From an optimization exercise on the open Yosys and OpenROAD flow, aimed at small area and a short achievable clock period; shortcuts taken in it are not production practice. In this exercise RTL edits were held to simulation tests only and were not proved equivalent to the original. Some runs may be left out. An edit can pass the tests and still lose a function that they never use.

--- design.v ---
	parameter ori = 'b001101, addi= 'b001000,
				 addiu='b001001,
				 lw  = 'b100011, 
				 lh  = 'b100001, lhu = 'b100101,
				 lb  = 'b100000, lbu = 'b100100,
				 sw  = 'b101011, sh  = 'b101001, sb  = 'b101000,
				 beq = 'b000100, bne = 'b000101,
				 bgtz= 'b000111, blez= 'b000110,
				 lui = 'b001111,
				 j   = 'b000010, jal = 'b000011,
				 lwl = 'b100010, lwr = 'b100110,
				 xori= 'b001110, slti= 'b001010,
				 sltiu='b001011, andi= 'b001100;
	parameter addu= 'b100001, subu= 'b100011,
				 jr  = 'b001000, sll = 'b000000,
				 jalr= 'b001001, movn= 'b001011,
				 movz= 'b001010, add = 'b100000,
				 sub = 'b100010, srl = 'b000010,
				 and_= 'b100100, or_ = 'b100101,
				 xor_= 'b100110, sra = 'b000011,
				 sllv= 'b000100, srlv= 'b000110,
				 srav= 'b000111, nor_= 'b100111,
				 sltu= 'b101011, slt = 'b101010,
				 mult= 'b011000, multu='b011001,
				 mthi= 'b010001, mtlo= 'b010011,
				 mfhi= 'b010000, mflo= 'b010010,
				 div = 'b011010, divu= 'b011011,
				 break_='b001101,
				 eret= 'b011000;
	parameter R   = 'b000000, SP2 = 'b011100,
				 SP3 = 'b011111, REGIMM = 'b000001,
				 COP0= 'b010000;
	parameter clo = 'b100001, clz = 'b100000,
				 mul = 'b000010, madd= 'b000000,
				 msub= 'b000100, maddu='b000001,
				 msubu='b000101;
	parameter ins = 'b000100, ext = 'b000000,
				 bshfl='b100000;
	parameter bgez= 'b00001, bltz= 'b00000,
				 bgezal = 'b10001, bltzal = 'b10000,
				 bal = 'b10001;
	parameter mfc0= 'b00000, mtc0= 'b00100;
`timescale 1ns / 1ps
module Ctrl(
    input [31:0] instr,
    output reg RegDst,
    output reg AluSrcA,
	 output reg AluSrcB,
    output reg [3:0] Branch,
    output reg MemtoReg,
    output reg [1:0] ExtOp,
    output reg RegWrite,
    output reg MemRead,
    output reg MemWrite,
	 output reg [3:0] MemMask,
	 output reg [1:0] MemExtPos,
    output reg [3:0] AluOp,
    output reg Jump,
	 output reg JumpSrc,
	 output reg Link,
	 output reg LinkSrc,
	 output reg Unsigned,
	 output reg [3:0] MDOp,
	 output reg MDStart,
	 output reg MDOutSel,
	 output reg ERet,
	 output reg CPWrite,
	 output reg Rd2AltCP,
	 output reg SWInt
    );
	 	parameter ori = 'b001101, addi= 'b001000,
				 addiu='b001001,
				 lw  = 'b100011, 
				 lh  = 'b100001, lhu = 'b100101,
				 lb  = 'b100000, lbu = 'b100100,
				 sw  = 'b101011, sh  = 'b101001, sb  = 'b101000,
				 beq = 'b000100, bne = 'b000101,
				 bgtz= 'b000111, blez= 'b000110,
				 lui = 'b001111,
				 j   = 'b000010, jal = 'b000011,
				 lwl = 'b100010, lwr = 'b100110,
				 xori= 'b001110, slti= 'b001010,
				 sltiu='b001011, andi= 'b001100;
	parameter addu= 'b100001, subu= 'b100011,
				 jr  = 'b001000, sll = 'b000000,
				 jalr= 'b001001, movn= 'b001011,
				 movz= 'b001010, add = 'b100000,
				 sub = 'b100010, srl = 'b000010,
				 and_= 'b100100, or_ = 'b100101,
				 xor_= 'b100110, sra = 'b000011,
				 sllv= 'b000100, srlv= 'b000110,
				 srav= 'b000111, nor_= 'b100111,
				 sltu= 'b101011, slt = 'b101010,
				 mult= 'b011000, multu='b011001,
				 mthi= 'b010001, mtlo= 'b010011,
				 mfhi= 'b010000, mflo= 'b010010,
				 div = 'b011010, divu= 'b011011,
				 break_='b001101,
				 eret= 'b011000;
	parameter R   = 'b000000, SP2 = 'b011100,
				 SP3 = 'b011111, REGIMM = 'b000001,
				 COP0= 'b010000;
	parameter clo = 'b100001, clz = 'b100000,
				 mul = 'b000010, madd= 'b000000,
				 msub= 'b000100, maddu='b000001,
				 msubu='b000101;
	parameter ins = 'b000100, ext = 'b000000,
				 bshfl='b100000;
	parameter bgez= 'b00001, bltz= 'b00000,
				 bgezal = 'b10001, bltzal = 'b10000,
				 bal = 'b10001;
	parameter mfc0= 'b00000, mtc0= 'b00100;
	wire [5:0] func = instr[5:0];
	wire [4:0] shamt = instr[10:6];
	wire [4:0] rd = instr[15:11];
	wire [4:0] rt = instr[20:16];
	wire [4:0] rs = instr[25:21];
	wire [5:0] op = instr[31:26];
	wire [15:0] imm16 = instr[15:0];
	wire [25:0] imm26 = instr[25:0];
	always @(*) begin
		RegDst = 0; AluSrcA = 0; AluSrcB = 0; Branch = 0; MemtoReg = 0; ExtOp = 0;
		RegWrite = 0; MemRead = 0; MemWrite = 0; MemMask = 0; MemExtPos = 0; AluOp = 0;
		Jump = 0; JumpSrc = 0; Link = 0; LinkSrc = 0; Unsigned = 0; 
		MDOp = 0; MDStart = 0; MDOutSel = 0;
		ERet = 0; CPWrite = 0; Rd2AltCP = 0; SWInt = 0;
		case (op)
			R: begin
				case (func)
					add: begin 
						RegDst = 1;
						RegWrite = 1;
						AluOp = 0;
						Unsigned = 0;
					end
					addu: begin 
						RegDst = 1;
						RegWrite = 1;
						AluOp = 0;
						Unsigned = 1;
					end
					sub: begin
						RegDst = 1;
						RegWrite = 1;
						AluOp = 1;
						Unsigned = 0;
					end
					subu: begin
						RegDst = 1;
						RegWrite = 1;
						AluOp = 1;
						Unsigned = 1;
					end
					jr: begin
						Jump = 1;
						JumpSrc = 1;
					end
					jalr: begin
						RegWrite = 1;
						Jump = 1;
						JumpSrc = 1;
						Link = 1;
						LinkSrc = 1;
					end
					sll: 
						if (instr != 0) begin
							RegDst = 1;
							AluSrcA = 1;
							ExtOp = 2;
							RegWrite = 1;
							AluOp = 15;
						end
					srl : begin
						RegDst = 1;
						AluSrcA = 1;
						ExtOp = 2;
						RegWrite = 1;
						if (rs == 0)
							AluOp = 13;
						else AluOp = 4;
					end
					sra: begin
						RegDst = 1;
						AluSrcA = 1;
						ExtOp = 2;
						RegWrite = 1;
						AluOp = 12;
					end
					sllv: begin
						RegDst = 1;
						RegWrite = 1;
						AluOp = 15;
					end
					srlv : begin
						RegDst = 1;
						RegWrite = 1;
						if (shamt == 0)
							AluOp = 13;
						else AluOp = 4;
					end
					srav: begin
						RegDst = 1;
						RegWrite = 1;
						AluOp = 12;
					end					
					and_: begin 
						RegDst = 1;
						RegWrite = 1;
						AluOp = 6;
					end
					or_: begin 
						RegDst = 1;
						RegWrite = 1;
						AluOp = 7;
					end
					xor_: begin 
						RegDst = 1;
						RegWrite = 1;
						AluOp = 9;
					end
					nor_: begin 
						RegDst = 1;
						RegWrite = 1;
						AluOp = 8;
					end
					slt: begin 
						RegDst = 1;
						RegWrite = 1;
						AluOp = 10;
						Unsigned = 0;
					end
					sltu: begin 
						RegDst = 1;
						RegWrite = 1;
						AluOp = 10;
						Unsigned = 1;
					end
					mult: begin
						MDStart = 1;
						MDOp = 1;
					end
					multu: begin
						MDStart = 1;
						MDOp = 2;
					end
					mthi: begin
						MDStart = 1;
						MDOp = 7;
					end
					mtlo: begin
						MDStart = 1;
						MDOp = 8;
					end
					mfhi: begin
						RegDst = 1;
						RegWrite = 1;
						MDStart = 1;
						MDOp = 9;
						MDOutSel = 1;
					end
					mflo: begin
						RegDst = 1;
						RegWrite = 1;
						MDStart = 1;
						MDOp = 10;
						MDOutSel = 1;
					end
					div: begin
						MDStart = 1;
						MDOp = 14;
					end
					divu: begin
						MDStart = 1;
						MDOp = 15;
					end
					break_: begin
						SWInt = 1;
					end
					default: ;
				endcase
			end
			SP2: begin
				case (func)
					madd: begin
						MDStart = 1;
						MDOp = 3;
					end
					maddu: begin
						MDStart = 1;
						MDOp = 4;
					end
					msub: begin
						MDStart = 1;
						MDOp = 5;
					end
					msubu: begin
						MDStart = 1;
						MDOp = 6;
					end
					default: ;
				endcase
			end
			COP0: begin
				if (rs == mfc0) begin
					RegWrite = 1;
					AluOp = 2;
					Rd2AltCP = 1;
				end
				else if (rs == mtc0) begin
					CPWrite = 1;
				end
				else if (func == eret) begin
					ERet = 1;
				end
			end
			ori: begin
				AluSrcB = 1;
				RegWrite = 1;
				AluOp = 7;
			end
			xori: begin
				AluSrcB = 1;
				RegWrite = 1;
				AluOp = 9;
			end
			andi: begin
				AluSrcB = 1;
				RegWrite = 1;
				AluOp = 6;
			end
			addi: begin
				AluSrcB = 1;
				ExtOp = 1;
				RegWrite = 1;
				AluOp = 0;
				Unsigned = 0;
			end
			addiu: begin
				AluSrcB = 1;
				ExtOp = 1;
				RegWrite = 1;
				AluOp = 0;
				Unsigned = 1;
			end
			slti: begin
				AluSrcB = 1;
				ExtOp = 1;
				RegWrite = 1;
				AluOp = 10;
				Unsigned = 0;
			end
			sltiu: begin
				AluSrcB = 1;
				ExtOp = 1;
				RegWrite = 1;
				AluOp = 10;
				Unsigned = 1;
			end
			lw: begin
				AluSrcB = 1;
				MemtoReg = 1;
				MemMask = 'b1111;
				MemExtPos = 3;
				ExtOp = 1;
				RegWrite = 1;
				MemRead = 1;
				AluOp = 0;
			end
			lh: begin
				AluSrcB = 1;
				MemtoReg = 1;
				MemMask = 'b0011;
				MemExtPos = 1;
				ExtOp = 1;
				RegWrite = 1;
				MemRead = 1;
				AluOp = 0;
			end
			lb: begin
				AluSrcB = 1;
				MemtoReg = 1;
				MemMask = 'b0001;
				MemExtPos = 0;
				ExtOp = 1;
				RegWrite = 1;
				MemRead = 1;
				AluOp = 0;
			end
			lhu: begin
				AluSrcB = 1;
				MemtoReg = 1;
				MemMask = 'b0011;
				MemExtPos = 3;
				ExtOp = 1;
				RegWrite = 1;
				MemRead = 1;
				AluOp = 0;
			end
			lbu: begin
				AluSrcB = 1;
				MemtoReg = 1;
				MemMask = 'b0001;
				MemExtPos = 3;
				ExtOp = 1;
				RegWrite = 1;
				MemRead = 1;
				AluOp = 0;
			end
			sw: begin
				AluSrcB = 1;
				ExtOp = 1;
				MemWrite = 1;
				MemMask = 'b1111;
				AluOp = 0;
			end
			sh: begin
				AluSrcB = 1;
				ExtOp = 1;
				MemWrite = 1;
				MemMask = 'b0011;
				AluOp = 0;
			end
			sb: begin
				AluSrcB = 1;
				ExtOp = 1;
				MemWrite = 1;
				MemMask = 'b0001;
				AluOp = 0;
			end
			beq: begin
				Branch = 'b0010;
				ExtOp = 1;
			end
			bne: begin
				Branch = 'b0101;
				ExtOp = 1;
			end
			lui: begin
				AluSrcB = 1;
				ExtOp = 0;
				RegWrite = 1;
				AluOp = 5;
			end
			j: begin
				ExtOp = 3;
				Jump = 1;
				JumpSrc = 0;
			end
			jal: begin
				ExtOp = 3;
				RegWrite = 1;
				Jump = 1;
				JumpSrc = 0;
				Link = 1;
				LinkSrc = 0;
			end
			bgtz: begin
				ExtOp = 1;
				Branch = 'b1100;
			end
			blez: begin
				ExtOp = 1;
				Branch = 'b1011;
			end
			REGIMM: begin
				ExtOp = 1;
				if (rt == bgez)
					Branch = 'b1110;
				else if (rt == bltz)
					Branch = 'b1001;
			end
			default: ;
		endcase
	end
endmodule
`timescale 1ns / 1ps
module InstrAnalysis(
    input [31:0] instr,
    output movC,
    output alr,
    output al,
    output cal_rd,
    output cal_rt,
    output load,
	 output readRs,
	 output readRt,
	 output needRsD,
	 output needRtD,
	 output useMD
    );
	 	parameter ori = 'b001101, addi= 'b001000,
				 addiu='b001001,
				 lw  = 'b100011, 
				 lh  = 'b100001, lhu = 'b100101,
				 lb  = 'b100000, lbu = 'b100100,
				 sw  = 'b101011, sh  = 'b101001, sb  = 'b101000,
				 beq = 'b000100, bne = 'b000101,
				 bgtz= 'b000111, blez= 'b000110,
				 lui = 'b001111,
				 j   = 'b000010, jal = 'b000011,
				 lwl = 'b100010, lwr = 'b100110,
				 xori= 'b001110, slti= 'b001010,
				 sltiu='b001011, andi= 'b001100;
	parameter addu= 'b100001, subu= 'b100011,
				 jr  = 'b001000, sll = 'b000000,
				 jalr= 'b001001, movn= 'b001011,
				 movz= 'b001010, add = 'b100000,
				 sub = 'b100010, srl = 'b000010,
				 and_= 'b100100, or_ = 'b100101,
				 xor_= 'b100110, sra = 'b000011,
				 sllv= 'b000100, srlv= 'b000110,
				 srav= 'b000111, nor_= 'b100111,
				 sltu= 'b101011, slt = 'b101010,
				 mult= 'b011000, multu='b011001,
				 mthi= 'b010001, mtlo= 'b010011,
				 mfhi= 'b010000, mflo= 'b010010,
				 div = 'b011010, divu= 'b011011,
				 break_='b001101,
				 eret= 'b011000;
	parameter R   = 'b000000, SP2 = 'b011100,
				 SP3 = 'b011111, REGIMM = 'b000001,
				 COP0= 'b010000;
	parameter clo = 'b100001, clz = 'b100000,
				 mul = 'b000010, madd= 'b000000,
				 msub= 'b000100, maddu='b000001,
				 msubu='b000101;
	parameter ins = 'b000100, ext = 'b000000,
				 bshfl='b100000;
	parameter bgez= 'b00001, bltz= 'b00000,
				 bgezal = 'b10001, bltzal = 'b10000,
				 bal = 'b10001;
	parameter mfc0= 'b00000, mtc0= 'b00100;
	wire [5:0] func = instr[5:0];
	wire [4:0] rd = instr[15:11];
	wire [4:0] rt = instr[20:16];
	wire [4:0] rs = instr[25:21];
	wire [5:0] op = instr[31:26];
	wire [15:0] imm16 = instr[15:0];
	wire [25:0] imm26 = instr[25:0];
	wire cal_i = op == addi || op == addiu || op == lui || op == slti || op == sltiu
	|| op == ori || op == andi || op == xori;
	assign useMD = (op == R && (func == mflo || func == mfhi || func == mtlo || func == mthi
	|| func == mult || func == multu || func == div || func == divu))
	|| (op == SP2 && (func == madd || func == msub || func == maddu || func == msubu || func == mul));
	assign movC = op == R && (func == movn || func == movz);
	assign alr = op == R && func == jalr;
	assign al = op == jal || (op == REGIMM && (rt == bal || rt == bgezal || rt == bltzal));
	assign cal_rd = (op == R && (!al && !alr && !movC && instr != 0 && (!useMD || func == mfhi || func == mflo))) 
	|| (op == SP2 && (func == clo || func == clz))
	|| (op == SP3 && (func == bshfl));
	assign cal_rt = (op == SP3 && (func == ins || func == ext)) || cal_i || (op == COP0 && rs == mfc0);
	assign load = op == lw || op == lh || op == lb || op == lhu || op == lbu;
	assign needRsD = movC || op == bgtz || op == blez || op == beq || op == bne
	|| (op == REGIMM && (rt == bgez || rt == bltz || rt == bgezal || rt == bltzal))
	|| (op == R && (func == jr || func == jalr));
	assign needRtD = movC || op == beq || op == bne || (op == COP0 && rs == mtc0);
	wire noReg = op == j || op == jal || op == lui 
	|| (op == R && (func == mfhi || func == mflo));
	wire singRs = op == bgtz || op == blez 
	|| (op == R && (func == jr || func == jalr || func == mthi || func == mtlo))
	|| (op == SP2 && (func == clo || func == clz))
	|| (op == SP3 && (func == ext))
	|| cal_i
	|| (load && op != lwl && op != lwr)
	|| (op == REGIMM && (rt == bgez || rt == bltz || rt == bgezal || rt == bltzal));
	wire singRt = (op == SP3 && func == bshfl)
	|| (op == R && (func == sll || func == sra || func == srl))
	|| (op == COP0 && rs == mtc0);
	assign readRs = !singRt && !noReg;
	assign readRt = !singRs && !noReg;
endmodule
`timescale 1ns / 1ps
module StageReg(
    input Clk,
    input Rst,
	 input StallClr,
    input Stall,
    input [31:0] PC_in,
    input [31:0] instr_in,
    input [31:0] Din1,
    input [31:0] Din2,
    input [31:0] Din3,
    output reg [31:0] PC,
    output reg [31:0] instr,
    output reg [31:0] D1,
    output reg [31:0] D2,
    output reg [31:0] D3
    );
	always @(posedge Clk) begin
		if (Rst) begin
			PC <= 'h0000_0000;
			instr <= 0;
			D1 <= 0;
			D2 <= 0;
			D3 <= 0;
		end
		else if (StallClr === 1) begin
			PC <= PC_in;
			instr <= 0;
			D1 <= 0;
			D2 <= 0;
			D3 <= 0;
		end
		else if (Stall !== 1) begin
			PC <= PC_in;
			instr <= instr_in;
			D1 <= Din1;
			D2 <= Din2;
			D3 <= Din3;
		end
	end
endmodule
`timescale 1ns / 1ps
module pc(
    input Clk,
    input Rst,
	 input Stall,
	 input [31:0] nPC,
    output reg [31:0] PC
    );
	always @(posedge Clk) begin
		if (Rst)
			PC <= 'h0000_3000;
		else if (!Stall)
			PC <= nPC;
	end
endmodule
`timescale 1ns / 1ps
module IF(
	 input Clk,
	 input Rst,
    input [31:0] nPCAlt,
	 input nPCSel,
	 input Stall,
	 input [31:0] InstrData,
    output [31:0] PC,
    output [31:0] instr
    );
	wire [31:0] nPC, cur_PC;
	assign nPC = nPCSel? nPCAlt : cur_PC + 4;
	pc pc (
		.Clk(Clk),
		.Rst(Rst),
		.Stall(Stall),
		.nPC(nPC),
		.PC(cur_PC)
	);
	assign instr = InstrData;
	assign PC = cur_PC;
endmodule
`timescale 1ns / 1ps
module grf(
    input Clk,
    input Rst,
    input [4:0] RS1,
    input [4:0] RS2,
    input [4:0] WAddr,
    input RegWrite,
    input [31:0] WData,
    output [31:0] RData1,
    output [31:0] RData2
    );
	reg [31:0] _reg[31:0];
	integer i;
	always @(posedge Clk) begin
		if (Rst) begin
			for (i=0;i<32;i=i+1)
				_reg[i] <= 0;
		end else
			if (RegWrite) begin
					_reg[WAddr] <= WData;
				end
	end
	assign RData1 = RS1 == 0? 0 : ( RegWrite && RS1 == WAddr ? WData : _reg[RS1]);
	assign RData2 = RS2 == 0? 0 : ( RegWrite && RS2 == WAddr ? WData : _reg[RS2]);
endmodule
`timescale 1ns / 1ps
module ImmExt(
    input [31:0] instr,
    input [1:0] ExtOp,
    output reg [31:0] imm32
    );
	wire [15:0] imm16 = instr[15:0];
	wire signed [15:0] sig_imm = imm16;
	wire [4:0] shamt = instr[10:6];
	wire [25:0] target = instr[25:0];
	always @(*) begin
		case (ExtOp)
			0: imm32 = imm16;
			1: imm32 = sig_imm;
			2: imm32 = shamt;
			3: imm32 = target;
			default: ;
		endcase
	end
endmodule
`timescale 1ns / 1ps
module nPC_Ctrl(
    input signed [31:0] Rd1,
    input signed [31:0] Rd2,
    input [31:0] imm,
	 input [31:0] target,
    input [31:0] PC,
    input Jump,
	 input JumpSrc,
    input [3:0] Branch,
    output reg [31:0] nPCAlt,
	 output reg nPCSel
    );
	wire signed [31:0] Res = Branch[3] ? Rd1 : Rd1 - Rd2;
	wire gtz = Res > 0;
	wire zero = Res == 0;
	wire ltz = Res < 0;
	always @(*) begin
		nPCSel = 0;
		nPCAlt = 0;
		if (Jump) begin
			nPCAlt = PC + 4;
			nPCSel = 1;
			if (JumpSrc)
				nPCAlt = target;
			else nPCAlt = {nPCAlt[31:28], imm[25:0], 2'b00};
		end
		else if ((Branch[2]&gtz) | (Branch[1]&zero) | (Branch[0]&ltz)) begin
			nPCSel = 1;
			nPCAlt = PC + 4 + (imm <<< 2);
		end
		else ;
	end
endmodule
`timescale 1ns / 1ps
module ID(
    input Clk,
    input Rst,
    input [31:0] PC_in,
    input [31:0] instr_in,
    input [31:0] Rd1F,
    input [31:0] Rd2F,
    input Rd1FSel,
    input Rd2FSel,
    input [31:0] RegWData,
	 input RegWrite,
	 input [4:0] RegWAddr,
    input Stall,
	 input ExcStall,
	 input [31:0] CPRData,
	 output CPWrite,
	 output ERet,
	 output SWInt,
    output [31:0] nPCAlt,
	 output nPCSel,
    output [31:0] Rd1,
    output [31:0] Rd2,
    output [31:0] imm,
	 output [31:0] PC,
    output [31:0] instr
    );
	StageReg IF_ID(
		.Clk(Clk),
		.Rst(Rst),
		.Stall(Stall),
		.StallClr(ExcStall),
		.PC_in(PC_in),
		.instr_in(instr_in),
		.Din1(32'b0),
		.Din2(32'b0),
		.Din3(32'b0),
		.PC(PC),
		.instr(instr)
	);
	wire [5:0] func = instr[5:0];
	wire [4:0] shamt = instr[10:6];
	wire [4:0] rd = instr[15:11];
	wire [4:0] rt = instr[20:16];
	wire [4:0] rs = instr[25:21];
	wire [5:0] op = instr[31:26];
	wire [3:0] Branch;
	wire [1:0] ExtOp;
	wire [3:0] AluOp;
	Ctrl Ctrl(
		.instr(instr),
		.Branch(Branch),
		.ExtOp(ExtOp),
		.AluOp(AluOp),
		.Jump(Jump),
		.JumpSrc(JumpSrc),
		.Link(Link),
		.LinkSrc(LinkSrc),
		.ERet(ERet),
		.CPWrite(CPWrite),
		.Rd2AltCP(Rd2AltCP),
		.SWInt(SWInt)
	);
	wire [31:0] RData1, RData2;
	grf grf(
		.Clk(Clk),
		.Rst(Rst),
		.RS1(rs),
		.RS2(rt),
		.WAddr(RegWAddr),
		.RegWrite(RegWrite),
		.WData(RegWData),
		.RData1(RData1),
		.RData2(RData2)
	);
	assign Rd1 = Rd1FSel? Rd1F : RData1;
	assign Rd2 = Rd2AltCP? CPRData : (Rd2FSel? Rd2F : RData2);
	ImmExt ImmExt(
		.instr(instr),
		.ExtOp(ExtOp),
		.imm32(imm)
	);
	nPC_Ctrl nPC_Ctrl(
		.Rd1(Rd1),
		.Rd2(Rd2),
		.imm(imm),
		.target(Rd1),
		.PC(PC),
		.Jump(Jump),
		.JumpSrc(JumpSrc),
		.Branch(Branch),
		.nPCAlt(nPCAlt),
		.nPCSel(nPCSel)
	);
endmodule
`timescale 1ns / 1ps
module alu(
    input signed [31:0] A,
    input signed [31:0] B,
	 input Unsigned,
    input [3:0] AluOp,
    output reg [31:0] Res,
    output gtz,
    output zero,
    output ltz
    );
	integer i;
	always@(*) begin
		case (AluOp)
			0: Res = A + B;
			1: Res = A - B;
			2: Res = B;
			4: Res = {B,B}>>A;
			5: Res = B << 16;
			6: Res = A & B;
			7: Res = A | B;
			8: Res = ~ (A | B);
			9: Res = A ^ B;
			10:
				if (Unsigned)
					Res = $unsigned(A)<$unsigned(B);
				else Res = A < B;
			11: Res = A;
			12: Res = (B >>> A[4:0]);
			13: Res = (B >> A[4:0]);
			14: Res = (B <<< A[4:0]);
			15: Res = (B << A[4:0]);
			default: Res = 32'b0;
		endcase
	end
	assign gtz = $signed(Res) > 0;
	assign zero = $signed(Res) == 0;
	assign ltz = $signed(Res) < 0;
endmodule
`timescale 1ns / 1ps
module MD(
    input Clk,
    input Rst,
    input [3:0] MDOp,
    input MDStart,
    input signed [31:0] A,
    input signed [31:0] B,
	 output [31:0] Out,
	 output MDBusy
    );
	integer cnt;
	reg signed [31:0] Hi, Lo;
	assign Out = MDOp == 9 ? Hi : (MDOp == 10 ? Lo : 32'b0);
	assign MDBusy = cnt > 0;
	reg [31:0] dq, dr, dv;
	reg dnq, dnr, drun;
	reg [3:0] dstep;
	wire sgn = MDOp == 14;
	wire [31:0] absA = (sgn && A[31]) ? -A : A;
	wire [31:0] absB = (sgn && B[31]) ? -B : B;
	reg [31:0] nq, nr;
	reg [32:0] t;
	integer k;
	always @(*) begin
		nq = dq;
		nr = dr;
		for (k = 0; k < 4; k = k + 1) begin
			t = {nr, nq[31]};
			nq = {nq[30:0], 1'b0};
			if (t >= {1'b0, dv}) begin
				t = t - {1'b0, dv};
				nq[0] = 1'b1;
			end
			nr = t[31:0];
		end
	end
	always @(posedge Clk) begin
		if (Rst) begin
			Hi <= 0;
			Lo <= 0;
			cnt <= 0;
			drun <= 0;
			dstep <= 0;
		end
		else if (MDOp == 7) begin
			Hi <= A;
		end
		else if (MDOp == 8) begin
			Lo <= A;
		end
		else if (MDStart && !(MDOp >= 14 && B == 0)) begin
			if (MDOp < 7)
				cnt <= 5;
			else if (MDOp >= 14)
				cnt <= 10;
			else ;
			case (MDOp)
				1: {Hi,Lo} <= A * B;
				2: {Hi,Lo} <= $unsigned({0,A}) * $unsigned({0,B});
				3: {Hi,Lo} <= {Hi,Lo} + A * B;
				4: {Hi,Lo} <= $unsigned({Hi,Lo}) + $unsigned({0,A}) * $unsigned({0,B});
				5: {Hi,Lo} <= {Hi,Lo} - A * B;
				6: {Hi,Lo} <= $unsigned({Hi,Lo}) - $unsigned({0,A}) * $unsigned({0,B});
				14, 15: begin
					dq <= absA;
					dr <= 0;
					dv <= absB;
					dnq <= sgn && (A[31] ^ B[31]);
					dnr <= sgn && A[31];
					drun <= 1;
					dstep <= 0;
				end
				default: ;
			endcase
		end
		else begin
			if (cnt > 0)
				cnt <= cnt - 1;
			if (drun) begin
				if (dstep == 8) begin
					drun <= 0;
					Lo <= dnq ? -dq : dq;
					Hi <= dnr ? -dr : dr;
				end
				else begin
					dq <= nq;
					dr <= nr;
					dstep <= dstep + 1;
				end
			end
		end
	end	
endmodule
`timescale 1ns / 1ps
module EX(
    input Clk,
    input Rst,
    input [31:0] PC_in,
    input [31:0] instr_in,
    input [31:0] Rd1,
    input [31:0] Rd2,
    input [31:0] imm_in,
    input [31:0] AF,
    input [31:0] BF,
    input [31:0] DataF,
    input AFSel,
    input BFSel,
    input DataFSel,
    input Stall,
	 output MDBusy,
	 output [31:0] Rd1E,
    output [31:0] Res,
    output [31:0] Data,
	 output [31:0] PC,
    output [31:0] instr
    );
	wire [31:0] RegA, RegB, imm;
	StageReg ID_EX(
		.Clk(Clk),
		.Rst(Rst),
		.StallClr(Stall),
		.Stall(1'b0),
		.PC_in(PC_in),
		.instr_in(instr_in),
		.Din1(Rd1),
		.Din2(Rd2),
		.Din3(imm_in),
		.D1(RegA),
		.D2(RegB),
		.D3(imm),
		.PC(PC),
		.instr(instr)
	);
	assign Rd1E = RegA;
	wire [3:0] AluOp, MDOp;
	Ctrl Ctrl(
		.instr(instr),
		.AluSrcA(AluSrcA),
		.AluSrcB(AluSrcB),
		.AluOp(AluOp),
		.Unsigned(Unsigned),
		.MDOp(MDOp),
		.MDStart(MDStart),
		.MDOutSel(MDOutSel),
		.Rd2AltCP(Rd2AltCP)
	);
	wire [31:0] AluA, AluB, AluRes;
	assign AluA = AluSrcA ? imm : (AFSel? AF: RegA);
	assign AluB = AluSrcB ? imm : (BFSel && !Rd2AltCP ? BF: RegB);
	alu alu(
		.A(AluA),
		.B(AluB),
		.Unsigned(Unsigned),
		.AluOp(AluOp),
		.Res(AluRes)
	);
	assign Data = DataFSel ? DataF : RegB;
	wire [31:0] MDOut;
	wire MDBusy_;
	MD MD(
		.Clk(Clk),
		.Rst(Rst),
		.MDOp(MDOp),
		.MDStart(MDStart),
		.A(AluA),
		.B(AluB),
		.Out(MDOut),
		.MDBusy(MDBusy_)
	);
	assign MDBusy = MDBusy_ || (MDStart && !(MDOp >= 7 && MDOp <= 10));
	assign Res = MDOutSel ? MDOut : AluRes;
endmodule
`timescale 1ns / 1ps
module MEM(
    input Clk,
    input Rst,
    input [31:0] PC_in,
    input [31:0] instr_in,
    input [31:0] Res_in,
    input [31:0] Data_in,
    input [31:0] DataF,
    input DataFSel,
	 input [31:0] PrRData,
	 output [31:0] PrAddr,
	 output [31:0] PrWData,
	 output [3:0] PrMask,
	 output PrWrite,
	 input [31:0] DmRData,
	 output [31:0] DmAddr,
	 output [31:0] DmWData,
	 output [3:0] DmBE,
	 output DmWrite,
    output [31:0] Res,
    output [31:0] MemRData,
	 output [31:0] PC,
    output [31:0] instr
    );
	wire AccessPr = Res >= 'h7f00;
	assign PrAddr = Res;
	assign PrWData = MemWData;
	assign PrMask = MemMask;
	assign PrWrite = AccessPr && MemWrite_;
	wire MemWrite = !AccessPr && MemWrite_;
	assign MemRData = AccessPr ? PrRData : MemRDataOut;
	wire [31:0] Data;
	StageReg EX_MEM(
		.Clk(Clk),
		.Rst(Rst),
		.PC_in(PC_in),
		.instr_in(instr_in),
		.Din1(Res_in),
		.StallClr(1'b0),
		.Stall(1'b0),
		.Din3(32'b0),
		.Din2(Data_in),
		.D1(Res),
		.D2(Data),
		.PC(PC),
		.instr(instr)
	);
	wire [3:0] MemMask;
	Ctrl Ctrl(
		.instr(instr),
		.MemRead(MemRead),
		.MemWrite(MemWrite_),
		.MemMask(MemMask)
	);
	wire [31:0] MemRDataOut;
	wire [31:0] MemWData = DataFSel ? DataF : Data;
	assign DmAddr = Res;
	assign DmWrite = MemWrite;
	assign DmBE = MemMask << Res[1:0];
	assign DmWData = MemMask[3] ? MemWData :
		(MemMask[1] ? {2{MemWData[15:0]}} : {4{MemWData[7:0]}});
	assign MemRDataOut = DmRData;
endmodule
`timescale 1ns / 1ps
module MemExt(
    input [31:0] MemRData,
    input [3:0] MemMask,
    input [1:0] MemExtPos,
	 input [1:0] subAddr,
    output reg [31:0] MemData
    );
	wire [3:0] mask;
	assign mask = MemMask << subAddr;
	always @(*) begin
		MemData = 0;
		if (mask[3])
			MemData[31:24] = MemRData[31:24];
		if (mask[2])
			MemData[23:16] = MemRData[23:16];
		if (mask[1])
			MemData[15:8] = MemRData[15:8];
		if (mask[0])
			MemData[7:0] = MemRData[7:0];
		MemData = MemData >> ( {32'b0,subAddr} << 3);
		case (MemExtPos)
			3: ;
			2: MemData[31:24] = {8{MemData[23]}};
			1: MemData[31:16] = {16{MemData[15]}};
			0: MemData[31:8] = {24{MemData[7]}};
		endcase
	end
endmodule
`timescale 1ns / 1ps
module WB(
    input Clk,
    input Rst,
	 input [31:0] PC_in,
    input [31:0] instr_in,
    input [31:0] Res_in,
    input [31:0] MemRData_in,
    output reg [31:0] RegWData,
    output RegWrite,
    output reg [4:0] RegWAddr,
	 output [31:0] ResW,
	 output [31:0] DataW,
	 output [31:0] PC,
	 output [31:0] instr
    );
	wire [31:0] Res, MemRData, MemData;
	StageReg EX_MEM(
		.Clk(Clk),
		.Rst(Rst),
		.PC_in(PC_in),
		.instr_in(instr_in),
		.Din1(Res_in),
		.StallClr(1'b0),
		.Stall(1'b0),
		.Din3(32'b0),
		.Din2(MemRData_in),
		.D1(Res),
		.D2(MemRData),
		.PC(PC),
		.instr(instr)
	);
	assign ResW = Res;
	assign DataW = MemData;
	wire [3:0] MemMask;
	wire [1:0] MemExtPos;
	Ctrl Ctrl(
		.instr(instr),
		.RegDst(RegDst),
		.MemtoReg(MemtoReg),
		.MemMask(MemMask),
		.MemExtPos(MemExtPos),
		.RegWrite(RegWrite),
		.Link(Link),
		.LinkSrc(LinkSrc)
	);
	wire [4:0] rd = instr[15:11];
	wire [4:0] rt = instr[20:16];
	always @(*) begin
		RegWData = 0;
		RegWAddr = 0;
		if (Link) begin
			RegWData = PC + 8;
			if (LinkSrc)
				RegWAddr = rd;
			else RegWAddr = 31;
		end
		else begin
			if (RegDst)
				RegWAddr = rd;
			else RegWAddr = rt;
			if (MemtoReg)
				RegWData = MemData;
			else RegWData = Res;
		end
	end
	MemExt MemExt(
		.MemRData(MemRData),
		.MemMask(MemMask),
		.MemExtPos(MemExtPos),
		.subAddr(Res[1:0]),
		.MemData(MemData)
	);
	assign RegData = MemtoReg ? MemData : Res;
endmodule
`timescale 1ns / 1ps
module Hazard(
    input [31:0] instrD,
    input [31:0] instrE,
    input [31:0] instrM,
	 input [31:0] instrW,
	 input [31:0] D_E_Rd1,
	 input [31:0] D_E_PC,
	 input E_MDBusy,
	 input [31:0] E_M_Res,
	 input [31:0] M_W_Res,
	 input [31:0] M_W_Data,
	 input [31:0] E_M_PC,
	 input [31:0] M_W_PC,
    output reg [31:0] Rd1F,
    output reg [31:0] Rd2F,
    output reg Rd1FSel,
    output reg Rd2FSel,
    output reg [31:0] AF,
    output reg [31:0] BF,
    output reg [31:0] DataF_E,
    output reg AFSel,
    output reg BFSel,
    output reg DataF_ESel,
    output reg [31:0] DataF_M,
    output reg DataF_MSel,
	 output reg Stall
    );
	InstrAnalysis InstrD(
		.instr(instrD),
		.readRs(readRsD),
		.readRt(readRtD),
		.needRsD(needRsD),
		.needRtD(needRtD),
		.useMD(D_useMD)
	);
	InstrAnalysis InstrE(
		.instr(instrE),
		.movC(E_movC),
		.alr(E_alr),
		.al(E_al),
		.cal_rd(E_cal_rd),
		.cal_rt(E_cal_rt),
		.load(E_load),
		.useMD(E_useMD)
	);
	InstrAnalysis InstrM(
		.instr(instrM),
		.movC(M_movC),
		.alr(M_alr),
		.al(M_al),
		.cal_rd(M_cal_rd),
		.cal_rt(M_cal_rt),
		.load(M_load)
	);
	InstrAnalysis InstrW(
		.instr(instrW),
		.movC(W_movC),
		.alr(W_alr),
		.al(W_al),
		.cal_rd(W_cal_rd),
		.cal_rt(W_cal_rt),
		.load(W_load)
	);
	wire [4:0] rdD = instrD[15:11];
	wire [4:0] rtD = instrD[20:16];
	wire [4:0] rsD = instrD[25:21];
	wire [5:0] opD = instrD[31:26];
	wire [5:0] funcD = instrD[5:0];
	wire [4:0] rdE = instrE[15:11];
	wire [4:0] rtE = instrE[20:16];
	wire [4:0] rsE = instrE[25:21];
	wire [5:0] opE = instrE[31:26];
	wire [5:0] funcE = instrE[5:0];
	wire [4:0] rdM = instrM[15:11];
	wire [4:0] rtM = instrM[20:16];
	wire [4:0] rsM = instrM[25:21];
	wire [5:0] opM = instrM[31:26];
	wire [5:0] funcM = instrM[5:0];
	wire [4:0] rdW = instrW[15:11];
	wire [4:0] rtW = instrW[20:16];
	wire [4:0] rsW = instrW[25:21];
	wire [5:0] opW = instrW[31:26];
	wire [5:0] funcW = instrW[5:0];
	reg [31:0] E_F, M_F, W_F;
	reg [4:0] E_Addr, M_Addr, W_Addr;
	reg E_toWrite, M_toWrite, W_toWrite;
	reg E_Unready, M_Unready;
	always @(*) begin
		Rd1FSel = 0; Rd2FSel = 0; AFSel = 0; BFSel = 0;
		DataF_ESel = 0; DataF_MSel = 0; Stall = 0;
		E_toWrite = 0; M_toWrite = 0; W_toWrite = 0;
		E_Unready = 0; M_Unready = 0;
		E_F = 0; M_F = 0; W_F = 0;
		E_Addr = 0; M_Addr = 0; W_Addr = 0;
		Rd1F = 0; Rd2F = 0;
		AF = 0; BF = 0; DataF_E = 0;
		DataF_M = 0;
		if (E_movC) begin
			E_F = D_E_Rd1;
			E_Addr = rdE;
			E_toWrite = 1;
		end
		else if (E_alr) begin
			E_F = D_E_PC+8;
			E_Addr = rdE;
			E_toWrite = 1;
		end
		else if (E_al) begin
			E_F = D_E_PC+8;
			E_Addr = 31;
			E_toWrite = 1;
		end
		else if (E_cal_rd || E_cal_rt || E_load) begin
			E_Unready = 1; E_toWrite = 1;
			if (E_cal_rd)
				E_Addr = rdE;
			else E_Addr = rtE;
		end
		else ;
		if (M_movC || M_cal_rd) begin
			M_F = E_M_Res;
			M_Addr = rdM;
			M_toWrite = 1;
		end
		else if (M_cal_rt) begin
			M_F = E_M_Res;
			M_Addr = rtM;
			M_toWrite = 1;
		end
		else if (M_alr) begin
			M_F = E_M_PC+8;
			M_Addr = rdM;
			M_toWrite = 1;
		end
		else if (M_al) begin
			M_F = E_M_PC+8;
			M_Addr = 31;
			M_toWrite = 1;
		end
		else if (M_load) begin
			M_Unready = 1; M_toWrite = 1;
			M_Addr = rtM;
		end
		else ;
		if (W_movC || W_cal_rd) begin
			W_F = M_W_Res;
			W_Addr = rdW;
			W_toWrite = 1;
		end
		else if (W_cal_rt) begin
			W_F = M_W_Res;
			W_Addr = rtW;
			W_toWrite = 1;
		end
		else if (W_alr) begin
			W_F = M_W_PC+8;
			W_Addr = rdW;
			W_toWrite = 1;
		end
		else if (W_al) begin
			W_F = M_W_PC+8;
			W_Addr = 31;
			W_toWrite = 1;
		end
		else if (W_load) begin
			W_F = M_W_Data;
			W_Addr = rtW;
			W_toWrite = 1;
		end
		else ;
		if (readRsD && rsD != 0)
			if (E_toWrite && rsD == E_Addr) begin
				if ((needRsD || E_load) && E_Unready)
					Stall = 1;
				else if (!E_Unready) begin
					Rd1F = E_F;
					Rd1FSel = 1;
				end
				else ;
			end
			else if (M_toWrite && rsD == M_Addr) begin
				if (M_Unready)
					if (needRsD)
						Stall = 1;
					else ;
				else begin
					Rd1F = M_F;
					Rd1FSel = 1;
				end
			end
			else ;
		else ;
		if (readRtD && rtD != 0)
			if (E_toWrite && rtD == E_Addr) begin
				if ((needRtD || E_load) && E_Unready)
					Stall = 1;
				else if (!E_Unready) begin
					Rd2F = E_F;
					Rd2FSel = 1;
				end
			end
			else if (M_toWrite && rtD == M_Addr) begin
				if (M_Unready)
					if (needRtD)
						Stall = 1;
					else ;
				else begin
					Rd2F = M_F;
					Rd2FSel = 1;
				end
			end
			else ;
		else ;
		if (D_useMD && E_MDBusy)
			Stall = 1;
		else ;
		if (rsE != 0)
			if (M_toWrite && rsE == M_Addr) begin
				AF = M_F;
				AFSel = 1;
			end
			else if (W_toWrite && rsE == W_Addr) begin
				AF = W_F;
				AFSel = 1;
			end
			else ;
		else ;
		if (rtE != 0)
			if (M_toWrite && rtE == M_Addr) begin
				BF = M_F; DataF_E = M_F;
				BFSel = 1; DataF_ESel = 1;
			end
			else if (W_toWrite && rtE == W_Addr) begin
				BF = W_F; DataF_E = W_F;
				BFSel = 1; DataF_ESel = 1;
			end
			else ;
		else ;
	end
endmodule
`timescale 1ns / 1ps
module cp0(
    input [4:0] Addr,
    input [31:0] WData,
    input [31:0] PC_F,
	 input [31:0] nPCAlt_in,
	 input nPCSel_in,
    input [6:2] ExcCode,
    input [7:2] HWInt,
    input CPWrite,
    input ERet,
	 input Clk,
	 input Rst,
    output reg [31:0] nPCAlt,
    output reg nPCSel,
    output reg [31:0] RData,
	 output reg ExcStall
    );
	parameter EXL = 1, BD = 31, IE = 0;
	reg [31:0] sr, cause, epc;
	wire Exc = ((|(HWInt & sr[15:10])) | (|ExcCode)) && !sr[EXL] && sr[IE];
	wire [31:0] PrID = 32'b0;
	always @(*) begin
		case (Addr)
			12: RData = sr;
			13: RData = cause;
			14: RData = epc;
			15: RData = PrID;
			default: RData = 0;
		endcase
	end
	always @(*) begin
		nPCAlt = nPCAlt_in;
		nPCSel = nPCSel_in;
		ExcStall = 0;
		if (Exc) begin
			nPCAlt = 'h0000_4180;
			nPCSel = 1;
			ExcStall = 1;
		end
		else if (ERet) begin
			nPCAlt = epc;
			nPCSel = 1;
			ExcStall = 1;
		end
	end
	always @(posedge Clk) begin
		if (Rst) begin
			sr <= 0;
			cause <= 0;
			epc <= 0;
		end
		else if (Exc) begin
			if (nPCSel_in) begin
				cause[BD] <= 1;
				epc <= PC_F - 4;
			end
			else begin
				cause[BD] <= 0;
				epc <= PC_F;
			end
			sr[EXL] <= 1;
			cause[15:10] <= HWInt;
			cause[6:2] <= ExcCode;
		end
		else if (ERet) begin
			sr[EXL] <= 0;
		end
		else if (CPWrite) begin
			case (Addr)
				12: begin 
					sr <= WData;
				end
				14: epc <= WData;
			endcase
		end
	end
endmodule
`timescale 1ns / 1ps
module mips(
    input clk,
    input reset,
	 input [31:0] PrRData,
	 input [7:2] HWInt,
	 output [31:0] PrAddr,
	 output [31:0] PrWData,
	 output [3:0] PrMask,
	 output PrWrite,
	 output [31:0] InstrAddr,
	 input [31:0] InstrData,
	 output [31:0] DmAddr,
	 output [31:0] DmWData,
	 output [3:0] DmBE,
	 output DmWrite,
	 input [31:0] DmRData
    );
	wire Clk = clk;
	wire Rst = reset;
	wire [31:0] nPCAlt, CPRData;
	wire [6:2] ExcCode;
	cp0 cp0(
		.Addr(instrD[15:11]),
		.WData(Rd2),
		.PC_F(PC_F),
		.nPCAlt_in(nPCAltD),
		.nPCSel_in(nPCSelD),
		.ExcCode(ExcCode),
		.HWInt(HWInt),
		.CPWrite(CPWrite),
		.ERet(ERet),
		.Clk(Clk),
		.Rst(Rst),
		.nPCAlt(nPCAlt),
		.nPCSel(nPCSel),
		.RData(CPRData),
		.ExcStall(ExcStall)
	);
	wire [31:0] PC_F, instrF;
	assign InstrAddr = PC_F;
	IF IF(
		.Clk(Clk),
		.Rst(Rst),
		.nPCAlt(nPCAlt),
		.nPCSel(nPCSel),
		.Stall(Stall && !ExcStall),
		.InstrData(InstrData),
		.PC(PC_F),
		.instr(instrF)
	);
	wire [31:0] nPCAltD, Rd1, Rd2, imm, PC_D, instrD;
	ID ID(
		.Clk(Clk),
		.Rst(Rst),
		.PC_in(PC_F),
		.instr_in(instrF),
		.Rd1F(Rd1F),
		.Rd2F(Rd2F),
		.Rd1FSel(Rd1FSel),
		.Rd2FSel(Rd2FSel),
		.RegWData(RegWData),
		.RegWrite(RegWrite),
		.RegWAddr(RegWAddr),
		.Stall(Stall),
		.ExcStall(ExcStall),
		.CPRData(CPRData),
		.CPWrite(CPWrite),
		.ERet(ERet),
		.SWInt(SWInt),
		.nPCAlt(nPCAltD),
		.nPCSel(nPCSelD),
		.Rd1(Rd1),
		.Rd2(Rd2),
		.imm(imm),
		.PC(PC_D),
		.instr(instrD)
	);
	assign ExcCode = SWInt ? 'b1001 : 0;
	wire [31:0] ResE, Data, PC_E, instrE, Rd1E;
	EX EX(
		.Clk(Clk),
		.Rst(Rst),
		.PC_in(PC_D),
		.instr_in(instrD),
		.Rd1(Rd1),
		.Rd2(Rd2),
		.imm_in(imm),
		.AF(AF),
		.BF(BF),
		.DataF(DataF_E),
		.AFSel(AFSel),
		.BFSel(BFSel),
		.DataFSel(DataF_ESel),
		.Stall(Stall),
		.Rd1E(Rd1E),
		.Res(ResE),
		.Data(Data),
		.MDBusy(MDBusy),
		.PC(PC_E),
		.instr(instrE)
	);
	wire [31:0] RegWData;
	wire [4:0] RegWAddr;
	wire [31:0] ResM, MemRData, PC_M, instrM, ResW, DataW, PC_W, instrW;
	MEM MEM(
		.Clk(Clk),
		.Rst(Rst),
		.PC_in(PC_E),
		.instr_in(instrE),
		.Res_in(ResE),
		.Data_in(Data),
		.DataF(DataF_M),
		.DataFSel(DataF_MSel),
		.PrRData(PrRData),
		.PrAddr(PrAddr),
		.PrWData(PrWData),
		.PrMask(PrMask),
		.PrWrite(PrWrite),
		.DmRData(DmRData),
		.DmAddr(DmAddr),
		.DmWData(DmWData),
		.DmBE(DmBE),
		.DmWrite(DmWrite),
		.Res(ResM),
		.MemRData(MemRData),
		.PC(PC_M),
		.instr(instrM)
	);
	wire [31:0] Rd1F, Rd2F, AF, BF, DataF_E, DataF_M;
	WB WB(
		.Clk(Clk),
		.Rst(Rst),
		.PC_in(PC_M),
		.instr_in(instrM),
		.Res_in(ResM),
		.MemRData_in(MemRData),
		.RegWData(RegWData),
		.RegWrite(RegWrite),
		.RegWAddr(RegWAddr),
		.ResW(ResW),
		.DataW(DataW),
		.PC(PC_W),
		.instr(instrW)
	);
	Hazard Hazard(
		.instrD(instrD),
		.instrE(instrE),
		.instrM(instrM),
		.instrW(instrW),
		.D_E_Rd1(Rd1E),
		.E_M_Res(ResM),
		.E_MDBusy(MDBusy),
		.M_W_Res(ResW),
		.M_W_Data(DataW),
		.D_E_PC(PC_E),
		.E_M_PC(PC_M),
		.M_W_PC(PC_W),
		.Rd1F(Rd1F),
		.Rd2F(Rd2F),
		.Rd1FSel(Rd1FSel),
		.Rd2FSel(Rd2FSel),
		.AF(AF),
		.BF(BF),
		.DataF_E(DataF_E),
		.AFSel(AFSel),
		.BFSel(BFSel),
		.DataF_ESel(DataF_ESel),
		.DataF_M(DataF_M),
		.DataF_MSel(DataF_MSel),
		.Stall(Stall)
	);
endmodule
--- run.sh ---
#!/bin/bash
# synth_recipe.tcl (not shown) runs the flow's synth.tcl, then flattens the netlist and writes it again
# the make line also repeats each setting of config.mk as NAME=value (left out here)
make -C /OpenROAD-flow-scripts/flow DESIGN_CONFIG=/design/flow/config.mk WORK_HOME=/design/flow/orfs CLKGATE_MAP_FILE= SYNTH_SCRIPT=/design/flow/synth_recipe.tcl finish
--- config.mk ---
export PLATFORM = sky130hd
export DESIGN_NAME = mips
export DESIGN_NICKNAME = mips
export VERILOG_FILES = /design/flow/design.v
export SDC_FILE = /design/flow/constraint.sdc
export NUM_CORES = 4
export LEC_CHECK = 0
export CAP_MARGIN = 20
export CORE_MARGIN = 2
export CORE_UTILIZATION = 40
export SLEW_MARGIN = 20
--- constraint.sdc ---
create_clock -name core_clock -period 18.0 [get_ports {clk}]
set_input_delay 3.6000 -clock core_clock [delete_from_list [all_inputs] [get_ports {clk}]]
set_output_delay 3.6000 -clock core_clock [all_outputs]
set_load 0.01 [all_outputs]
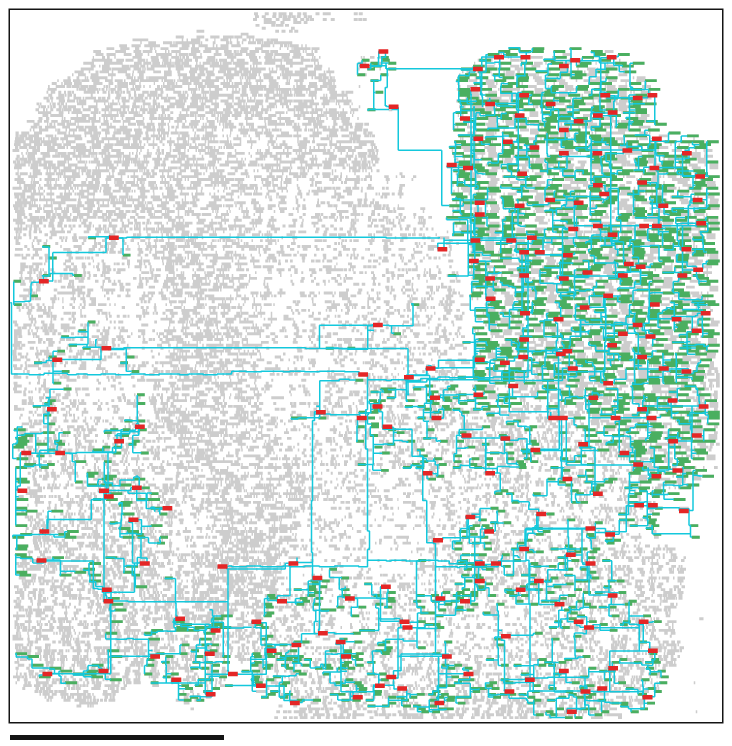
**Above:** run 1 (clock network drawn from the DEF).
The bar under the picture is 200 um long.
legend:
  red:
    item: clock-net drivers
    count: 213
  cyan:
    item: clock wires
    length: 28.9 mm
  green:
    item: flip-flops
    count: 1812
flops lie: spread over the die
final setup skew: 0.178 ns

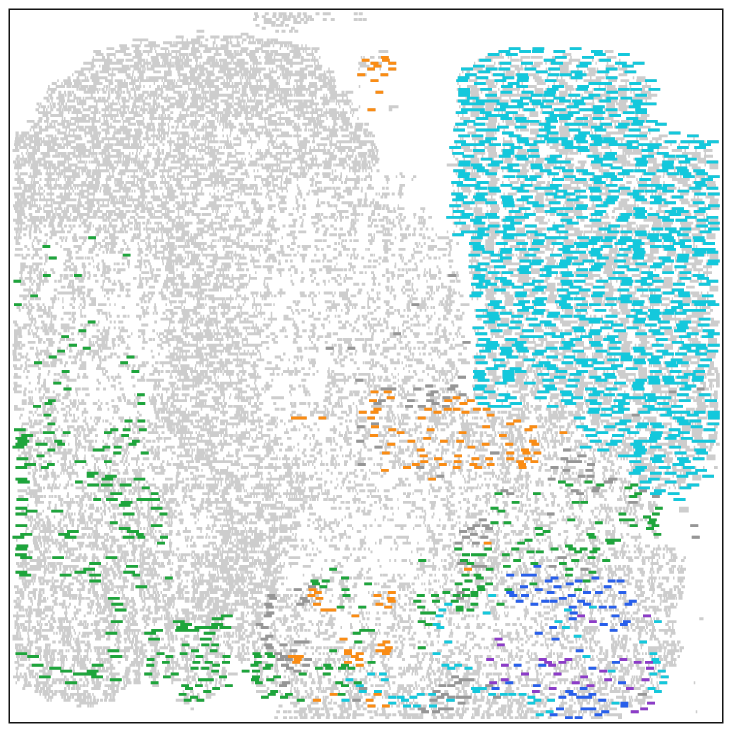
**Above:** run 1 (flops by top-level scope).
Other sequential cells in the stronger gray, the rest of the logic in the fainter gray.
legend:
  green:
    scope: `EX`
    sequential_cells: 354
  purple:
    scope: `IF`
    sequential_cells: 32
    where: south-east
  blue:
    scope: `cp0`
    sequential_cells: 72
    where: south-east
  cyan:
    scope: `ID`
    sequential_cells: 1088
  orange:
    scope: `WB`
    sequential_cells: 128
not colored: 138

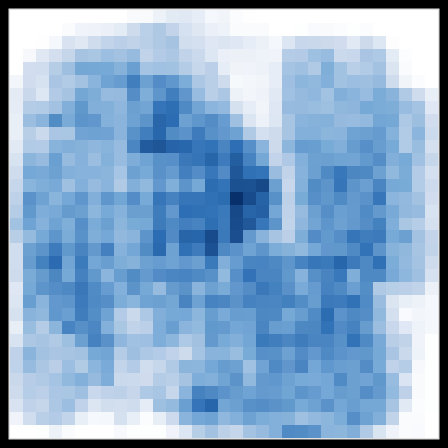
**Above:** run 1 (wiring heat map).
33 x 33 tiles, from white (low) to dark blue (high), scaled to the fullest tile. Values are wire area over tile area, all layers added.
fullest tile: 0.90
tiles over half the peak: 41%
nearly empty tiles: 6.6%
mean over tiles: 0.38
densest ninth of the die: center

==> Implementation_results.wiki, run 1 <==
{| class="wikitable"
! Metric !! Value
|-
| Status || finished clean
|-
| Register Area || 47500 um2
|-
| Mapped cell area || 175000 um2
|-
| EDFF count, synth || 1122
|-
| Via count || 158000
|-
| Worst Max-Slew Pin Slew || 1.35 ns
|-
| Residual DRC count || 0
|-
| Number of buffers inserted for hold repair after clock tree synthesis || 0
|-
| Register with the most flip-flops || ID.grf.
|-
| Max reg flops || 1024
|-
| H-tree levels || 4
|-
| Register clock-pin slew on the reported worst setup and hold paths || 0.07 ns
|-
| Height of the die || 666 um
|-
| Commonest register cell after synthesis || sky130_fd_sc_hd__edfxtp_1
|-
| CTS-repair resized insts || 0
|-
| TritonCTS Sinks || 1812
|-
| Final setup violation count || 0
|-
| Post-CTS Setup Inserts || 0
|-
| Worst setup slack after placement || 1.62 ns
|-
| Most common cell after layout, fill and taps aside || sky130_fd_sc_hd__nor2_1
|-
| Crit path capture type || register
|-
| Top library cells by usage in the layout, fill and taps aside || 2720 x sky130_fd_sc_hd__nor2_1, 2074 x sky130_fd_sc_hd__inv_1, 1470 x sky130_fd_sc_hd__fa_1
|-
| Routed len/inst || 37.3 um
|-
| Required time of the worst setup path || 18.92 ns
|-
| Via count of the first global-routing pass || 154000
|-
| DRT iter0 DRCs || 22100
|-
| Avg Inst Size Synth || 9.38 um2
|-
| Syn-to-layout area delta || 11.0%
|-
| Post-route clock period utilization || 92.5%
|-
| CP max stage cell || sky130_fd_sc_hd__inv_1
|-
| Worst-case hold slack || 0.424 ns
|-
| Area enclosed by the die boundary || 443000 um2
|-
| Data arrival, critical path || 17.57 ns
|-
| Area taken by multi-input logic gates || 116000 um2
|-
| Number of ports placed on the die boundary || 274
|-
| Via density per instance || 6.42
|-
| Initial core utilization || 40.1%
|-
| Number of fill cells in the layout || 42600
|-
| Max-capacitance violation count || 0
|-
| Setup tns final || 0 ns
|-
| Class of the tightest hold or removal check || reg -> reg
|-
| Fraction of final layout cells with drive strength greater than 1 || 12.0%
|-
| Clk root buf || sky130_fd_sc_hd__clkbuf_16
|-
| Unrepaired setup endpoints after global routing || no
|-
| Number of buffers on the longest clock path || 4
|-
| Post-Synthesis Net Count || 21100
|-
| Post-placement cell count || 24200
|-
| Final HPWL from detailed placement || 697 mm
|-
| Most common cell type on the critical path || sky130_fd_sc_hd__fa_1
|-
| Family of cells with the greatest summed delay on the critical path || adder cells
|-
| Total routed wirelength || 921 mm
|-
| Post-synthesis sequential element count || 1812
|-
| DR pass1 iterations || 9
|-
| Maximum number of pins on one net before global-route repair || 137
|-
| Timing-limited maximum frequency || 0.0600 GHz
|-
| Quantity of I/O buffers inserted on ports || 273
|-
| Initial antenna violation count || 106
|-
| WP buf/inv || 8
|-
| Kind of start point of the critical path || register
|-
| Sequential cell area fraction in the yosys report || 27.1%
|-
| Clock buffers created by TritonCTS || 213
|-
| Post-synthesis cell count || 18700
|-
| Final critical path time including I/O delays and setup || 16.66 ns
|-
| Clock latency on the worst-skew pair || 1.04 ns
|-
| Total of warnings raised by yosys || 69
|-
| Worst setup margin || 1.34 ns
|-
| Worst Path Class, Setup || reg -> reg
|-
| Antenna violation net count after detailed routing || 0
|-
| Worst-case headroom to the max-slew limit || 9.57%
|-
| Wire length of the first global-routing pass || 1260 mm
|-
| Die boundary width || 666 um
|-
| Count of distinct cell types in the synthesized netlist || 111
|-
| NumNets Final || 21000
|-
| Slowest Stage Delay on Critical Path || 0.99 ns
|-
| Crit-path max FO || 31
|-
| Overall routing resource usage || 40.8%
|-
| Number of rows in the core area || 243
|-
| CORE AREA || 437000 um2
|-
| Asr flop ratio synth || 0%
|-
| Number of standard cells in the final layout excluding fillers || 24700
|-
| Final Hold Violating Endpoints || 0
|-
| Global route total overflow || 0
|-
| Final number of max-transition violations || 0
|-
| Weighted congestion at the end of routability-driven global placement || 1.11
|-
| TritonCTS clock tree || yes
|}
-- run 1: Yosys cell counts (73+ instances only) --
master,n,area [um2]
sky130_fd_sc_hd__mux4_2,655,14800
sky130_fd_sc_hd__inv_1,2080,7810
sky130_fd_sc_hd__xnor2_1,399,3490
sky130_fd_sc_hd__edfxtp_1,1122,33700
sky130_fd_sc_hd__o211ai_1,159,1190
sky130_fd_sc_hd__nor3_1,266,1330
sky130_fd_sc_hd__ha_1,835,10400
sky130_fd_sc_hd__o22ai_1,177,1110
sky130_fd_sc_hd__nor2b_1,281,1760
sky130_fd_sc_hd__or3_1,79,494
sky130_fd_sc_hd__fa_1,1470,29400
sky130_fd_sc_hd__a221oi_1,162,1420
sky130_fd_sc_hd__a22oi_1,150,1130
sky130_fd_sc_hd__nand3_1,238,1190
sky130_fd_sc_hd__o31ai_1,87,653
sky130_fd_sc_hd__and3_1,105,657
sky130_fd_sc_hd__and2_1,98,613
sky130_fd_sc_hd__a21oi_1,894,4470
sky130_fd_sc_hd__xor2_1,200,1750
sky130_fd_sc_hd__a31oi_1,148,926
sky130_fd_sc_hd__nor2_1,2751,10300
sky130_fd_sc_hd__a211oi_1,152,1140
sky130_fd_sc_hd__nand2b_1,113,707
sky130_fd_sc_hd__o21ai_0,599,3000
sky130_fd_sc_hd__mux2_2,133,1500
sky130_fd_sc_hd__nand2_1,1485,5570
sky130_fd_sc_hd__o21a_1,103,773
sky130_fd_sc_hd__mux2i_1,316,3160
sky130_fd_sc_hd__buf_1,185,694
sky130_fd_sc_hd__o21bai_1,92,691
sky130_fd_sc_hd__a21o_1,183,1370
sky130_fd_sc_hd__nand4_1,124,776
sky130_fd_sc_hd__clkbuf_1,992,3720
sky130_fd_sc_hd__dfxtp_1,690,13800
sky130_fd_sc_hd__nor4_1,73,457
sky130_fd_sc_hd__o221ai_1,90,788
-- run 1: final cells by class --
| type | count | share of cell area [%] |
|---|---|---|
| clock inverter | 118 | 0.720 |
| inverter | 2107 | 4.07 |
| antenna | 131 | 0.169 |
| multi-input combinational | 13500 | 59.5 |
| timing repair buffer | 1023 | 4.39 |
| tap | 5757 | 3.70 |
| clock buffer | 266 | 2.96 |
| sequential | 1812 | 24.4 |
-- run 1: per-stage QoR --
stage | cell area, um2 | util, %
after floorplan | 175000 | -
after global placement | 187000 | 42.7
after detailed placement | 187000 | 42.7
after CTS | 194000 | 44.4
after global routing | 194000 | 44.4
final | 194000 | 44.5
-- run 1: final timing paths --
path                                         from                               to  cells past startpoint
setup / recovery  MEM.EX_MEM.instr[29]$_SDFF_PP0_        EX.MD.Hi[25]$_SDFFE_PP0P_                     53
hold reg to reg     EX.ID_EX.instr[12]$_SDFF_PP0_  MEM.EX_MEM.instr[12]$_SDFF_PP0_                      1
hold / removal      EX.ID_EX.instr[12]$_SDFF_PP0_  MEM.EX_MEM.instr[12]$_SDFF_PP0_                      1
setup reg to reg  MEM.EX_MEM.instr[29]$_SDFF_PP0_        EX.MD.Hi[25]$_SDFFE_PP0P_                     53
-- run 1: per-layer routing --
layer	up-vias	wire, um	GRT usage [%]	part of all wire (%)
li1	64800	-	-	-
met1	79400	331000	49.9	36
met2	11200	386000	59.2	42
met3	3015	114000	13.0	12
met4	58	90500	32.3	9.8
met5	-	402	0	0.044
-- run 1: cells by family after synthesis --
family                     after synthesis  share of synthesized area (%)
AOI/OAI and AO/OA                     3574                           13.7
and+or+nand+nor                       5886                           14.9
muxes                                 1104                           11.1
buffers and inverters                 3399                           7.45
DFF                                   1812                           27.1
adders and majority gates             2305                           22.8
xor gates and xnor gates               600                           3.01
## Run 2: files that changed since run 1, shown whole
==> design.v <==
`timescale 1ns / 1ps
module mips(
    input clk,
    input reset,
    input [31:0] PrRData,
    input [7:2] HWInt,
    output [31:0] PrAddr,
    output [31:0] PrWData,
    output [3:0] PrMask,
    output PrWrite,
    output [31:0] InstrAddr,
    input [31:0] InstrData,
    output [31:0] DmAddr,
    output [31:0] DmWData,
    output [3:0] DmBE,
    output DmWrite,
    input [31:0] DmRData
    );
    reg  [31:0] PC_F;
    reg  [31:0] PC4_D, I_D;
    reg  [31:0] A_E, B_E, I_E;
    reg  [4:0]  sh_amt_E;
    reg         a_imm_E, a_fwM_E, a_fwW_E, b_imm_E, b_fwM_E, b_fwW_E;
    reg         r_sub_E, r_slt_E, r_sltu_E, r_and_E, r_or_E, r_xor_E, r_nor_E;
    reg         r_sll_E, r_srl_E, r_sra_E, r_rot_E, r_pass_E, r_hi_E, r_lo_E;
    reg         E_toWrite, E_Unready, E_load;
    reg  [4:0]  E_Addr;
    reg         E_rw;
    reg  [4:0]  E_wa;
    reg         E_st, E_sth, E_stw;
    reg         E_ld, E_ldh, E_ldw, E_ldsx;
    reg         md_busy_E, md_mul_E, md_sgn_E, md_acc_E, md_sub_E, md_div_E, md_mthi_E, md_mtlo_E;
    reg  [31:0] Res_M, Data_M;
    reg         M_toWrite, M_Unready;
    reg  [4:0]  M_Addr;
    reg         M_rw;
    reg  [4:0]  M_wa;
    reg         DmWrite_M, PrWrite_M, acc_M;
    reg  [3:0]  BE_M;
    reg         M_sth, M_stw;
    reg         M_ld, M_ldh, M_ldw, M_ldsx;
    reg  [31:0] WD_W;
    reg         W_rw;
    reg  [4:0]  W_wa;
    reg  [31:0] gr [1:31];
    reg  [31:0] sr, epc;
    reg         c_bd;
    reg  [5:0]  c_ip;
    reg         c_sw;
    reg  [31:0] Hi, Lo;
    reg  [3:0]  cnt;
    reg         fin;
    reg  [31:0] mA, mB;
    reg  [32:0] mW;
    reg  [2:0]  Lx;
    reg         s_div, s_sgn, s_sub, s_nq, s_nr;
    wire [5:0] op = I_D[31:26];
    wire [5:0] fn = I_D[5:0];
    wire [4:0] rs = I_D[25:21];
    wire [4:0] rt = I_D[20:16];
    wire [4:0] rd = I_D[15:11];
    wire [4:0] sa = I_D[10:6];
    wire opR   = op == 6'b000000;
    wire opSP2 = op == 6'b011100;
    wire opCP0 = op == 6'b010000;
    wire opRI  = op == 6'b000001;
    wire nz    = |I_D;
    wire f_add  = fn == 6'b100000, f_addu = fn == 6'b100001;
    wire f_sub  = fn == 6'b100010, f_subu = fn == 6'b100011;
    wire f_and  = fn == 6'b100100, f_or   = fn == 6'b100101;
    wire f_xor  = fn == 6'b100110, f_nor  = fn == 6'b100111;
    wire f_slt  = fn == 6'b101010, f_sltu = fn == 6'b101011;
    wire f_sll  = fn == 6'b000000, f_srl  = fn == 6'b000010, f_sra  = fn == 6'b000011;
    wire f_sllv = fn == 6'b000100, f_srlv = fn == 6'b000110, f_srav = fn == 6'b000111;
    wire f_jr   = fn == 6'b001000, f_jalr = fn == 6'b001001;
    wire f_mfhi = fn == 6'b010000, f_mthi = fn == 6'b010001;
    wire f_mflo = fn == 6'b010010, f_mtlo = fn == 6'b010011;
    wire f_mult = fn == 6'b011000, f_multu= fn == 6'b011001;
    wire f_div  = fn == 6'b011010, f_divu = fn == 6'b011011;
    wire f_brk  = fn == 6'b001101;
    wire i_ori  = op == 6'b001101, i_xori = op == 6'b001110, i_andi = op == 6'b001100;
    wire i_addi = op == 6'b001000, i_addiu= op == 6'b001001;
    wire i_slti = op == 6'b001010, i_sltiu= op == 6'b001011, i_lui = op == 6'b001111;
    wire i_lw   = op == 6'b100011, i_lh   = op == 6'b100001, i_lhu = op == 6'b100101;
    wire i_lb   = op == 6'b100000, i_lbu  = op == 6'b100100;
    wire i_sw   = op == 6'b101011, i_sh   = op == 6'b101001, i_sb  = op == 6'b101000;
    wire i_beq  = op == 6'b000100, i_bne  = op == 6'b000101;
    wire i_bgtz = op == 6'b000111, i_blez = op == 6'b000110;
    wire i_j    = op == 6'b000010, i_jal  = op == 6'b000011;
    wire i_bgez = opRI & (rt == 5'b00001);
    wire i_bltz = opRI & (rt == 5'b00000);
    wire i_jr    = opR & f_jr;
    wire i_jalr  = opR & f_jalr;
    wire i_mfc0  = opCP0 & (rs == 5'b00000);
    wire i_mtc0  = opCP0 & (rs == 5'b00100);
    wire i_eret  = opCP0 & !(rs == 5'b00000) & !(rs == 5'b00100) & (fn == 6'b011000);
    wire i_brk   = opR & f_brk;
    wire cal_i  = i_addi | i_addiu | i_lui | i_slti | i_sltiu | i_ori | i_andi | i_xori;
    wire load   = i_lw | i_lh | i_lb | i_lhu | i_lbu;
    wire store  = i_sw | i_sh | i_sb;
    wire md_R   = f_mflo | f_mfhi | f_mtlo | f_mthi | f_mult | f_multu | f_div | f_divu;
    wire useMD  = (opR & md_R) | (opSP2 & (fn == 6'b000000 | fn == 6'b000100 | fn == 6'b000001 | fn == 6'b000101 | fn == 6'b000010));
    wire alr    = i_jalr;
    wire al     = i_jal;
    wire cal_rd = opR & !f_jalr & nz & (!md_R | f_mfhi | f_mflo);
    wire cal_rt = cal_i | i_mfc0;
    wire toW    = alr | al | cal_rd | cal_rt | load;
    wire [4:0] cAddr = (alr | cal_rd) ? rd : (al ? 5'd31 : rt);
    wire needRs = i_bgtz | i_blez | i_beq | i_bne | i_bgez | i_bltz | i_jr | i_jalr;
    wire needRt = i_beq | i_bne | i_mtc0;
    wire noReg  = i_j | i_jal | i_lui | (opR & (f_mfhi | f_mflo));
    wire singRs = i_bgtz | i_blez | (opR & (f_jr | f_jalr | f_mthi | f_mtlo)) | cal_i | load | i_bgez | i_bltz;
    wire singRt = (opR & (f_sll | f_sra | f_srl)) | i_mtc0;
    wire readRs = !singRt & !noReg;
    wire readRt = !singRs & !noReg;
    wire rw = (opR & (f_add | f_addu | f_sub | f_subu | f_jalr | (f_sll & nz) | f_srl | f_sra |
                      f_sllv | f_srlv | f_srav | f_and | f_or | f_xor | f_nor | f_slt | f_sltu |
                      f_mfhi | f_mflo)) |
              i_mfc0 | cal_i | load | i_jal;
    wire [4:0] wa = i_jal ? 5'd31 : (opR ? rd : rt);
    wire [1023:0] gflat;
    assign gflat[31:0] = 32'b0;
    genvar gi;
    generate
        for (gi = 1; gi < 32; gi = gi + 1) begin : g_flat
            assign gflat[gi*32 +: 32] = gr[gi];
        end
    endgenerate
    wire [31:0] gr1 = gflat[rs*32 +: 32];
    wire [31:0] gr2 = gflat[rt*32 +: 32];
    wire byp1 = W_rw & (rs == W_wa) & (rs != 5'd0);
    wire byp2 = W_rw & (rt == W_wa) & (rt != 5'd0);
    wire [31:0] RData1 = byp1 ? WD_W : gr1;
    wire [31:0] RData2 = byp2 ? WD_W : gr2;
    wire rs_hitE = (rs != 5'd0) & E_toWrite & (rs == E_Addr);
    wire rs_hitM = (rs != 5'd0) & M_toWrite & (rs == M_Addr);
    wire rt_hitE = (rt != 5'd0) & E_toWrite & (rt == E_Addr);
    wire rt_hitM = (rt != 5'd0) & M_toWrite & (rt == M_Addr);
    wire E_MDBusy = (cnt != 4'd0) | md_busy_E;
    wire stall_rs = readRs & (rs_hitE ? (E_Unready & (needRs | E_load)) : (rs_hitM & M_Unready & needRs));
    wire stall_rt = readRt & (rt_hitE ? (E_Unready & (needRt | E_load)) : (rt_hitM & M_Unready & needRt));
    wire Stall = stall_rs | stall_rt | (useMD & E_MDBusy);
    wire fs1 = readRs & (rs_hitE ? !E_Unready : (rs_hitM & !M_Unready));
    wire fs2 = readRt & (rt_hitE ? !E_Unready : (rt_hitM & !M_Unready));
    wire [31:0] F1 = rs_hitE ? I_E : Res_M;
    wire [31:0] F2 = rt_hitE ? I_E : Res_M;
    wire [31:0] Rd1 = fs1 ? F1 : RData1;
    wire [31:0] CPRData;
    wire [31:0] Rd2 = i_mfc0 ? CPRData : (fs2 ? F2 : RData2);
    wire eq   = Rd1 == Rd2;
    wire r1z  = Rd1 == 32'b0;
    wire r1n  = Rd1[31];
    wire taken = (i_beq & eq) | (i_bne & !eq) | (i_bgtz & !r1n & !r1z) | (i_blez & (r1n | r1z)) |
                 (i_bgez & !r1n) | (i_bltz & r1n);
    wire jmp  = i_j | i_jal | i_jr | i_jalr;
    wire nPCSel_D = jmp | taken;
    wire [31:0] sext = {{16{I_D[15]}}, I_D[15:0]};
    wire [31:0] btarget = PC4_D + {sext[29:0], 2'b00};
    wire [31:0] nPCAlt_D = (i_jr | i_jalr) ? Rd1 :
                           ((i_j | i_jal) ? {PC4_D[31:28], I_D[25:0], 2'b00} : btarget);
    wire Exc   = ((|(HWInt & sr[15:10])) | i_brk) & !sr[1] & sr[0];
    wire ERet  = i_eret;
    wire ExcStall = Exc | ERet;
    wire [31:0] cause = {c_bd, 15'b0, c_ip, 4'b0, c_sw, 2'b0, c_sw, 2'b0};
    assign CPRData = (rd == 5'd12) ? sr : (rd == 5'd13) ? cause : (rd == 5'd14) ? epc : 32'b0;
    always @(posedge clk) begin
        if (reset) begin
            sr <= 0; epc <= 0; c_bd <= 0; c_ip <= 0; c_sw <= 0;
        end else if (Exc) begin
            c_bd <= nPCSel_D;
            epc <= nPCSel_D ? PC_F - 32'd4 : PC_F;
            sr[1] <= 1'b1;
            c_ip <= HWInt;
            c_sw <= i_brk;
        end else if (ERet) begin
            sr[1] <= 1'b0;
        end else if (i_mtc0) begin
            if (rd == 5'd12) sr <= Rd2;
            if (rd == 5'd14) epc <= Rd2;
        end
    end
    wire [31:0] PC4_F = PC_F + 32'd4;
    wire [31:0] nPC = Exc ? 32'h0000_4180 : (ERet ? epc : (nPCSel_D ? nPCAlt_D : PC4_F));
    assign InstrAddr = PC_F;
    always @(posedge clk) begin
        if (reset)
            PC_F <= 32'h0000_3000;
        else if (!Stall | ExcStall)
            PC_F <= nPC;
    end
    always @(posedge clk) begin
        if (reset)
            I_D <= 0;
        else if (ExcStall)
            I_D <= 0;
        else if (!Stall)
            I_D <= InstrData;
        if (ExcStall | !Stall)
            PC4_D <= PC4_F;
    end
    wire link   = i_jal | i_jalr;
    wire sh_imm = opR & (f_sll | f_srl | f_sra);
    wire sx_imm = i_addi | i_addiu | i_slti | i_sltiu | load | store;
    wire [31:0] I_next = link ? PC4_D + 32'd4 :
                         i_lui ? {I_D[15:0], 16'b0} :
                         sh_imm ? {27'b0, sa} :
                         sx_imm ? sext : {16'b0, I_D[15:0]};
    wire d_sub  = opR & (f_sub | f_subu);
    wire d_slt  = (opR & f_slt) | i_slti;
    wire d_sltu = (opR & f_sltu) | i_sltiu;
    wire d_and  = (opR & f_and) | i_andi;
    wire d_or   = (opR & f_or) | i_ori;
    wire d_xor  = (opR & f_xor) | i_xori;
    wire d_nor  = opR & f_nor;
    wire d_sll  = opR & ((f_sll & nz) | f_sllv);
    wire d_srl  = opR & ((f_srl & (rs == 5'd0)) | (f_srlv & (sa == 5'd0)));
    wire d_rot  = opR & ((f_srl & (rs != 5'd0)) | (f_srlv & (sa != 5'd0)));
    wire d_sra  = opR & (f_sra | f_srav);
    wire d_pass = i_mfc0 | link | i_lui;
    wire d_mfhi = opR & f_mfhi;
    wire d_mflo = opR & f_mflo;
    wire d_aimm = sh_imm;
    wire d_bimm = cal_i | load | store | link;
    wire m_mult = opR & f_mult, m_multu = opR & f_multu;
    wire m_madd = opSP2 & (fn == 6'b000000 | fn == 6'b000001);
    wire m_msub = opSP2 & (fn == 6'b000100 | fn == 6'b000101);
    wire m_div  = opR & (f_div | f_divu);
    wire m_mthi = opR & f_mthi, m_mtlo = opR & f_mtlo;
    wire m_start = m_mult | m_multu | m_madd | m_msub | m_div | m_mthi | m_mtlo | d_mfhi | d_mflo;
    always @(posedge clk) begin
        A_E <= Rd1;
        B_E <= Rd2;
        I_E <= I_next;
        if (reset | Stall) begin
            a_imm_E <= 0; a_fwM_E <= 0; a_fwW_E <= 0; b_imm_E <= 0; b_fwM_E <= 0; b_fwW_E <= 0;
            r_sub_E <= 0; r_slt_E <= 0; r_sltu_E <= 0; r_and_E <= 0; r_or_E <= 0; r_xor_E <= 0; r_nor_E <= 0;
            r_sll_E <= 0; r_srl_E <= 0; r_sra_E <= 0; r_rot_E <= 0; r_pass_E <= 0; r_hi_E <= 0; r_lo_E <= 0;
            E_toWrite <= 0; E_Unready <= 0; E_load <= 0; E_Addr <= 0; E_rw <= 0; E_wa <= 0;
            E_st <= 0; E_sth <= 0; E_stw <= 0; E_ld <= 0; E_ldh <= 0; E_ldw <= 0; E_ldsx <= 0;
            md_busy_E <= 0; md_mul_E <= 0; md_sgn_E <= 0; md_acc_E <= 0; md_sub_E <= 0; md_div_E <= 0;
            md_mthi_E <= 0; md_mtlo_E <= 0;
        end else begin
            a_imm_E <= d_aimm;
            a_fwM_E <= rs_hitE;
            a_fwW_E <= !rs_hitE & rs_hitM;
            b_imm_E <= d_bimm;
            b_fwM_E <= !i_mfc0 & rt_hitE;
            b_fwW_E <= !i_mfc0 & !rt_hitE & rt_hitM;
            r_sub_E <= d_sub | d_slt | d_sltu;
            r_slt_E <= d_slt; r_sltu_E <= d_sltu;
            r_and_E <= d_and; r_or_E <= d_or; r_xor_E <= d_xor; r_nor_E <= d_nor;
            r_sll_E <= d_sll; r_srl_E <= d_srl; r_sra_E <= d_sra; r_rot_E <= d_rot;
            r_pass_E <= d_pass; r_hi_E <= d_mfhi; r_lo_E <= d_mflo;
            E_toWrite <= toW; E_Unready <= cal_rd | cal_rt | load; E_load <= load; E_Addr <= cAddr;
            E_rw <= rw; E_wa <= wa;
            E_st <= store; E_sth <= i_sh; E_stw <= i_sw;
            E_ld <= load; E_ldh <= i_lh | i_lhu; E_ldw <= i_lw; E_ldsx <= i_lh | i_lb;
            md_busy_E <= m_mult | m_multu | m_madd | m_msub | m_div;
            md_mul_E <= m_mult | m_multu | m_madd | m_msub;
            md_sgn_E <= m_mult | (opR & f_div);
            md_acc_E <= m_madd;
            md_sub_E <= m_msub;
            md_div_E <= m_div;
            md_mthi_E <= m_mthi; md_mtlo_E <= m_mtlo;
        end
    end
    wire [31:0] fwA = a_fwM_E ? Res_M : (a_fwW_E ? WD_W : A_E);
    wire [31:0] AluA = a_imm_E ? I_E : fwA;
    wire [31:0] RT = b_fwM_E ? Res_M : (b_fwW_E ? WD_W : B_E);
    wire [31:0] AluB = b_imm_E ? I_E : RT;
    wire [32:0] sum = {1'b0, AluA} + {1'b0, AluB ^ {32{r_sub_E}}} + {32'b0, r_sub_E};
    wire lt_u = !sum[32];
    wire lt_s = (AluA[31] ^ AluB[31]) ? AluA[31] : sum[31];
    wire slt_bit = (r_slt_E & lt_s) | (r_sltu_E & lt_u);
    wire [31:0] lg = ({32{r_and_E}} & (AluA & AluB)) |
                     ({32{r_or_E}}  & (AluA | AluB)) |
                     ({32{r_xor_E}} & (AluA ^ AluB)) |
                     ({32{r_nor_E}} & ~(AluA | AluB));
    wire [4:0] s = AluA[4:0];
    wire [31:0] Bx = r_sll_E ? {AluB[0], AluB[31:1]} : AluB;
    wire [4:0] sx = r_sll_E ? ~s : s;
    wire [31:0] rt0 = sx[0] ? {Bx[0], Bx[31:1]} : Bx;
    wire [31:0] rt1 = sx[1] ? {rt0[1:0], rt0[31:2]} : rt0;
    wire [31:0] rt2 = sx[2] ? {rt1[3:0], rt1[31:4]} : rt1;
    wire [31:0] rt3 = sx[3] ? {rt2[7:0], rt2[31:8]} : rt2;
    wire [31:0] rot = sx[4] ? {rt3[15:0], rt3[31:16]} : rt3;
    wire [31:0] mR = 32'hffff_ffff >> s;
    wire [31:0] mL = 32'hffff_ffff << s;
    wire rot_big = |AluA[31:6];
    wire rot_keep = r_rot_E & !AluA[5];
    wire [31:0] msk = r_sll_E ? mL : ((rot_keep) ? 32'hffff_ffff : mR);
    wire [31:0] shres = ((r_rot_E & rot_big) ? 32'b0 : (rot & msk)) |
                        ({32{r_sra_E & AluB[31]}} & ~mR);
    wire r_sh = r_sll_E | r_srl_E | r_sra_E | r_rot_E;
    wire r_lg = r_and_E | r_or_E | r_xor_E | r_nor_E;
    wire r_cmp = r_slt_E | r_sltu_E;
    wire r_md = r_hi_E | r_lo_E;
    wire [31:0] ResE = r_md ? (r_hi_E ? Hi : Lo) :
                       r_pass_E ? AluB :
                       r_cmp ? {31'b0, slt_bit} :
                       r_lg ? lg :
                       r_sh ? shres : sum[31:0];
    wire accE = (|sum[31:15]) | (&sum[14:8]);
    wire [3:0] mskE = E_stw ? 4'b1111 : (E_sth ? 4'b0011 : 4'b0001);
    always @(posedge clk) begin
        Res_M <= ResE;
        Data_M <= RT;
        BE_M <= mskE << sum[1:0];
        acc_M <= accE;
        M_sth <= E_sth; M_stw <= E_stw;
        M_ldh <= E_ldh; M_ldw <= E_ldw; M_ldsx <= E_ldsx;
        if (reset) begin
            M_toWrite <= 0; M_Unready <= 0; M_Addr <= 0; M_rw <= 0; M_wa <= 0;
            DmWrite_M <= 0; PrWrite_M <= 0; M_ld <= 0;
        end else begin
            M_toWrite <= E_toWrite; M_Unready <= E_load; M_Addr <= E_Addr;
            M_rw <= E_rw; M_wa <= E_wa;
            DmWrite_M <= E_st & !accE;
            PrWrite_M <= E_st & accE;
            M_ld <= E_ld;
        end
    end
    assign DmAddr = Res_M;
    assign PrAddr = Res_M;
    assign DmWrite = DmWrite_M;
    assign PrWrite = PrWrite_M;
    assign DmBE = BE_M;
    assign PrWData = Data_M;
    assign PrMask = {M_stw, M_stw, M_stw | M_sth, 1'b1};
    assign DmWData = {M_stw ? Data_M[31:24] : (M_sth ? Data_M[15:8] : Data_M[7:0]),
                      M_stw ? Data_M[23:16] : Data_M[7:0],
                      (M_stw | M_sth) ? Data_M[15:8] : Data_M[7:0],
                      Data_M[7:0]};
    wire [31:0] mrd = acc_M ? PrRData : DmRData;
    wire [1:0] ba = Res_M[1:0];
    wire [31:0] msh = ba == 2'd0 ? mrd : ba == 2'd1 ? {8'b0, mrd[31:8]} :
                      ba == 2'd2 ? {16'b0, mrd[31:16]} : {24'b0, mrd[31:24]};
    wire [31:0] mext = M_ldw ? msh :
                       M_ldh ? {{16{M_ldsx & msh[15]}}, msh[15:0]} :
                               {{24{M_ldsx & msh[7]}}, msh[7:0]};
    always @(posedge clk) begin
        WD_W <= M_ld ? mext : Res_M;
        if (reset) begin
            W_rw <= 0; W_wa <= 0;
        end else begin
            W_rw <= M_rw; W_wa <= M_wa;
        end
    end
    wire [31:0] gwd = reset ? 32'b0 : WD_W;
    integer k;
    always @(posedge clk) begin
        for (k = 1; k < 32; k = k + 1)
            if (reset | (W_rw & (W_wa == k)))
                gr[k] <= gwd;
    end
    wire mul_start = md_mul_E;
    wire div_start = md_div_E & (AluB != 32'b0);
    wire run = cnt != 4'd0;
    wire mul_step = run & !s_div;
    wire div_step = run & s_div;
    wire mul_fin = fin & !s_div;
    wire div_fin = fin & s_div;
    wire [39:0] pp0 = mB[0] ? {8'b0, mA} : 40'b0;
    wire [39:0] pp1 = mB[1] ? {7'b0, mA, 1'b0} : 40'b0;
    wire [39:0] pp2 = mB[2] ? {6'b0, mA, 2'b0} : 40'b0;
    wire [39:0] pp3 = mB[3] ? {5'b0, mA, 3'b0} : 40'b0;
    wire [39:0] pp4 = mB[4] ? {4'b0, mA, 4'b0} : 40'b0;
    wire [39:0] pp5 = mB[5] ? {3'b0, mA, 5'b0} : 40'b0;
    wire [39:0] pp6 = mB[6] ? {2'b0, mA, 6'b0} : 40'b0;
    wire [39:0] pw  = {7'b0, mW};
    wire [39:0] s1 = pw ^ pp0 ^ pp1;
    wire [39:0] c1 = {((pw & pp0) | (pw & pp1) | (pp0 & pp1)), 1'b0};
    wire [39:0] s2 = pp2 ^ pp3 ^ pp4;
    wire [39:0] c2 = {((pp2 & pp3) | (pp2 & pp4) | (pp3 & pp4)), 1'b0};
    wire [39:0] s3 = s1 ^ c1 ^ s2;
    wire [39:0] c3 = {((s1 & c1) | (s1 & s2) | (c1 & s2)), 1'b0};
    wire [39:0] s4 = c2 ^ pp5 ^ pp6;
    wire [39:0] c4 = {((c2 & pp5) | (c2 & pp6) | (pp5 & pp6)), 1'b0};
    wire [39:0] s5 = s3 ^ c3 ^ s4;
    wire [39:0] c5 = {((s3 & c3) | (s3 & s4) | (c3 & s4)), 1'b0};
    wire [39:0] s6 = s5 ^ c5 ^ c4;
    wire [39:0] c6 = {((s5 & c5) | (s5 & c4) | (c5 & c4)), 1'b0};
    wire [39:0] T = s6 + c6;
    wire corr = mul_step & (cnt == 4'd5);
    wire [31:0] adP = corr ? (mA[31] ? mB : 32'b0) : {mW[28:0], Lx};
    wire [31:0] adQ = corr ? (mB[31] ? mA : 32'b0) : (s_sgn ? ~Hi : Hi);
    wire [31:0] adS = adP + adQ + {31'b0, !corr & s_sgn};
    wire [32:0] dx1 = {mW[31:0], mB[31]};
    wire [33:0] dd1 = {1'b0, dx1} - {2'b0, mA};
    wire q1 = !dd1[33];
    wire [31:0] dr1 = q1 ? dd1[31:0] : dx1[31:0];
    wire [32:0] dx2 = {dr1, mB[30]};
    wire [33:0] dd2 = {1'b0, dx2} - {2'b0, mA};
    wire q2 = !dd2[33];
    wire [31:0] dr2 = q2 ? dd2[31:0] : dx2[31:0];
    wire [32:0] dx3 = {dr2, mB[29]};
    wire [33:0] dd3 = {1'b0, dx3} - {2'b0, mA};
    wire q3 = !dd3[33];
    wire [31:0] dr3 = q3 ? dd3[31:0] : dx3[31:0];
    wire [31:0] qa1 = {mB[30:0], q1};
    wire [31:0] qm1 = q1 ? {mB[30:0], 1'b0} : {Lo[30:0], 1'b1};
    wire [31:0] qa2 = {qa1[30:0], q2};
    wire [31:0] qm2 = q2 ? {qa1[30:0], 1'b0} : {qm1[30:0], 1'b1};
    wire [31:0] qm3 = q3 ? {qa2[30:0], 1'b0} : {qm2[30:0], 1'b1};
    wire [31:0] absA = (md_sgn_E & AluA[31]) ? -AluA : AluA;
    wire [31:0] absB = (md_sgn_E & AluB[31]) ? -AluB : AluB;
    always @(posedge clk) begin
        if (reset) begin
            cnt <= 0;
            fin <= 0;
        end else begin
            fin <= cnt == 4'd1;
            if (mul_start)
                cnt <= 4'd5;
            else if (div_start)
                cnt <= 4'd10;
            else if (run)
                cnt <= cnt - 4'd1;
        end
        if (mul_start | div_start) begin
            mA <= div_start ? absB : AluA;
            mB <= div_start ? absA : AluB;
            mW <= div_start ? 33'b0 : {1'b0, md_sub_E ? ~Lo : (md_acc_E ? Lo : 32'b0)};
            s_div <= div_start;
            s_sgn <= md_sgn_E & !div_start;
            s_sub <= md_sub_E;
            s_nq <= md_sgn_E & (AluA[31] ^ AluB[31]);
            s_nr <= md_sgn_E & AluA[31];
        end else if (mul_step) begin
            mB <= {7'b0, mB[31:7]};
            mW <= T[39:7];
            Lx <= T[6:4];
        end else if (div_step) begin
            mB <= {mB[28:0], q1, q2, q3};
            mW <= {1'b0, dr3};
        end
        if (reset)
            Hi <= 0;
        else if (md_mthi_E)
            Hi <= AluA;
        else if (mul_start)
            Hi <= md_sub_E ? ~Hi : (md_acc_E ? Hi : 32'b0);
        else if (corr & s_sgn)
            Hi <= adS;
        else if (mul_fin)
            Hi <= adS ^ {32{s_sub}};
        else if (div_fin)
            Hi <= s_nr ? -dr2 : dr2;
        if (reset)
            Lo <= 0;
        else if (md_mtlo_E)
            Lo <= AluA;
        else if (mul_step)
            Lo <= {T[3:0], Lx, Lo[31:7]};
        else if (mul_fin)
            Lo <= Lo ^ {32{s_sub}};
        else if (div_step)
            Lo <= qm3;
        else if (div_fin)
            Lo <= s_nq ? ~qm2 : qa2;
    end
endmodule
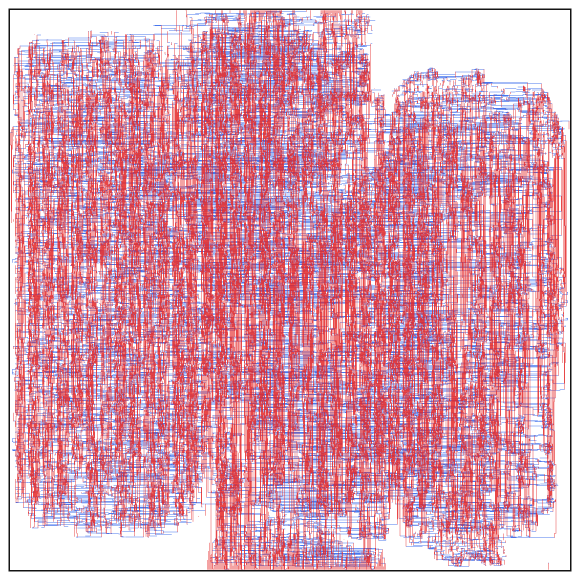
**Above:** run 2 (routed metal, one color a layer).
Only two layers are drawn.
legend:
  red:
    layer: M2
    wire_length: 255 mm
  blue:
    layer: M1
    wire_length: 186 mm

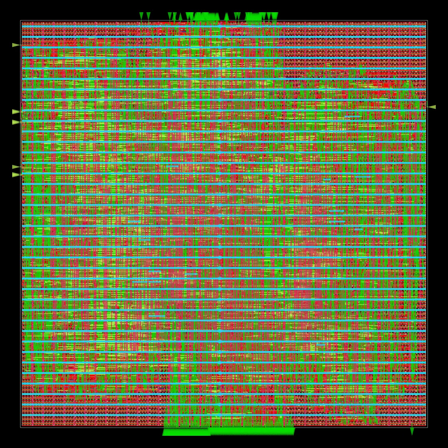
**Above:** run 2 (the whole layout, all layers).
height of the die: 527 um
number of rows in the core area: 192
number of standard cells in the final layout excluding fillers: 14400
Final Core Density: 45.2%

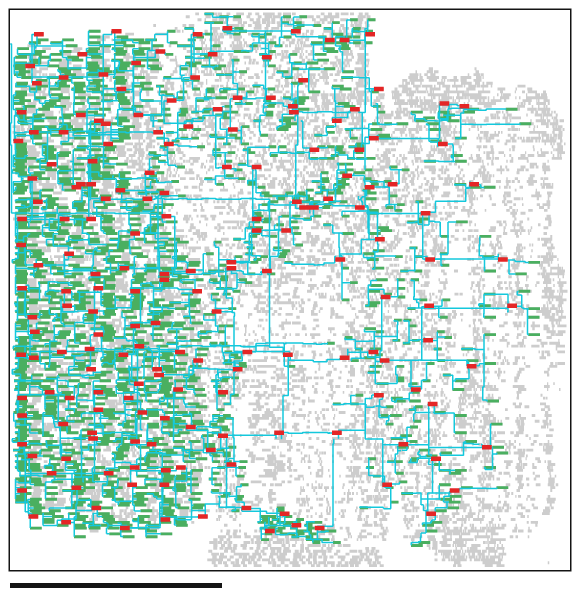
**Above:** run 2 (clock network drawn from the DEF).
The bar under the picture is 200 um long.
legend:
  cyan:
    item: clock wires
    length: 22.8 mm
  red:
    item: clock-net drivers
    count: 185
  green:
    item: flip-flops
    count: 1605
flops lie: spread over the die
routed clock nets: 186
clock latency on the worst-skew pair: 0.92 ns
final setup skew: 0.0826 ns

==> Implementation_results.wiki, run 2 <==
{| class="wikitable"
! Metric !! Value
|-
| Avg Inst Size Synth || 10.3 um2
|-
| Area enclosed by the die boundary || 278000 um2
|-
| Leading cell types by count after synthesis || 1129 x sky130_fd_sc_hd__edfxtp_1, 984 x sky130_fd_sc_hd__nand2_1, 691 x sky130_fd_sc_hd__nor2_1
|-
| Via count || 95400
|-
| Clock buffers created by TritonCTS || 185
|-
| Top-area cell type share of the netlist area || 31.0%
|-
| Family of cells with the greatest summed delay on the critical path || compound AO/OA/AOI/OAI gates
|-
| Asr flop ratio synth || 0%
|-
| Die boundary width || 527 um
|-
| Maximum number of pins on one net before global-route repair || 118
|-
| TritonCTS clock tree || yes
|-
| Register clock-pin slew on the reported worst setup and hold paths || 0.07 ns
|-
| Quantity of I/O buffers inserted on ports || 272
|-
| Status || finished clean
|-
| CTS-repair resized insts || 0
|-
| Post-synthesis sequential element count || 1605
|-
| Class of the tightest hold or removal check || reg -> reg
|-
| Count of distinct cell types in the synthesized netlist || 110
|-
| Hold path startpoint || E_ldsx$_SDFF_PP0_
|-
| Syn-to-layout area delta || 12.6%
|-
| Number of buffers inserted for hold repair after clock tree synthesis || 0
|-
| Worst Path Class, Setup || reg -> reg
|-
| Weighted congestion at the end of routability-driven global placement || 1.06
|-
| Final HPWL from detailed placement || 402 mm
|-
| Worst Max-Slew Pin Slew || 1.38 ns
|-
| CORE AREA || 273000 um2
|-
| Unrepaired setup endpoints after global routing || no
|-
| TritonCTS Sinks || 1605
|-
| CP max stage cell || sky130_fd_sc_hd__a21boi_0
|-
| Mapped cell area || 110000 um2
|-
| Crit-path max FO || 51
|-
| Fraction of final layout cells with drive strength greater than 1 || 14.5%
|-
| Top library cells by usage in the layout, fill and taps aside || 1129 x sky130_fd_sc_hd__edfxtp_1, 974 x sky130_fd_sc_hd__nand2_1, 668 x sky130_fd_sc_hd__nor2_1
|-
| Setup tns final || 0 ns
|-
| Beginning of the worst register-to-register path || mA[1]$_DFFE_PN_
|-
| Most frequent cell after synthesis || sky130_fd_sc_hd__edfxtp_1
|-
| Via density per instance || 6.63
|-
| Residual DRC count || 0
|-
| Sequential cell area fraction in the yosys report || 39.7%
|-
| Wire length on met3 || 48.7 mm
|-
| Final Hold Violating Endpoints || 0
|-
| Crit path capture type || register
|-
| WHS Path Cells || 0
|-
| WP buf/inv || 6
|-
| Total of warnings raised by yosys || 2
|-
| Leading cell types by total area after synthesis || sky130_fd_sc_hd__edfxtp_1 31%, sky130_fd_sc_hd__mux4_2 9.4%, sky130_fd_sc_hd__dfxtp_1 8.7%, sky130_fd_sc_hd__mux2i_1 4.7%, sky130_fd_sc_hd__ha_1 3.6%
|-
| Post-Synthesis Net Count || 11200
|-
| Clk root buf || sky130_fd_sc_hd__clkbuf_16
|-
| Total routed wirelength || 553 mm
|-
| DR pass1 iterations || 8
|-
| Final number of max-transition violations || 0
|-
| DRT iter0 DRCs || 12400
|-
| Placed cell areas || 117000 um2
|-
| Dominant cell type by area after synthesis || sky130_fd_sc_hd__edfxtp_1
|-
| Initial core utilization || 40.1%
|-
| Final critical path time including I/O delays and setup || 13.30 ns
|-
| H-tree levels || 4
|-
| Max-capacitance violation count || 0
|-
| Slowest Stage Delay on Critical Path || 0.61 ns
|-
| DR top layer || met5
|-
| Met2 Wirelength || 255 mm
|-
| Most common cell type on the critical path || sky130_fd_sc_hd__buf_4
|-
| Number of buffers on the longest clock path || 3
|-
| Global route total overflow || 0
|-
| Data arrival, critical path || 14.05 ns
|-
| Routed len/inst || 38.4 um
|-
| Post-route clock period utilization || 73.9%
|-
| Via count of the first global-routing pass || 93200
|-
| Kind of start point of the critical path || register
|-
| Most common cell after layout, fill and taps aside || sky130_fd_sc_hd__edfxtp_1
|-
| Final setup violation count || 0
|-
| Max reg flops || 992
|-
| Commonest register cell after synthesis || sky130_fd_sc_hd__edfxtp_1
|-
| Overall routing resource usage || 39.0%
|-
| Required time of the worst setup path || 18.75 ns
|-
| FF-to-FF path depth || 39
|-
| Antenna violation net count after detailed routing || 0
|-
| NumNets Final || 11200
|-
| Post-synthesis cell count || 10600
|-
| Worst-case headroom to the max-slew limit || 7.89%
|-
| Timing-limited maximum frequency || 0.0752 GHz
|-
| FF-to-FF End || Lo[0]$_SDFFE_PP0P_
|-
| Initial antenna violation count || 49
|-
| Leading registers by flop count || gr: 992 flops, mW: 33 flops
|-
| Post-CTS Setup Inserts || 0
|-
| Post-Layout Inst Area || 123000 um2
|-
| Wire length of the first global-routing pass || 759 mm
|-
| EDFF count, synth || 1129
|-
| Register with the most flip-flops || gr
|-
| Number of ports placed on the die boundary || 274
|-
| End point of the worst hold path || M_ldsx$_DFF_P_
|-
| Routed met1 length || 186 mm
|}
[run 2: worst register-to-register path, delay by kind of cell, from the launching register on]
family          cells  cell delay [ns]
flops               1             0.54
buf+inv             6             2.35
simple gates       11             3.03
mux                 1             0.44
compound gates     18             5.68
fa+ha+maj           3             1.09
[run 2: area by class of cell]
cell class	instances	area, um2
Fill cell	25600	150000
Multi-Input combinational cell	7617	61000
Sequential cell	1605	43500
Timing Repair Buffer	655	5720
Clock buffer	221	4860
Tap cell	3589	4490
Inverter	547	2050
Clock inverter	125	1660
Antenna cell	46	115
[run 2: metal layers]
layer | vias to the layer above | GRT usage, %
met5 | - | 0
met1 | 47400 | 43.0
met3 | 2028 | 8.73
met2 | 6424 | 62.6
li1 | 39500 | -
met4 | 30 | 35.8
[run 2: worst max-delay path by stage]
stage / from / to / slack (ns) / cells past startpoint
floorplan: mA[3]$_DFFE_PN_ / mW[22]$_DFFE_PP_ / 7.39 / 47
global placement: mA[1]$_DFFE_PN_ / Lo[2]$_SDFFE_PP0P_ / 5.12 / 40
detailed placement: mA[1]$_DFFE_PN_ / Lo[2]$_SDFFE_PP0P_ / 5.10 / 40
CTS: mA[1]$_DFFE_PN_ / Lo[2]$_SDFFE_PP0P_ / 5.02 / 40
global route: mA[1]$_DFFE_PN_ / Lo[2]$_SDFFE_PP0P_ / 4.06 / 40
finish: mA[1]$_DFFE_PN_ / Lo[0]$_SDFFE_PP0P_ / 4.70 / 39
[run 2: cells by family after synthesis]
logic type / after synthesis / share of synthesized area (%)
and+or+nand+nor: 2912 / 12.7
xor gates and xnor gates: 503 / 4.02
AOI/OAI and AO/OA: 2538 / 15.2
buffers and inverters: 1370 / 5.34
muxes: 1160 / 16.1
adders and majority gates: 503 / 7.06
other: 1 / 0.00342
DFF: 1605 / 39.7
[run 2: per-stage QoR]
step	worst slack, ns	util (%)	hold slack [ns]	cells
global route	4.06	45.2	0.346	14400
finish	4.70	45.2	0.337	14400
detailed placement	5.10	42.7	0.322	14000
floorplan	7.39	-	0.310	10600
CTS	5.02	45.1	0.337	14400
global placement	5.12	42.7	0.320	14000
==> run 3: changes to the inputs <==
==> flow/run.sh (new file) <==
#!/bin/bash
# Standard layout, with timing repair aiming at a shorter period than the
# clock it is built at (repair_timing -setup_margin), so that gate sizing and
# buffering work on the paths that set the achieved period.
set -euo pipefail
bash standard.sh SETUP_SLACK_MARGIN=9 finish > standard_flow.log 2>&1
==> standard.sh (new file) <==
#!/bin/bash
# synth_recipe.tcl (not shown) runs the flow's synth.tcl, then flattens the netlist and writes it again
# the make line also repeats each setting of config.mk as NAME=value (left out here)
make -C /OpenROAD-flow-scripts/flow DESIGN_CONFIG=/design/flow/config.mk WORK_HOME=/design/flow/orfs CLKGATE_MAP_FILE= SYNTH_SCRIPT=/design/flow/synth_recipe.tcl "${@:-finish}"
removed: run.sh
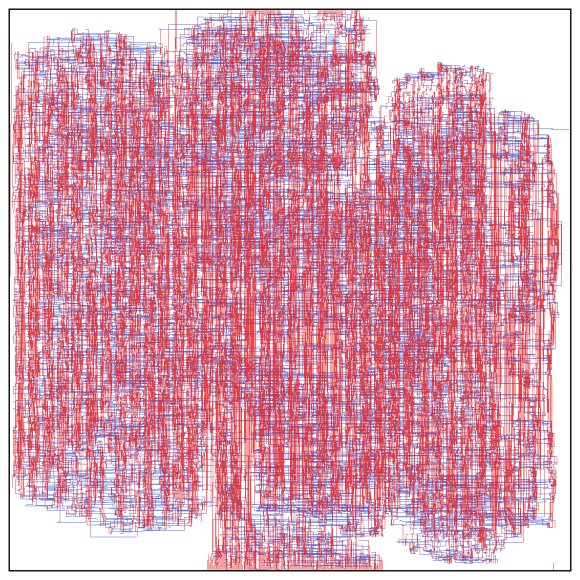
**Above:** run 3 (routed metal, one color a layer).
Only two layers are drawn.
legend:
  blue:
    layer: M1
    wire_length: 183 mm
  red:
    layer: M2
    wire_length: 254 mm

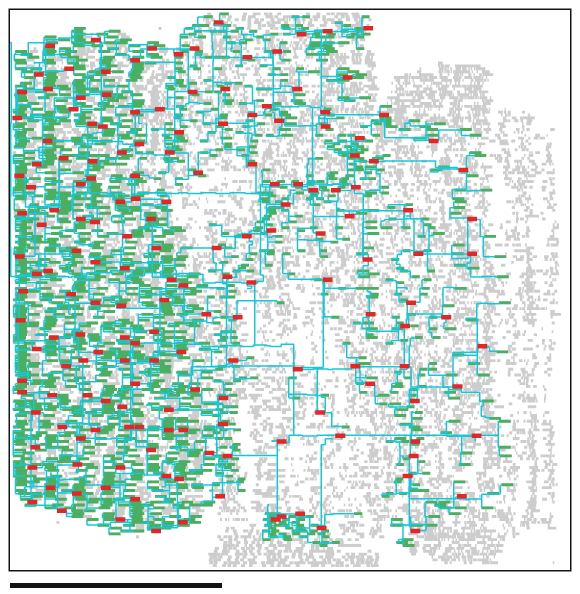
**Above:** run 3 (clock network drawn from the DEF).
The bar under the picture is 200 um long.
legend:
  cyan:
    item: clock wires
    length: 22.2 mm
  green:
    item: flip-flops
    count: 1605
  red:
    item: clock-net drivers
    count: 177
flops lie: spread over the die
routed clock nets: 178
clock latency on the worst-skew pair: 0.93 ns
final setup skew: 0.0649 ns

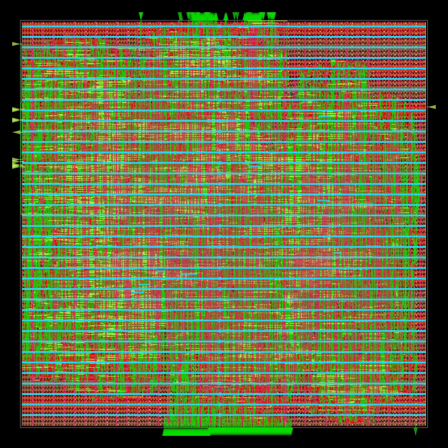
**Above:** run 3 (the whole layout, all layers).
Post-Layout Inst Area: 125000 um2
area enclosed by the die boundary: 278000 um2
number of ports placed on the die boundary: 274
die boundary width: 527 um
total routed wirelength: 551 mm

==> Implementation_results.wiki, run 3 <==
{| class="wikitable"
! Metric !! Value
|-
| Status || finished clean
|-
| Data arrival, critical path || 9.59 ns
|-
| Worst Max-Slew Pin Slew || 1.33 ns
|-
| Met1 routing resource usage after global routing || 42.4%
|-
| Leading registers by flop count || gr: 992 flops, mW: 33 flops
|-
| Residual DRC count || 0
|-
| Top library cells by usage in the layout, fill and taps aside || 1129 x sky130_fd_sc_hd__edfxtp_1, 962 x sky130_fd_sc_hd__nand2_1, 658 x sky130_fd_sc_hd__nor2_1
|-
| TritonCTS Sinks || 1605
|-
| Fraction of final layout cells with drive strength greater than 1 || 16.9%
|-
| Leading cell types by total area after synthesis || sky130_fd_sc_hd__edfxtp_1 31%, sky130_fd_sc_hd__mux4_2 9.4%, sky130_fd_sc_hd__dfxtp_1 8.7%, sky130_fd_sc_hd__mux2i_1 4.7%, sky130_fd_sc_hd__ha_1 3.6%
|-
| Register clock-pin slew on the reported worst setup and hold paths || 0.07 ns
|-
| Final Hold Violating Endpoints || 0
|-
| Most common cell after layout, fill and taps aside || sky130_fd_sc_hd__edfxtp_1
|-
| Commonest register cell after synthesis || sky130_fd_sc_hd__edfxtp_1
|-
| Weighted congestion at the end of routability-driven global placement || 1.03
|-
| Mapped cell area || 110000 um2
|-
| EDFF count, synth || 1129
|-
| Post-synthesis sequential element count || 1605
|-
| Clk root buf || sky130_fd_sc_hd__clkbuf_16
|-
| Timing-limited maximum frequency || 0.111 GHz
|-
| DR pass1 iterations || 9
|-
| WP buf/inv || 9
|-
| Crit-path max FO || 6
|-
| Leading cell types by count after synthesis || 1129 x sky130_fd_sc_hd__edfxtp_1, 984 x sky130_fd_sc_hd__nand2_1, 691 x sky130_fd_sc_hd__nor2_1
|-
| Met2 Resource Use GR || 62.0%
|-
| Register with the most flip-flops || gr
|-
| Crit path capture type || register
|-
| Setup tns final || 0 ns
|-
| Final setup violation count || 0
|-
| Unrepaired setup endpoints after global routing || yes
|-
| Worst Path Class, Setup || reg -> reg
|-
| Number of fill cells in the layout || 25400
|-
| Antenna violation net count after detailed routing || 0
|-
| Sequential cell area fraction in the yosys report || 39.7%
|-
| Max-capacitance violation count || 0
|-
| Final critical path time including I/O delays and setup || 8.98 ns
|-
| Placed cell areas || 117000 um2
|-
| TritonCTS clock tree || yes
|-
| Asr flop ratio synth || 0%
|-
| Count of distinct cell types in the synthesized netlist || 110
|-
| Routed len/inst || 37.9 um
|-
| Most frequent cell after synthesis || sky130_fd_sc_hd__edfxtp_1
|-
| Max reg flops || 992
|-
| Final number of max-transition violations || 0
|-
| Top-area cell type share of the netlist area || 31.0%
|-
| Total of warnings raised by yosys || 2
|-
| Initial antenna violation count || 32
|-
| Class of the tightest hold or removal check || reg -> reg
|-
| CORE AREA || 273000 um2
|-
| Met3 track demand over resource in global routing || 8.05%
|-
| Via density per instance || 6.61
|-
| Post-synthesis cell count || 10600
|-
| Dominant cell type by area after synthesis || sky130_fd_sc_hd__edfxtp_1
|-
| Number of buffers on the longest clock path || 3
|-
| Avg Inst Size Synth || 10.3 um2
|-
| Final HPWL from detailed placement || 392 mm
|-
| DRT iter0 DRCs || 13300
|-
| Syn-to-layout area delta || 14.4%
|-
| Clock buffers created by TritonCTS || 177
|-
| Number of buffers inserted for hold repair after clock tree synthesis || 0
|-
| Post-route clock period utilization || 49.9%
|-
| Worst-case headroom to the max-slew limit || 11.0%
|-
| Via count of the first global-routing pass || 93300
|-
| Initial core utilization || 40.1%
|-
| Slowest Stage Delay on Critical Path || 0.53 ns
|-
| Wire length of the first global-routing pass || 754 mm
|-
| Quantity of I/O buffers inserted on ports || 272
|-
| Kind of start point of the critical path || register
|-
| Gr busiest metal || met2
|-
| Post-Synthesis Net Count || 11200
|-
| CP max stage cell || sky130_fd_sc_hd__or4_4
|-
| NumNets Final || 11400
|-
| Via count || 96000
|-
| Most common cell type on the critical path || sky130_fd_sc_hd__buf_6
|-
| Overall routing resource usage || 38.6%
|-
| Number of rows in the core area || 192
|-
| Family of cells with the greatest summed delay on the critical path || compound AO/OA/AOI/OAI gates
|-
| Global route total overflow || 0
|-
| H-tree levels || 4
|-
| Required time of the worst setup path || 18.61 ns
|-
| Maximum number of pins on one net before global-route repair || 115
|}
## run 3: cell counts after synthesis
Identical to the previous run, type by type.
## run 3: metal layers
layer | routed length (um) | vias up
met4 | 65700 | 16
met3 | 47900 | 2078
met1 | 183000 | 47800
met5 | 104 | -
li1 | - | 39800
met2 | 254000 | 6354
## run 3: final timing paths
path / start / to / slack [ns] / depth (start not counted)
max: mB[31]$_DFFE_PP_ / mW[0]$_DFFE_PP_ / 9.02 / 42
min: E_ldsx$_SDFF_PP0_ / M_ldsx$_DFF_P_ / 0.33 / 0
max reg2reg: mB[31]$_DFFE_PP_ / mW[0]$_DFFE_PP_ / 9.02 / 42
min reg2reg: E_ldsx$_SDFF_PP0_ / M_ldsx$_DFF_P_ / 0.33 / 0
## run 3: worst register-to-register path: cells and delay by family, from the launching register on
kind / cells / cell delay, ns
AOI/OAI and AO/OA: 17 / 3.27
and+or+nand+nor: 10 / 1.91
adders and majority gates: 4 / 1.23
muxes: 1 / 0.34
buffers and inverters: 9 / 1.29
DFF: 1 / 0.42
xor gates and xnor gates: 1 / 0.23
## run 3: layout make-up
cell class	instances	area [um2]	share of cell area, %
well taps	3589	4490	3.58
flip-flops and latches	1605	43500	34.7
inverters	547	2060	1.64
diodes	37	92.6	0.0739
clock buffers	220	4840	3.86
repair buffers	796	7220	5.76
multi-input cells	7619	62000	49.4
clock inverters	109	1210	0.965
## run 3: cell families (layout without fill, tap and decap cells)
kind of cell | Yosys count | in the layout | synth area share [%]
compound gates | 2538 | 2538 | 15.2
other cells | 1 | 38 | 0.00342
mux | 1160 | 1160 | 16.1
fa+ha+maj | 503 | 503 | 7.06
xor+xnor | 503 | 503 | 4.02
flops | 1605 | 1605 | 39.7
buf+inv | 1370 | 1672 | 5.34
simple gates | 2912 | 2914 | 12.7
## run 3: repair_timing
item	CTS	global route
pin swaps	30	82
resized for setup	117	151
setup endpoints to repair	91	66
buffers inserted	78	49
cloned	9	6
## run 3: stage by stage
stage               hold slack [ns]  std cells  worst slack, ns  utilization, %
global route                  0.338      14500             8.79            45.9
global placement              0.322      14000             5.09            42.7
CTS                           0.333      14400             9.00            45.4
finish                        0.331      14500             9.02            45.9
floorplan                     0.310      10600             9.00               -
detailed placement            0.324      14000             5.18            42.7
==> run 4: changes to the inputs <==
--- a/design.v
+++ b/design.v
@@ -52,6 +52,7 @@
     reg         fin;
     reg  [31:0] mA, mB;
     reg  [32:0] mW;
+    reg  [33:0] m3;
     reg  [2:0]  Lx;
     reg         s_div, s_sgn, s_sub, s_nq, s_nr;
     wire [5:0] op = I_D[31:26];
@@ -385,23 +386,33 @@
     wire [31:0] adP = corr ? (mA[31] ? mB : 32'b0) : {mW[28:0], Lx};
     wire [31:0] adQ = corr ? (mB[31] ? mA : 32'b0) : (s_sgn ? ~Hi : Hi);
     wire [31:0] adS = adP + adQ + {31'b0, !corr & s_sgn};
-    wire [32:0] dx1 = {mW[31:0], mB[31]};
-    wire [33:0] dd1 = {1'b0, dx1} - {2'b0, mA};
-    wire q1 = !dd1[33];
-    wire [31:0] dr1 = q1 ? dd1[31:0] : dx1[31:0];
-    wire [32:0] dx2 = {dr1, mB[30]};
-    wire [33:0] dd2 = {1'b0, dx2} - {2'b0, mA};
-    wire q2 = !dd2[33];
-    wire [31:0] dr2 = q2 ? dd2[31:0] : dx2[31:0];
-    wire [32:0] dx3 = {dr2, mB[29]};
-    wire [33:0] dd3 = {1'b0, dx3} - {2'b0, mA};
-    wire q3 = !dd3[33];
-    wire [31:0] dr3 = q3 ? dd3[31:0] : dx3[31:0];
-    wire [31:0] qa1 = {mB[30:0], q1};
-    wire [31:0] qm1 = q1 ? {mB[30:0], 1'b0} : {Lo[30:0], 1'b1};
-    wire [31:0] qa2 = {qa1[30:0], q2};
-    wire [31:0] qm2 = q2 ? {qa1[30:0], 1'b0} : {qm1[30:0], 1'b1};
-    wire [31:0] qm3 = q3 ? {qa2[30:0], 1'b0} : {qm2[30:0], 1'b1};
+    wire dv_mul = div_step & (cnt == 4'd10);
+    wire dv_stp = (div_step & (cnt != 4'd10)) | div_fin;
+    wire neg_r = div_fin & s_nr;           
+    wire [33:0] dX = {mW[31:0], mB[31:30]};
+    wire [33:0] k1 = {2'b0, mA};
+    wire [33:0] k2 = {1'b0, mA, 1'b0};
+    wire [33:0] k3 = m3;
+    wire [34:0] T1 = {1'b0, dX} + {1'b0, ~k1} + 35'd1;
+    wire [34:0] T2 = {1'b0, dX} + {1'b0, ~k2} + 35'd1;
+    wire [34:0] T3 = {1'b0, dX} + {1'b0, ~k3} + 35'd1;
+    wire g1 = T1[34], g2 = T2[34], g3 = T3[34];
+    wire [31:0] dR4 = g3 ? T3[31:0] : g2 ? T2[31:0] : g1 ? T1[31:0] : dX[31:0];
+    wire [32:0] dY = {dR4, mB[29]};
+    wire gy = dY >= {1'b0, mA};
+    wire ci = !neg_r;
+    wire [32:0] U0 = dY + {33{!ci}};
+    wire [32:0] U1 = dY + {1'b0, ~mA} + {32'b0, ci};
+    wire [31:0] dR = gy ? U1[31:0] : U0[31:0];
+    wire [2:0] dq = {g2, g1 & !g2 | g3, gy};
+    wire [2:0] dqm = dq - 3'd1;
+    wire [31:0] qa = {mB[28:0], dq};
+    wire [31:0] qm = (g1 | gy) ? {mB[28:0], dqm} : {Lo[28:0], 3'b111};
+    wire [1:0] tx = mB[31:30];
+    wire dis1 = mA == 32'd1, dis2 = mA == 32'd2, dis3 = mA == 32'd3;
+    wire [1:0] sq = dis1 ? tx : dis2 ? {1'b0, tx[1]} : dis3 ? {1'b0, &tx} : 2'b0;
+    wire [1:0] tr = dis1 ? 2'b0 : dis2 ? {1'b0, tx[0]} : (dis3 & (&tx)) ? 2'b0 : tx;
+    wire [31:0] sqm = (sq != 2'd0) ? {mB[29:0], sq - 2'd1} : {Lo[29:0], 2'b11};
     wire [31:0] absA = (md_sgn_E & AluA[31]) ? -AluA : AluA;
     wire [31:0] absB = (md_sgn_E & AluB[31]) ? -AluB : AluB;
     always @(posedge clk) begin
@@ -430,9 +441,15 @@
             mB <= {7'b0, mB[31:7]};
             mW <= T[39:7];
             Lx <= T[6:4];
-        end else if (div_step) begin
-            mB <= {mB[28:0], q1, q2, q3};
-            mW <= {1'b0, dr3};
+        end else if (dv_mul) begin
+            mB <= {mB[29:0], sq};
+            mW <= {31'b0, tr};
+        end else if (dv_stp) begin
+            mB <= {mB[28:0], dq};
+            mW <= {1'b0, dR};
+        end
+        if (dv_mul) begin
+            m3 <= {2'b0, mA} + {1'b0, mA, 1'b0};
         end
         if (reset)
             Hi <= 0;
@@ -445,7 +462,7 @@
         else if (mul_fin)
             Hi <= adS ^ {32{s_sub}};
         else if (div_fin)
-            Hi <= s_nr ? -dr2 : dr2;
+            Hi <= s_nr ? ~dR : dR;
         if (reset)
             Lo <= 0;
         else if (md_mtlo_E)
@@ -454,9 +471,11 @@
             Lo <= {T[3:0], Lx, Lo[31:7]};
         else if (mul_fin)
             Lo <= Lo ^ {32{s_sub}};
-        else if (div_step)
-            Lo <= qm3;
         else if (div_fin)
-            Lo <= s_nq ? ~qm2 : qa2;
+            Lo <= s_nq ? ~qm : qa;
+        else if (dv_mul)
+            Lo <= sqm;
+        else if (dv_stp)
+            Lo <= qm;
     end
 endmodule
==> flow/run.sh (replaced) <==
#!/bin/bash
# Standard layout, with timing repair aiming at a shorter period than the
# clock it is built at (repair_timing -setup_margin), so that gate sizing and
# buffering work on the paths that set the achieved period.
set -euo pipefail
bash standard.sh SETUP_SLACK_MARGIN=11 finish > standard_flow.log 2>&1
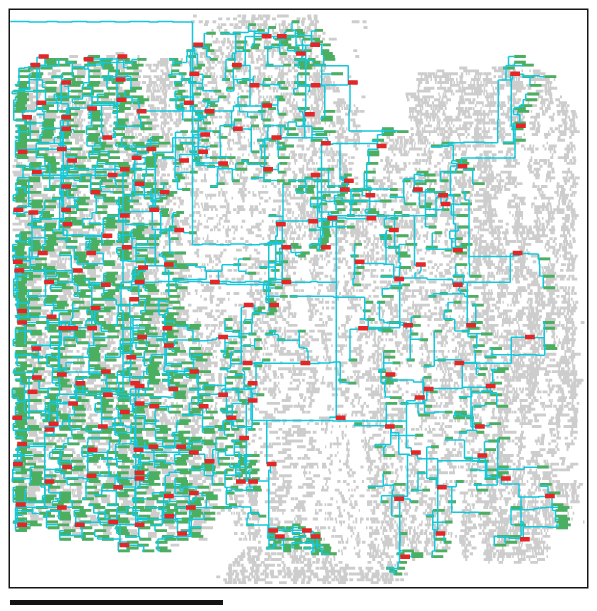
**Above:** run 4 (clock network drawn from the DEF).
The bar under the picture is 200 um long.
final setup skew: 0.0754 ns

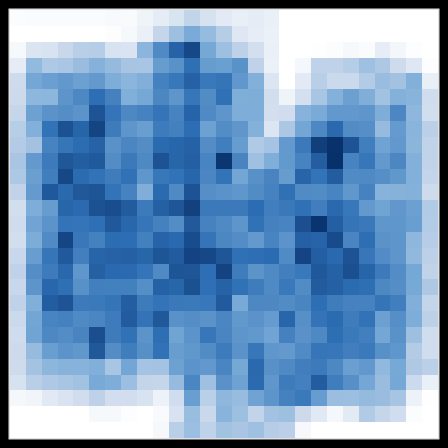
**Above:** run 4 (wiring heat map).
27 x 27 tiles, from white (low) to dark blue (high), scaled to the fullest tile. Values are wire area over tile area, all layers added.
overall routing resource usage: 39.0%
via count: 105000
routed len/inst: 38.1 um

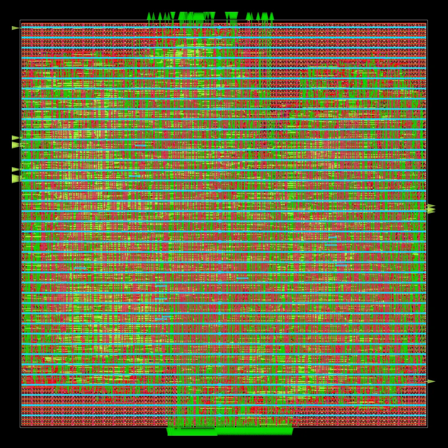
**Above:** run 4 (the whole layout, all layers).
number of rows in the core area: 197
Post-Layout Inst Area: 135000 um2
total routed wirelength: 593 mm

==> Implementation_results.wiki, run 4 <==
{| class="wikitable"
! Metric !! Value
|-
| Status || finished clean
|-
| Register with the most flip-flops || gr
|-
| Unrepaired setup endpoints after global routing || yes
|-
| Slowest Stage Delay on Critical Path || 0.77 ns
|-
| Final setup violation count || 0
|-
| Commonest register cell after synthesis || sky130_fd_sc_hd__edfxtp_1
|-
| Dominant cell type by area after synthesis || sky130_fd_sc_hd__edfxtp_1
|-
| Initial core utilization || 40.3%
|-
| Maximum number of pins on one net before global-route repair || 93
|-
| Most common cell after layout, fill and taps aside || sky130_fd_sc_hd__edfxtp_1
|-
| TritonCTS clock tree || yes
|-
| Avg Inst Size Synth || 10.2 um2
|-
| Number of fill cells in the layout || 26700
|-
| Fraction of final layout cells with drive strength greater than 1 || 17.3%
|-
| Number of buffers on the longest clock path || 4
|-
| Register clock-pin slew on the reported worst setup and hold paths || 0.07 ns
|-
| Worst Path Class, Setup || reg -> reg
|-
| Compound-Gate Fraction of Synth Area || 16.8%
|-
| Final critical path time including I/O delays and setup || 7.19 ns
|-
| Worst Max-Slew Pin Slew || 1.36 ns
|-
| NumNets Final || 12300
|-
| Area share of xor/xnor cells in the synthesized design || 4.43%
|-
| DR pass1 iterations || 8
|-
| Post-route clock period utilization || 39.9%
|-
| Crit-path max FO || 36
|-
| Setup tns final || 0 ns
|-
| Clock latency on the worst-skew pair || 0.92 ns
|-
| Global route total overflow || 0
|-
| Leading cell types by count after synthesis || 1163 x sky130_fd_sc_hd__edfxtp_1, 955 x sky130_fd_sc_hd__nand2_1, 761 x sky130_fd_sc_hd__a21oi_1
|-
| Total of warnings raised by yosys || 2
|-
| Leading cell types by total area after synthesis || sky130_fd_sc_hd__edfxtp_1 30%, sky130_fd_sc_hd__mux4_2 8.7%, sky130_fd_sc_hd__dfxtp_1 8.2%, sky130_fd_sc_hd__mux2i_1 4.7%, sky130_fd_sc_hd__ha_1 4.6%
|-
| EDFF count, synth || 1163
|-
| Count of distinct cell types in the synthesized netlist || 103
|-
| Register Area || 44500 um2
|-
| Critical path cell sequence || buf_6 -> buf_4 -> mux4_2 -> mux2i_1 -> a22oi_1 -> nand4_1 -> a21boi_1 -> mux2_2 -> xnor2_1 -> nor4_1 -> nand3_1 -> nor3_2 -> mux2i_2 -> buf_4 -> or2_2 -> buf_6 -> mux2_4 -> a211o_1
|-
| Sequential cell area fraction in the yosys report || 38.3%
|-
| Class of the tightest hold or removal check || reg -> reg
|-
| Post-synthesis sequential element count || 1639
|-
| Mapped cell area || 116000 um2
|-
| Data arrival, critical path || 7.92 ns
|-
| Final number of max-transition violations || 0
|-
| Asr flop ratio synth || 0%
|-
| Clk root buf || sky130_fd_sc_hd__clkbuf_16
|-
| H-tree levels || 4
|-
| Top library cells by usage in the layout, fill and taps aside || 1163 x sky130_fd_sc_hd__edfxtp_1, 939 x sky130_fd_sc_hd__nand2_1, 719 x sky130_fd_sc_hd__a21oi_1
|-
| TritonCTS Sinks || 1639
|-
| Final HPWL from detailed placement || 418 mm
|-
| Required time of the worst setup path || 18.74 ns
|-
| Height of the die || 543 um
|-
| Via count of the first global-routing pass || 101000
|-
| Antenna violation net count after detailed routing || 0
|-
| Most frequent cell after synthesis || sky130_fd_sc_hd__edfxtp_1
|-
| Number of ports placed on the die boundary || 274
|-
| Leading registers by flop count || gr: 992 flops, m3: 34 flops, mW: 33 flops
|-
| Max-capacitance violation count || 0
|-
| Adder-Cell Fraction of Synth Area || 8.01%
|-
| CP max stage cell || sky130_fd_sc_hd__a21boi_1
|-
| Fraction of synthesized area in multiplexers || 15.3%
|-
| Hold path startpoint || E_ldh$_SDFF_PP0_
|-
| Post-Synthesis Net Count || 12100
|-
| Die boundary width || 543 um
|-
| Area enclosed by the die boundary || 295000 um2
|-
| Placed cell areas || 123000 um2
|-
| Max reg flops || 992
|-
| Wire length of the first global-routing pass || 809 mm
|-
| DRT iter0 DRCs || 12600
|-
| Number of buffers inserted for hold repair after clock tree synthesis || 0
|-
| CORE AREA || 288000 um2
|-
| Weighted congestion at the end of routability-driven global placement || 1.05
|-
| Post-synthesis cell count || 11400
|-
| Worst-case headroom to the max-slew limit || 9.52%
|-
| Timing-limited maximum frequency || 0.139 GHz
|-
| Area taken by multi-input logic gates || 68300 um2
|-
| Final Hold Violating Endpoints || 0
|-
| Worst-case hold slack || 0.330 ns
|-
| Crit path capture type || register
|-
| Kind of start point of the critical path || register
|-
| Simple logic cell fraction of the synthesized area || 11.8%
|-
| Residual DRC count || 0
|-
| Initial antenna violation count || 35
|-
| Clock buffers created by TritonCTS || 189
|-
| Crit path launch || I_D[23]$_SDFFE_PP0N_
|-
| Beginning of the worst register-to-register path || I_D[23]$_SDFFE_PP0N_
|-
| Syn-to-layout area delta || 15.9%
|-
| Quantity of I/O buffers inserted on ports || 272
|}
run 4: cell types whose count changed in the layout (fill, tap and decap cells not counted), sizes merged, moves of 63 or more:
cell,before,now
ha,311,430
a211oi,167,230
buf,515,585
o21ai,540,606
a21oi,623,763
a21o,69,150
run 4: final cells by class:
class / count / area share, %
Multi-Input combinational cell: 8267 / 50.7
Timing Repair inverter: 1 / 0.0223
Antenna cell: 49 / 0.0911
Clock buffer: 252 / 3.91
Timing Repair Buffer: 865 / 6.07
Clock inverter: 96 / 0.899
Sequential cell: 1639 / 33.1
Inverter: 604 / 1.72
Tap cell: 3781 / 3.51
run 4: what timing repair did:
action,in CTS,in global routing
endpoints found under the setup margin,165,168
pin swaps,87,109
cloned,15,4
setup buffers,126,64
gates resized for setup,311,237
run 4: through the flow:
step | instances | utilization, % | setup WS (ns)
6_report | 15600 | 46.7 | 10.81
5_1_grt | 15500 | 46.6 | 10.67
4_1_cts | 15400 | 46.0 | 10.85
3_5_place_dp | 14900 | 42.8 | 7.39
3_3_place_gp | 14900 | 42.8 | 7.49
2_1_floorplan | 11400 | - | 11.01
run 4: cell families after synthesis:
group | count (synthesis)
AOI/OAI and AO/OA | 2971
adders and majority gates | 626
DFF | 1639
buffers and inverters | 1468
other | 1
xor gates and xnor gates | 588
and+or+nand+nor | 2889
muxes | 1192
run 4: layer usage:
layer | global-route usage (%) | share of wire [%]
met3 | 8.29 | 9.3
met5 | 0 | 0.024
met2 | 62.8 | 46
met4 | 38.6 | 12
met1 | 42.0 | 33
run 4: path summary, 6_finish.rpt:
check / slack (ns) / endpoint / cells after the start
max reg2reg: 10.81 / PC_F[13]$_SDFFE_PP1P_ / 18
min reg2reg: 0.33 / M_ldh$_DFF_P_ / 0
min: 0.33 / M_ldh$_DFF_P_ / 0
max: 10.81 / PC_F[13]$_SDFFE_PP1P_ / 18
run 4: worst max-delay path, delay by kind of cell, from the launching register on:
family                 cells  cell delay, ns
multiplexers               5            1.79
XOR/XNOR                   1            0.11
buffers and inverters      4            1.69
flip-flops                 1            0.61
AO/OA/AOI/OAI              3            1.20
AND/OR/NAND/NOR            5            1.45
==> run 5: changes to the inputs <==
--- a/design.v
+++ b/design.v
@@ -53,6 +53,7 @@
     reg  [31:0] mA, mB;
     reg  [32:0] mW;
     reg  [33:0] m3;
+    reg  [34:0] m5, m7;
     reg  [2:0]  Lx;
     reg         s_div, s_sgn, s_sub, s_nq, s_nr;
     wire [5:0] op = I_D[31:26];
@@ -389,25 +390,34 @@
     wire dv_mul = div_step & (cnt == 4'd10);
     wire dv_stp = (div_step & (cnt != 4'd10)) | div_fin;
     wire neg_r = div_fin & s_nr;           
-    wire [33:0] dX = {mW[31:0], mB[31:30]};
-    wire [33:0] k1 = {2'b0, mA};
-    wire [33:0] k2 = {1'b0, mA, 1'b0};
-    wire [33:0] k3 = m3;
-    wire [34:0] T1 = {1'b0, dX} + {1'b0, ~k1} + 35'd1;
-    wire [34:0] T2 = {1'b0, dX} + {1'b0, ~k2} + 35'd1;
-    wire [34:0] T3 = {1'b0, dX} + {1'b0, ~k3} + 35'd1;
-    wire g1 = T1[34], g2 = T2[34], g3 = T3[34];
-    wire [31:0] dR4 = g3 ? T3[31:0] : g2 ? T2[31:0] : g1 ? T1[31:0] : dX[31:0];
-    wire [32:0] dY = {dR4, mB[29]};
-    wire gy = dY >= {1'b0, mA};
+    wire [34:0] dX = {mW[31:0], mB[31:29]};
+    wire [34:0] k1 = {3'b0, mA};
+    wire [34:0] k2 = {2'b0, mA, 1'b0};
+    wire [34:0] k3 = {1'b0, m3};
+    wire [34:0] k4 = {1'b0, mA, 2'b0};
+    wire [34:0] k5 = m5;
+    wire [34:0] k6 = {m3, 1'b0};
+    wire [34:0] k7 = m7;
+    wire g1 = dX >= k1, g2 = dX >= k2, g3 = dX >= k3, g4 = dX >= k4;
+    wire g5 = dX >= k5, g6 = dX >= k6, g7 = dX >= k7;
     wire ci = !neg_r;
-    wire [32:0] U0 = dY + {33{!ci}};
-    wire [32:0] U1 = dY + {1'b0, ~mA} + {32'b0, ci};
-    wire [31:0] dR = gy ? U1[31:0] : U0[31:0];
-    wire [2:0] dq = {g2, g1 & !g2 | g3, gy};
+    wire [34:0] S0 = dX + {35{!ci}};
+    wire [34:0] S1 = dX + ~k1 + {34'b0, ci};
+    wire [34:0] S2 = dX + ~k2 + {34'b0, ci};
+    wire [34:0] S3 = dX + ~k3 + {34'b0, ci};
+    wire [34:0] S4 = dX + ~k4 + {34'b0, ci};
+    wire [34:0] S5 = dX + ~k5 + {34'b0, ci};
+    wire [34:0] S6 = dX + ~k6 + {34'b0, ci};
+    wire [34:0] S7 = dX + ~k7 + {34'b0, ci};
+    wire h0 = !g1, h1 = g1 & !g2, h2 = g2 & !g3, h3 = g3 & !g4;
+    wire h4 = g4 & !g5, h5 = g5 & !g6, h6 = g6 & !g7, h7 = g7;
+    wire [31:0] dR = ({32{h0}} & S0[31:0]) | ({32{h1}} & S1[31:0]) | ({32{h2}} & S2[31:0]) |
+                     ({32{h3}} & S3[31:0]) | ({32{h4}} & S4[31:0]) | ({32{h5}} & S5[31:0]) |
+                     ({32{h6}} & S6[31:0]) | ({32{h7}} & S7[31:0]);
+    wire [2:0] dq = {g4, (h2 | h3 | h6 | h7), (h1 | h3 | h5 | h7)};
     wire [2:0] dqm = dq - 3'd1;
     wire [31:0] qa = {mB[28:0], dq};
-    wire [31:0] qm = (g1 | gy) ? {mB[28:0], dqm} : {Lo[28:0], 3'b111};
+    wire [31:0] qm = g1 ? {mB[28:0], dqm} : {Lo[28:0], 3'b111};
     wire [1:0] tx = mB[31:30];
     wire dis1 = mA == 32'd1, dis2 = mA == 32'd2, dis3 = mA == 32'd3;
     wire [1:0] sq = dis1 ? tx : dis2 ? {1'b0, tx[1]} : dis3 ? {1'b0, &tx} : 2'b0;
@@ -450,6 +460,8 @@
         end
         if (dv_mul) begin
             m3 <= {2'b0, mA} + {1'b0, mA, 1'b0};
+            m5 <= {3'b0, mA} + {1'b0, mA, 2'b0};
+            m7 <= {mA, 3'b0} - {3'b0, mA};
         end
         if (reset)
             Hi <= 0;
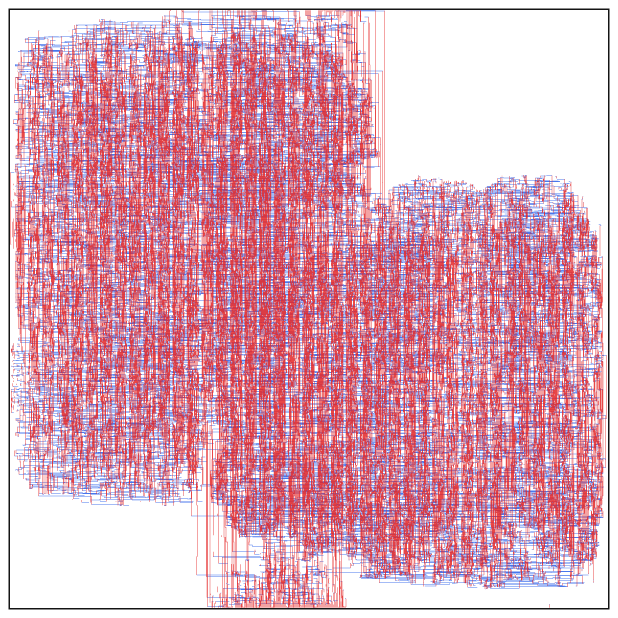
**Above:** run 5 (routed metal, one color a layer).
Only two layers are drawn.
via count: 110000
total routed wirelength: 587 mm
routed len/inst: 35.0 um
overall routing resource usage: 36.0%

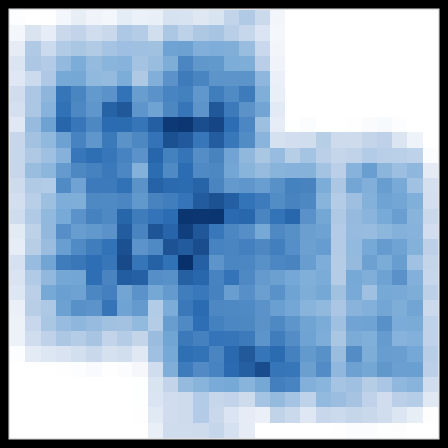
**Above:** run 5 (wiring heat map).
28 x 28 tiles, from white (low) to dark blue (high), scaled to the fullest tile. Values are wire area over tile area, all layers added.

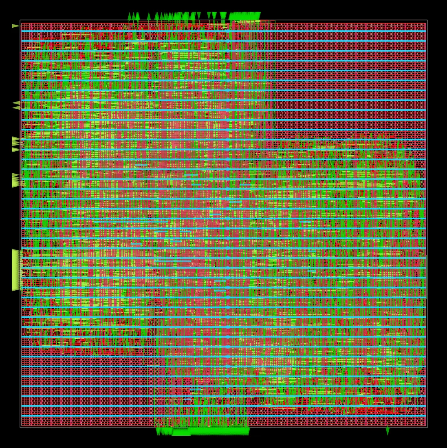
**Above:** run 5 (the whole layout, all layers).
die boundary width: 562 um
Post-Layout Inst Area: 140000 um2
area enclosed by the die boundary: 316000 um2
Final Core Density: 45.4%
number of standard cells in the final layout excluding fillers: 16800

==> Implementation_results.wiki, run 5 <==
{| class="wikitable"
! Metric !! Value
|-
| Clock buffers created by TritonCTS || 200
|-
| Most common cell after layout, fill and taps aside || sky130_fd_sc_hd__edfxtp_1
|-
| Dominant cell type by area after synthesis || sky130_fd_sc_hd__edfxtp_1
|-
| Initial antenna violation count || 62
|-
| TritonCTS Sinks || 1706
|-
| Worst Max-Slew Pin Slew || 1.32 ns
|-
| Register clock-pin slew on the reported worst setup and hold paths || 0.06 ns
|-
| Class of the tightest hold or removal check || reg -> reg
|-
| Antenna violation net count after detailed routing || 0
|-
| Global route total overflow || 0
|-
| Initial core utilization || 40.3%
|-
| CORE AREA || 309000 um2
|-
| DR pass1 iterations || 8
|-
| Commonest register cell after synthesis || sky130_fd_sc_hd__edfxtp_1
|-
| Register with the most flip-flops || gr
|-
| Unrepaired setup endpoints after global routing || no
|-
| TritonCTS clock tree || yes
|-
| Kind of start point of the critical path || register
|-
| Clock latency on the worst-skew pair || 0.96 ns
|-
| Fraction of final layout cells with drive strength greater than 1 || 13.5%
|-
| Sequential cell area fraction in the yosys report || 37.3%
|-
| Weighted congestion at the end of routability-driven global placement || 1.05
|-
| Post-Synthesis Net Count || 13300
|-
| Quantity of I/O buffers inserted on ports || 272
|-
| Placed cell areas || 132000 um2
|-
| Mapped cell area || 125000 um2
|-
| Final HPWL from detailed placement || 418 mm
|-
| Number of rows in the core area || 204
|-
| Number of buffers inserted for hold repair after clock tree synthesis || 0
|-
| Status || finished clean
|-
| Count of distinct cell types in the synthesized netlist || 114
|-
| Post-synthesis cell count || 12400
|-
| Maximum number of pins on one net before global-route repair || 102
|-
| Required time of the worst setup path || 18.77 ns
|-
| Number of ports placed on the die boundary || 274
|-
| DRT iter0 DRCs || 15000
|-
| Timing-limited maximum frequency || 0.140 GHz
|-
| Total of warnings raised by yosys || 2
|-
| Most frequent cell after synthesis || sky130_fd_sc_hd__edfxtp_1
|-
| Final critical path time including I/O delays and setup || 7.14 ns
|-
| Max reg flops || 992
|-
| Top-area cell type share of the netlist area || 29.7%
|-
| Leading cell types by total area after synthesis || sky130_fd_sc_hd__edfxtp_1 30%, sky130_fd_sc_hd__mux4_2 8.6%, sky130_fd_sc_hd__dfxtp_1 7.6%, sky130_fd_sc_hd__ha_1 6.0%, sky130_fd_sc_hd__xnor2_1 3.7%
|-
| Worst Path Class, Setup || reg -> reg
|-
| NumNets Final || 13300
|-
| Setup tns final || 0 ns
|-
| Leading cell types by count after synthesis || 1230 x sky130_fd_sc_hd__edfxtp_1, 1109 x sky130_fd_sc_hd__nand2_1, 856 x sky130_fd_sc_hd__a21oi_1
|-
| Max-capacitance violation count || 0
|-
| Worst-case headroom to the max-slew limit || 11.2%
|-
| Asr flop ratio synth || 0%
|-
| Top library cells by usage in the layout, fill and taps aside || 1230 x sky130_fd_sc_hd__edfxtp_1, 1095 x sky130_fd_sc_hd__nand2_1, 850 x sky130_fd_sc_hd__a21oi_1
|-
| Via density per instance || 6.56
|-
| Crit-path max FO || 26
|-
| Post-route clock period utilization || 39.7%
|-
| Final setup violation count || 0
|-
| Syn-to-layout area delta || 12.7%
|-
| Wire length of the first global-routing pass || 812 mm
|-
| EDFF count, synth || 1230
|-
| Clk root buf || sky130_fd_sc_hd__clkbuf_16
|-
| Leading registers by flop count || gr: 992 flops, m3: 34 flops, m5: 34 flops
|-
| Data arrival, critical path || 7.91 ns
|-
| Residual DRC count || 0
|-
| Number of buffers on the longest clock path || 4
|-
| Post-synthesis sequential element count || 1706
|-
| Final number of max-transition violations || 0
|-
| Via count of the first global-routing pass || 105000
|-
| Final setup skew || 0.130 ns
|-
| H-tree levels || 4
|-
| Crit path capture type || register
|-
| Final Hold Violating Endpoints || 0
|-
| Avg Inst Size Synth || 10.1 um2
|}
## run 5: cells by family after synthesis
group	synth area share, %
compound gates	17.5
simple gates	11.8
xor+xnor	5.16
flops	37.3
fa+ha+maj	9.19
mux	13.8
buf+inv	5.21
other cells	0.00301
## run 5: timing repair
action,CTS,global route
gates resized for setup,39,44
setup buffers,19,14
setup endpoints to repair,175,178
gates cloned,1,2
pin swaps,1,3
## run 5: path summary, 6_finish.rpt
path | from | end | slack (ns) | depth (start not counted)
hold reg to reg | E_ldsx$_SDFF_PP0_ | M_ldsx$_DFF_P_ | 0.33 | 0
setup reg to reg | mB[29]$_DFFE_PP_ | Hi[1]$_SDFFE_PP0P_ | 10.86 | 20
setup / recovery | mB[29]$_DFFE_PP_ | Hi[1]$_SDFFE_PP0P_ | 10.86 | 20
hold / removal | E_ldsx$_SDFF_PP0_ | M_ldsx$_DFF_P_ | 0.33 | 0
## run 5: area by class of cell
type | count | area [um2]
Antenna cell | 69 | 173
Clock buffer | 256 | 5560
Clock inverter | 113 | 1310
Fill cell | 29200 | 169000
Inverter | 707 | 2670
Multi-Input combinational cell | 9094 | 72600
Sequential cell | 1706 | 46500
Tap cell | 4120 | 5150
Timing Repair Buffer | 722 | 6470
## run 5: critical path, stage by stage (launching register included)
cell and delay [ns]:
sky130_fd_sc_hd__edfxtp_1 0.38, sky130_fd_sc_hd__buf_4 0.25, sky130_fd_sc_hd__inv_1 0.70, sky130_fd_sc_hd__ha_1 0.30, sky130_fd_sc_hd__nor2b_1 0.05, sky130_fd_sc_hd__o21ai_0 0.15
sky130_fd_sc_hd__a21oi_1 0.12, sky130_fd_sc_hd__a31oi_2 0.57, sky130_fd_sc_hd__o31ai_1 0.18, sky130_fd_sc_hd__a21oi_1 0.34, sky130_fd_sc_hd__o21ai_1 0.40, sky130_fd_sc_hd__and2_1 0.55
sky130_fd_sc_hd__buf_4 0.38, sky130_fd_sc_hd__a22oi_1 0.23, sky130_fd_sc_hd__nand3_1 0.12, sky130_fd_sc_hd__a211oi_1 0.82, sky130_fd_sc_hd__xnor2_1 0.20, sky130_fd_sc_hd__nor2_1 0.05
sky130_fd_sc_hd__a2111oi_0 0.72, sky130_fd_sc_hd__o22ai_1 0.20, sky130_fd_sc_hd__o22ai_1 0.16
## run 5: metal layers
metal / track usage [%] / vias up / share of wire [%]
met3: 9.80 / 2438 / 11
met1: 40.0 / 53600 / 34
met5: 0.241 / - / 0.063
met2: 55.8 / 7611 / 44
met4: 34.1 / 38 / 12
li1: - / 46400 / -
## run 5: stage by stage
stage / instances / setup WS, ns / hold WS [ns] / util (%)
CTS: 16700 / 10.99 / 0.333 / 45.1
finish: 16800 / 10.86 / 0.330 / 45.4
global route: 16700 / 10.99 / 0.343 / 45.4
global placement: 16300 / 10.27 / 0.317 / 42.8
detailed placement: 16300 / 10.19 / 0.313 / 42.8
floorplan: 12400 / 11.26 / 0.310 / -
==> run 6: changes to the inputs <==
==> flow/run.sh (replaced) <==
#!/bin/bash
# Standard layout, with timing repair aiming at a shorter period than the
# clock it is built at (repair_timing -setup_margin), so that gate sizing and
# buffering work on the paths that set the achieved period.
set -euo pipefail
bash standard.sh SETUP_SLACK_MARGIN=12 finish > standard_flow.log 2>&1
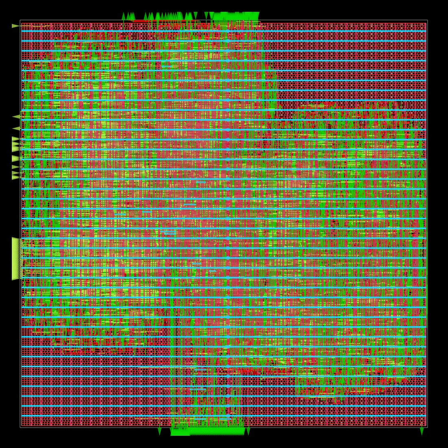
**Above:** run 6 (the whole layout, all layers).
number of rows in the core area: 204
Post-Layout Inst Area: 143000 um2
total routed wirelength: 587 mm

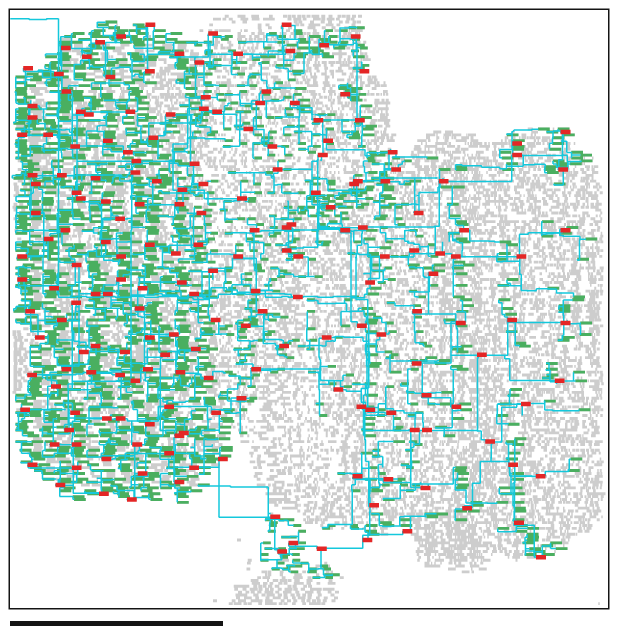
**Above:** run 6 (clock network drawn from the DEF).
The bar under the picture is 200 um long.
legend:
  cyan:
    item: clock wires
    length: 25.1 mm
  red:
    item: clock-net drivers
    count: 200
  green:
    item: flip-flops
    count: 1706
flops lie: spread over the die
routed clock nets: 201
final setup skew: 0.127 ns
clock latency on the worst-skew pair: 0.96 ns

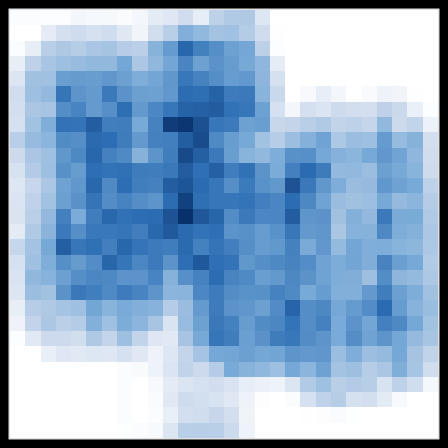
**Above:** run 6 (wiring heat map).
28 x 28 tiles, from white (low) to dark blue (high), scaled to the fullest tile. Values are wire area over tile area, all layers added.
routed len/inst: 34.7 um
overall routing resource usage: 36.0%
via count: 111000

==> Implementation_results.wiki, run 6 <==
{| class="wikitable"
! Metric !! Value
|-
| Status || finished clean
|-
| Register with the most flip-flops || gr
|-
| Via density per instance || 6.59
|-
| Fraction of final layout cells with drive strength greater than 1 || 16.0%
|-
| Final Hold Violating Endpoints || 0
|-
| Dominant cell type by area after synthesis || sky130_fd_sc_hd__edfxtp_1
|-
| Mapped cell area || 125000 um2
|-
| WHS Path Cells || 0
|-
| NumNets Final || 13500
|-
| Top library cells by usage in the layout, fill and taps aside || 1230 x sky130_fd_sc_hd__edfxtp_1, 1094 x sky130_fd_sc_hd__nand2_1, 820 x sky130_fd_sc_hd__a21oi_1
|-
| Depth of the critical timing path with buffers and inverters included || 27
|-
| Global route total overflow || 0
|-
| Maximum number of pins on one net before global-route repair || 79
|-
| Sequential cell area fraction in the yosys report || 37.3%
|-
| Height of the die || 562 um
|-
| Via count of the first global-routing pass || 106000
|-
| CORE AREA || 309000 um2
|-
| Residual DRC count || 0
|-
| Number of buffers on the longest clock path || 4
|-
| Register Area || 46500 um2
|-
| TritonCTS clock tree || yes
|-
| Number of buffers inserted for hold repair after clock tree synthesis || 0
|-
| DR pass1 iterations || 7
|-
| Worst Max-Slew Pin Slew || 1.40 ns
|-
| Data arrival, critical path || 7.10 ns
|-
| Post-route clock period utilization || 35.8%
|-
| Max-capacitance violation count || 0
|-
| DRT iter0 DRCs || 15300
|-
| Worst Path Class, Setup || reg -> reg
|-
| Placed cell areas || 132000 um2
|-
| Number of ports placed on the die boundary || 274
|-
| TritonCTS Sinks || 1706
|-
| Post-Synthesis Net Count || 13300
|-
| Class of the tightest hold or removal check || reg -> reg
|-
| Final critical path time including I/O delays and setup || 6.44 ns
|-
| FF-to-FF path depth || 27
|-
| Weighted congestion at the end of routability-driven global placement || 1.09
|-
| Timing-limited maximum frequency || 0.155 GHz
|-
| Syn-to-layout area delta || 15.0%
|-
| Kind of start point of the critical path || register
|-
| Crit-path max FO || 3
|-
| Most common cell after layout, fill and taps aside || sky130_fd_sc_hd__edfxtp_1
|-
| Number of fill cells in the layout || 29200
|-
| Worst setup slack after placement || 9.84 ns
|-
| Area taken by multi-input logic gates || 73900 um2
|-
| Register clock-pin slew on the reported worst setup and hold paths || 0.06 ns
|-
| Family of cells with the greatest summed delay on the critical path || adder cells
|-
| Top-area cell type share of the netlist area || 29.7%
|-
| Unrepaired setup endpoints after global routing || yes
|-
| Wire length of the first global-routing pass || 813 mm
|-
| Leading cell types by count after synthesis || 1230 x sky130_fd_sc_hd__edfxtp_1, 1109 x sky130_fd_sc_hd__nand2_1, 856 x sky130_fd_sc_hd__a21oi_1
|-
| H-tree levels || 4
|-
| Crit path capture type || register
|-
| Post-synthesis sequential element count || 1706
|-
| Worst-case headroom to the max-slew limit || 6.17%
|-
| EDFF count, synth || 1230
|-
| Max reg flops || 992
|-
| Count of distinct cell types in the synthesized netlist || 114
|-
| Area enclosed by the die boundary || 316000 um2
|-
| Initial antenna violation count || 53
|-
| Post-synthesis cell count || 12400
|-
| Quantity of I/O buffers inserted on ports || 272
|-
| Worst setup margin || 11.56 ns
|-
| Clk root buf || sky130_fd_sc_hd__clkbuf_16
|-
| Setup tns final || 0 ns
|-
| Initial core utilization || 40.3%
|-
| Asr flop ratio synth || 0%
|-
| Final Core Density || 46.3%
|-
| Most frequent cell after synthesis || sky130_fd_sc_hd__edfxtp_1
|-
| Avg Inst Size Synth || 10.1 um2
|}
run 6: final cells by class:
cell class	instances	area share, %
multi-input cells	9096	51.5
well taps	4120	3.60
diodes	59	0.103
clock buffers	250	3.76
clock inverters	122	0.777
inverters	707	1.89
repair buffers	852	5.84
flip-flops and latches	1706	32.5
run 6: path summary, 6_finish.rpt:
path	start	end	slack (ns)
worst max-delay path	mA[10]$_DFFE_PN_	mW[28]$_DFFE_PP_	11.56
worst min-delay path	E_ldsx$_SDFF_PP0_	M_ldsx$_DFF_P_	0.33
worst max register to register	mA[10]$_DFFE_PN_	mW[28]$_DFFE_PP_	11.56
worst min register to register	E_ldsx$_SDFF_PP0_	M_ldsx$_DFF_P_	0.33
run 6: per-layer routing:
| layer | share of wire [%] | GRT usage, % | vias to the layer above |
|---|---|---|---|
| li1 | - | - | 46600 |
| met1 | 33 | 40.1 | 54400 |
| met2 | 44 | 56.0 | 7714 |
| met3 | 11 | 9.56 | 2566 |
| met4 | 12 | 33.7 | 26 |
| met5 | 0.030 | 0 | - |
run 6: timing repair:
action	CTS	global route
pin swaps	39	33
gates resized for setup	311	191
endpoints found under the setup margin	362	123
setup buffers	123	53
gates cloned	11	7
run 6: through the flow:
step           hold slack, ns  cells
4_1_cts                 0.329  16800
3_3_place_gp            0.312  16300
2_1_floorplan           0.310  12400
5_1_grt                 0.344  16900
3_5_place_dp            0.319  16300
6_report                0.328  16900
run 6: cells by family (layout without fill, tap and decap cells):
kind of cell	count (synthesis)	in the layout	synth area share [%]
AOI/OAI and AO/OA	3314	3315	17.5
adders and majority gates	796	796	9.19
xor gates and xnor gates	734	734	5.16
other	1	60	0.00301
muxes	1109	1109	13.8
and+or+nand+nor	3140	3141	11.8
DFF	1706	1706	37.3
buffers and inverters	1561	1931	5.21
==> run 7: changes to the inputs <==
--- a/design.v
+++ b/design.v
@@ -51,10 +51,9 @@
     reg  [3:0]  cnt;
     reg         fin;
     reg  [31:0] mA, mB;
-    reg  [32:0] mW;
+    reg  [33:0] mW;
     reg  [33:0] m3;
     reg  [34:0] m5, m7;
-    reg  [2:0]  Lx;
     reg         s_div, s_sgn, s_sub, s_nq, s_nr;
     wire [5:0] op = I_D[31:26];
     wire [5:0] fn = I_D[5:0];
@@ -230,7 +229,7 @@
     wire m_mthi = opR & f_mthi, m_mtlo = opR & f_mtlo;
     wire m_start = m_mult | m_multu | m_madd | m_msub | m_div | m_mthi | m_mtlo | d_mfhi | d_mflo;
     always @(posedge clk) begin
-        A_E <= Rd1;
+        A_E <= sh_imm ? {27'b0, sa} : Rd1;
         B_E <= Rd2;
         I_E <= I_next;
         if (reset | Stall) begin
@@ -243,8 +242,8 @@
             md_mthi_E <= 0; md_mtlo_E <= 0;
         end else begin
             a_imm_E <= d_aimm;
-            a_fwM_E <= rs_hitE;
-            a_fwW_E <= !rs_hitE & rs_hitM;
+            a_fwM_E <= !sh_imm & rs_hitE;
+            a_fwW_E <= !sh_imm & !rs_hitE & rs_hitM;
             b_imm_E <= d_bimm;
             b_fwM_E <= !i_mfc0 & rt_hitE;
             b_fwW_E <= !i_mfc0 & !rt_hitE & rt_hitM;
@@ -267,17 +266,20 @@
         end
     end
     wire [31:0] fwA = a_fwM_E ? Res_M : (a_fwW_E ? WD_W : A_E);
-    wire [31:0] AluA = a_imm_E ? I_E : fwA;
+    wire [31:0] AluA = fwA;
     wire [31:0] RT = b_fwM_E ? Res_M : (b_fwW_E ? WD_W : B_E);
     wire [31:0] AluB = b_imm_E ? I_E : RT;
     wire [32:0] sum = {1'b0, AluA} + {1'b0, AluB ^ {32{r_sub_E}}} + {32'b0, r_sub_E};
     wire lt_u = !sum[32];
     wire lt_s = (AluA[31] ^ AluB[31]) ? AluA[31] : sum[31];
     wire slt_bit = (r_slt_E & lt_s) | (r_sltu_E & lt_u);
-    wire [31:0] lg = ({32{r_and_E}} & (AluA & AluB)) |
-                     ({32{r_or_E}}  & (AluA | AluB)) |
-                     ({32{r_xor_E}} & (AluA ^ AluB)) |
-                     ({32{r_nor_E}} & ~(AluA | AluB));
+    wire [3:0] lut = {r_and_E | r_or_E | r_pass_E, r_or_E | r_xor_E,
+                      r_or_E | r_xor_E | r_pass_E, r_nor_E};
+    reg [31:0] lg;
+    integer li;
+    always @(*)
+        for (li = 0; li < 32; li = li + 1)
+            lg[li] = lut[{AluA[li], AluB[li]}];
     wire [4:0] s = AluA[4:0];
     wire [31:0] Bx = r_sll_E ? {AluB[0], AluB[31:1]} : AluB;
     wire [4:0] sx = r_sll_E ? ~s : s;
@@ -294,11 +296,10 @@
     wire [31:0] shres = ((r_rot_E & rot_big) ? 32'b0 : (rot & msk)) |
                         ({32{r_sra_E & AluB[31]}} & ~mR);
     wire r_sh = r_sll_E | r_srl_E | r_sra_E | r_rot_E;
-    wire r_lg = r_and_E | r_or_E | r_xor_E | r_nor_E;
+    wire r_lg = r_and_E | r_or_E | r_xor_E | r_nor_E | r_pass_E;
     wire r_cmp = r_slt_E | r_sltu_E;
     wire r_md = r_hi_E | r_lo_E;
     wire [31:0] ResE = r_md ? (r_hi_E ? Hi : Lo) :
-                       r_pass_E ? AluB :
                        r_cmp ? {31'b0, slt_bit} :
                        r_lg ? lg :
                        r_sh ? shres : sum[31:0];
@@ -362,31 +363,31 @@
     wire div_step = run & s_div;
     wire mul_fin = fin & !s_div;
     wire div_fin = fin & s_div;
-    wire [39:0] pp0 = mB[0] ? {8'b0, mA} : 40'b0;
-    wire [39:0] pp1 = mB[1] ? {7'b0, mA, 1'b0} : 40'b0;
-    wire [39:0] pp2 = mB[2] ? {6'b0, mA, 2'b0} : 40'b0;
-    wire [39:0] pp3 = mB[3] ? {5'b0, mA, 3'b0} : 40'b0;
-    wire [39:0] pp4 = mB[4] ? {4'b0, mA, 4'b0} : 40'b0;
-    wire [39:0] pp5 = mB[5] ? {3'b0, mA, 5'b0} : 40'b0;
-    wire [39:0] pp6 = mB[6] ? {2'b0, mA, 6'b0} : 40'b0;
-    wire [39:0] pw  = {7'b0, mW};
+    wire mlast = mul_fin;
+    wire sgA = s_sgn & mA[31];
+    wire [39:0] aX = {{8{sgA}}, mA};
+    wire neg1 = mlast & s_sgn & mB[1];
+    wire [39:0] pp0 = mB[0] ? aX : 40'b0;
+    wire [39:0] pp1 = mB[1] ? ({aX[38:0], 1'b0} ^ {40{neg1}}) : 40'b0;
+    wire [39:0] pp2 = mB[2] ? {aX[37:0], 2'b0} : 40'b0;
+    wire [39:0] pp3 = mB[3] ? {aX[36:0], 3'b0} : 40'b0;
+    wire [39:0] pp4 = mB[4] ? {aX[35:0], 4'b0} : 40'b0;
+    wire [39:0] pp5 = mB[5] ? {aX[34:0], 5'b0} : 40'b0;
+    wire [39:0] pw  = {{6{mW[33]}}, mW};
+    wire [39:0] ph  = mlast ? {6'b0, Hi, 2'b0} : 40'b0;
     wire [39:0] s1 = pw ^ pp0 ^ pp1;
-    wire [39:0] c1 = {((pw & pp0) | (pw & pp1) | (pp0 & pp1)), 1'b0};
+    wire [39:0] c1 = {((pw & pp0) | (pw & pp1) | (pp0 & pp1)), neg1};
     wire [39:0] s2 = pp2 ^ pp3 ^ pp4;
     wire [39:0] c2 = {((pp2 & pp3) | (pp2 & pp4) | (pp3 & pp4)), 1'b0};
     wire [39:0] s3 = s1 ^ c1 ^ s2;
     wire [39:0] c3 = {((s1 & c1) | (s1 & s2) | (c1 & s2)), 1'b0};
-    wire [39:0] s4 = c2 ^ pp5 ^ pp6;
-    wire [39:0] c4 = {((c2 & pp5) | (c2 & pp6) | (pp5 & pp6)), 1'b0};
+    wire [39:0] s4 = c2 ^ pp5 ^ ph;
+    wire [39:0] c4 = {((c2 & pp5) | (c2 & ph) | (pp5 & ph)), 1'b0};
     wire [39:0] s5 = s3 ^ c3 ^ s4;
     wire [39:0] c5 = {((s3 & c3) | (s3 & s4) | (c3 & s4)), 1'b0};
     wire [39:0] s6 = s5 ^ c5 ^ c4;
     wire [39:0] c6 = {((s5 & c5) | (s5 & c4) | (c5 & c4)), 1'b0};
     wire [39:0] T = s6 + c6;
-    wire corr = mul_step & (cnt == 4'd5);
-    wire [31:0] adP = corr ? (mA[31] ? mB : 32'b0) : {mW[28:0], Lx};
-    wire [31:0] adQ = corr ? (mB[31] ? mA : 32'b0) : (s_sgn ? ~Hi : Hi);
-    wire [31:0] adS = adP + adQ + {31'b0, !corr & s_sgn};
     wire dv_mul = div_step & (cnt == 4'd10);
     wire dv_stp = (div_step & (cnt != 4'd10)) | div_fin;
     wire neg_r = div_fin & s_nr;           
@@ -441,22 +442,21 @@
         if (mul_start | div_start) begin
             mA <= div_start ? absB : AluA;
             mB <= div_start ? absA : AluB;
-            mW <= div_start ? 33'b0 : {1'b0, md_sub_E ? ~Lo : (md_acc_E ? Lo : 32'b0)};
+            mW <= div_start ? 34'b0 : {2'b0, md_sub_E ? ~Lo : (md_acc_E ? Lo : 32'b0)};
             s_div <= div_start;
             s_sgn <= md_sgn_E & !div_start;
             s_sub <= md_sub_E;
             s_nq <= md_sgn_E & (AluA[31] ^ AluB[31]);
             s_nr <= md_sgn_E & AluA[31];
         end else if (mul_step) begin
-            mB <= {7'b0, mB[31:7]};
-            mW <= T[39:7];
-            Lx <= T[6:4];
+            mB <= {6'b0, mB[31:6]};
+            mW <= T[39:6];
         end else if (dv_mul) begin
             mB <= {mB[29:0], sq};
-            mW <= {31'b0, tr};
+            mW <= {32'b0, tr};
         end else if (dv_stp) begin
             mB <= {mB[28:0], dq};
-            mW <= {1'b0, dR};
+            mW <= {2'b0, dR};
         end
         if (dv_mul) begin
             m3 <= {2'b0, mA} + {1'b0, mA, 1'b0};
@@ -469,10 +469,8 @@
             Hi <= AluA;
         else if (mul_start)
             Hi <= md_sub_E ? ~Hi : (md_acc_E ? Hi : 32'b0);
-        else if (corr & s_sgn)
-            Hi <= adS;
         else if (mul_fin)
-            Hi <= adS ^ {32{s_sub}};
+            Hi <= T[33:2] ^ {32{s_sub}};
         else if (div_fin)
             Hi <= s_nr ? ~dR : dR;
         if (reset)
@@ -480,9 +478,9 @@
         else if (md_mtlo_E)
             Lo <= AluA;
         else if (mul_step)
-            Lo <= {T[3:0], Lx, Lo[31:7]};
+            Lo <= {T[5:0], Lo[31:6]};
         else if (mul_fin)
-            Lo <= Lo ^ {32{s_sub}};
+            Lo <= {T[1:0], Lo[31:2]} ^ {32{s_sub}};
         else if (div_fin)
             Lo <= s_nq ? ~qm : qa;
         else if (dv_mul)
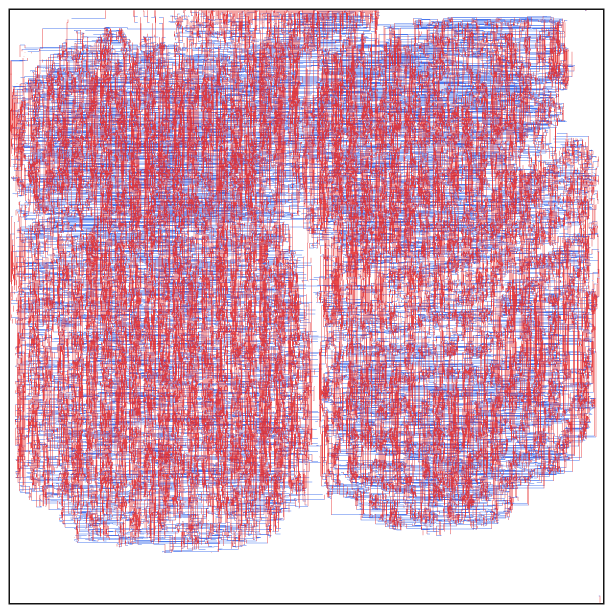
**Above:** run 7 (routed metal, one color a layer).
Only two layers are drawn.
legend:
  blue:
    layer: M1
    wire_length: 219 mm
  red:
    layer: M2
    wire_length: 245 mm
overall routing resource usage: 36.5%
via count: 111000
routed len/inst: 35.5 um

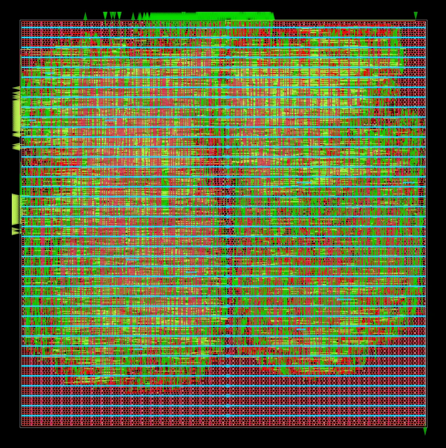
**Above:** run 7 (the whole layout, all layers).
area enclosed by the die boundary: 310000 um2
Final Core Density: 46.3%
total routed wirelength: 588 mm
number of standard cells in the final layout excluding fillers: 16500
Post-Layout Inst Area: 141000 um2

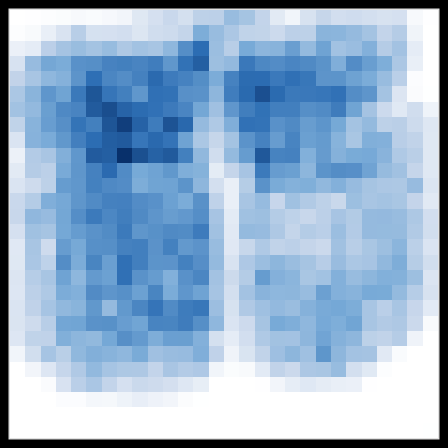
**Above:** run 7 (wiring heat map).
28 x 28 tiles, from white (low) to dark blue (high), scaled to the fullest tile. Values are wire area over tile area, all layers added.
mean over tiles: 0.34
tiles over half the peak: 31%
emptiest ninth of the die: south-east
nearly empty tiles: 14%
fullest tile: 0.92

==> Implementation_results.wiki, run 7 <==
{| class="wikitable"
! Metric !! Value
|-
| Top library cells by usage in the layout, fill and taps aside || 1228 x sky130_fd_sc_hd__edfxtp_1, 1023 x sky130_fd_sc_hd__nand2_1, 806 x sky130_fd_sc_hd__nor2_1
|-
| Final Hold Violating Endpoints || 0
|-
| Initial antenna violation count || 34
|-
| Worst setup slack after placement || 9.92 ns
|-
| Top-area cell type share of the netlist area || 30.1%
|-
| Post-synthesis sequential element count || 1703
|-
| Die boundary width || 557 um
|-
| NumNets Final || 13100
|-
| Most common cell type on the critical path || sky130_fd_sc_hd__fa_1
|-
| Post-route clock period utilization || 36.5%
|-
| Sequential cell area fraction in the yosys report || 37.9%
|-
| Clock buffers created by TritonCTS || 201
|-
| DRT iter0 DRCs || 17000
|-
| Register clock-pin slew on the reported worst setup and hold paths || 0.06 ns
|-
| Kind of start point of the critical path || register
|-
| CP max stage cell || sky130_fd_sc_hd__fa_1
|-
| Height of the die || 557 um
|-
| Via count of the first global-routing pass || 105000
|-
| Fraction of final layout cells with drive strength greater than 1 || 16.0%
|-
| EDFF count, synth || 1228
|-
| Main combinational cell family by area after synthesis || compound AO/OA/AOI/OAI gates
|-
| Asr flop ratio synth || 0%
|-
| Worst Path Class, Setup || reg -> reg
|-
| Clock latency on the worst-skew pair || 0.93 ns
|-
| Quantity of I/O buffers inserted on ports || 272
|-
| Max-capacitance violation count || 0
|-
| Number of buffers on the longest clock path || 4
|-
| Avg Inst Size Synth || 10.2 um2
|-
| Compound-Gate Fraction of Synth Area || 17.3%
|-
| Worst setup margin || 11.44 ns
|-
| Total of warnings raised by yosys || 2
|-
| Placed cell areas || 130000 um2
|-
| Leading cell types by total area after synthesis || sky130_fd_sc_hd__edfxtp_1 30%, sky130_fd_sc_hd__mux4_2 7.9%, sky130_fd_sc_hd__dfxtp_1 7.8%, sky130_fd_sc_hd__ha_1 5.1%, sky130_fd_sc_hd__mux2i_1 4.1%
|-
| Max reg flops || 992
|-
| Maximum number of pins on one net before global-route repair || 99
|-
| Crit path capture type || register
|-
| Via density per instance || 6.69
|-
| Final number of max-transition violations || 0
|-
| Post-synthesis cell count || 12000
|-
| Commonest register cell after synthesis || sky130_fd_sc_hd__edfxtp_1
|-
| Final critical path time including I/O delays and setup || 6.56 ns
|-
| Global route total overflow || 0
|-
| Slowest Stage Delay on Critical Path || 0.51 ns
|-
| Count of distinct cell types in the synthesized netlist || 106
|-
| Weighted congestion at the end of routability-driven global placement || 1.07
|-
| Final setup skew || 0.116 ns
|-
| Area share of xor/xnor cells in the synthesized design || 5.19%
|-
| Register with the most flip-flops || gr
|-
| Family of cells with the greatest summed delay on the critical path || adder cells
|-
| Status || finished clean
|-
| Number of ports placed on the die boundary || 274
|-
| TritonCTS Sinks || 1703
|-
| Number of rows in the core area || 203
|-
| Final HPWL from detailed placement || 411 mm
|-
| Mapped cell area || 122000 um2
|-
| Fraction of synthesized area in multiplexers || 14.0%
|-
| Required time of the worst setup path || 18.56 ns
|-
| Most common cell after layout, fill and taps aside || sky130_fd_sc_hd__edfxtp_1
|-
| Unrepaired setup endpoints after global routing || yes
|-
| Worst Max-Slew Pin Slew || 1.37 ns
|-
| Class of the tightest hold or removal check || reg -> reg
|-
| Post-Synthesis Net Count || 12900
|-
| Clk root buf || sky130_fd_sc_hd__clkbuf_16
|-
| Setup tns final || 0 ns
|-
| Timing-limited maximum frequency || 0.152 GHz
|-
| Most frequent cell after synthesis || sky130_fd_sc_hd__edfxtp_1
|-
| Adder-Cell Fraction of Synth Area || 8.63%
|-
| CORE AREA || 305000 um2
|-
| Residual DRC count || 0
|-
| Simple logic cell fraction of the synthesized area || 12.1%
|-
| Leading cell types by count after synthesis || 1228 x sky130_fd_sc_hd__edfxtp_1, 1039 x sky130_fd_sc_hd__nand2_1, 831 x sky130_fd_sc_hd__nor2_1
|-
| Worst-case headroom to the max-slew limit || 8.28%
|-
| Antenna violation net count after detailed routing || 0
|-
| Initial core utilization || 40.1%
|-
| Data arrival, critical path || 7.13 ns
|-
| Wire length of the first global-routing pass || 810 mm
|-
| Syn-to-layout area delta || 15.4%
|-
| Crit-path max FO || 11
|-
| Dominant cell type by area after synthesis || sky130_fd_sc_hd__edfxtp_1
|-
| DR pass1 iterations || 9
|-
| TritonCTS clock tree || yes
|-
| Final setup violation count || 0
|-
| H-tree levels || 4
|-
| WP buf/inv || 3
|}
-- run 7: final timing paths --
check	start	to	slack, ns	cells past startpoint
worst min register to register	E_ldw$_SDFF_PP0_	M_ldw$_DFF_P_	0.31	0
worst max register to register	s_div$_DFFE_PN_	mW[29]$_DFFE_PP_	11.44	25
worst min-delay path	E_ldw$_SDFF_PP0_	M_ldw$_DFF_P_	0.31	0
worst max-delay path	s_div$_DFFE_PN_	mW[29]$_DFFE_PP_	11.44	25
-- run 7: routing by layer --
metal  wire length [um]  share of wire (%)  GRT usage [%]
met4              50300                8.6           25.3
met3              73000                 12           9.21
met5                129              0.022              0
met2             245000                 42           53.0
met1             219000                 37           47.5
-- run 7: kinds of logic after synthesis --
kind of cell,Yosys count
buf+inv,1432
fa+ha+maj,715
mux,1145
simple gates,3162
flops,1703
other cells,1
compound gates,3163
xor+xnor,725
-- run 7: timing repair --
item                       CTS  global route
gates resized for setup    295           181
buffers inserted            86            52
gates cloned                10             8
pin swaps                   66            91
hold buffers                 0             0
hold endpoints to repair     0             0
setup endpoints to repair  514           142
-- run 7: area by class of cell --
cell class / instances / area [um2]
Fill cell: 28100 / 164000
Multi-Input combinational cell: 8913 / 72400
Sequential cell: 1703 / 46500
Timing Repair Buffer: 830 / 8160
Clock buffer: 260 / 5410
Tap cell: 4100 / 5130
Inverter: 615 / 2360
Clock inverter: 103 / 1140
Antenna cell: 18 / 45.0
-- run 7: through the flow --
stage | hold WS, ns | std cells
after floorplan | 0.310 | 12000
after global routing | 0.319 | 16500
final | 0.313 | 16500
after CTS | 0.302 | 16500
after global placement | 0.321 | 16000
after detailed placement | 0.322 | 16000
-- run 7: worst register-to-register path, stage by stage (launching register included) --
cell and delay [ns]:
sky130_fd_sc_hd__edfxtp_1 0.44, sky130_fd_sc_hd__nor2b_4 0.22, sky130_fd_sc_hd__nand2_8 0.13, sky130_fd_sc_hd__buf_16 0.18, sky130_fd_sc_hd__xnor2_1 0.12, sky130_fd_sc_hd__and2_1 0.18
sky130_fd_sc_hd__fa_1 0.51, sky130_fd_sc_hd__inv_1 0.05, sky130_fd_sc_hd__fa_1 0.48, sky130_fd_sc_hd__fa_1 0.51, sky130_fd_sc_hd__inv_1 0.05, sky130_fd_sc_hd__fa_1 0.43
sky130_fd_sc_hd__ha_1 0.37, sky130_fd_sc_hd__o21a_1 0.22, sky130_fd_sc_hd__nor2_1 0.24, sky130_fd_sc_hd__or4_4 0.24, sky130_fd_sc_hd__nor2_4 0.04, sky130_fd_sc_hd__a211oi_4 0.29
sky130_fd_sc_hd__o21ai_2 0.14, sky130_fd_sc_hd__o41ai_2 0.40, sky130_fd_sc_hd__o21ba_2 0.19, sky130_fd_sc_hd__o22ai_2 0.09, sky130_fd_sc_hd__or2_2 0.29, sky130_fd_sc_hd__xor2_1 0.16
sky130_fd_sc_hd__a22oi_1 0.17, sky130_fd_sc_hd__o21ai_1 0.09
==> run 8: changes to the inputs <==
==> flow/run.sh (replaced) <==
#!/bin/bash
# Standard layout, with timing repair aiming at a shorter period than the
# clock it is built at (repair_timing -setup_margin), so that gate sizing and
# buffering work on the paths that set the achieved period.
set -euo pipefail
bash standard.sh SETUP_SLACK_MARGIN=12.5 finish > standard_flow.log 2>&1
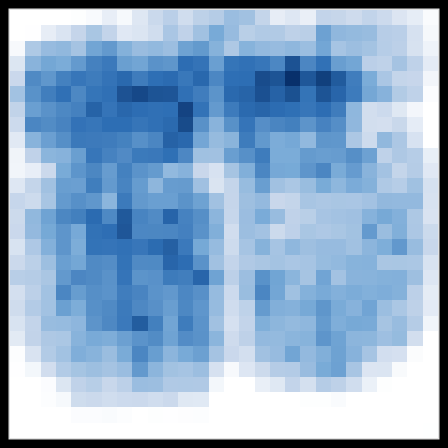
**Above:** run 8 (wiring heat map).
28 x 28 tiles, from white (low) to dark blue (high), scaled to the fullest tile. Values are wire area over tile area, all layers added.
nearly empty tiles: 13%
tiles over half the peak: 36%
fullest tile: 0.87
mean over tiles: 0.35
emptiest ninth of the die: south-east
routed len/inst: 35.8 um
via count: 112000
total routed wirelength: 601 mm
overall routing resource usage: 37.3%

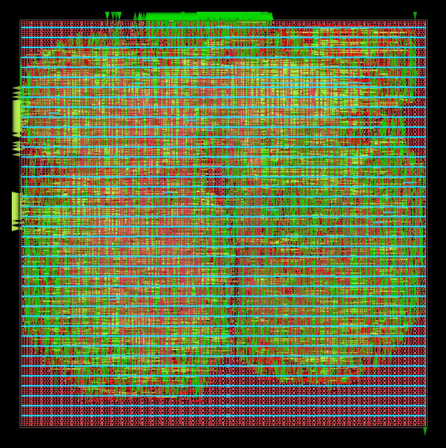
**Above:** run 8 (the whole layout, all layers).
Final Core Density: 47.6%
number of rows in the core area: 203

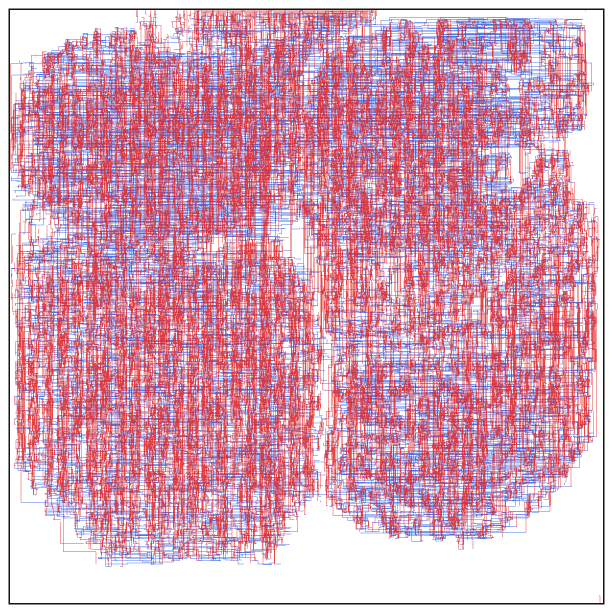
**Above:** run 8 (routed metal, one color a layer).
Only two layers are drawn.
legend:
  red:
    layer: M2
    wire_length: 255 mm
  blue:
    layer: M1
    wire_length: 220 mm

==> Implementation_results.wiki, run 8 <==
{| class="wikitable"
! Metric !! Value
|-
| Status || finished clean
|-
| Die boundary width || 557 um
|-
| Max reg flops || 992
|-
| Height of the die || 557 um
|-
| H-tree levels || 4
|-
| TritonCTS clock tree || yes
|-
| Family of cells with the greatest summed delay on the critical path || adder cells
|-
| Number of fill cells in the layout || 27900
|-
| EDFF count, synth || 1228
|-
| Most common cell type on the critical path || sky130_fd_sc_hd__fa_1
|-
| Clk root buf || sky130_fd_sc_hd__clkbuf_16
|-
| DRT iter0 DRCs || 16000
|-
| Register with the most flip-flops || gr
|-
| Weighted congestion at the end of routability-driven global placement || 1.05
|-
| Most frequent cell after synthesis || sky130_fd_sc_hd__edfxtp_1
|-
| Number of buffers inserted for hold repair after clock tree synthesis || 0
|-
| Final critical path time including I/O delays and setup || 6.55 ns
|-
| Unrepaired setup endpoints after global routing || yes
|-
| Max-capacitance violation count || 0
|-
| Antenna violation net count after detailed routing || 0
|-
| Number of buffers on the longest clock path || 4
|-
| TritonCTS Sinks || 1703
|-
| Required time of the worst setup path || 18.56 ns
|-
| Leading cell types by total area after synthesis || sky130_fd_sc_hd__edfxtp_1 30%, sky130_fd_sc_hd__mux4_2 7.9%, sky130_fd_sc_hd__dfxtp_1 7.8%, sky130_fd_sc_hd__ha_1 5.1%, sky130_fd_sc_hd__mux2i_1 4.1%
|-
| Initial core utilization || 40.1%
|-
| Quantity of I/O buffers inserted on ports || 272
|-
| Number of standard cells in the final layout excluding fillers || 16800
|-
| Class of the tightest hold or removal check || reg -> reg
|-
| Syn-to-layout area delta || 18.7%
|-
| Register clock-pin slew on the reported worst setup and hold paths || 0.06 ns
|-
| Dominant cell type by area after synthesis || sky130_fd_sc_hd__edfxtp_1
|-
| Number of ports placed on the die boundary || 274
|-
| Setup tns final || 0 ns
|-
| Via density per instance || 6.65
|-
| Avg Inst Size Synth || 10.2 um2
|-
| Final setup violation count || 0
|-
| Worst-case hold slack || 0.330 ns
|-
| Total of warnings raised by yosys || 2
|-
| Post-synthesis cell count || 12000
|-
| Post-Layout Inst Area || 145000 um2
|-
| Post-synthesis sequential element count || 1703
|-
| Wire length of the first global-routing pass || 823 mm
|-
| Sequential cell area fraction in the yosys report || 37.9%
|-
| Timing-limited maximum frequency || 0.153 GHz
|-
| Final number of max-transition violations || 0
|-
| CORE AREA || 305000 um2
|-
| Maximum number of pins on one net before global-route repair || 91
|-
| Clock buffers created by TritonCTS || 200
|-
| Commonest register cell after synthesis || sky130_fd_sc_hd__edfxtp_1
|-
| Worst Path Class, Setup || reg -> reg
|-
| Mapped cell area || 122000 um2
|-
| Final HPWL from detailed placement || 413 mm
|-
| NumNets Final || 13300
|-
| Fraction of final layout cells with drive strength greater than 1 || 19.5%
|-
| Clock latency on the worst-skew pair || 0.92 ns
|-
| Crit path capture type || register
|-
| Placed cell areas || 131000 um2
|-
| Worst Max-Slew Pin Slew || 1.25 ns
|-
| CP max stage cell || sky130_fd_sc_hd__fa_1
|-
| Final setup skew || 0.125 ns
|-
| Via count of the first global-routing pass || 106000
|-
| Leading cell types by count after synthesis || 1228 x sky130_fd_sc_hd__edfxtp_1, 1039 x sky130_fd_sc_hd__nand2_1, 831 x sky130_fd_sc_hd__nor2_1
|-
| Top library cells by usage in the layout, fill and taps aside || 1228 x sky130_fd_sc_hd__edfxtp_1, 1019 x sky130_fd_sc_hd__nand2_1, 799 x sky130_fd_sc_hd__nor2_1
|-
| Most common cell after layout, fill and taps aside || sky130_fd_sc_hd__edfxtp_1
|-
| Post-placement cell count || 16000
|-
| Global route total overflow || 0
|-
| DR pass1 iterations || 8
|-
| Post-route clock period utilization || 36.4%
|-
| WP buf/inv || 5
|-
| Area enclosed by the die boundary || 310000 um2
|-
| Initial antenna violation count || 26
|-
| Final Hold Violating Endpoints || 0
|-
| Top-area cell type share of the netlist area || 30.1%
|-
| Asr flop ratio synth || 0%
|-
| Worst-case headroom to the max-slew limit || 16.2%
|-
| Slowest Stage Delay on Critical Path || 0.53 ns
|-
| Residual DRC count || 0
|-
| Data arrival, critical path || 7.10 ns
|-
| Post-Synthesis Net Count || 12900
|-
| Kind of start point of the critical path || register
|-
| Count of distinct cell types in the synthesized netlist || 106
|-
| Crit-path max FO || 6
|}
run 8: worst paths after layout:
path                     from                   end  slack (ns)  cells after the start
max           s_div$_DFFE_PN_  mW[32]$_SDFFCE_PP0P_       11.45                     27
min          E_ldw$_SDFF_PP0_         M_ldw$_DFF_P_        0.33                      0
max reg2reg   s_div$_DFFE_PN_  mW[32]$_SDFFCE_PP0P_       11.45                     27
min reg2reg  E_ldw$_SDFF_PP0_         M_ldw$_DFF_P_        0.33                      0
run 8: worst register-to-register path, cell delays in order (launching register included):
cell                        delay, ns
sky130_fd_sc_hd__edfxtp_1        0.44
sky130_fd_sc_hd__nor2b_4         0.26
sky130_fd_sc_hd__nand2_8         0.09
sky130_fd_sc_hd__buf_12          0.17
sky130_fd_sc_hd__buf_12          0.15
sky130_fd_sc_hd__xnor2_2         0.12
sky130_fd_sc_hd__and2_4          0.14
sky130_fd_sc_hd__fa_1            0.49
sky130_fd_sc_hd__inv_2           0.04
sky130_fd_sc_hd__fa_1            0.46
sky130_fd_sc_hd__fa_1            0.51
sky130_fd_sc_hd__fa_1            0.53
sky130_fd_sc_hd__inv_2           0.05
sky130_fd_sc_hd__ha_4            0.23
sky130_fd_sc_hd__a21oi_4         0.14
sky130_fd_sc_hd__o21bai_2        0.10
sky130_fd_sc_hd__o311a_1         0.34
sky130_fd_sc_hd__o41a_1          0.48
sky130_fd_sc_hd__o211ai_1        0.23
sky130_fd_sc_hd__buf_4           0.19
sky130_fd_sc_hd__nand4_1         0.12
sky130_fd_sc_hd__o2111ai_2       0.13
sky130_fd_sc_hd__and4b_2         0.32
sky130_fd_sc_hd__a21oi_4         0.09
sky130_fd_sc_hd__a31oi_4         0.23
sky130_fd_sc_hd__o21ai_2         0.07
sky130_fd_sc_hd__xnor2_1         0.13
sky130_fd_sc_hd__nor2_1          0.06
run 8: cell type report:
class                           instances  area (um2)  share of cell area [%]
Multi-Input combinational cell       8912       73800                    50.9
Clock inverter                         92         942                   0.649
Tap cell                             4100        5130                    3.53
Antenna cell                           15        37.5                  0.0259
Clock buffer                          263        5410                    3.73
Timing Repair inverter                  1        7.51                 0.00517
Inverter                              615        2370                    1.63
Sequential cell                      1703       46600                    32.1
Timing Repair Buffer                 1068       10800                    7.43
run 8: metrics by stage:
step | utilization [%] | setup slack (ns)
floorplan | - | 11.84
global placement | 42.8 | 10.28
detailed placement | 42.8 | 10.28
CTS | 46.6 | 11.41
global route | 47.6 | 11.23
finish | 47.6 | 11.45
run 8: metal layers:
| metal | up-vias | track usage (%) | part of all wire [%] | wire, um |
|---|---|---|---|---|
| met2 | 8133 | 55.2 | 43 | 255000 |
| met1 | 55300 | 47.4 | 37 | 220000 |
| met5 | - | 0.340 | 0.048 | 288 |
| li1 | 46100 | - | - | - |
| met3 | 1985 | 9.62 | 12 | 73200 |
| met4 | 24 | 26.0 | 8.7 | 52100 |
run 8: cells by family (layout without fill, tap and decap cells):
| logic type | after synthesis | after routing | share of synthesized area (%) |
|---|---|---|---|
| AOI/OAI and AO/OA | 3163 | 3163 | 17.3 |
| xor gates and xnor gates | 725 | 725 | 5.19 |
| adders and majority gates | 715 | 715 | 8.63 |
| buffers and inverters | 1432 | 2039 | 4.86 |
| DFF | 1703 | 1703 | 37.9 |
| muxes | 1145 | 1145 | 14.0 |
| other | 1 | 16 | 0.00307 |
| and+or+nand+nor | 3162 | 3163 | 12.1 |
run 8: what timing repair did:
item                                    4_1_cts  5_1_grt
gates resized for setup                     790      357
endpoints found under the setup margin      786      226
gates cloned                                 24       10
setup buffers                               210      151
pin swaps                                   110      162
==> run 9: changes to the inputs <==
--- a/design.v
+++ b/design.v
@@ -50,6 +50,7 @@
     reg  [31:0] Hi, Lo;
     reg  [3:0]  cnt;
     reg         fin;
+    reg         nrow;
     reg  [31:0] mA, mB;
     reg  [33:0] mW;
     reg  [33:0] m3;
@@ -366,23 +367,23 @@
     wire mlast = mul_fin;
     wire sgA = s_sgn & mA[31];
     wire [39:0] aX = {{8{sgA}}, mA};
-    wire neg1 = mlast & s_sgn & mB[1];
+    wire neg1 = nrow & mB[1];
     wire [39:0] pp0 = mB[0] ? aX : 40'b0;
-    wire [39:0] pp1 = mB[1] ? ({aX[38:0], 1'b0} ^ {40{neg1}}) : 40'b0;
+    wire [39:0] pp1 = mB[1] ? ({aX[38:0], 1'b0} ^ {40{nrow}}) : 40'b0;
     wire [39:0] pp2 = mB[2] ? {aX[37:0], 2'b0} : 40'b0;
     wire [39:0] pp3 = mB[3] ? {aX[36:0], 3'b0} : 40'b0;
     wire [39:0] pp4 = mB[4] ? {aX[35:0], 4'b0} : 40'b0;
     wire [39:0] pp5 = mB[5] ? {aX[34:0], 5'b0} : 40'b0;
     wire [39:0] pw  = {{6{mW[33]}}, mW};
     wire [39:0] ph  = mlast ? {6'b0, Hi, 2'b0} : 40'b0;
-    wire [39:0] s1 = pw ^ pp0 ^ pp1;
-    wire [39:0] c1 = {((pw & pp0) | (pw & pp1) | (pp0 & pp1)), neg1};
+    wire [39:0] s1 = pw ^ pp0 ^ pp5;
+    wire [39:0] c1 = {((pw & pp0) | (pw & pp5) | (pp0 & pp5)), neg1};
     wire [39:0] s2 = pp2 ^ pp3 ^ pp4;
     wire [39:0] c2 = {((pp2 & pp3) | (pp2 & pp4) | (pp3 & pp4)), 1'b0};
     wire [39:0] s3 = s1 ^ c1 ^ s2;
     wire [39:0] c3 = {((s1 & c1) | (s1 & s2) | (c1 & s2)), 1'b0};
-    wire [39:0] s4 = c2 ^ pp5 ^ ph;
-    wire [39:0] c4 = {((c2 & pp5) | (c2 & ph) | (pp5 & ph)), 1'b0};
+    wire [39:0] s4 = c2 ^ pp1 ^ ph;
+    wire [39:0] c4 = {((c2 & pp1) | (c2 & ph) | (pp1 & ph)), 1'b0};
     wire [39:0] s5 = s3 ^ c3 ^ s4;
     wire [39:0] c5 = {((s3 & c3) | (s3 & s4) | (c3 & s4)), 1'b0};
     wire [39:0] s6 = s5 ^ c5 ^ c4;
@@ -430,8 +431,10 @@
         if (reset) begin
             cnt <= 0;
             fin <= 0;
+            nrow <= 0;
         end else begin
             fin <= cnt == 4'd1;
+            nrow <= (cnt == 4'd1) & !s_div & s_sgn;
             if (mul_start)
                 cnt <= 4'd5;
             else if (div_start)
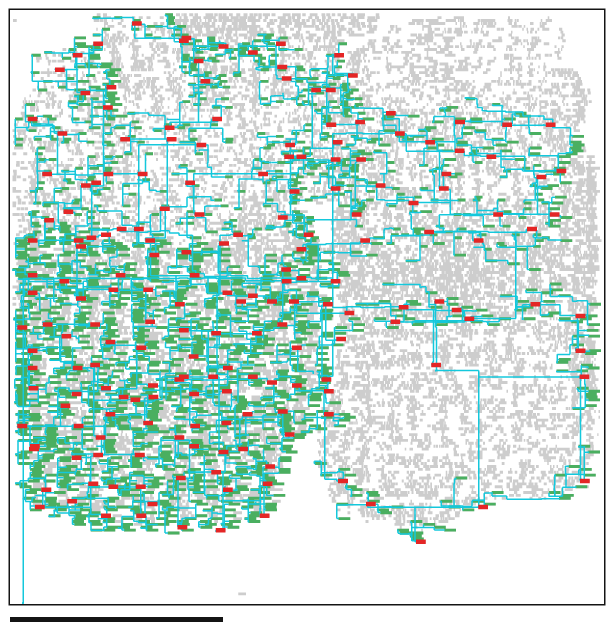
**Above:** run 9 (clock network drawn from the DEF).
The bar under the picture is 200 um long.
legend:
  green:
    item: flip-flops
    count: 1704
  cyan:
    item: clock wires
    length: 24.7 mm
  red:
    item: clock-net drivers
    count: 193
routed clock nets: 194
flops lie: spread over the die
final setup skew: 0.137 ns
clock latency on the worst-skew pair: 0.98 ns

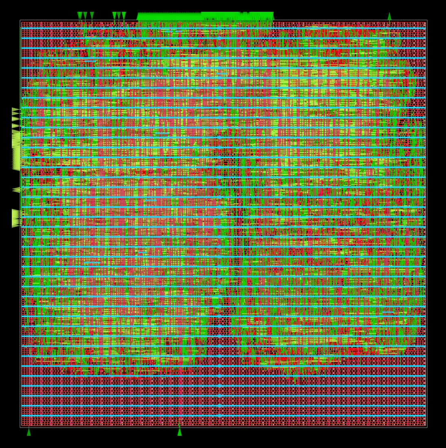
**Above:** run 9 (the whole layout, all layers).
Final Core Density: 47.4%
die boundary width: 558 um

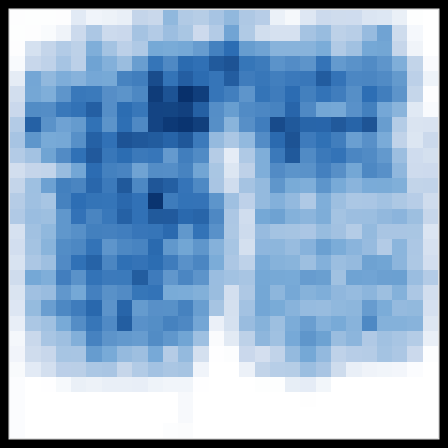
**Above:** run 9 (wiring heat map).
28 x 28 tiles, from white (low) to dark blue (high), scaled to the fullest tile. Values are wire area over tile area, all layers added.
routed len/inst: 35.6 um
via count: 112000
overall routing resource usage: 36.9%

==> Implementation_results.wiki, run 9 <==
{| class="wikitable"
! Metric !! Value
|-
| NumNets Final || 13300
|-
| Post-route clock period utilization || 32.2%
|-
| Clock buffers created by TritonCTS || 193
|-
| Asr flop ratio synth || 0%
|-
| Final critical path time including I/O delays and setup || 5.79 ns
|-
| Required time of the worst setup path || 14.40 ns
|-
| Unrepaired setup endpoints after global routing || yes
|-
| Register clock-pin slew on the reported worst setup and hold paths || 0.06 ns
|-
| Critical path cell sequence || buf_12 -> nor2_4 -> buf_6 -> buf_4 -> mux2_2 -> clkbuf_2
|-
| Worst-case headroom to the max-slew limit || 16.4%
|-
| TritonCTS Sinks || 1704
|-
| Area enclosed by the die boundary || 311000 um2
|-
| DRT iter0 DRCs || 17300
|-
| Post-synthesis sequential element count || 1704
|-
| Final number of max-transition violations || 0
|-
| H-tree levels || 4
|-
| Wire length of the first global-routing pass || 818 mm
|-
| Max-capacitance violation count || 0
|-
| Antenna violation net count after detailed routing || 0
|-
| EDFF count, synth || 1228
|-
| Sequential cell area fraction in the yosys report || 37.8%
|-
| Syn-to-layout area delta || 18.1%
|-
| Post-synthesis cell count || 12100
|-
| Final HPWL from detailed placement || 408 mm
|-
| Worst Path Class, Setup || reg -> out
|-
| Quantity of I/O buffers inserted on ports || 272
|-
| Most common cell after layout, fill and taps aside || sky130_fd_sc_hd__edfxtp_1
|-
| Via count of the first global-routing pass || 106000
|-
| Residual DRC count || 0
|-
| Setup tns final || 0 ns
|-
| Final setup violation count || 0
|-
| Timing-limited maximum frequency || 0.173 GHz
|-
| Maximum number of pins on one net before global-route repair || 83
|-
| Slowest Stage Delay on Critical Path || 0.35 ns
|-
| Mapped cell area || 123000 um2
|-
| Avg Inst Size Synth || 10.1 um2
|-
| Post-Synthesis Net Count || 13000
|-
| Register with the most flip-flops || gr
|-
| Most frequent cell after synthesis || sky130_fd_sc_hd__edfxtp_1
|-
| Dominant cell type by area after synthesis || sky130_fd_sc_hd__edfxtp_1
|-
| Number of fill cells in the layout || 28000
|-
| Fraction of final layout cells with drive strength greater than 1 || 18.8%
|-
| Kind of start point of the critical path || register
|-
| Via density per instance || 6.69
|-
| Number of standard cells in the final layout excluding fillers || 16800
|-
| Number of ports placed on the die boundary || 274
|-
| Max reg flops || 992
|-
| Clk root buf || sky130_fd_sc_hd__clkbuf_16
|-
| Number of rows in the core area || 203
|-
| Total routed wirelength || 599 mm
|-
| DR pass1 iterations || 8
|-
| Number of buffers on the longest clock path || 4
|-
| Crit-path max FO || 5
|-
| Initial antenna violation count || 39
|-
| TritonCTS clock tree || yes
|-
| Data arrival, critical path || 2.19 ns
|-
| Initial core utilization || 40.2%
|-
| Leading cell types by total area after synthesis || sky130_fd_sc_hd__edfxtp_1 30%, sky130_fd_sc_hd__dfxtp_1 7.8%, sky130_fd_sc_hd__mux4_2 7.6%, sky130_fd_sc_hd__ha_1 5.1%, sky130_fd_sc_hd__mux2i_1 4.6%
|-
| Post-placement cell count || 16100
|-
| CP max stage cell || sky130_fd_sc_hd__dfxtp_4
|-
| Crit path capture type || output pin
|-
| Class of the tightest hold or removal check || reg -> reg
|-
| Weighted congestion at the end of routability-driven global placement || 1.06
|-
| CORE AREA || 306000 um2
|-
| Commonest register cell after synthesis || sky130_fd_sc_hd__edfxtp_1
|-
| Global route total overflow || 0
|-
| Worst Max-Slew Pin Slew || 1.25 ns
|-
| Total of warnings raised by yosys || 2
|-
| Top library cells by usage in the layout, fill and taps aside || 1228 x sky130_fd_sc_hd__edfxtp_1, 996 x sky130_fd_sc_hd__nand2_1, 817 x sky130_fd_sc_hd__nor2_1
|-
| Leading cell types by count after synthesis || 1228 x sky130_fd_sc_hd__edfxtp_1, 1023 x sky130_fd_sc_hd__nand2_1, 850 x sky130_fd_sc_hd__nor2_1
|-
| Final Hold Violating Endpoints || 0
|-
| Status || finished clean
|-
| Count of distinct cell types in the synthesized netlist || 105
|-
| Top-area cell type share of the netlist area || 30.0%
|}
[run 9: worst paths after layout]
check,startpoint,end,slack (ns),cells past startpoint
worst max-delay path,M_sth$_DFF_P_,DmWData[8],12.21,6
worst min-delay path,E_ldw$_SDFF_PP0_,M_ldw$_DFF_P_,0.34,0
worst max register to register,mB[0]$_DFFE_PP_,Hi[27]$_SDFFE_PP0P_,12.24,25
worst min register to register,E_ldw$_SDFF_PP0_,M_ldw$_DFF_P_,0.34,0
[run 9: worst max-delay path: cells and delay by family, from the launching register on]
family,cells,cell delay [ns]
buffers and inverters,4,0.51
flip-flops,1,0.35
multiplexers,1,0.32
AND/OR/NAND/NOR,1,0.18
[run 9: cells by family (layout without fill, tap and decap cells)]
kind of cell               count (synthesis)  in the layout  share of synthesized area, %
buffers and inverters                   1460           1976                          4.78
DFF                                     1704           1704                          37.8
xor gates and xnor gates                 708            708                          5.07
and+or+nand+nor                         3216           3218                          12.4
adders and majority gates                725            725                          8.73
AOI/OAI and AO/OA                       3140           3140                          17.1
other                                      1             40                       0.00305
muxes                                   1191           1191                          14.1
[run 9: repair_timing]
item	4_1_cts	5_1_grt
hold buffers	0	0
gates cloned	31	14
buffers inserted	166	117
resized for setup	701	379
endpoints found under the setup margin	756	435
pin swaps	105	143
[run 9: metrics by stage]
step / setup slack (ns) / instance area (um2) / util, % / hold slack (ns)
floorplan: 11.89 / 123000 / - / 0.310
global placement: 10.01 / 131000 / 42.9 / 0.320
detailed placement: 10.19 / 131000 / 42.9 / 0.313
CTS: 12.11 / 142000 / 46.5 / 0.331
global route: 12.05 / 145000 / 47.4 / 0.339
finish: 12.21 / 145000 / 47.4 / 0.336
[run 9: cell type report]
| cell class | instances | area, um2 | share of cell area, % |
|---|---|---|---|
| Antenna cell | 39 | 97.6 | 0.0673 |
| Inverter | 624 | 2410 | 1.66 |
| Tap cell | 4100 | 5130 | 3.54 |
| Sequential cell | 1704 | 46600 | 32.1 |
| Clock buffer | 238 | 5160 | 3.56 |
| Multi-Input combinational cell | 8983 | 73900 | 51.0 |
| Timing Repair inverter | 2 | 12.5 | 0.00863 |
| Clock inverter | 113 | 1210 | 0.834 |
| Timing Repair Buffer | 999 | 10400 | 7.21 |
[run 9: layer usage]
layer / share of wire [%] / wire (um) / global-route usage, %
met5: 0.019 / 115 / 0
met4: 8.6 / 51400 / 25.8
met3: 13 / 80000 / 11.8
met2: 41 / 247000 / 52.9
met1: 37 / 220000 / 46.9
==> run 10: changes to the inputs <==
==> flow/run.sh (replaced) <==
#!/bin/bash
# Standard layout, with timing repair aiming at a shorter period than the
# clock it is built at (repair_timing -setup_margin), so that gate sizing and
# buffering work on the paths that set the achieved period.
set -euo pipefail
bash standard.sh SETUP_SLACK_MARGIN=12 finish > standard_flow.log 2>&1
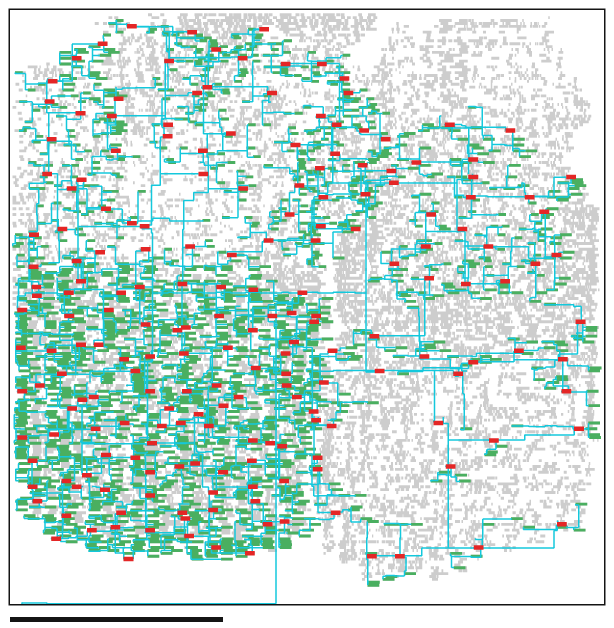
**Above:** run 10 (clock network drawn from the DEF).
The bar under the picture is 200 um long.
clock latency on the worst-skew pair: 0.94 ns

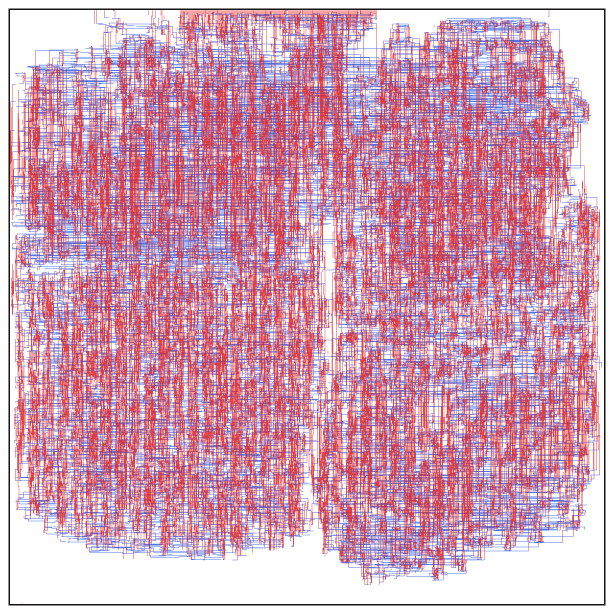
**Above:** run 10 (routed metal, one color a layer).
Only two layers are drawn.
legend:
  red:
    layer: M2
    wire_length: 258 mm
  blue:
    layer: M1
    wire_length: 228 mm
total routed wirelength: 603 mm
overall routing resource usage: 37.4%

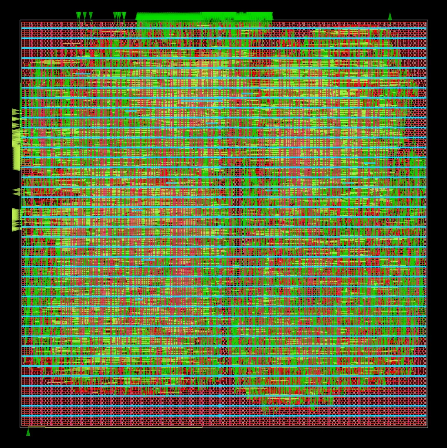
**Above:** run 10 (the whole layout, all layers).
area enclosed by the die boundary: 311000 um2
Post-Layout Inst Area: 141000 um2
Final Core Density: 46.0%
number of standard cells in the final layout excluding fillers: 16600
height of the die: 558 um

==> Implementation_results.wiki, run 10 <==
{| class="wikitable"
! Metric !! Value
|-
| Worst-case hold slack || 0.327 ns
|-
| Most frequent cell after synthesis || sky130_fd_sc_hd__edfxtp_1
|-
| Number of ports placed on the die boundary || 274
|-
| Clk root buf || sky130_fd_sc_hd__clkbuf_16
|-
| Via density per instance || 6.64
|-
| Register with the most flip-flops || gr
|-
| Worst Path Class, Setup || reg -> out
|-
| Unrepaired setup endpoints after global routing || yes
|-
| CP max stage cell || sky130_fd_sc_hd__dfxtp_1
|-
| Number of rows in the core area || 203
|-
| Final setup skew || 0.100 ns
|-
| Final setup violation count || 0
|-
| Residual DRC count || 0
|-
| Asr flop ratio synth || 0%
|-
| Final critical path time including I/O delays and setup || 6.07 ns
|-
| Antenna violation net count after detailed routing || 0
|-
| Via count of the first global-routing pass || 105000
|-
| WP buf/inv || 1
|-
| Wire length of the first global-routing pass || 826 mm
|-
| Commonest register cell after synthesis || sky130_fd_sc_hd__edfxtp_1
|-
| Number of fill cells in the layout || 28500
|-
| Status || finished clean
|-
| Critical path cell sequence || clkdlybuf4s50_1
|-
| Clock buffers created by TritonCTS || 199
|-
| DRT iter0 DRCs || 16500
|-
| Dominant cell type by area after synthesis || sky130_fd_sc_hd__edfxtp_1
|-
| Mapped cell area || 123000 um2
|-
| Post-synthesis cell count || 12100
|-
| Weighted congestion at the end of routability-driven global placement || 1.04
|-
| Post-route clock period utilization || 33.7%
|-
| Initial antenna violation count || 62
|-
| H-tree levels || 4
|-
| Required time of the worst setup path || 14.40 ns
|-
| Area taken by multi-input logic gates || 72200 um2
|-
| Timing-limited maximum frequency || 0.165 GHz
|-
| Final number of max-transition violations || 0
|-
| TritonCTS Sinks || 1704
|-
| Initial core utilization || 40.2%
|-
| Sequential cell area fraction in the yosys report || 37.8%
|-
| Top-area cell type share of the netlist area || 30.0%
|-
| Post-Synthesis Net Count || 13000
|-
| Worst-case headroom to the max-slew limit || 14.6%
|-
| Max reg flops || 992
|-
| Final HPWL from detailed placement || 424 mm
|-
| Number of buffers inserted for hold repair after clock tree synthesis || 0
|-
| Register Area || 46500 um2
|-
| Kind of start point of the critical path || register
|-
| Routed len/inst || 36.2 um
|-
| Syn-to-layout area delta || 14.6%
|-
| Top library cells by usage in the layout, fill and taps aside || 1228 x sky130_fd_sc_hd__edfxtp_1, 1006 x sky130_fd_sc_hd__nand2_1, 828 x sky130_fd_sc_hd__nor2_1
|-
| CORE AREA || 306000 um2
|-
| Post-synthesis sequential element count || 1704
|-
| Quantity of I/O buffers inserted on ports || 272
|-
| Avg Inst Size Synth || 10.1 um2
|-
| Number of buffers on the longest clock path || 4
|-
| Setup tns final || 0 ns
|-
| Via count || 110000
|-
| Global route total overflow || 0
|-
| Total of warnings raised by yosys || 2
|-
| Register clock-pin slew on the reported worst setup and hold paths || 0.06 ns
|-
| DR pass1 iterations || 9
|-
| Crit-path max FO || 7
|-
| Leading cell types by count after synthesis || 1228 x sky130_fd_sc_hd__edfxtp_1, 1023 x sky130_fd_sc_hd__nand2_1, 850 x sky130_fd_sc_hd__nor2_1
|-
| Max-capacitance violation count || 0
|-
| Data arrival, critical path || 2.47 ns
|-
| Final Hold Violating Endpoints || 0
|-
| Count of distinct cell types in the synthesized netlist || 105
|-
| Crit path capture type || output pin
|-
| Family of cells with the greatest summed delay on the critical path || flip-flops
|-
| Most common cell after layout, fill and taps aside || sky130_fd_sc_hd__edfxtp_1
|-
| Worst Max-Slew Pin Slew || 1.28 ns
|-
| Class of the tightest hold or removal check || reg -> reg
|-
| EDFF count, synth || 1228
|-
| Die boundary width || 558 um
|-
| Leading cell types by total area after synthesis || sky130_fd_sc_hd__edfxtp_1 30%, sky130_fd_sc_hd__dfxtp_1 7.8%, sky130_fd_sc_hd__mux4_2 7.6%, sky130_fd_sc_hd__ha_1 5.1%, sky130_fd_sc_hd__mux2i_1 4.6%
|-
| Maximum number of pins on one net before global-route repair || 107
|-
| TritonCTS clock tree || yes
|-
| Fraction of final layout cells with drive strength greater than 1 || 15.4%
|-
| Slowest Stage Delay on Critical Path || 0.90 ns
|-
| NumNets Final || 13200
|}
[run 10: cell count changes in the layout (fill, tap and decap cells not counted), sizes merged, moves of 6 or more]
cell / delta
bufbuf: -11
dlygate4sd2: -64
clkinvlp: -14
clkdlybuf4s50: +91
clkinv: +13
inv: +6
buf: -178
[run 10: final timing paths]
| path | from | endpoint | slack, ns | depth (start not counted) |
|---|---|---|---|---|
| min reg2reg | E_ldw$_SDFF_PP0_ | M_ldw$_DFF_P_ | 0.33 | 0 |
| max reg2reg | WD_W[11]$_DFF_P_ | Res_M[31]$_DFF_P_ | 11.94 | 19 |
| min | E_ldw$_SDFF_PP0_ | M_ldw$_DFF_P_ | 0.33 | 0 |
| max | Res_M[25]$_DFF_P_ | DmAddr[25] | 11.93 | 1 |
[run 10: repair_timing]
item	CTS	global route
cloned	9	8
gates resized for setup	204	149
endpoints found under the setup margin	198	107
pin swaps	14	36
buffers inserted	53	78
[run 10: layer usage]
| layer | vias up | part of all wire [%] | global-route usage (%) |
|---|---|---|---|
| met4 | 24 | 7.6 | 23.8 |
| met3 | 1737 | 12 | 9.43 |
| li1 | 45900 | - | - |
| met5 | - | 0.034 | 0.139 |
| met2 | 7863 | 43 | 55.5 |
| met1 | 55000 | 38 | 48.5 |
[run 10: final cells by class]
type / instances / share of cell area (%)
Timing Repair Buffer: 822 / 5.55
Sequential cell: 1704 / 33.0
Inverter: 624 / 1.69
Antenna cell: 39 / 0.0694
Tap cell: 4100 / 3.65
Multi-Input combinational cell: 8985 / 51.3
Clock inverter: 116 / 0.886
Clock buffer: 250 / 3.79
[run 10: per-stage QoR]
step,cell area [um2],instances,worst slack (ns)
after floorplan,123000,12100,11.89
after global placement,131000,16100,10.43
after detailed placement,131000,16100,10.44
after CTS,139000,16500,12.00
after global routing,141000,16600,11.94
final,141000,16600,11.93
[run 10: kinds of logic (layout without fill, tap and decap cells)]
| kind of cell | after synthesis | in the layout | share of synthesized area, % |
|---|---|---|---|
| AND/OR/NAND/NOR | 3216 | 3220 | 12.4 |
| AO/OA/AOI/OAI | 3140 | 3140 | 17.1 |
| flip-flops | 1704 | 1704 | 37.8 |
| buffers and inverters | 1460 | 1812 | 4.78 |
| multiplexers | 1191 | 1191 | 14.1 |
| adder cells (fa/ha/maj) | 725 | 725 | 8.73 |
| XOR/XNOR | 708 | 708 | 5.07 |
| other | 1 | 40 | 0.00305 |
==> run 11: changes to the inputs <==
==> flow/run.sh (replaced) <==
#!/bin/bash
# Standard layout, with two changes to how it is made:
#  - timing repair aims at a shorter period than the clock it is built at
#    (repair_timing -setup_margin), so that gate sizing and buffering work on
#    the paths that set the achieved period;
#  - the port buffers that the standard flow puts on every input and output
#    are plain buffers (buf_2) instead of the delay cell it picks by default.
set -euo pipefail
bash standard.sh "BUFFER_PORTS_ARGS=-inputs -outputs -buffer_cell sky130_fd_sc_hd__buf_2" SETUP_SLACK_MARGIN=12.5 finish > standard_flow.log 2>&1
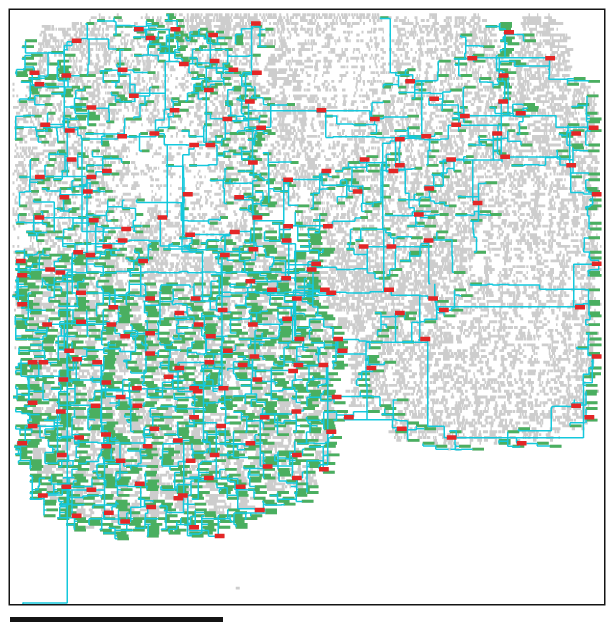
**Above:** run 11 (clock network drawn from the DEF).
The bar under the picture is 200 um long.
legend:
  green:
    item: flip-flops
    count: 1704
  red:
    item: clock-net drivers
    count: 197
  cyan:
    item: clock wires
    length: 25.1 mm
routed clock nets: 198

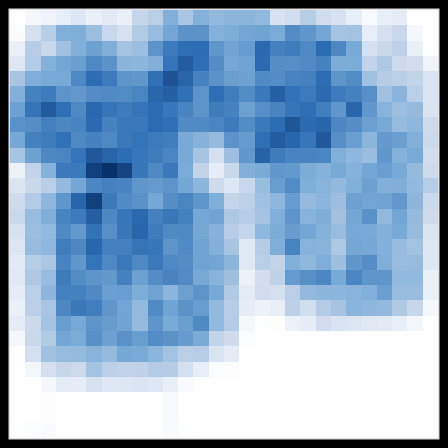
**Above:** run 11 (wiring heat map).
28 x 28 tiles, from white (low) to dark blue (high), scaled to the fullest tile. Values are wire area over tile area, all layers added.
nearly empty tiles: 19%
fullest tile: 0.87
emptiest ninth of the die: south-east

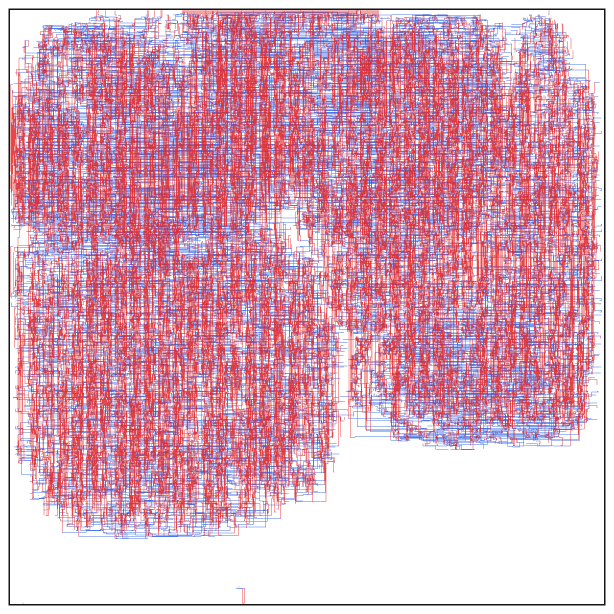
**Above:** run 11 (routed metal, one color a layer).
Only two layers are drawn.
legend:
  red:
    layer: M2
    wire_length: 243 mm
  blue:
    layer: M1
    wire_length: 212 mm

==> Implementation_results.wiki, run 11 <==
{| class="wikitable"
! Metric !! Value
|-
| Status || finished clean
|-
| Slowest Stage Delay on Critical Path || 0.54 ns
|-
| Top library cells by usage in the layout, fill and taps aside || 1228 x sky130_fd_sc_hd__edfxtp_1, 1002 x sky130_fd_sc_hd__nand2_1, 814 x sky130_fd_sc_hd__nor2_1
|-
| Register clock-pin slew on the reported worst setup and hold paths || 0.07 ns
|-
| Worst Max-Slew Pin Slew || 1.29 ns
|-
| Kind of start point of the critical path || register
|-
| DR pass1 iterations || 9
|-
| Worst-case headroom to the max-slew limit || 13.3%
|-
| Post-route clock period utilization || 32.9%
|-
| Area enclosed by the die boundary || 311000 um2
|-
| Total of warnings raised by yosys || 2
|-
| Weighted congestion at the end of routability-driven global placement || 1.06
|-
| Antenna violation net count after detailed routing || 0
|-
| Most common cell type on the critical path || sky130_fd_sc_hd__fa_1
|-
| Via count || 110000
|-
| Avg Inst Size Synth || 10.1 um2
|-
| Crit-path max FO || 20
|-
| Max-capacitance violation count || 0
|-
| DRT iter0 DRCs || 17200
|-
| Maximum number of pins on one net before global-route repair || 78
|-
| NumNets Final || 13200
|-
| Total routed wirelength || 579 mm
|-
| Wire length of the first global-routing pass || 798 mm
|-
| Number of buffers inserted for hold repair after clock tree synthesis || 0
|-
| Clock buffers created by TritonCTS || 197
|-
| Via count of the first global-routing pass || 103000
|-
| Die boundary width || 558 um
|-
| Main combinational cell family by area after synthesis || compound AO/OA/AOI/OAI gates
|-
| Fraction of final layout cells with drive strength greater than 1 || 19.0%
|-
| Simple logic cell fraction of the synthesized area || 12.4%
|-
| Compound-Gate Fraction of Synth Area || 17.1%
|-
| Worst setup margin || 12.08 ns
|-
| Commonest register cell after synthesis || sky130_fd_sc_hd__edfxtp_1
|-
| Placed cell areas || 129000 um2
|-
| Initial core utilization || 40.2%
|-
| Routed len/inst || 34.8 um
|-
| Clk root buf || sky130_fd_sc_hd__clkbuf_16
|-
| Leading cell types by count after synthesis || 1228 x sky130_fd_sc_hd__edfxtp_1, 1023 x sky130_fd_sc_hd__nand2_1, 850 x sky130_fd_sc_hd__nor2_1
|-
| CORE AREA || 306000 um2
|-
| H-tree levels || 4
|-
| Final Core Density || 46.4%
|-
| Most common cell after layout, fill and taps aside || sky130_fd_sc_hd__edfxtp_1
|-
| CP max stage cell || sky130_fd_sc_hd__fa_1
|-
| Final setup skew || 0.130 ns
|-
| Via density per instance || 6.61
|-
| Final setup violation count || 0
|-
| Number of buffers on the longest clock path || 4
|-
| Clock latency on the worst-skew pair || 0.94 ns
|-
| WHS Path Cells || 0
|-
| Count of distinct cell types in the synthesized netlist || 105
|-
| TritonCTS clock tree || yes
|-
| Worst Path Class, Setup || reg -> reg
|-
| Timing-limited maximum frequency || 0.169 GHz
|-
| Worst-case hold slack || 0.336 ns
|-
| Max reg flops || 992
|-
| Dominant cell type by area after synthesis || sky130_fd_sc_hd__edfxtp_1
|-
| Post-synthesis sequential element count || 1704
|-
| Number of fill cells in the layout || 28500
|-
| Final Hold Violating Endpoints || 0
|-
| Number of rows in the core area || 203
|}
## run 11: area by class of cell
| type | count | area [um2] | share of cell area, % |
|---|---|---|---|
| multi-input combinational | 8985 | 73300 | 51.8 |
| sequential | 1704 | 46500 | 32.8 |
| timing repair buffer | 862 | 7650 | 5.40 |
| clock buffer | 242 | 5280 | 3.72 |
| tap | 4100 | 5130 | 3.62 |
| inverter | 624 | 2390 | 1.69 |
| clock inverter | 118 | 1240 | 0.877 |
| antenna | 35 | 87.6 | 0.0618 |
| timing repair inverter | 1 | 7.51 | 0.00530 |
## run 11: cell families after synthesis
group                      after synthesis
AOI/OAI and AO/OA                     3140
xor gates and xnor gates               708
adders and majority gates              725
buffers and inverters                 1460
DFF                                   1704
muxes                                 1191
other                                    1
and+or+nand+nor                       3216
## run 11: routing by layer
metal	routed length, um	part of all wire, %	track usage, %	up-vias
li1	-	-	-	46000
met1	212000	37	45.3	54000
met2	243000	42	52.4	8111
met3	73900	13	10.2	2002
met4	50700	8.8	26.0	22
met5	147	0.025	0	-
## run 11: metrics by stage
| step | std cells |
|---|---|
| 3_5_place_dp | 16000 |
| 3_3_place_gp | 16000 |
| 5_1_grt | 16600 |
| 2_1_floorplan | 12100 |
| 6_report | 16700 |
| 4_1_cts | 16600 |
## run 11: final timing paths
path	endpoint	startpoint
max	mW[26]$_DFFE_PP_	mB[4]$_DFFE_PP_
min	M_ldh$_DFF_P_	E_ldh$_SDFF_PP0_
max reg2reg	mW[26]$_DFFE_PP_	mB[4]$_DFFE_PP_
min reg2reg	M_ldh$_DFF_P_	E_ldh$_SDFF_PP0_
## run 11: critical path: cells and delay by family (launching register included)
kind	cells	cell delay, ns
AOI/OAI and AO/OA	9	1.33
xor gates and xnor gates	1	0.15
adders and majority gates	5	2.18
buffers and inverters	4	0.60
DFF	1	0.40
and+or+nand+nor	4	0.91
## run 11: what timing repair did
item / in CTS / in global routing
resized for setup: 417 / 261
pin swaps: 61 / 73
setup endpoints to repair: 432 / 220
buffers inserted: 130 / 69
hold endpoints to repair: 0 / 0
cloned: 24 / 11
==> run 12: changes to the inputs <==
==> flow/run.sh (replaced) <==
#!/bin/bash
# Standard layout, with these changes to how it is made:
#  - timing repair aims at a shorter period than the clock it is built at
#    (repair_timing -setup_margin), so that gate sizing and buffering work on
#    the paths that set the achieved period, and repairs only the worst 20%
#    of the endpoints it sees as violating (repair_timing -repair_tns);
#  - the port buffers that the standard flow puts on every input and output
#    are plain buffers (buf_2) instead of the delay cell it picks by default.
set -euo pipefail
bash standard.sh "BUFFER_PORTS_ARGS=-inputs -outputs -buffer_cell sky130_fd_sc_hd__buf_2" SETUP_SLACK_MARGIN=12.5 TNS_END_PERCENT=20 finish > standard_flow.log 2>&1
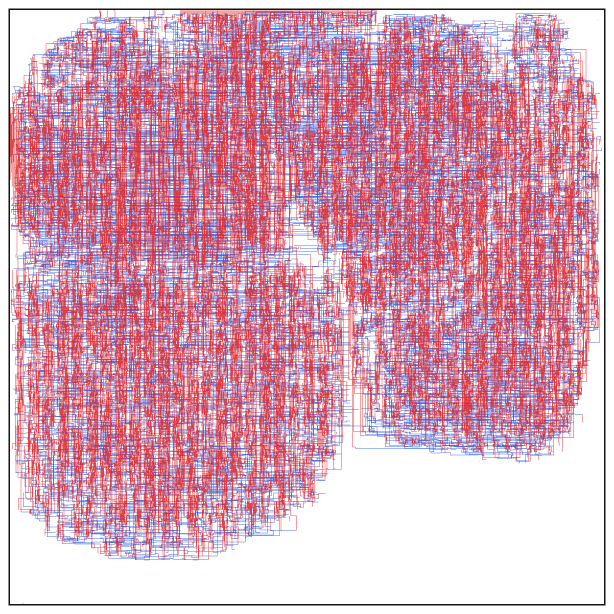
**Above:** run 12 (routed metal, one color a layer).
Only two layers are drawn.
legend:
  red:
    layer: M2
    wire_length: 244 mm
  blue:
    layer: M1
    wire_length: 215 mm

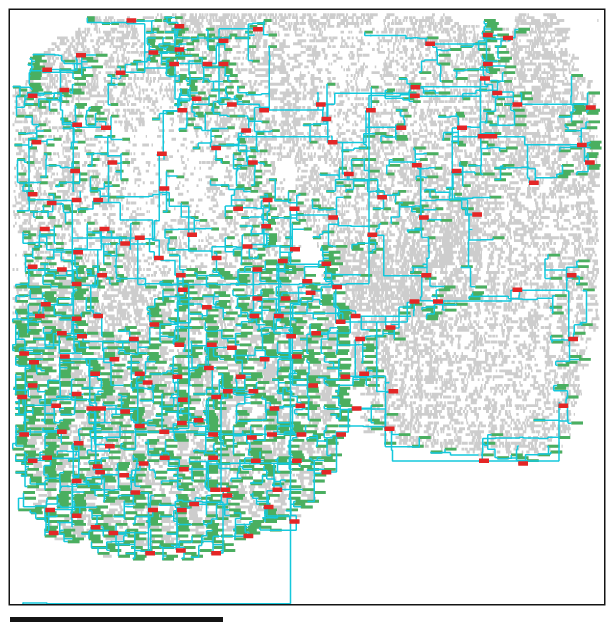
**Above:** run 12 (clock network drawn from the DEF).
The bar under the picture is 200 um long.
final setup skew: 0.111 ns

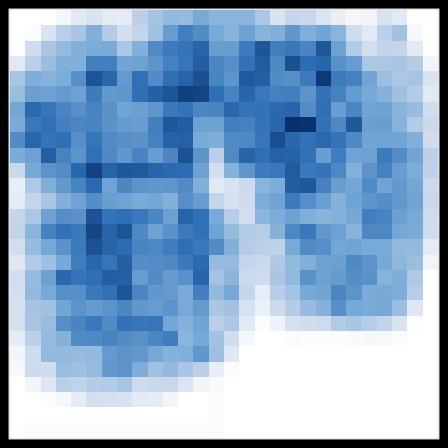
**Above:** run 12 (wiring heat map).
28 x 28 tiles, from white (low) to dark blue (high), scaled to the fullest tile. Values are wire area over tile area, all layers added.
mean over tiles: 0.33
nearly empty tiles: 17%
tiles over half the peak: 47%
routed len/inst: 34.7 um
overall routing resource usage: 36.0%
total routed wirelength: 582 mm

==> Implementation_results.wiki, run 12 <==
{| class="wikitable"
! Metric !! Value
|-
| Wire length of the first global-routing pass || 799 mm
|-
| Clock buffers created by TritonCTS || 194
|-
| CORE AREA || 306000 um2
|-
| Worst-case headroom to the max-slew limit || 17.0%
|-
| Via density per instance || 6.56
|-
| Leading cell types by total area after synthesis || sky130_fd_sc_hd__edfxtp_1 30%, sky130_fd_sc_hd__dfxtp_1 7.8%, sky130_fd_sc_hd__mux4_2 7.6%, sky130_fd_sc_hd__ha_1 5.1%, sky130_fd_sc_hd__mux2i_1 4.6%
|-
| Via count of the first global-routing pass || 103000
|-
| Number of ports placed on the die boundary || 274
|-
| Residual DRC count || 0
|-
| Simple logic cell fraction of the synthesized area || 12.4%
|-
| Post-Synthesis Net Count || 13000
|-
| Fraction of synthesized area in multiplexers || 14.1%
|-
| Final number of max-transition violations || 0
|-
| Final HPWL from detailed placement || 402 mm
|-
| Fraction of final layout cells with drive strength greater than 1 || 20.0%
|-
| Worst Path Class, Setup || reg -> out
|-
| Via count || 110000
|-
| Status || finished clean
|-
| Data arrival, critical path || 2.19 ns
|-
| Register with the most flip-flops || gr
|-
| Global route total overflow || 0
|-
| TritonCTS Sinks || 1704
|-
| Post-route clock period utilization || 32.1%
|-
| Setup tns final || 0 ns
|-
| Area enclosed by the die boundary || 311000 um2
|-
| Total of warnings raised by yosys || 2
|-
| Final Core Density || 46.7%
|-
| Number of rows in the core area || 203
|-
| Number of buffers on the longest clock path || 4
|-
| Final critical path time including I/O delays and setup || 5.79 ns
|-
| Mapped cell area || 123000 um2
|-
| Max reg flops || 992
|-
| Kind of start point of the critical path || register
|-
| Dominant cell type by area after synthesis || sky130_fd_sc_hd__edfxtp_1
|-
| Area share of xor/xnor cells in the synthesized design || 5.07%
|-
| Family of cells with the greatest summed delay on the critical path || flip-flops
|-
| Avg Inst Size Synth || 10.1 um2
|-
| DR pass1 iterations || 9
|-
| EDFF count, synth || 1228
|-
| Height of the die || 558 um
|-
| Compound-Gate Fraction of Synth Area || 17.1%
|-
| Beginning of the worst register-to-register path || b_fwW_E$_SDFF_PP0_
|-
| Clk root buf || sky130_fd_sc_hd__clkbuf_16
|-
| Main combinational cell family by area after synthesis || compound AO/OA/AOI/OAI gates
|-
| Required time of the worst setup path || 14.40 ns
|-
| WP buf/inv || 1
|-
| Quantity of I/O buffers inserted on ports || 272
|-
| Commonest register cell after synthesis || sky130_fd_sc_hd__edfxtp_1
|-
| Unrepaired setup endpoints after global routing || yes
|-
| H-tree levels || 4
|-
| Leading cell types by count after synthesis || 1228 x sky130_fd_sc_hd__edfxtp_1, 1023 x sky130_fd_sc_hd__nand2_1, 850 x sky130_fd_sc_hd__nor2_1
|-
| Sequential cell area fraction in the yosys report || 37.8%
|-
| Count of distinct cell types in the synthesized netlist || 105
|-
| Crit path launch || Res_M[10]$_DFF_P_
|-
| Syn-to-layout area delta || 16.3%
|-
| Class of the tightest hold or removal check || reg -> reg
|-
| Weighted congestion at the end of routability-driven global placement || 1.01
|-
| DRT iter0 DRCs || 16000
|-
| NumNets Final || 13300
|-
| Initial antenna violation count || 38
|-
| Worst Max-Slew Pin Slew || 1.24 ns
|-
| Top library cells by usage in the layout, fill and taps aside || 1228 x sky130_fd_sc_hd__edfxtp_1, 997 x sky130_fd_sc_hd__nand2_1, 819 x sky130_fd_sc_hd__nor2_1
|-
| Crit path capture type || output pin
|-
| Number of fill cells in the layout || 28400
|-
| Number of buffers inserted for hold repair after clock tree synthesis || 0
|-
| Initial core utilization || 40.2%
|-
| Most frequent cell after synthesis || sky130_fd_sc_hd__edfxtp_1
|-
| Post-synthesis sequential element count || 1704
|-
| Antenna violation net count after detailed routing || 0
|-
| CP max stage cell || sky130_fd_sc_hd__dfxtp_1
|-
| Clock latency on the worst-skew pair || 0.94 ns
|-
| Most common cell after layout, fill and taps aside || sky130_fd_sc_hd__edfxtp_1
|-
| Maximum number of pins on one net before global-route repair || 106
|-
| Final Hold Violating Endpoints || 0
|-
| Hold path startpoint || E_ldsx$_SDFF_PP0_
|-
| Post-synthesis cell count || 12100
|-
| Crit-path max FO || 7
|-
| Asr flop ratio synth || 0%
|-
| Max-capacitance violation count || 0
|-
| Slowest Stage Delay on Critical Path || 1.01 ns
|-
| Register clock-pin slew on the reported worst setup and hold paths || 0.06 ns
|-
| Critical path cell sequence || buf_2
|-
| Adder-Cell Fraction of Synth Area || 8.73%
|-
| Final setup violation count || 0
|-
| Timing-limited maximum frequency || 0.173 GHz
|-
| Top-area cell type share of the netlist area || 30.0%
|-
| TritonCTS clock tree || yes
|-
| Die boundary width || 558 um
|}
run 12: per-stage QoR:
step	setup slack [ns]	hold WS, ns	std cells	area, um2
final	12.21	0.327	16800	143000
after global routing	12.12	0.340	16700	143000
after CTS	12.31	0.330	16600	141000
after detailed placement	9.70	0.312	16100	130000
after global placement	9.75	0.315	16100	130000
after floorplan	11.89	0.310	12100	123000
run 12: layout make-up:
type | instances | area, um2 | share of cell area, %
antenna | 36 | 90.1 | 0.0631
sequential | 1704 | 46500 | 32.5
clock buffer | 245 | 5200 | 3.64
clock inverter | 110 | 1130 | 0.788
multi-input combinational | 8986 | 73700 | 51.6
timing repair buffer | 955 | 8730 | 6.11
tap | 4100 | 5130 | 3.59
inverter | 624 | 2390 | 1.68
run 12: metal layers:
layer  up-vias  share of wire [%]  GRT usage [%]
met5         -              0.017              0
met4        14                8.8           26.2
met3      1923                 12           8.73
met2      8061                 42           52.7
met1     53800                 37           46.3
li1      46200                  -              -
run 12: logic make-up after synthesis:
group	after synthesis
compound gates	3140
xor+xnor	708
mux	1191
buf+inv	1460
flops	1704
fa+ha+maj	725
simple gates	3216
other cells	1
run 12: path summary, 6_finish.rpt:
kind                  endpoint  cells past startpoint
max                 PrAddr[10]                      1
min             M_ldsx$_DFF_P_                      0
max reg2reg  Res_M[20]$_DFF_P_                     17
min reg2reg     M_ldsx$_DFF_P_                      0
run 12: repair_timing:
action,in CTS,in global routing
cloned,30,11
pin swaps,120,136
endpoints found under the setup margin,946,302
buffers inserted,171,80
resized for setup,509,250
==> run 13: changes to the inputs <==
--- a/flow/run.sh
+++ b/flow/run.sh
@@ -7,4 +7,4 @@
 #  - the port buffers that the standard flow puts on every input and output
 #    are plain buffers (buf_2) instead of the delay cell it picks by default.
 set -euo pipefail
-bash standard.sh "BUFFER_PORTS_ARGS=-inputs -outputs -buffer_cell sky130_fd_sc_hd__buf_2" SETUP_SLACK_MARGIN=12.5 TNS_END_PERCENT=20 finish > standard_flow.log 2>&1
+bash standard.sh "BUFFER_PORTS_ARGS=-inputs -outputs -buffer_cell sky130_fd_sc_hd__buf_2" SETUP_SLACK_MARGIN=12.75 TNS_END_PERCENT=20 finish > standard_flow.log 2>&1
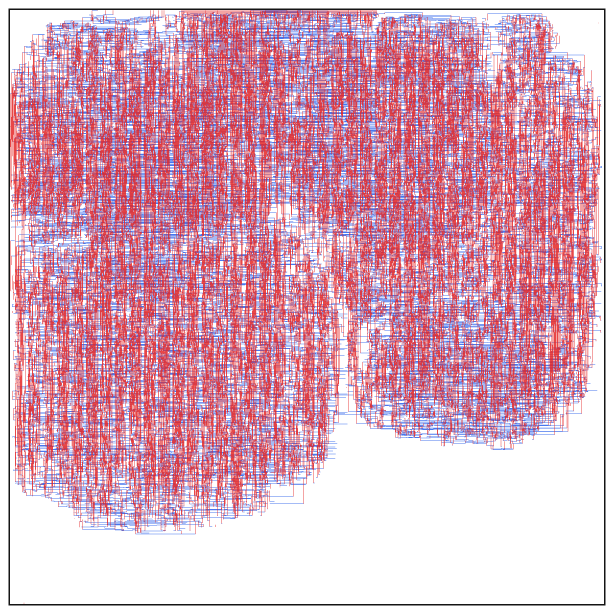
**Above:** run 13 (routed metal, one color a layer).
Only two layers are drawn.
overall routing resource usage: 35.5%
routed len/inst: 34.0 um
total routed wirelength: 576 mm
via count: 112000

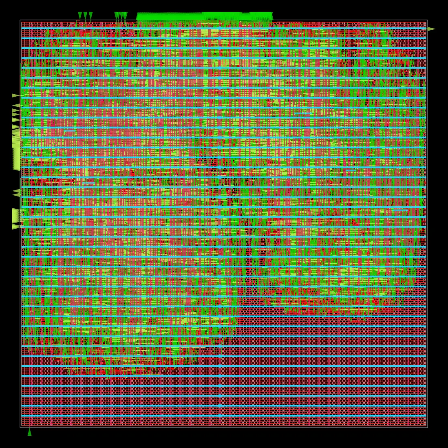
**Above:** run 13 (the whole layout, all layers).
number of standard cells in the final layout excluding fillers: 16900
Final Core Density: 47.5%
Post-Layout Inst Area: 145000 um2

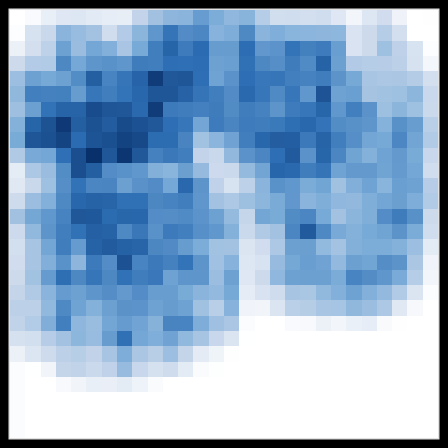
**Above:** run 13 (wiring heat map).
28 x 28 tiles, from white (low) to dark blue (high), scaled to the fullest tile. Values are wire area over tile area, all layers added.
emptiest ninth of the die: south-east
fullest tile: 0.84
mean over tiles: 0.34
tiles over half the peak: 43%
nearly empty tiles: 21%

==> Implementation_results.wiki, run 13 <==
{| class="wikitable"
! Metric !! Value
|-
| Status || finished clean
|-
| H-tree levels || 4
|-
| Initial core utilization || 40.2%
|-
| Wire length of the first global-routing pass || 793 mm
|-
| Syn-to-layout area delta || 18.3%
|-
| Class of the tightest hold or removal check || reg -> reg
|-
| Commonest register cell after synthesis || sky130_fd_sc_hd__edfxtp_1
|-
| Required time of the worst setup path || 18.58 ns
|-
| Residual DRC count || 0
|-
| Dominant cell type by area after synthesis || sky130_fd_sc_hd__edfxtp_1
|-
| Final setup skew || 0.110 ns
|-
| Crit-path max FO || 5
|-
| Number of rows in the core area || 203
|-
| Beginning of the worst register-to-register path || mB[0]$_DFFE_PP_
|-
| Register clock-pin slew on the reported worst setup and hold paths || 0.06 ns
|-
| Number of buffers on the longest clock path || 4
|-
| Post-route clock period utilization || 32.3%
|-
| Total of warnings raised by yosys || 2
|-
| Post-synthesis sequential element count || 1704
|-
| Die boundary width || 558 um
|-
| Final critical path time including I/O delays and setup || 5.82 ns
|-
| Most common cell after layout, fill and taps aside || sky130_fd_sc_hd__edfxtp_1
|-
| Kind of start point of the critical path || register
|-
| Height of the die || 558 um
|-
| Number of buffers inserted for hold repair after clock tree synthesis || 0
|-
| Leading cell types by total area after synthesis || sky130_fd_sc_hd__edfxtp_1 30%, sky130_fd_sc_hd__dfxtp_1 7.8%, sky130_fd_sc_hd__mux4_2 7.6%, sky130_fd_sc_hd__ha_1 5.1%, sky130_fd_sc_hd__mux2i_1 4.6%
|-
| Worst-case headroom to the max-slew limit || 9.04%
|-
| Avg Inst Size Synth || 10.1 um2
|-
| Worst Max-Slew Pin Slew || 1.35 ns
|-
| Max-capacitance violation count || 0
|-
| Antenna violation net count after detailed routing || 0
|-
| WHS Path Cells || 0
|-
| Sequential cell area fraction in the yosys report || 37.8%
|-
| Post-synthesis cell count || 12100
|-
| Worst Path Class, Setup || reg -> reg
|-
| End point of the worst hold path || M_ldw$_DFF_P_
|-
| Final setup violation count || 0
|-
| Unrepaired setup endpoints after global routing || yes
|-
| Area enclosed by the die boundary || 311000 um2
|-
| Via density per instance || 6.62
|-
| Maximum number of pins on one net before global-route repair || 76
|-
| Final Hold Violating Endpoints || 0
|-
| Number of ports placed on the die boundary || 274
|-
| Quantity of I/O buffers inserted on ports || 272
|-
| TritonCTS Sinks || 1704
|-
| Final HPWL from detailed placement || 394 mm
|-
| Asr flop ratio synth || 0%
|-
| Top library cells by usage in the layout, fill and taps aside || 1228 x sky130_fd_sc_hd__edfxtp_1, 985 x sky130_fd_sc_hd__nand2_1, 813 x sky130_fd_sc_hd__nor2_1
|-
| CORE AREA || 306000 um2
|-
| Global route total overflow || 0
|-
| Mapped cell area || 123000 um2
|-
| Initial antenna violation count || 41
|-
| Setup tns final || 0 ns
|-
| Number of fill cells in the layout || 28000
|-
| Register with the most flip-flops || gr
|-
| FF-to-FF path depth || 22
|-
| Leading cell types by count after synthesis || 1228 x sky130_fd_sc_hd__edfxtp_1, 1023 x sky130_fd_sc_hd__nand2_1, 850 x sky130_fd_sc_hd__nor2_1
|-
| Count of distinct cell types in the synthesized netlist || 105
|-
| FF-to-FF End || mW[30]$_DFFE_PP_
|-
| Clock buffers created by TritonCTS || 193
|-
| Data arrival, critical path || 6.40 ns
|-
| Crit path capture type || register
|-
| Hold path startpoint || E_ldw$_SDFF_PP0_
|-
| Clock latency on the worst-skew pair || 0.93 ns
|-
| Via count of the first global-routing pass || 104000
|-
| Timing-limited maximum frequency || 0.172 GHz
|-
| Final number of max-transition violations || 0
|-
| Most frequent cell after synthesis || sky130_fd_sc_hd__edfxtp_1
|-
| DRT iter0 DRCs || 17300
|-
| Clk root buf || sky130_fd_sc_hd__clkbuf_16
|-
| NumNets Final || 13500
|-
| Fraction of final layout cells with drive strength greater than 1 || 22.0%
|-
| Post-Synthesis Net Count || 13000
|-
| Max reg flops || 992
|-
| DR pass1 iterations || 7
|-
| EDFF count, synth || 1228
|-
| Top-area cell type share of the netlist area || 30.0%
|-
| TritonCTS clock tree || yes
|-
| Weighted congestion at the end of routability-driven global placement || 1.06
|}
run 13: metal layers:
metal	vias to the layer above	wire (um)	GRT usage [%]
met5	-	80	0
met4	10	51400	25.6
met3	2158	76700	10.3
met2	8544	240000	51.5
met1	54800	208000	44.9
li1	46500	-	-
run 13: cell type report:
cell class | instances | area, um2 | area share [%]
Multi-Input combinational cell | 8984 | 74400 | 51.3
Sequential cell | 1704 | 46500 | 32.0
Timing Repair Buffer | 1135 | 10300 | 7.07
Tap cell | 4100 | 5130 | 3.53
Clock buffer | 236 | 5120 | 3.52
Inverter | 624 | 2410 | 1.66
Clock inverter | 110 | 1260 | 0.865
Antenna cell | 34 | 85.1 | 0.0586
run 13: how the worst max path moves through the flow:
stage | from | to | slack, ns | cells after the start
detailed placement | I_D[21]$_SDFFE_PP0N_ | PC_F[12]$_SDFFE_PP1P_ | 9.67 | 17
CTS | mB[0]$_DFFE_PP_ | mW[33]$_SDFFCE_PP0P_ | 12.22 | 25
global placement | I_D[21]$_SDFFE_PP0N_ | PC_F[12]$_SDFFE_PP1P_ | 9.68 | 17
floorplan | b_fwW_E$_SDFF_PP0_ | mB[0]$_DFFE_PP_ | 11.89 | 17
global route | mB[0]$_DFFE_PP_ | mW[30]$_DFFE_PP_ | 12.10 | 22
finish | mB[0]$_DFFE_PP_ | mW[30]$_DFFE_PP_ | 12.18 | 22
run 13: repair_timing:
action / CTS / global route
pin swaps: 168 / 176
setup buffers: 238 / 203
endpoints found under the setup margin: 1222 / 1101
gates resized for setup: 640 / 387
gates cloned: 27 / 17
run 13: stage by stage:
stage	instances	hold slack, ns	utilization, %	setup WS (ns)	area, um2
2_1_floorplan	12100	0.310	-	11.89	123000
3_3_place_gp	16100	0.311	42.4	9.68	129000
3_5_place_dp	16100	0.312	42.4	9.67	129000
4_1_cts	16700	0.326	46.3	12.22	141000
5_1_grt	16900	0.346	47.5	12.10	145000
6_report	16900	0.328	47.5	12.18	145000
run 13: cell families (layout without fill, tap and decap cells):
kind of cell             Yosys count  count (layout)  share of synthesized area [%]
adder cells (fa/ha/maj)          725             725                           8.73
buffers and inverters           1460            2105                           4.78
multiplexers                    1191            1191                           14.1
AO/OA/AOI/OAI                   3140            3140                           17.1
XOR/XNOR                         708             708                           5.07
flip-flops                      1704            1704                           37.8
other                              1              35                        0.00305
AND/OR/NAND/NOR                 3216            3219                           12.4
run 13: worst max-delay path, stage by stage (launching register included):
cell and delay (ns):
sky130_fd_sc_hd__edfxtp_1 0.40, sky130_fd_sc_hd__buf_6 0.18, sky130_fd_sc_hd__buf_16 0.15, sky130_fd_sc_hd__and2_4 0.13
sky130_fd_sc_hd__fa_2 0.56, sky130_fd_sc_hd__inv_1 0.07, sky130_fd_sc_hd__fa_1 0.52, sky130_fd_sc_hd__fa_1 0.51
sky130_fd_sc_hd__inv_1 0.05, sky130_fd_sc_hd__fa_1 0.49, sky130_fd_sc_hd__ha_4 0.21, sky130_fd_sc_hd__a21o_1 0.21
sky130_fd_sc_hd__a21oi_2 0.16, sky130_fd_sc_hd__o21ai_2 0.09, sky130_fd_sc_hd__or4_4 0.48, sky130_fd_sc_hd__nand2_4 0.11
sky130_fd_sc_hd__o21ai_4 0.10, sky130_fd_sc_hd__a211oi_4 0.35, sky130_fd_sc_hd__o211ai_1 0.19, sky130_fd_sc_hd__a31oi_1 0.25
sky130_fd_sc_hd__xnor2_1 0.15, sky130_fd_sc_hd__nand2_1 0.10, sky130_fd_sc_hd__o221ai_2 0.08
==> run 14: changes to the inputs <==
==> flow/run.sh (replaced) <==
#!/bin/bash
# Standard layout, with these changes to how it is made:
#  - timing repair aims at a shorter period than the clock it is built at
#    (repair_timing -setup_margin), so that gate sizing and buffering work on
#    the paths that set the achieved period, and repairs only the worst 5%
#    of the endpoints it sees as violating (repair_timing -repair_tns);
#  - the port buffers that the standard flow puts on every input and output
#    are plain buffers (buf_2) instead of the delay cell it picks by default.
set -euo pipefail
bash standard.sh "BUFFER_PORTS_ARGS=-inputs -outputs -buffer_cell sky130_fd_sc_hd__buf_2" SETUP_SLACK_MARGIN=12.5 TNS_END_PERCENT=5 finish > standard_flow.log 2>&1
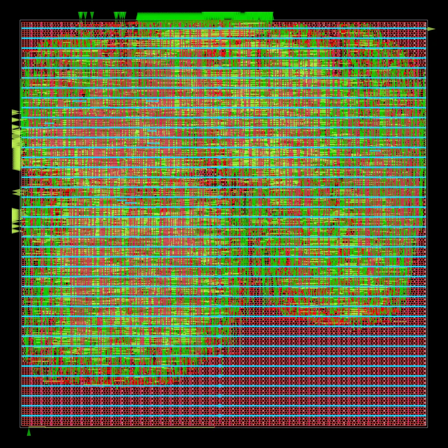
**Above:** run 14 (the whole layout, all layers).
Post-Layout Inst Area: 142000 um2
Final Core Density: 46.4%
number of standard cells in the final layout excluding fillers: 16700
total routed wirelength: 581 mm

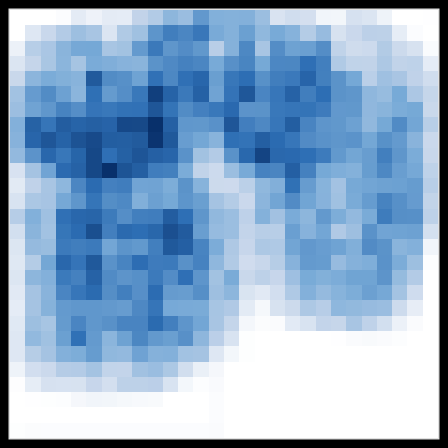
**Above:** run 14 (wiring heat map).
28 x 28 tiles, from white (low) to dark blue (high), scaled to the fullest tile. Values are wire area over tile area, all layers added.
nearly empty tiles: 19%
tiles over half the peak: 42%
mean over tiles: 0.34
emptiest ninth of the die: south-east

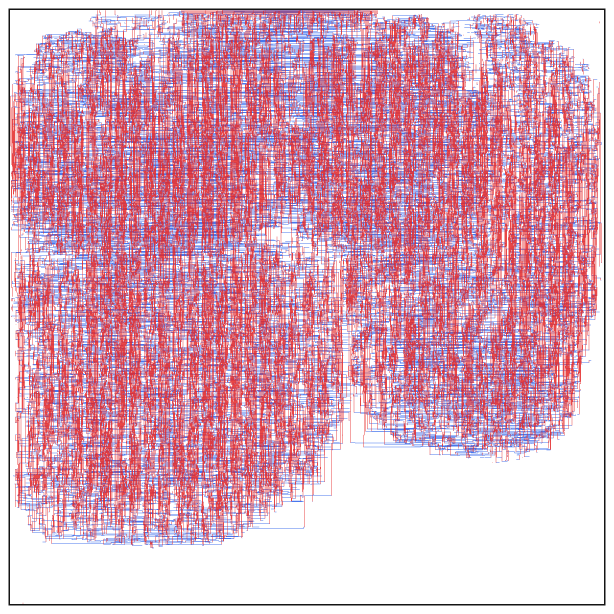
**Above:** run 14 (routed metal, one color a layer).
Only two layers are drawn.
overall routing resource usage: 35.9%
via count: 110000
routed len/inst: 34.7 um

==> Implementation_results.wiki, run 14 <==
{| class="wikitable"
! Metric !! Value
|-
| Leading cell types by total area after synthesis || sky130_fd_sc_hd__edfxtp_1 30%, sky130_fd_sc_hd__dfxtp_1 7.8%, sky130_fd_sc_hd__mux4_2 7.6%, sky130_fd_sc_hd__ha_1 5.1%, sky130_fd_sc_hd__mux2i_1 4.6%
|-
| Required time of the worst setup path || 18.52 ns
|-
| H-tree levels || 4
|-
| Post-synthesis cell count || 12100
|-
| Sequential cell area fraction in the yosys report || 37.8%
|-
| Clock buffers created by TritonCTS || 199
|-
| Number of buffers on the longest clock path || 4
|-
| Worst-case hold slack || 0.324 ns
|-
| Die boundary width || 558 um
|-
| Worst Path Class, Setup || in -> reg
|-
| Status || finished clean
|-
| Post-Synthesis Net Count || 13000
|-
| Count of distinct cell types in the synthesized netlist || 105
|-
| Total of warnings raised by yosys || 2
|-
| Clock latency on the worst-skew pair || 0.97 ns
|-
| Timing-limited maximum frequency || 0.166 GHz
|-
| Leading cell types by count after synthesis || 1228 x sky130_fd_sc_hd__edfxtp_1, 1023 x sky130_fd_sc_hd__nand2_1, 850 x sky130_fd_sc_hd__nor2_1
|-
| Max reg flops || 992
|-
| Maximum number of pins on one net before global-route repair || 94
|-
| Post-route clock period utilization || 33.4%
|-
| Final number of max-transition violations || 0
|-
| Avg Inst Size Synth || 10.1 um2
|-
| Residual DRC count || 0
|-
| Via count of the first global-routing pass || 103000
|-
| Class of the tightest hold or removal check || reg -> reg
|-
| Antenna violation net count after detailed routing || 0
|-
| Most common cell after layout, fill and taps aside || sky130_fd_sc_hd__edfxtp_1
|-
| Asr flop ratio synth || 0%
|-
| Area enclosed by the die boundary || 311000 um2
|-
| Fraction of final layout cells with drive strength greater than 1 || 19.0%
|-
| Top library cells by usage in the layout, fill and taps aside || 1228 x sky130_fd_sc_hd__edfxtp_1, 1003 x sky130_fd_sc_hd__nand2_1, 819 x sky130_fd_sc_hd__nor2_1
|-
| EDFF count, synth || 1228
|-
| Number of ports placed on the die boundary || 274
|-
| Wire length of the first global-routing pass || 798 mm
|-
| Setup tns final || 0 ns
|-
| NumNets Final || 13300
|-
| Final setup skew || 0.155 ns
|-
| Worst-case headroom to the max-slew limit || 9.01%
|-
| Kind of start point of the critical path || input pin
|-
| Most frequent cell after synthesis || sky130_fd_sc_hd__edfxtp_1
|-
| Final Hold Violating Endpoints || 0
|-
| Clk root buf || sky130_fd_sc_hd__clkbuf_16
|-
| Syn-to-layout area delta || 15.4%
|-
| Commonest register cell after synthesis || sky130_fd_sc_hd__edfxtp_1
|-
| Worst setup margin || 11.99 ns
|-
| Weighted congestion at the end of routability-driven global placement || 1.06
|-
| Unrepaired setup endpoints after global routing || yes
|-
| Dominant cell type by area after synthesis || sky130_fd_sc_hd__edfxtp_1
|-
| DRT iter0 DRCs || 17100
|-
| Crit path capture type || register
|-
| Initial antenna violation count || 45
|-
| Final critical path time including I/O delays and setup || 6.01 ns
|-
| Crit-path max FO || 31
|-
| Post-synthesis sequential element count || 1704
|-
| Worst Max-Slew Pin Slew || 1.36 ns
|-
| Initial core utilization || 40.2%
|-
| Global route total overflow || 0
|-
| Worst setup slack after placement || 10.33 ns
|-
| Mapped cell area || 123000 um2
|-
| Number of rows in the core area || 203
|-
| Register with the most flip-flops || gr
|-
| Max-capacitance violation count || 0
|-
| Final setup violation count || 0
|-
| Height of the die || 558 um
|-
| Register clock-pin slew on the reported worst setup and hold paths || 0.06 ns
|-
| DR pass1 iterations || 7
|}
[run 14: cell counts after synthesis]
Identical to the previous run, type by type.
[run 14: path summary, 6_finish.rpt]
kind                         start                    to  slack, ns  cells past startpoint
hold reg to reg   E_ldh$_SDFF_PP0_         M_ldh$_DFF_P_       0.32                      0
hold / removal    E_ldh$_SDFF_PP0_         M_ldh$_DFF_P_       0.32                      0
setup / recovery             reset  gr[27][15]$_DFFE_PP_      11.99                      5
setup reg to reg   mB[0]$_DFFE_PP_   Hi[29]$_SDFFE_PP0P_      12.12                     23
[run 14: final cells by class]
type / count / area (um2)
diodes: 43 / 108
repair buffers: 928 / 8130
well taps: 4100 / 5130
multi-input cells: 8983 / 72900
clock inverters: 109 / 1080
fillers: 28500 / 164000
clock buffers: 252 / 5400
flip-flops and latches: 1704 / 46500
inverters: 624 / 2390
[run 14: cells by family (layout without fill, tap and decap cells)]
group,Yosys count,count (layout),synth area share (%)
AND/OR/NAND/NOR,3216,3217,12.4
multiplexers,1191,1191,14.1
buffers and inverters,1460,1913,4.78
other,1,44,0.00305
XOR/XNOR,708,708,5.07
AO/OA/AOI/OAI,3140,3141,17.1
flip-flops,1704,1704,37.8
adder cells (fa/ha/maj),725,725,8.73
[run 14: per-layer routing]
layer | vias to the layer above | GRT usage (%) | wire length (um)
met1 | 54100 | 45.2 | 211000
met2 | 8147 | 52.8 | 245000
met3 | 2096 | 9.38 | 71200
met4 | 16 | 26.7 | 53200
met5 | - | 0 | 106
li1 | 46100 | - | -
[run 14: timing repair]
action	in CTS	in global routing
hold buffers	0	0
gates cloned	19	20
buffers inserted	92	136
resized for setup	302	299
pin swaps	33	84
endpoints found under the setup margin	777	862
[run 14: per-stage QoR]
step	instance area [um2]	cells
after CTS	139000	16500
final	142000	16700
after floorplan	123000	12100
after global routing	142000	16700
after global placement	129000	16100
after detailed placement	129000	16100
[run 14: critical path, stage by stage]
cell and delay, ns:
sky130_fd_sc_hd__buf_6 0.38, sky130_fd_sc_hd__clkinv_2 0.68, sky130_fd_sc_hd__buf_4 0.64, sky130_fd_sc_hd__o21ai_4 0.39, sky130_fd_sc_hd__buf_4 0.69
==> run 15: changes to the inputs <==
--- a/design.v
+++ b/design.v
@@ -50,9 +50,11 @@
     reg  [31:0] Hi, Lo;
     reg  [3:0]  cnt;
     reg         fin;
-    reg         nrow;
     reg  [31:0] mA, mB;
     reg  [33:0] mW;
+    reg  [32:0] mWc;
+    reg         cy;
+    reg  [2:0]  Lx;
     reg  [33:0] m3;
     reg  [34:0] m5, m7;
     reg         s_div, s_sgn, s_sub, s_nq, s_nr;
@@ -120,20 +122,18 @@
                       f_mfhi | f_mflo)) |
               i_mfc0 | cal_i | load | i_jal;
     wire [4:0] wa = i_jal ? 5'd31 : (opR ? rd : rt);
-    wire [1023:0] gflat;
-    assign gflat[31:0] = 32'b0;
-    genvar gi;
-    generate
-        for (gi = 1; gi < 32; gi = gi + 1) begin : g_flat
-            assign gflat[gi*32 +: 32] = gr[gi];
-        end
-    endgenerate
-    wire [31:0] gr1 = gflat[rs*32 +: 32];
-    wire [31:0] gr2 = gflat[rt*32 +: 32];
     wire byp1 = W_rw & (rs == W_wa) & (rs != 5'd0);
     wire byp2 = W_rw & (rt == W_wa) & (rt != 5'd0);
-    wire [31:0] RData1 = byp1 ? WD_W : gr1;
-    wire [31:0] RData2 = byp2 ? WD_W : gr2;
+    reg [31:0] RData1, RData2;
+    integer ri;
+    always @(*) begin
+        RData1 = {32{byp1}} & WD_W;
+        RData2 = {32{byp2}} & WD_W;
+        for (ri = 1; ri < 32; ri = ri + 1) begin
+            RData1 = RData1 | ({32{!byp1 & (rs == ri)}} & gr[ri]);
+            RData2 = RData2 | ({32{!byp2 & (rt == ri)}} & gr[ri]);
+        end
+    end
     wire rs_hitE = (rs != 5'd0) & E_toWrite & (rs == E_Addr);
     wire rs_hitM = (rs != 5'd0) & M_toWrite & (rs == M_Addr);
     wire rt_hitE = (rt != 5'd0) & E_toWrite & (rt == E_Addr);
@@ -364,31 +364,44 @@
     wire div_step = run & s_div;
     wire mul_fin = fin & !s_div;
     wire div_fin = fin & s_div;
-    wire mlast = mul_fin;
-    wire sgA = s_sgn & mA[31];
-    wire [39:0] aX = {{8{sgA}}, mA};
-    wire neg1 = nrow & mB[1];
-    wire [39:0] pp0 = mB[0] ? aX : 40'b0;
-    wire [39:0] pp1 = mB[1] ? ({aX[38:0], 1'b0} ^ {40{nrow}}) : 40'b0;
-    wire [39:0] pp2 = mB[2] ? {aX[37:0], 2'b0} : 40'b0;
-    wire [39:0] pp3 = mB[3] ? {aX[36:0], 3'b0} : 40'b0;
-    wire [39:0] pp4 = mB[4] ? {aX[35:0], 4'b0} : 40'b0;
-    wire [39:0] pp5 = mB[5] ? {aX[34:0], 5'b0} : 40'b0;
-    wire [39:0] pw  = {{6{mW[33]}}, mW};
-    wire [39:0] ph  = mlast ? {6'b0, Hi, 2'b0} : 40'b0;
-    wire [39:0] s1 = pw ^ pp0 ^ pp5;
-    wire [39:0] c1 = {((pw & pp0) | (pw & pp5) | (pp0 & pp5)), neg1};
-    wire [39:0] s2 = pp2 ^ pp3 ^ pp4;
-    wire [39:0] c2 = {((pp2 & pp3) | (pp2 & pp4) | (pp3 & pp4)), 1'b0};
-    wire [39:0] s3 = s1 ^ c1 ^ s2;
-    wire [39:0] c3 = {((s1 & c1) | (s1 & s2) | (c1 & s2)), 1'b0};
-    wire [39:0] s4 = c2 ^ pp1 ^ ph;
-    wire [39:0] c4 = {((c2 & pp1) | (c2 & ph) | (pp1 & ph)), 1'b0};
-    wire [39:0] s5 = s3 ^ c3 ^ s4;
-    wire [39:0] c5 = {((s3 & c3) | (s3 & s4) | (c3 & s4)), 1'b0};
-    wire [39:0] s6 = s5 ^ c5 ^ c4;
-    wire [39:0] c6 = {((s5 & c5) | (s5 & c4) | (c5 & c4)), 1'b0};
-    wire [39:0] T = s6 + c6;
+    wire [39:0] pp0 = mB[0] ? {8'b0, mA} : 40'b0;
+    wire [39:0] pp1 = mB[1] ? {7'b0, mA, 1'b0} : 40'b0;
+    wire [39:0] pp2 = mB[2] ? {6'b0, mA, 2'b0} : 40'b0;
+    wire [39:0] pp3 = mB[3] ? {5'b0, mA, 3'b0} : 40'b0;
+    wire [39:0] pp4 = mB[4] ? {4'b0, mA, 4'b0} : 40'b0;
+    wire [39:0] pp5 = mB[5] ? {3'b0, mA, 5'b0} : 40'b0;
+    wire [39:0] pp6 = mB[6] ? {2'b0, mA, 6'b0} : 40'b0;
+    wire [39:0] pw  = {7'b0, mW[32:0]};
+    wire [39:0] pc  = {7'b0, mWc};
+    wire [39:0] s1 = pw ^ pc ^ pp0;
+    wire [39:0] c1 = {((pw & pc) | (pw & pp0) | (pc & pp0)), cy};
+    wire [39:0] s2 = pp1 ^ pp2 ^ pp3;
+    wire [39:0] c2 = {((pp1 & pp2) | (pp1 & pp3) | (pp2 & pp3)), 1'b0};
+    wire [39:0] s3 = pp4 ^ pp5 ^ pp6;
+    wire [39:0] c3 = {((pp4 & pp5) | (pp4 & pp6) | (pp5 & pp6)), 1'b0};
+    wire [39:0] s4 = s1 ^ c1 ^ s2;
+    wire [39:0] c4 = {((s1 & c1) | (s1 & s2) | (c1 & s2)), 1'b0};
+    wire [39:0] s5 = c2 ^ s3 ^ c3;
+    wire [39:0] c5 = {((c2 & s3) | (c2 & c3) | (s3 & c3)), 1'b0};
+    wire [39:0] s6 = s4 ^ c4 ^ s5;
+    wire [39:0] c6 = {((s4 & c4) | (s4 & s5) | (c4 & s5)), 1'b0};
+    wire [39:0] s7 = s6 ^ c6 ^ c5;
+    wire [39:0] c7 = {((s6 & c6) | (s6 & c5) | (c6 & c5)), 1'b0};
+    wire [7:0] mlow = {1'b0, s7[6:0]} + {1'b0, c7[6:0]};
+    wire corr = mul_step & (cnt == 4'd5);
+    wire [31:0] f1 = {mW[28:0], Lx};
+    wire [31:0] f2 = {mWc[28:0], 3'b0};
+    wire [31:0] f3 = s_sgn ? ~Hi : Hi;
+    wire [31:0] f4 = {28'b0, cy, 3'b0};
+    wire [31:0] hs1 = f1 ^ f2 ^ f3;
+    wire [31:0] hm1 = (f1 & f2) | (f1 & f3) | (f2 & f3);
+    wire [31:0] hc1 = {hm1[30:0], s_sgn};
+    wire [31:0] hs2 = hs1 ^ hc1 ^ f4;
+    wire [31:0] hm2 = (hs1 & hc1) | (hs1 & f4) | (hc1 & f4);
+    wire [31:0] hc2 = {hm2[30:0], 1'b0};
+    wire [31:0] adP = corr ? (mA[31] ? mB : 32'b0) : hs2;
+    wire [31:0] adQ = corr ? (mB[31] ? mA : 32'b0) : hc2;
+    wire [31:0] adS = adP + adQ;
     wire dv_mul = div_step & (cnt == 4'd10);
     wire dv_stp = (div_step & (cnt != 4'd10)) | div_fin;
     wire neg_r = div_fin & s_nr;           
@@ -431,10 +444,8 @@
         if (reset) begin
             cnt <= 0;
             fin <= 0;
-            nrow <= 0;
         end else begin
             fin <= cnt == 4'd1;
-            nrow <= (cnt == 4'd1) & !s_div & s_sgn;
             if (mul_start)
                 cnt <= 4'd5;
             else if (div_start)
@@ -446,14 +457,19 @@
             mA <= div_start ? absB : AluA;
             mB <= div_start ? absA : AluB;
             mW <= div_start ? 34'b0 : {2'b0, md_sub_E ? ~Lo : (md_acc_E ? Lo : 32'b0)};
+            mWc <= 33'b0;
+            cy <= 1'b0;
             s_div <= div_start;
             s_sgn <= md_sgn_E & !div_start;
             s_sub <= md_sub_E;
             s_nq <= md_sgn_E & (AluA[31] ^ AluB[31]);
             s_nr <= md_sgn_E & AluA[31];
         end else if (mul_step) begin
-            mB <= {6'b0, mB[31:6]};
-            mW <= T[39:6];
+            mB <= {7'b0, mB[31:7]};
+            mW <= {1'b0, s7[39:7]};
+            mWc <= c7[39:7];
+            cy <= mlow[7];
+            Lx <= mlow[6:4];
         end else if (dv_mul) begin
             mB <= {mB[29:0], sq};
             mW <= {32'b0, tr};
@@ -472,8 +488,10 @@
             Hi <= AluA;
         else if (mul_start)
             Hi <= md_sub_E ? ~Hi : (md_acc_E ? Hi : 32'b0);
+        else if (corr & s_sgn)
+            Hi <= adS;
         else if (mul_fin)
-            Hi <= T[33:2] ^ {32{s_sub}};
+            Hi <= adS ^ {32{s_sub}};
         else if (div_fin)
             Hi <= s_nr ? ~dR : dR;
         if (reset)
@@ -481,9 +499,9 @@
         else if (md_mtlo_E)
             Lo <= AluA;
         else if (mul_step)
-            Lo <= {T[5:0], Lo[31:6]};
+            Lo <= {mlow[3:0], Lx, Lo[31:7]};
         else if (mul_fin)
-            Lo <= {T[1:0], Lo[31:2]} ^ {32{s_sub}};
+            Lo <= Lo ^ {32{s_sub}};
         else if (div_fin)
             Lo <= s_nq ? ~qm : qa;
         else if (dv_mul)
==> flow/run.sh (replaced) <==
#!/bin/bash
# Standard layout, with two changes to how it is made:
#  - timing repair aims at a shorter period than the clock it is built at
#    (repair_timing -setup_margin), so that gate sizing and buffering work on
#    the paths that set the achieved period;
#  - the port buffers that the standard flow puts on every input and output
#    are plain buffers (buf_2) instead of the delay cell it picks by default.
set -euo pipefail
bash standard.sh "BUFFER_PORTS_ARGS=-inputs -outputs -buffer_cell sky130_fd_sc_hd__buf_2" SETUP_SLACK_MARGIN=12.5 finish > standard_flow.log 2>&1
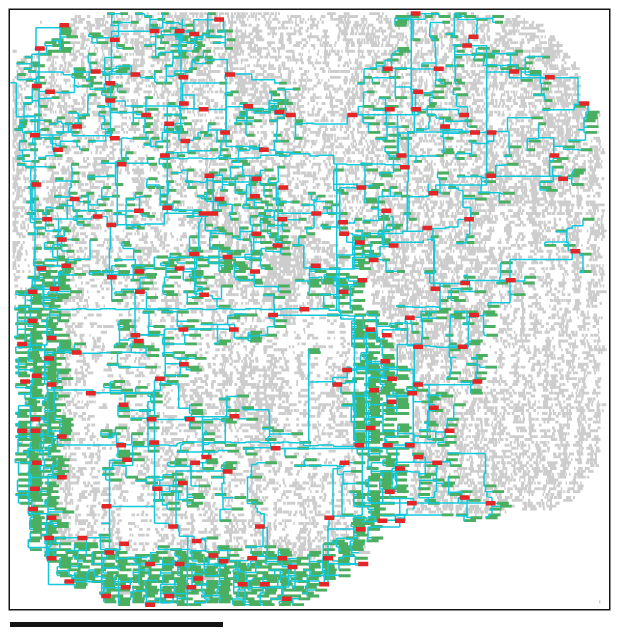
**Above:** run 15 (clock network drawn from the DEF).
The bar under the picture is 200 um long.
legend:
  green:
    item: flip-flops
    count: 1737
  cyan:
    item: clock wires
    length: 25.9 mm
  red:
    item: clock-net drivers
    count: 201
flops lie: spread over the die
final setup skew: 0.0853 ns
clock latency on the worst-skew pair: 0.96 ns

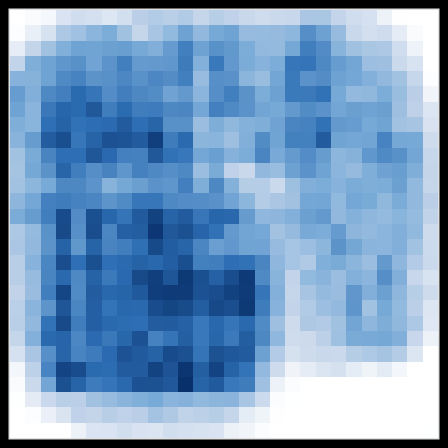
**Above:** run 15 (wiring heat map).
28 x 28 tiles, from white (low) to dark blue (high), scaled to the fullest tile. Values are wire area over tile area, all layers added.
nearly empty tiles: 8.0%
tiles over half the peak: 50%
mean over tiles: 0.47
emptiest ninth of the die: south-east
fullest tile: 0.96
routed len/inst: 43.2 um
total routed wirelength: 789 mm
overall routing resource usage: 47.9%

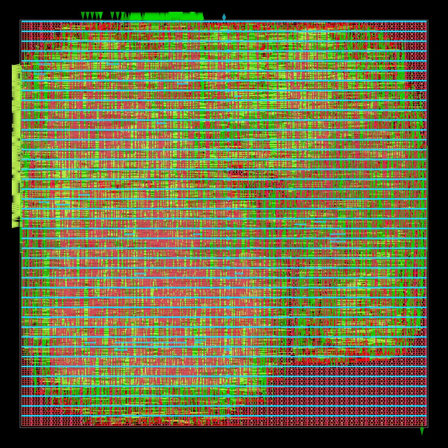
**Above:** run 15 (the whole layout, all layers).
area enclosed by the die boundary: 316000 um2
height of the die: 562 um
number of rows in the core area: 205
die boundary width: 562 um
number of standard cells in the final layout excluding fillers: 18300

==> Implementation_results.wiki, run 15 <==
{| class="wikitable"
! Metric !! Value
|-
| Status || finished clean
|-
| Leading registers by flop count || gr: 992 flops, m3: 34 flops, m5: 34 flops
|-
| Quantity of I/O buffers inserted on ports || 272
|-
| EDFF count, synth || 1229
|-
| TritonCTS Sinks || 1737
|-
| Post-synthesis sequential element count || 1737
|-
| Leading cell types by total area after synthesis || sky130_fd_sc_hd__edfxtp_1 30%, sky130_fd_sc_hd__dfxtp_1 8.2%, sky130_fd_sc_hd__ha_1 5.4%, sky130_fd_sc_hd__fa_1 4.1%, sky130_fd_sc_hd__mux2i_1 3.9%
|-
| Data arrival, critical path || 6.73 ns
|-
| Routed met1 length || 274 mm
|-
| Top-area cell type share of the netlist area || 29.6%
|-
| Post-route clock period utilization || 33.0%
|-
| Worst-case hold slack || 0.328 ns
|-
| Post-synthesis cell count || 13200
|-
| Antenna violation net count after detailed routing || 0
|-
| Worst Max-Slew Pin Slew || 1.31 ns
|-
| Initial antenna violation count || 93
|-
| NumNets Final || 14800
|-
| Mapped cell area || 125000 um2
|-
| TritonCTS clock tree || yes
|-
| Class of the tightest hold or removal check || reg -> reg
|-
| Final number of max-transition violations || 0
|-
| Residual DRC count || 0
|-
| Final HPWL from detailed placement || 544 mm
|-
| Placed cell areas || 133000 um2
|-
| Dominant cell type by area after synthesis || sky130_fd_sc_hd__edfxtp_1
|-
| Kind of start point of the critical path || register
|-
| Crit-path max FO || 10
|-
| Max reg flops || 992
|-
| Timing-limited maximum frequency || 0.168 GHz
|-
| FF-to-FF path depth || 23
|-
| Initial core utilization || 40.1%
|-
| CORE AREA || 311000 um2
|-
| Via count of the first global-routing pass || 117000
|-
| Crit path capture type || register
|-
| Weighted congestion at the end of routability-driven global placement || 1.11
|-
| WHS Path Cells || 0
|-
| Fraction of final layout cells with drive strength greater than 1 || 18.7%
|-
| Via density per instance || 7.09
|-
| Via count || 130000
|-
| Most common cell after layout, fill and taps aside || sky130_fd_sc_hd__edfxtp_1
|-
| Beginning of the worst register-to-register path || I_D[17]$_SDFFE_PP0N_
|-
| Met2 Wirelength || 313 mm
|-
| Clk root buf || sky130_fd_sc_hd__clkbuf_16
|-
| Sequential cell area fraction in the yosys report || 37.7%
|-
| Post-Synthesis Net Count || 14100
|-
| Required time of the worst setup path || 18.79 ns
|-
| Register with the most flip-flops || gr
|-
| Wire length of the first global-routing pass || 1040 mm
|-
| DR top layer || met5
|-
| Register clock-pin slew on the reported worst setup and hold paths || 0.06 ns
|-
| Most frequent cell after synthesis || sky130_fd_sc_hd__edfxtp_1
|-
| Global route total overflow || 0
|-
| End point of the worst hold path || M_ldh$_DFF_P_
|-
| Commonest register cell after synthesis || sky130_fd_sc_hd__edfxtp_1
|-
| Final Hold Violating Endpoints || 0
|-
| Wire length on met3 || 115 mm
|-
| Max-capacitance violation count || 0
|-
| Worst Path Class, Setup || reg -> reg
|-
| FF-to-FF End || epc[8]$_SDFFE_PP0P_
|-
| Maximum number of pins on one net before global-route repair || 76
|-
| Number of ports placed on the die boundary || 274
|-
| Number of buffers on the longest clock path || 4
|-
| Avg Inst Size Synth || 9.42 um2
|-
| Final setup violation count || 0
|-
| Clock buffers created by TritonCTS || 201
|-
| Hold path startpoint || E_ldh$_SDFF_PP0_
|-
| H-tree levels || 4
|-
| Leading cell types by count after synthesis || 1229 x sky130_fd_sc_hd__edfxtp_1, 1153 x sky130_fd_sc_hd__nand2_1, 981 x sky130_fd_sc_hd__nor2_1
|-
| Top library cells by usage in the layout, fill and taps aside || 1229 x sky130_fd_sc_hd__edfxtp_1, 1128 x sky130_fd_sc_hd__nand2_1, 946 x sky130_fd_sc_hd__nor2_1
|-
| Syn-to-layout area delta || 20.1%
|-
| Post-Layout Inst Area || 150000 um2
|-
| Number of buffers inserted for hold repair after clock tree synthesis || 0
|-
| Count of distinct cell types in the synthesized netlist || 131
|-
| Final critical path time including I/O delays and setup || 5.95 ns
|-
| Setup tns final || 0 ns
|-
| Asr flop ratio synth || 0%
|-
| Unrepaired setup endpoints after global routing || yes
|-
| DRT iter0 DRCs || 23600
|-
| Worst-case headroom to the max-slew limit || 12.4%
|-
| DR pass1 iterations || 11
|-
| Total of warnings raised by yosys || 2
|}
## run 15: worst max path at each step
stage / from / cells past startpoint / endpoint / slack, ns
after CTS: M_sth$_DFF_P_ / 4 / DmWData[10] / 12.31
after global routing: I_D[17]$_SDFFE_PP0N_ / 22 / epc[11]$_SDFFE_PP0P_ / 12.17
after global placement: I_D[22]$_SDFFE_PP0N_ / 19 / PC_F[18]$_SDFFE_PP0P_ / 9.72
final: I_D[17]$_SDFFE_PP0N_ / 23 / epc[8]$_SDFFE_PP0P_ / 12.05
after floorplan: reset / 4 / gr[23][0]$_DFFE_PP_ / 12.21
after detailed placement: W_wa[0]$_SDFF_PP0_ / 18 / PC_F[18]$_SDFFE_PP0P_ / 9.78
## run 15: kinds of logic after synthesis
group           after synthesis  share of synthesized area [%]
flops                      1737                           37.7
simple gates               3727                           14.2
compound gates             3977                           22.1
buf+inv                    1609                           5.36
fa+ha+maj                   799                           9.56
other cells                   1                        0.00301
xor+xnor                    706                           4.99
mux                         681                           6.08
## run 15: critical path, cell delays in order, from the launching register on
cell	delay, ns
sky130_fd_sc_hd__dfxtp_4	0.35
sky130_fd_sc_hd__buf_12	0.16
sky130_fd_sc_hd__xnor2_4	0.16
sky130_fd_sc_hd__and4_4	0.35
sky130_fd_sc_hd__buf_16	0.18
sky130_fd_sc_hd__buf_4	0.14
sky130_fd_sc_hd__a21oi_4	0.09
sky130_fd_sc_hd__buf_4	0.25
sky130_fd_sc_hd__buf_4	0.26
sky130_fd_sc_hd__a221oi_1	0.28
sky130_fd_sc_hd__a22oi_1	0.14
sky130_fd_sc_hd__o21a_1	0.24
sky130_fd_sc_hd__nor4_4	0.42
sky130_fd_sc_hd__buf_4	0.36
sky130_fd_sc_hd__nor3_1	0.12
sky130_fd_sc_hd__nor3_2	0.43
sky130_fd_sc_hd__nand4_1	0.22
sky130_fd_sc_hd__o31ai_4	0.41
sky130_fd_sc_hd__buf_4	0.18
sky130_fd_sc_hd__buf_6	0.10
sky130_fd_sc_hd__mux2_4	0.38
sky130_fd_sc_hd__o211ai_1	0.22
sky130_fd_sc_hd__xor2_1	0.18
sky130_fd_sc_hd__o22ai_1	0.10
## run 15: metrics by stage
stage,worst slack [ns],utilization [%],std cells
floorplan,12.21,-,13200
global placement,9.72,42.7,17300
detailed placement,9.78,42.8,17300
CTS,12.31,46.9,18000
global route,12.17,48.1,18200
finish,12.05,48.1,18300
## run 15: repair_timing
| item | CTS | global route |
|---|---|---|
| cloned | 23 | 16 |
| resized for setup | 669 | 379 |
| endpoints found under the setup margin | 1129 | 195 |
| pin swaps | 97 | 139 |
| setup buffers | 271 | 204 |
## run 15: routing by layer
layer,GRT usage [%],vias to the layer above
met4,40.3,46
li1,-,50900
met1,56.7,62900
met2,67.0,12000
met3,20.0,3748
met5,0.467,-
## run 15: final cells by class
class / instances / area [um2]
Clock inverter: 119 / 1280
Sequential cell: 1737 / 47200
Tap cell: 4140 / 5180
Fill cell: 29300 / 161000
Multi-Input combinational cell: 9898 / 75400
Inverter: 680 / 2690
Clock buffer: 251 / 5430
Timing Repair Buffer: 1372 / 12400
Antenna cell: 74 / 185

afterwards: timing with drivers on the ports:
The flow's constraints put no driver on any port. The routed layouts listed below were extracted and timed again, unchanged, in two steps.
Step 1, drivers: a clkbuf_16 drives clk and a buf_2 each remaining input, both assumed.
Step 2, shift: input delay + t, output delay - t, t = (earliest + latest rising clock arrival at the registers) / 2. This alone moves slack from input paths to output paths.
Three values: ideal ports, drivers, drivers and shift; two values: the first two.
| run | t (ns) | slack for setup (ns) | worst setup path after step 2 | latest minus earliest clock arrival (ns) |
|---|---|---|---|---|
| run 1 | 1.054 | 1.343 / 1.343 / 1.343 | register to register | 0.178 / 0.178 |
| run 2 | 0.980 | 4.700 / 4.700 / 4.700 | register to register | 0.090 / 0.090 |
| run 3 | 0.980 | 9.022 / 9.022 / 9.022 | register to register | 0.065 / 0.065 |
| run 4 | 0.988 | 10.812 / 10.812 / 10.399 | input to register | 0.081 / 0.081 |
| run 5 | 1.000 | 10.860 / 10.860 / 10.508 | input to register | 0.134 / 0.133 |
| run 6 | 1.027 | 11.559 / 11.559 / 11.147 | input to register | 0.127 / 0.127 |
| run 7 | 0.960 | 11.436 / 11.436 / 11.005 | input to register | 0.140 / 0.140 |
| run 8 | 0.986 | 11.453 / 11.453 / 11.453 | register to register | 0.141 / 0.141 |
| run 9 | 1.030 | 12.207 / 12.081 / 11.497 | input to register | 0.144 / 0.143 |
| run 10 | 0.990 | 11.934 / 11.830 / 11.101 | input to register | 0.116 / 0.117 |
| run 11 | 1.004 | 12.078 / 12.078 / 11.590 | input to register | 0.137 / 0.137 |
| run 12 | 0.982 | 12.213 / 12.113 / 11.353 | input to register | 0.111 / 0.111 |
| run 13 | 0.998 | 12.179 / 12.179 / 11.440 | input to register | 0.113 / 0.113 |
| run 14 | 0.993 | 11.986 / 12.035 / 11.042 | input to register | 0.157 / 0.158 |
| run 15 | 1.032 | 12.054 / 12.054 / 11.333 | input to register | 0.090 / 0.091 |
After both steps every run listed still meets setup and hold. For run 14, which loses most, drivers alone change the setup slack by +0.049 ns; drivers and shift together by -0.944 ns.
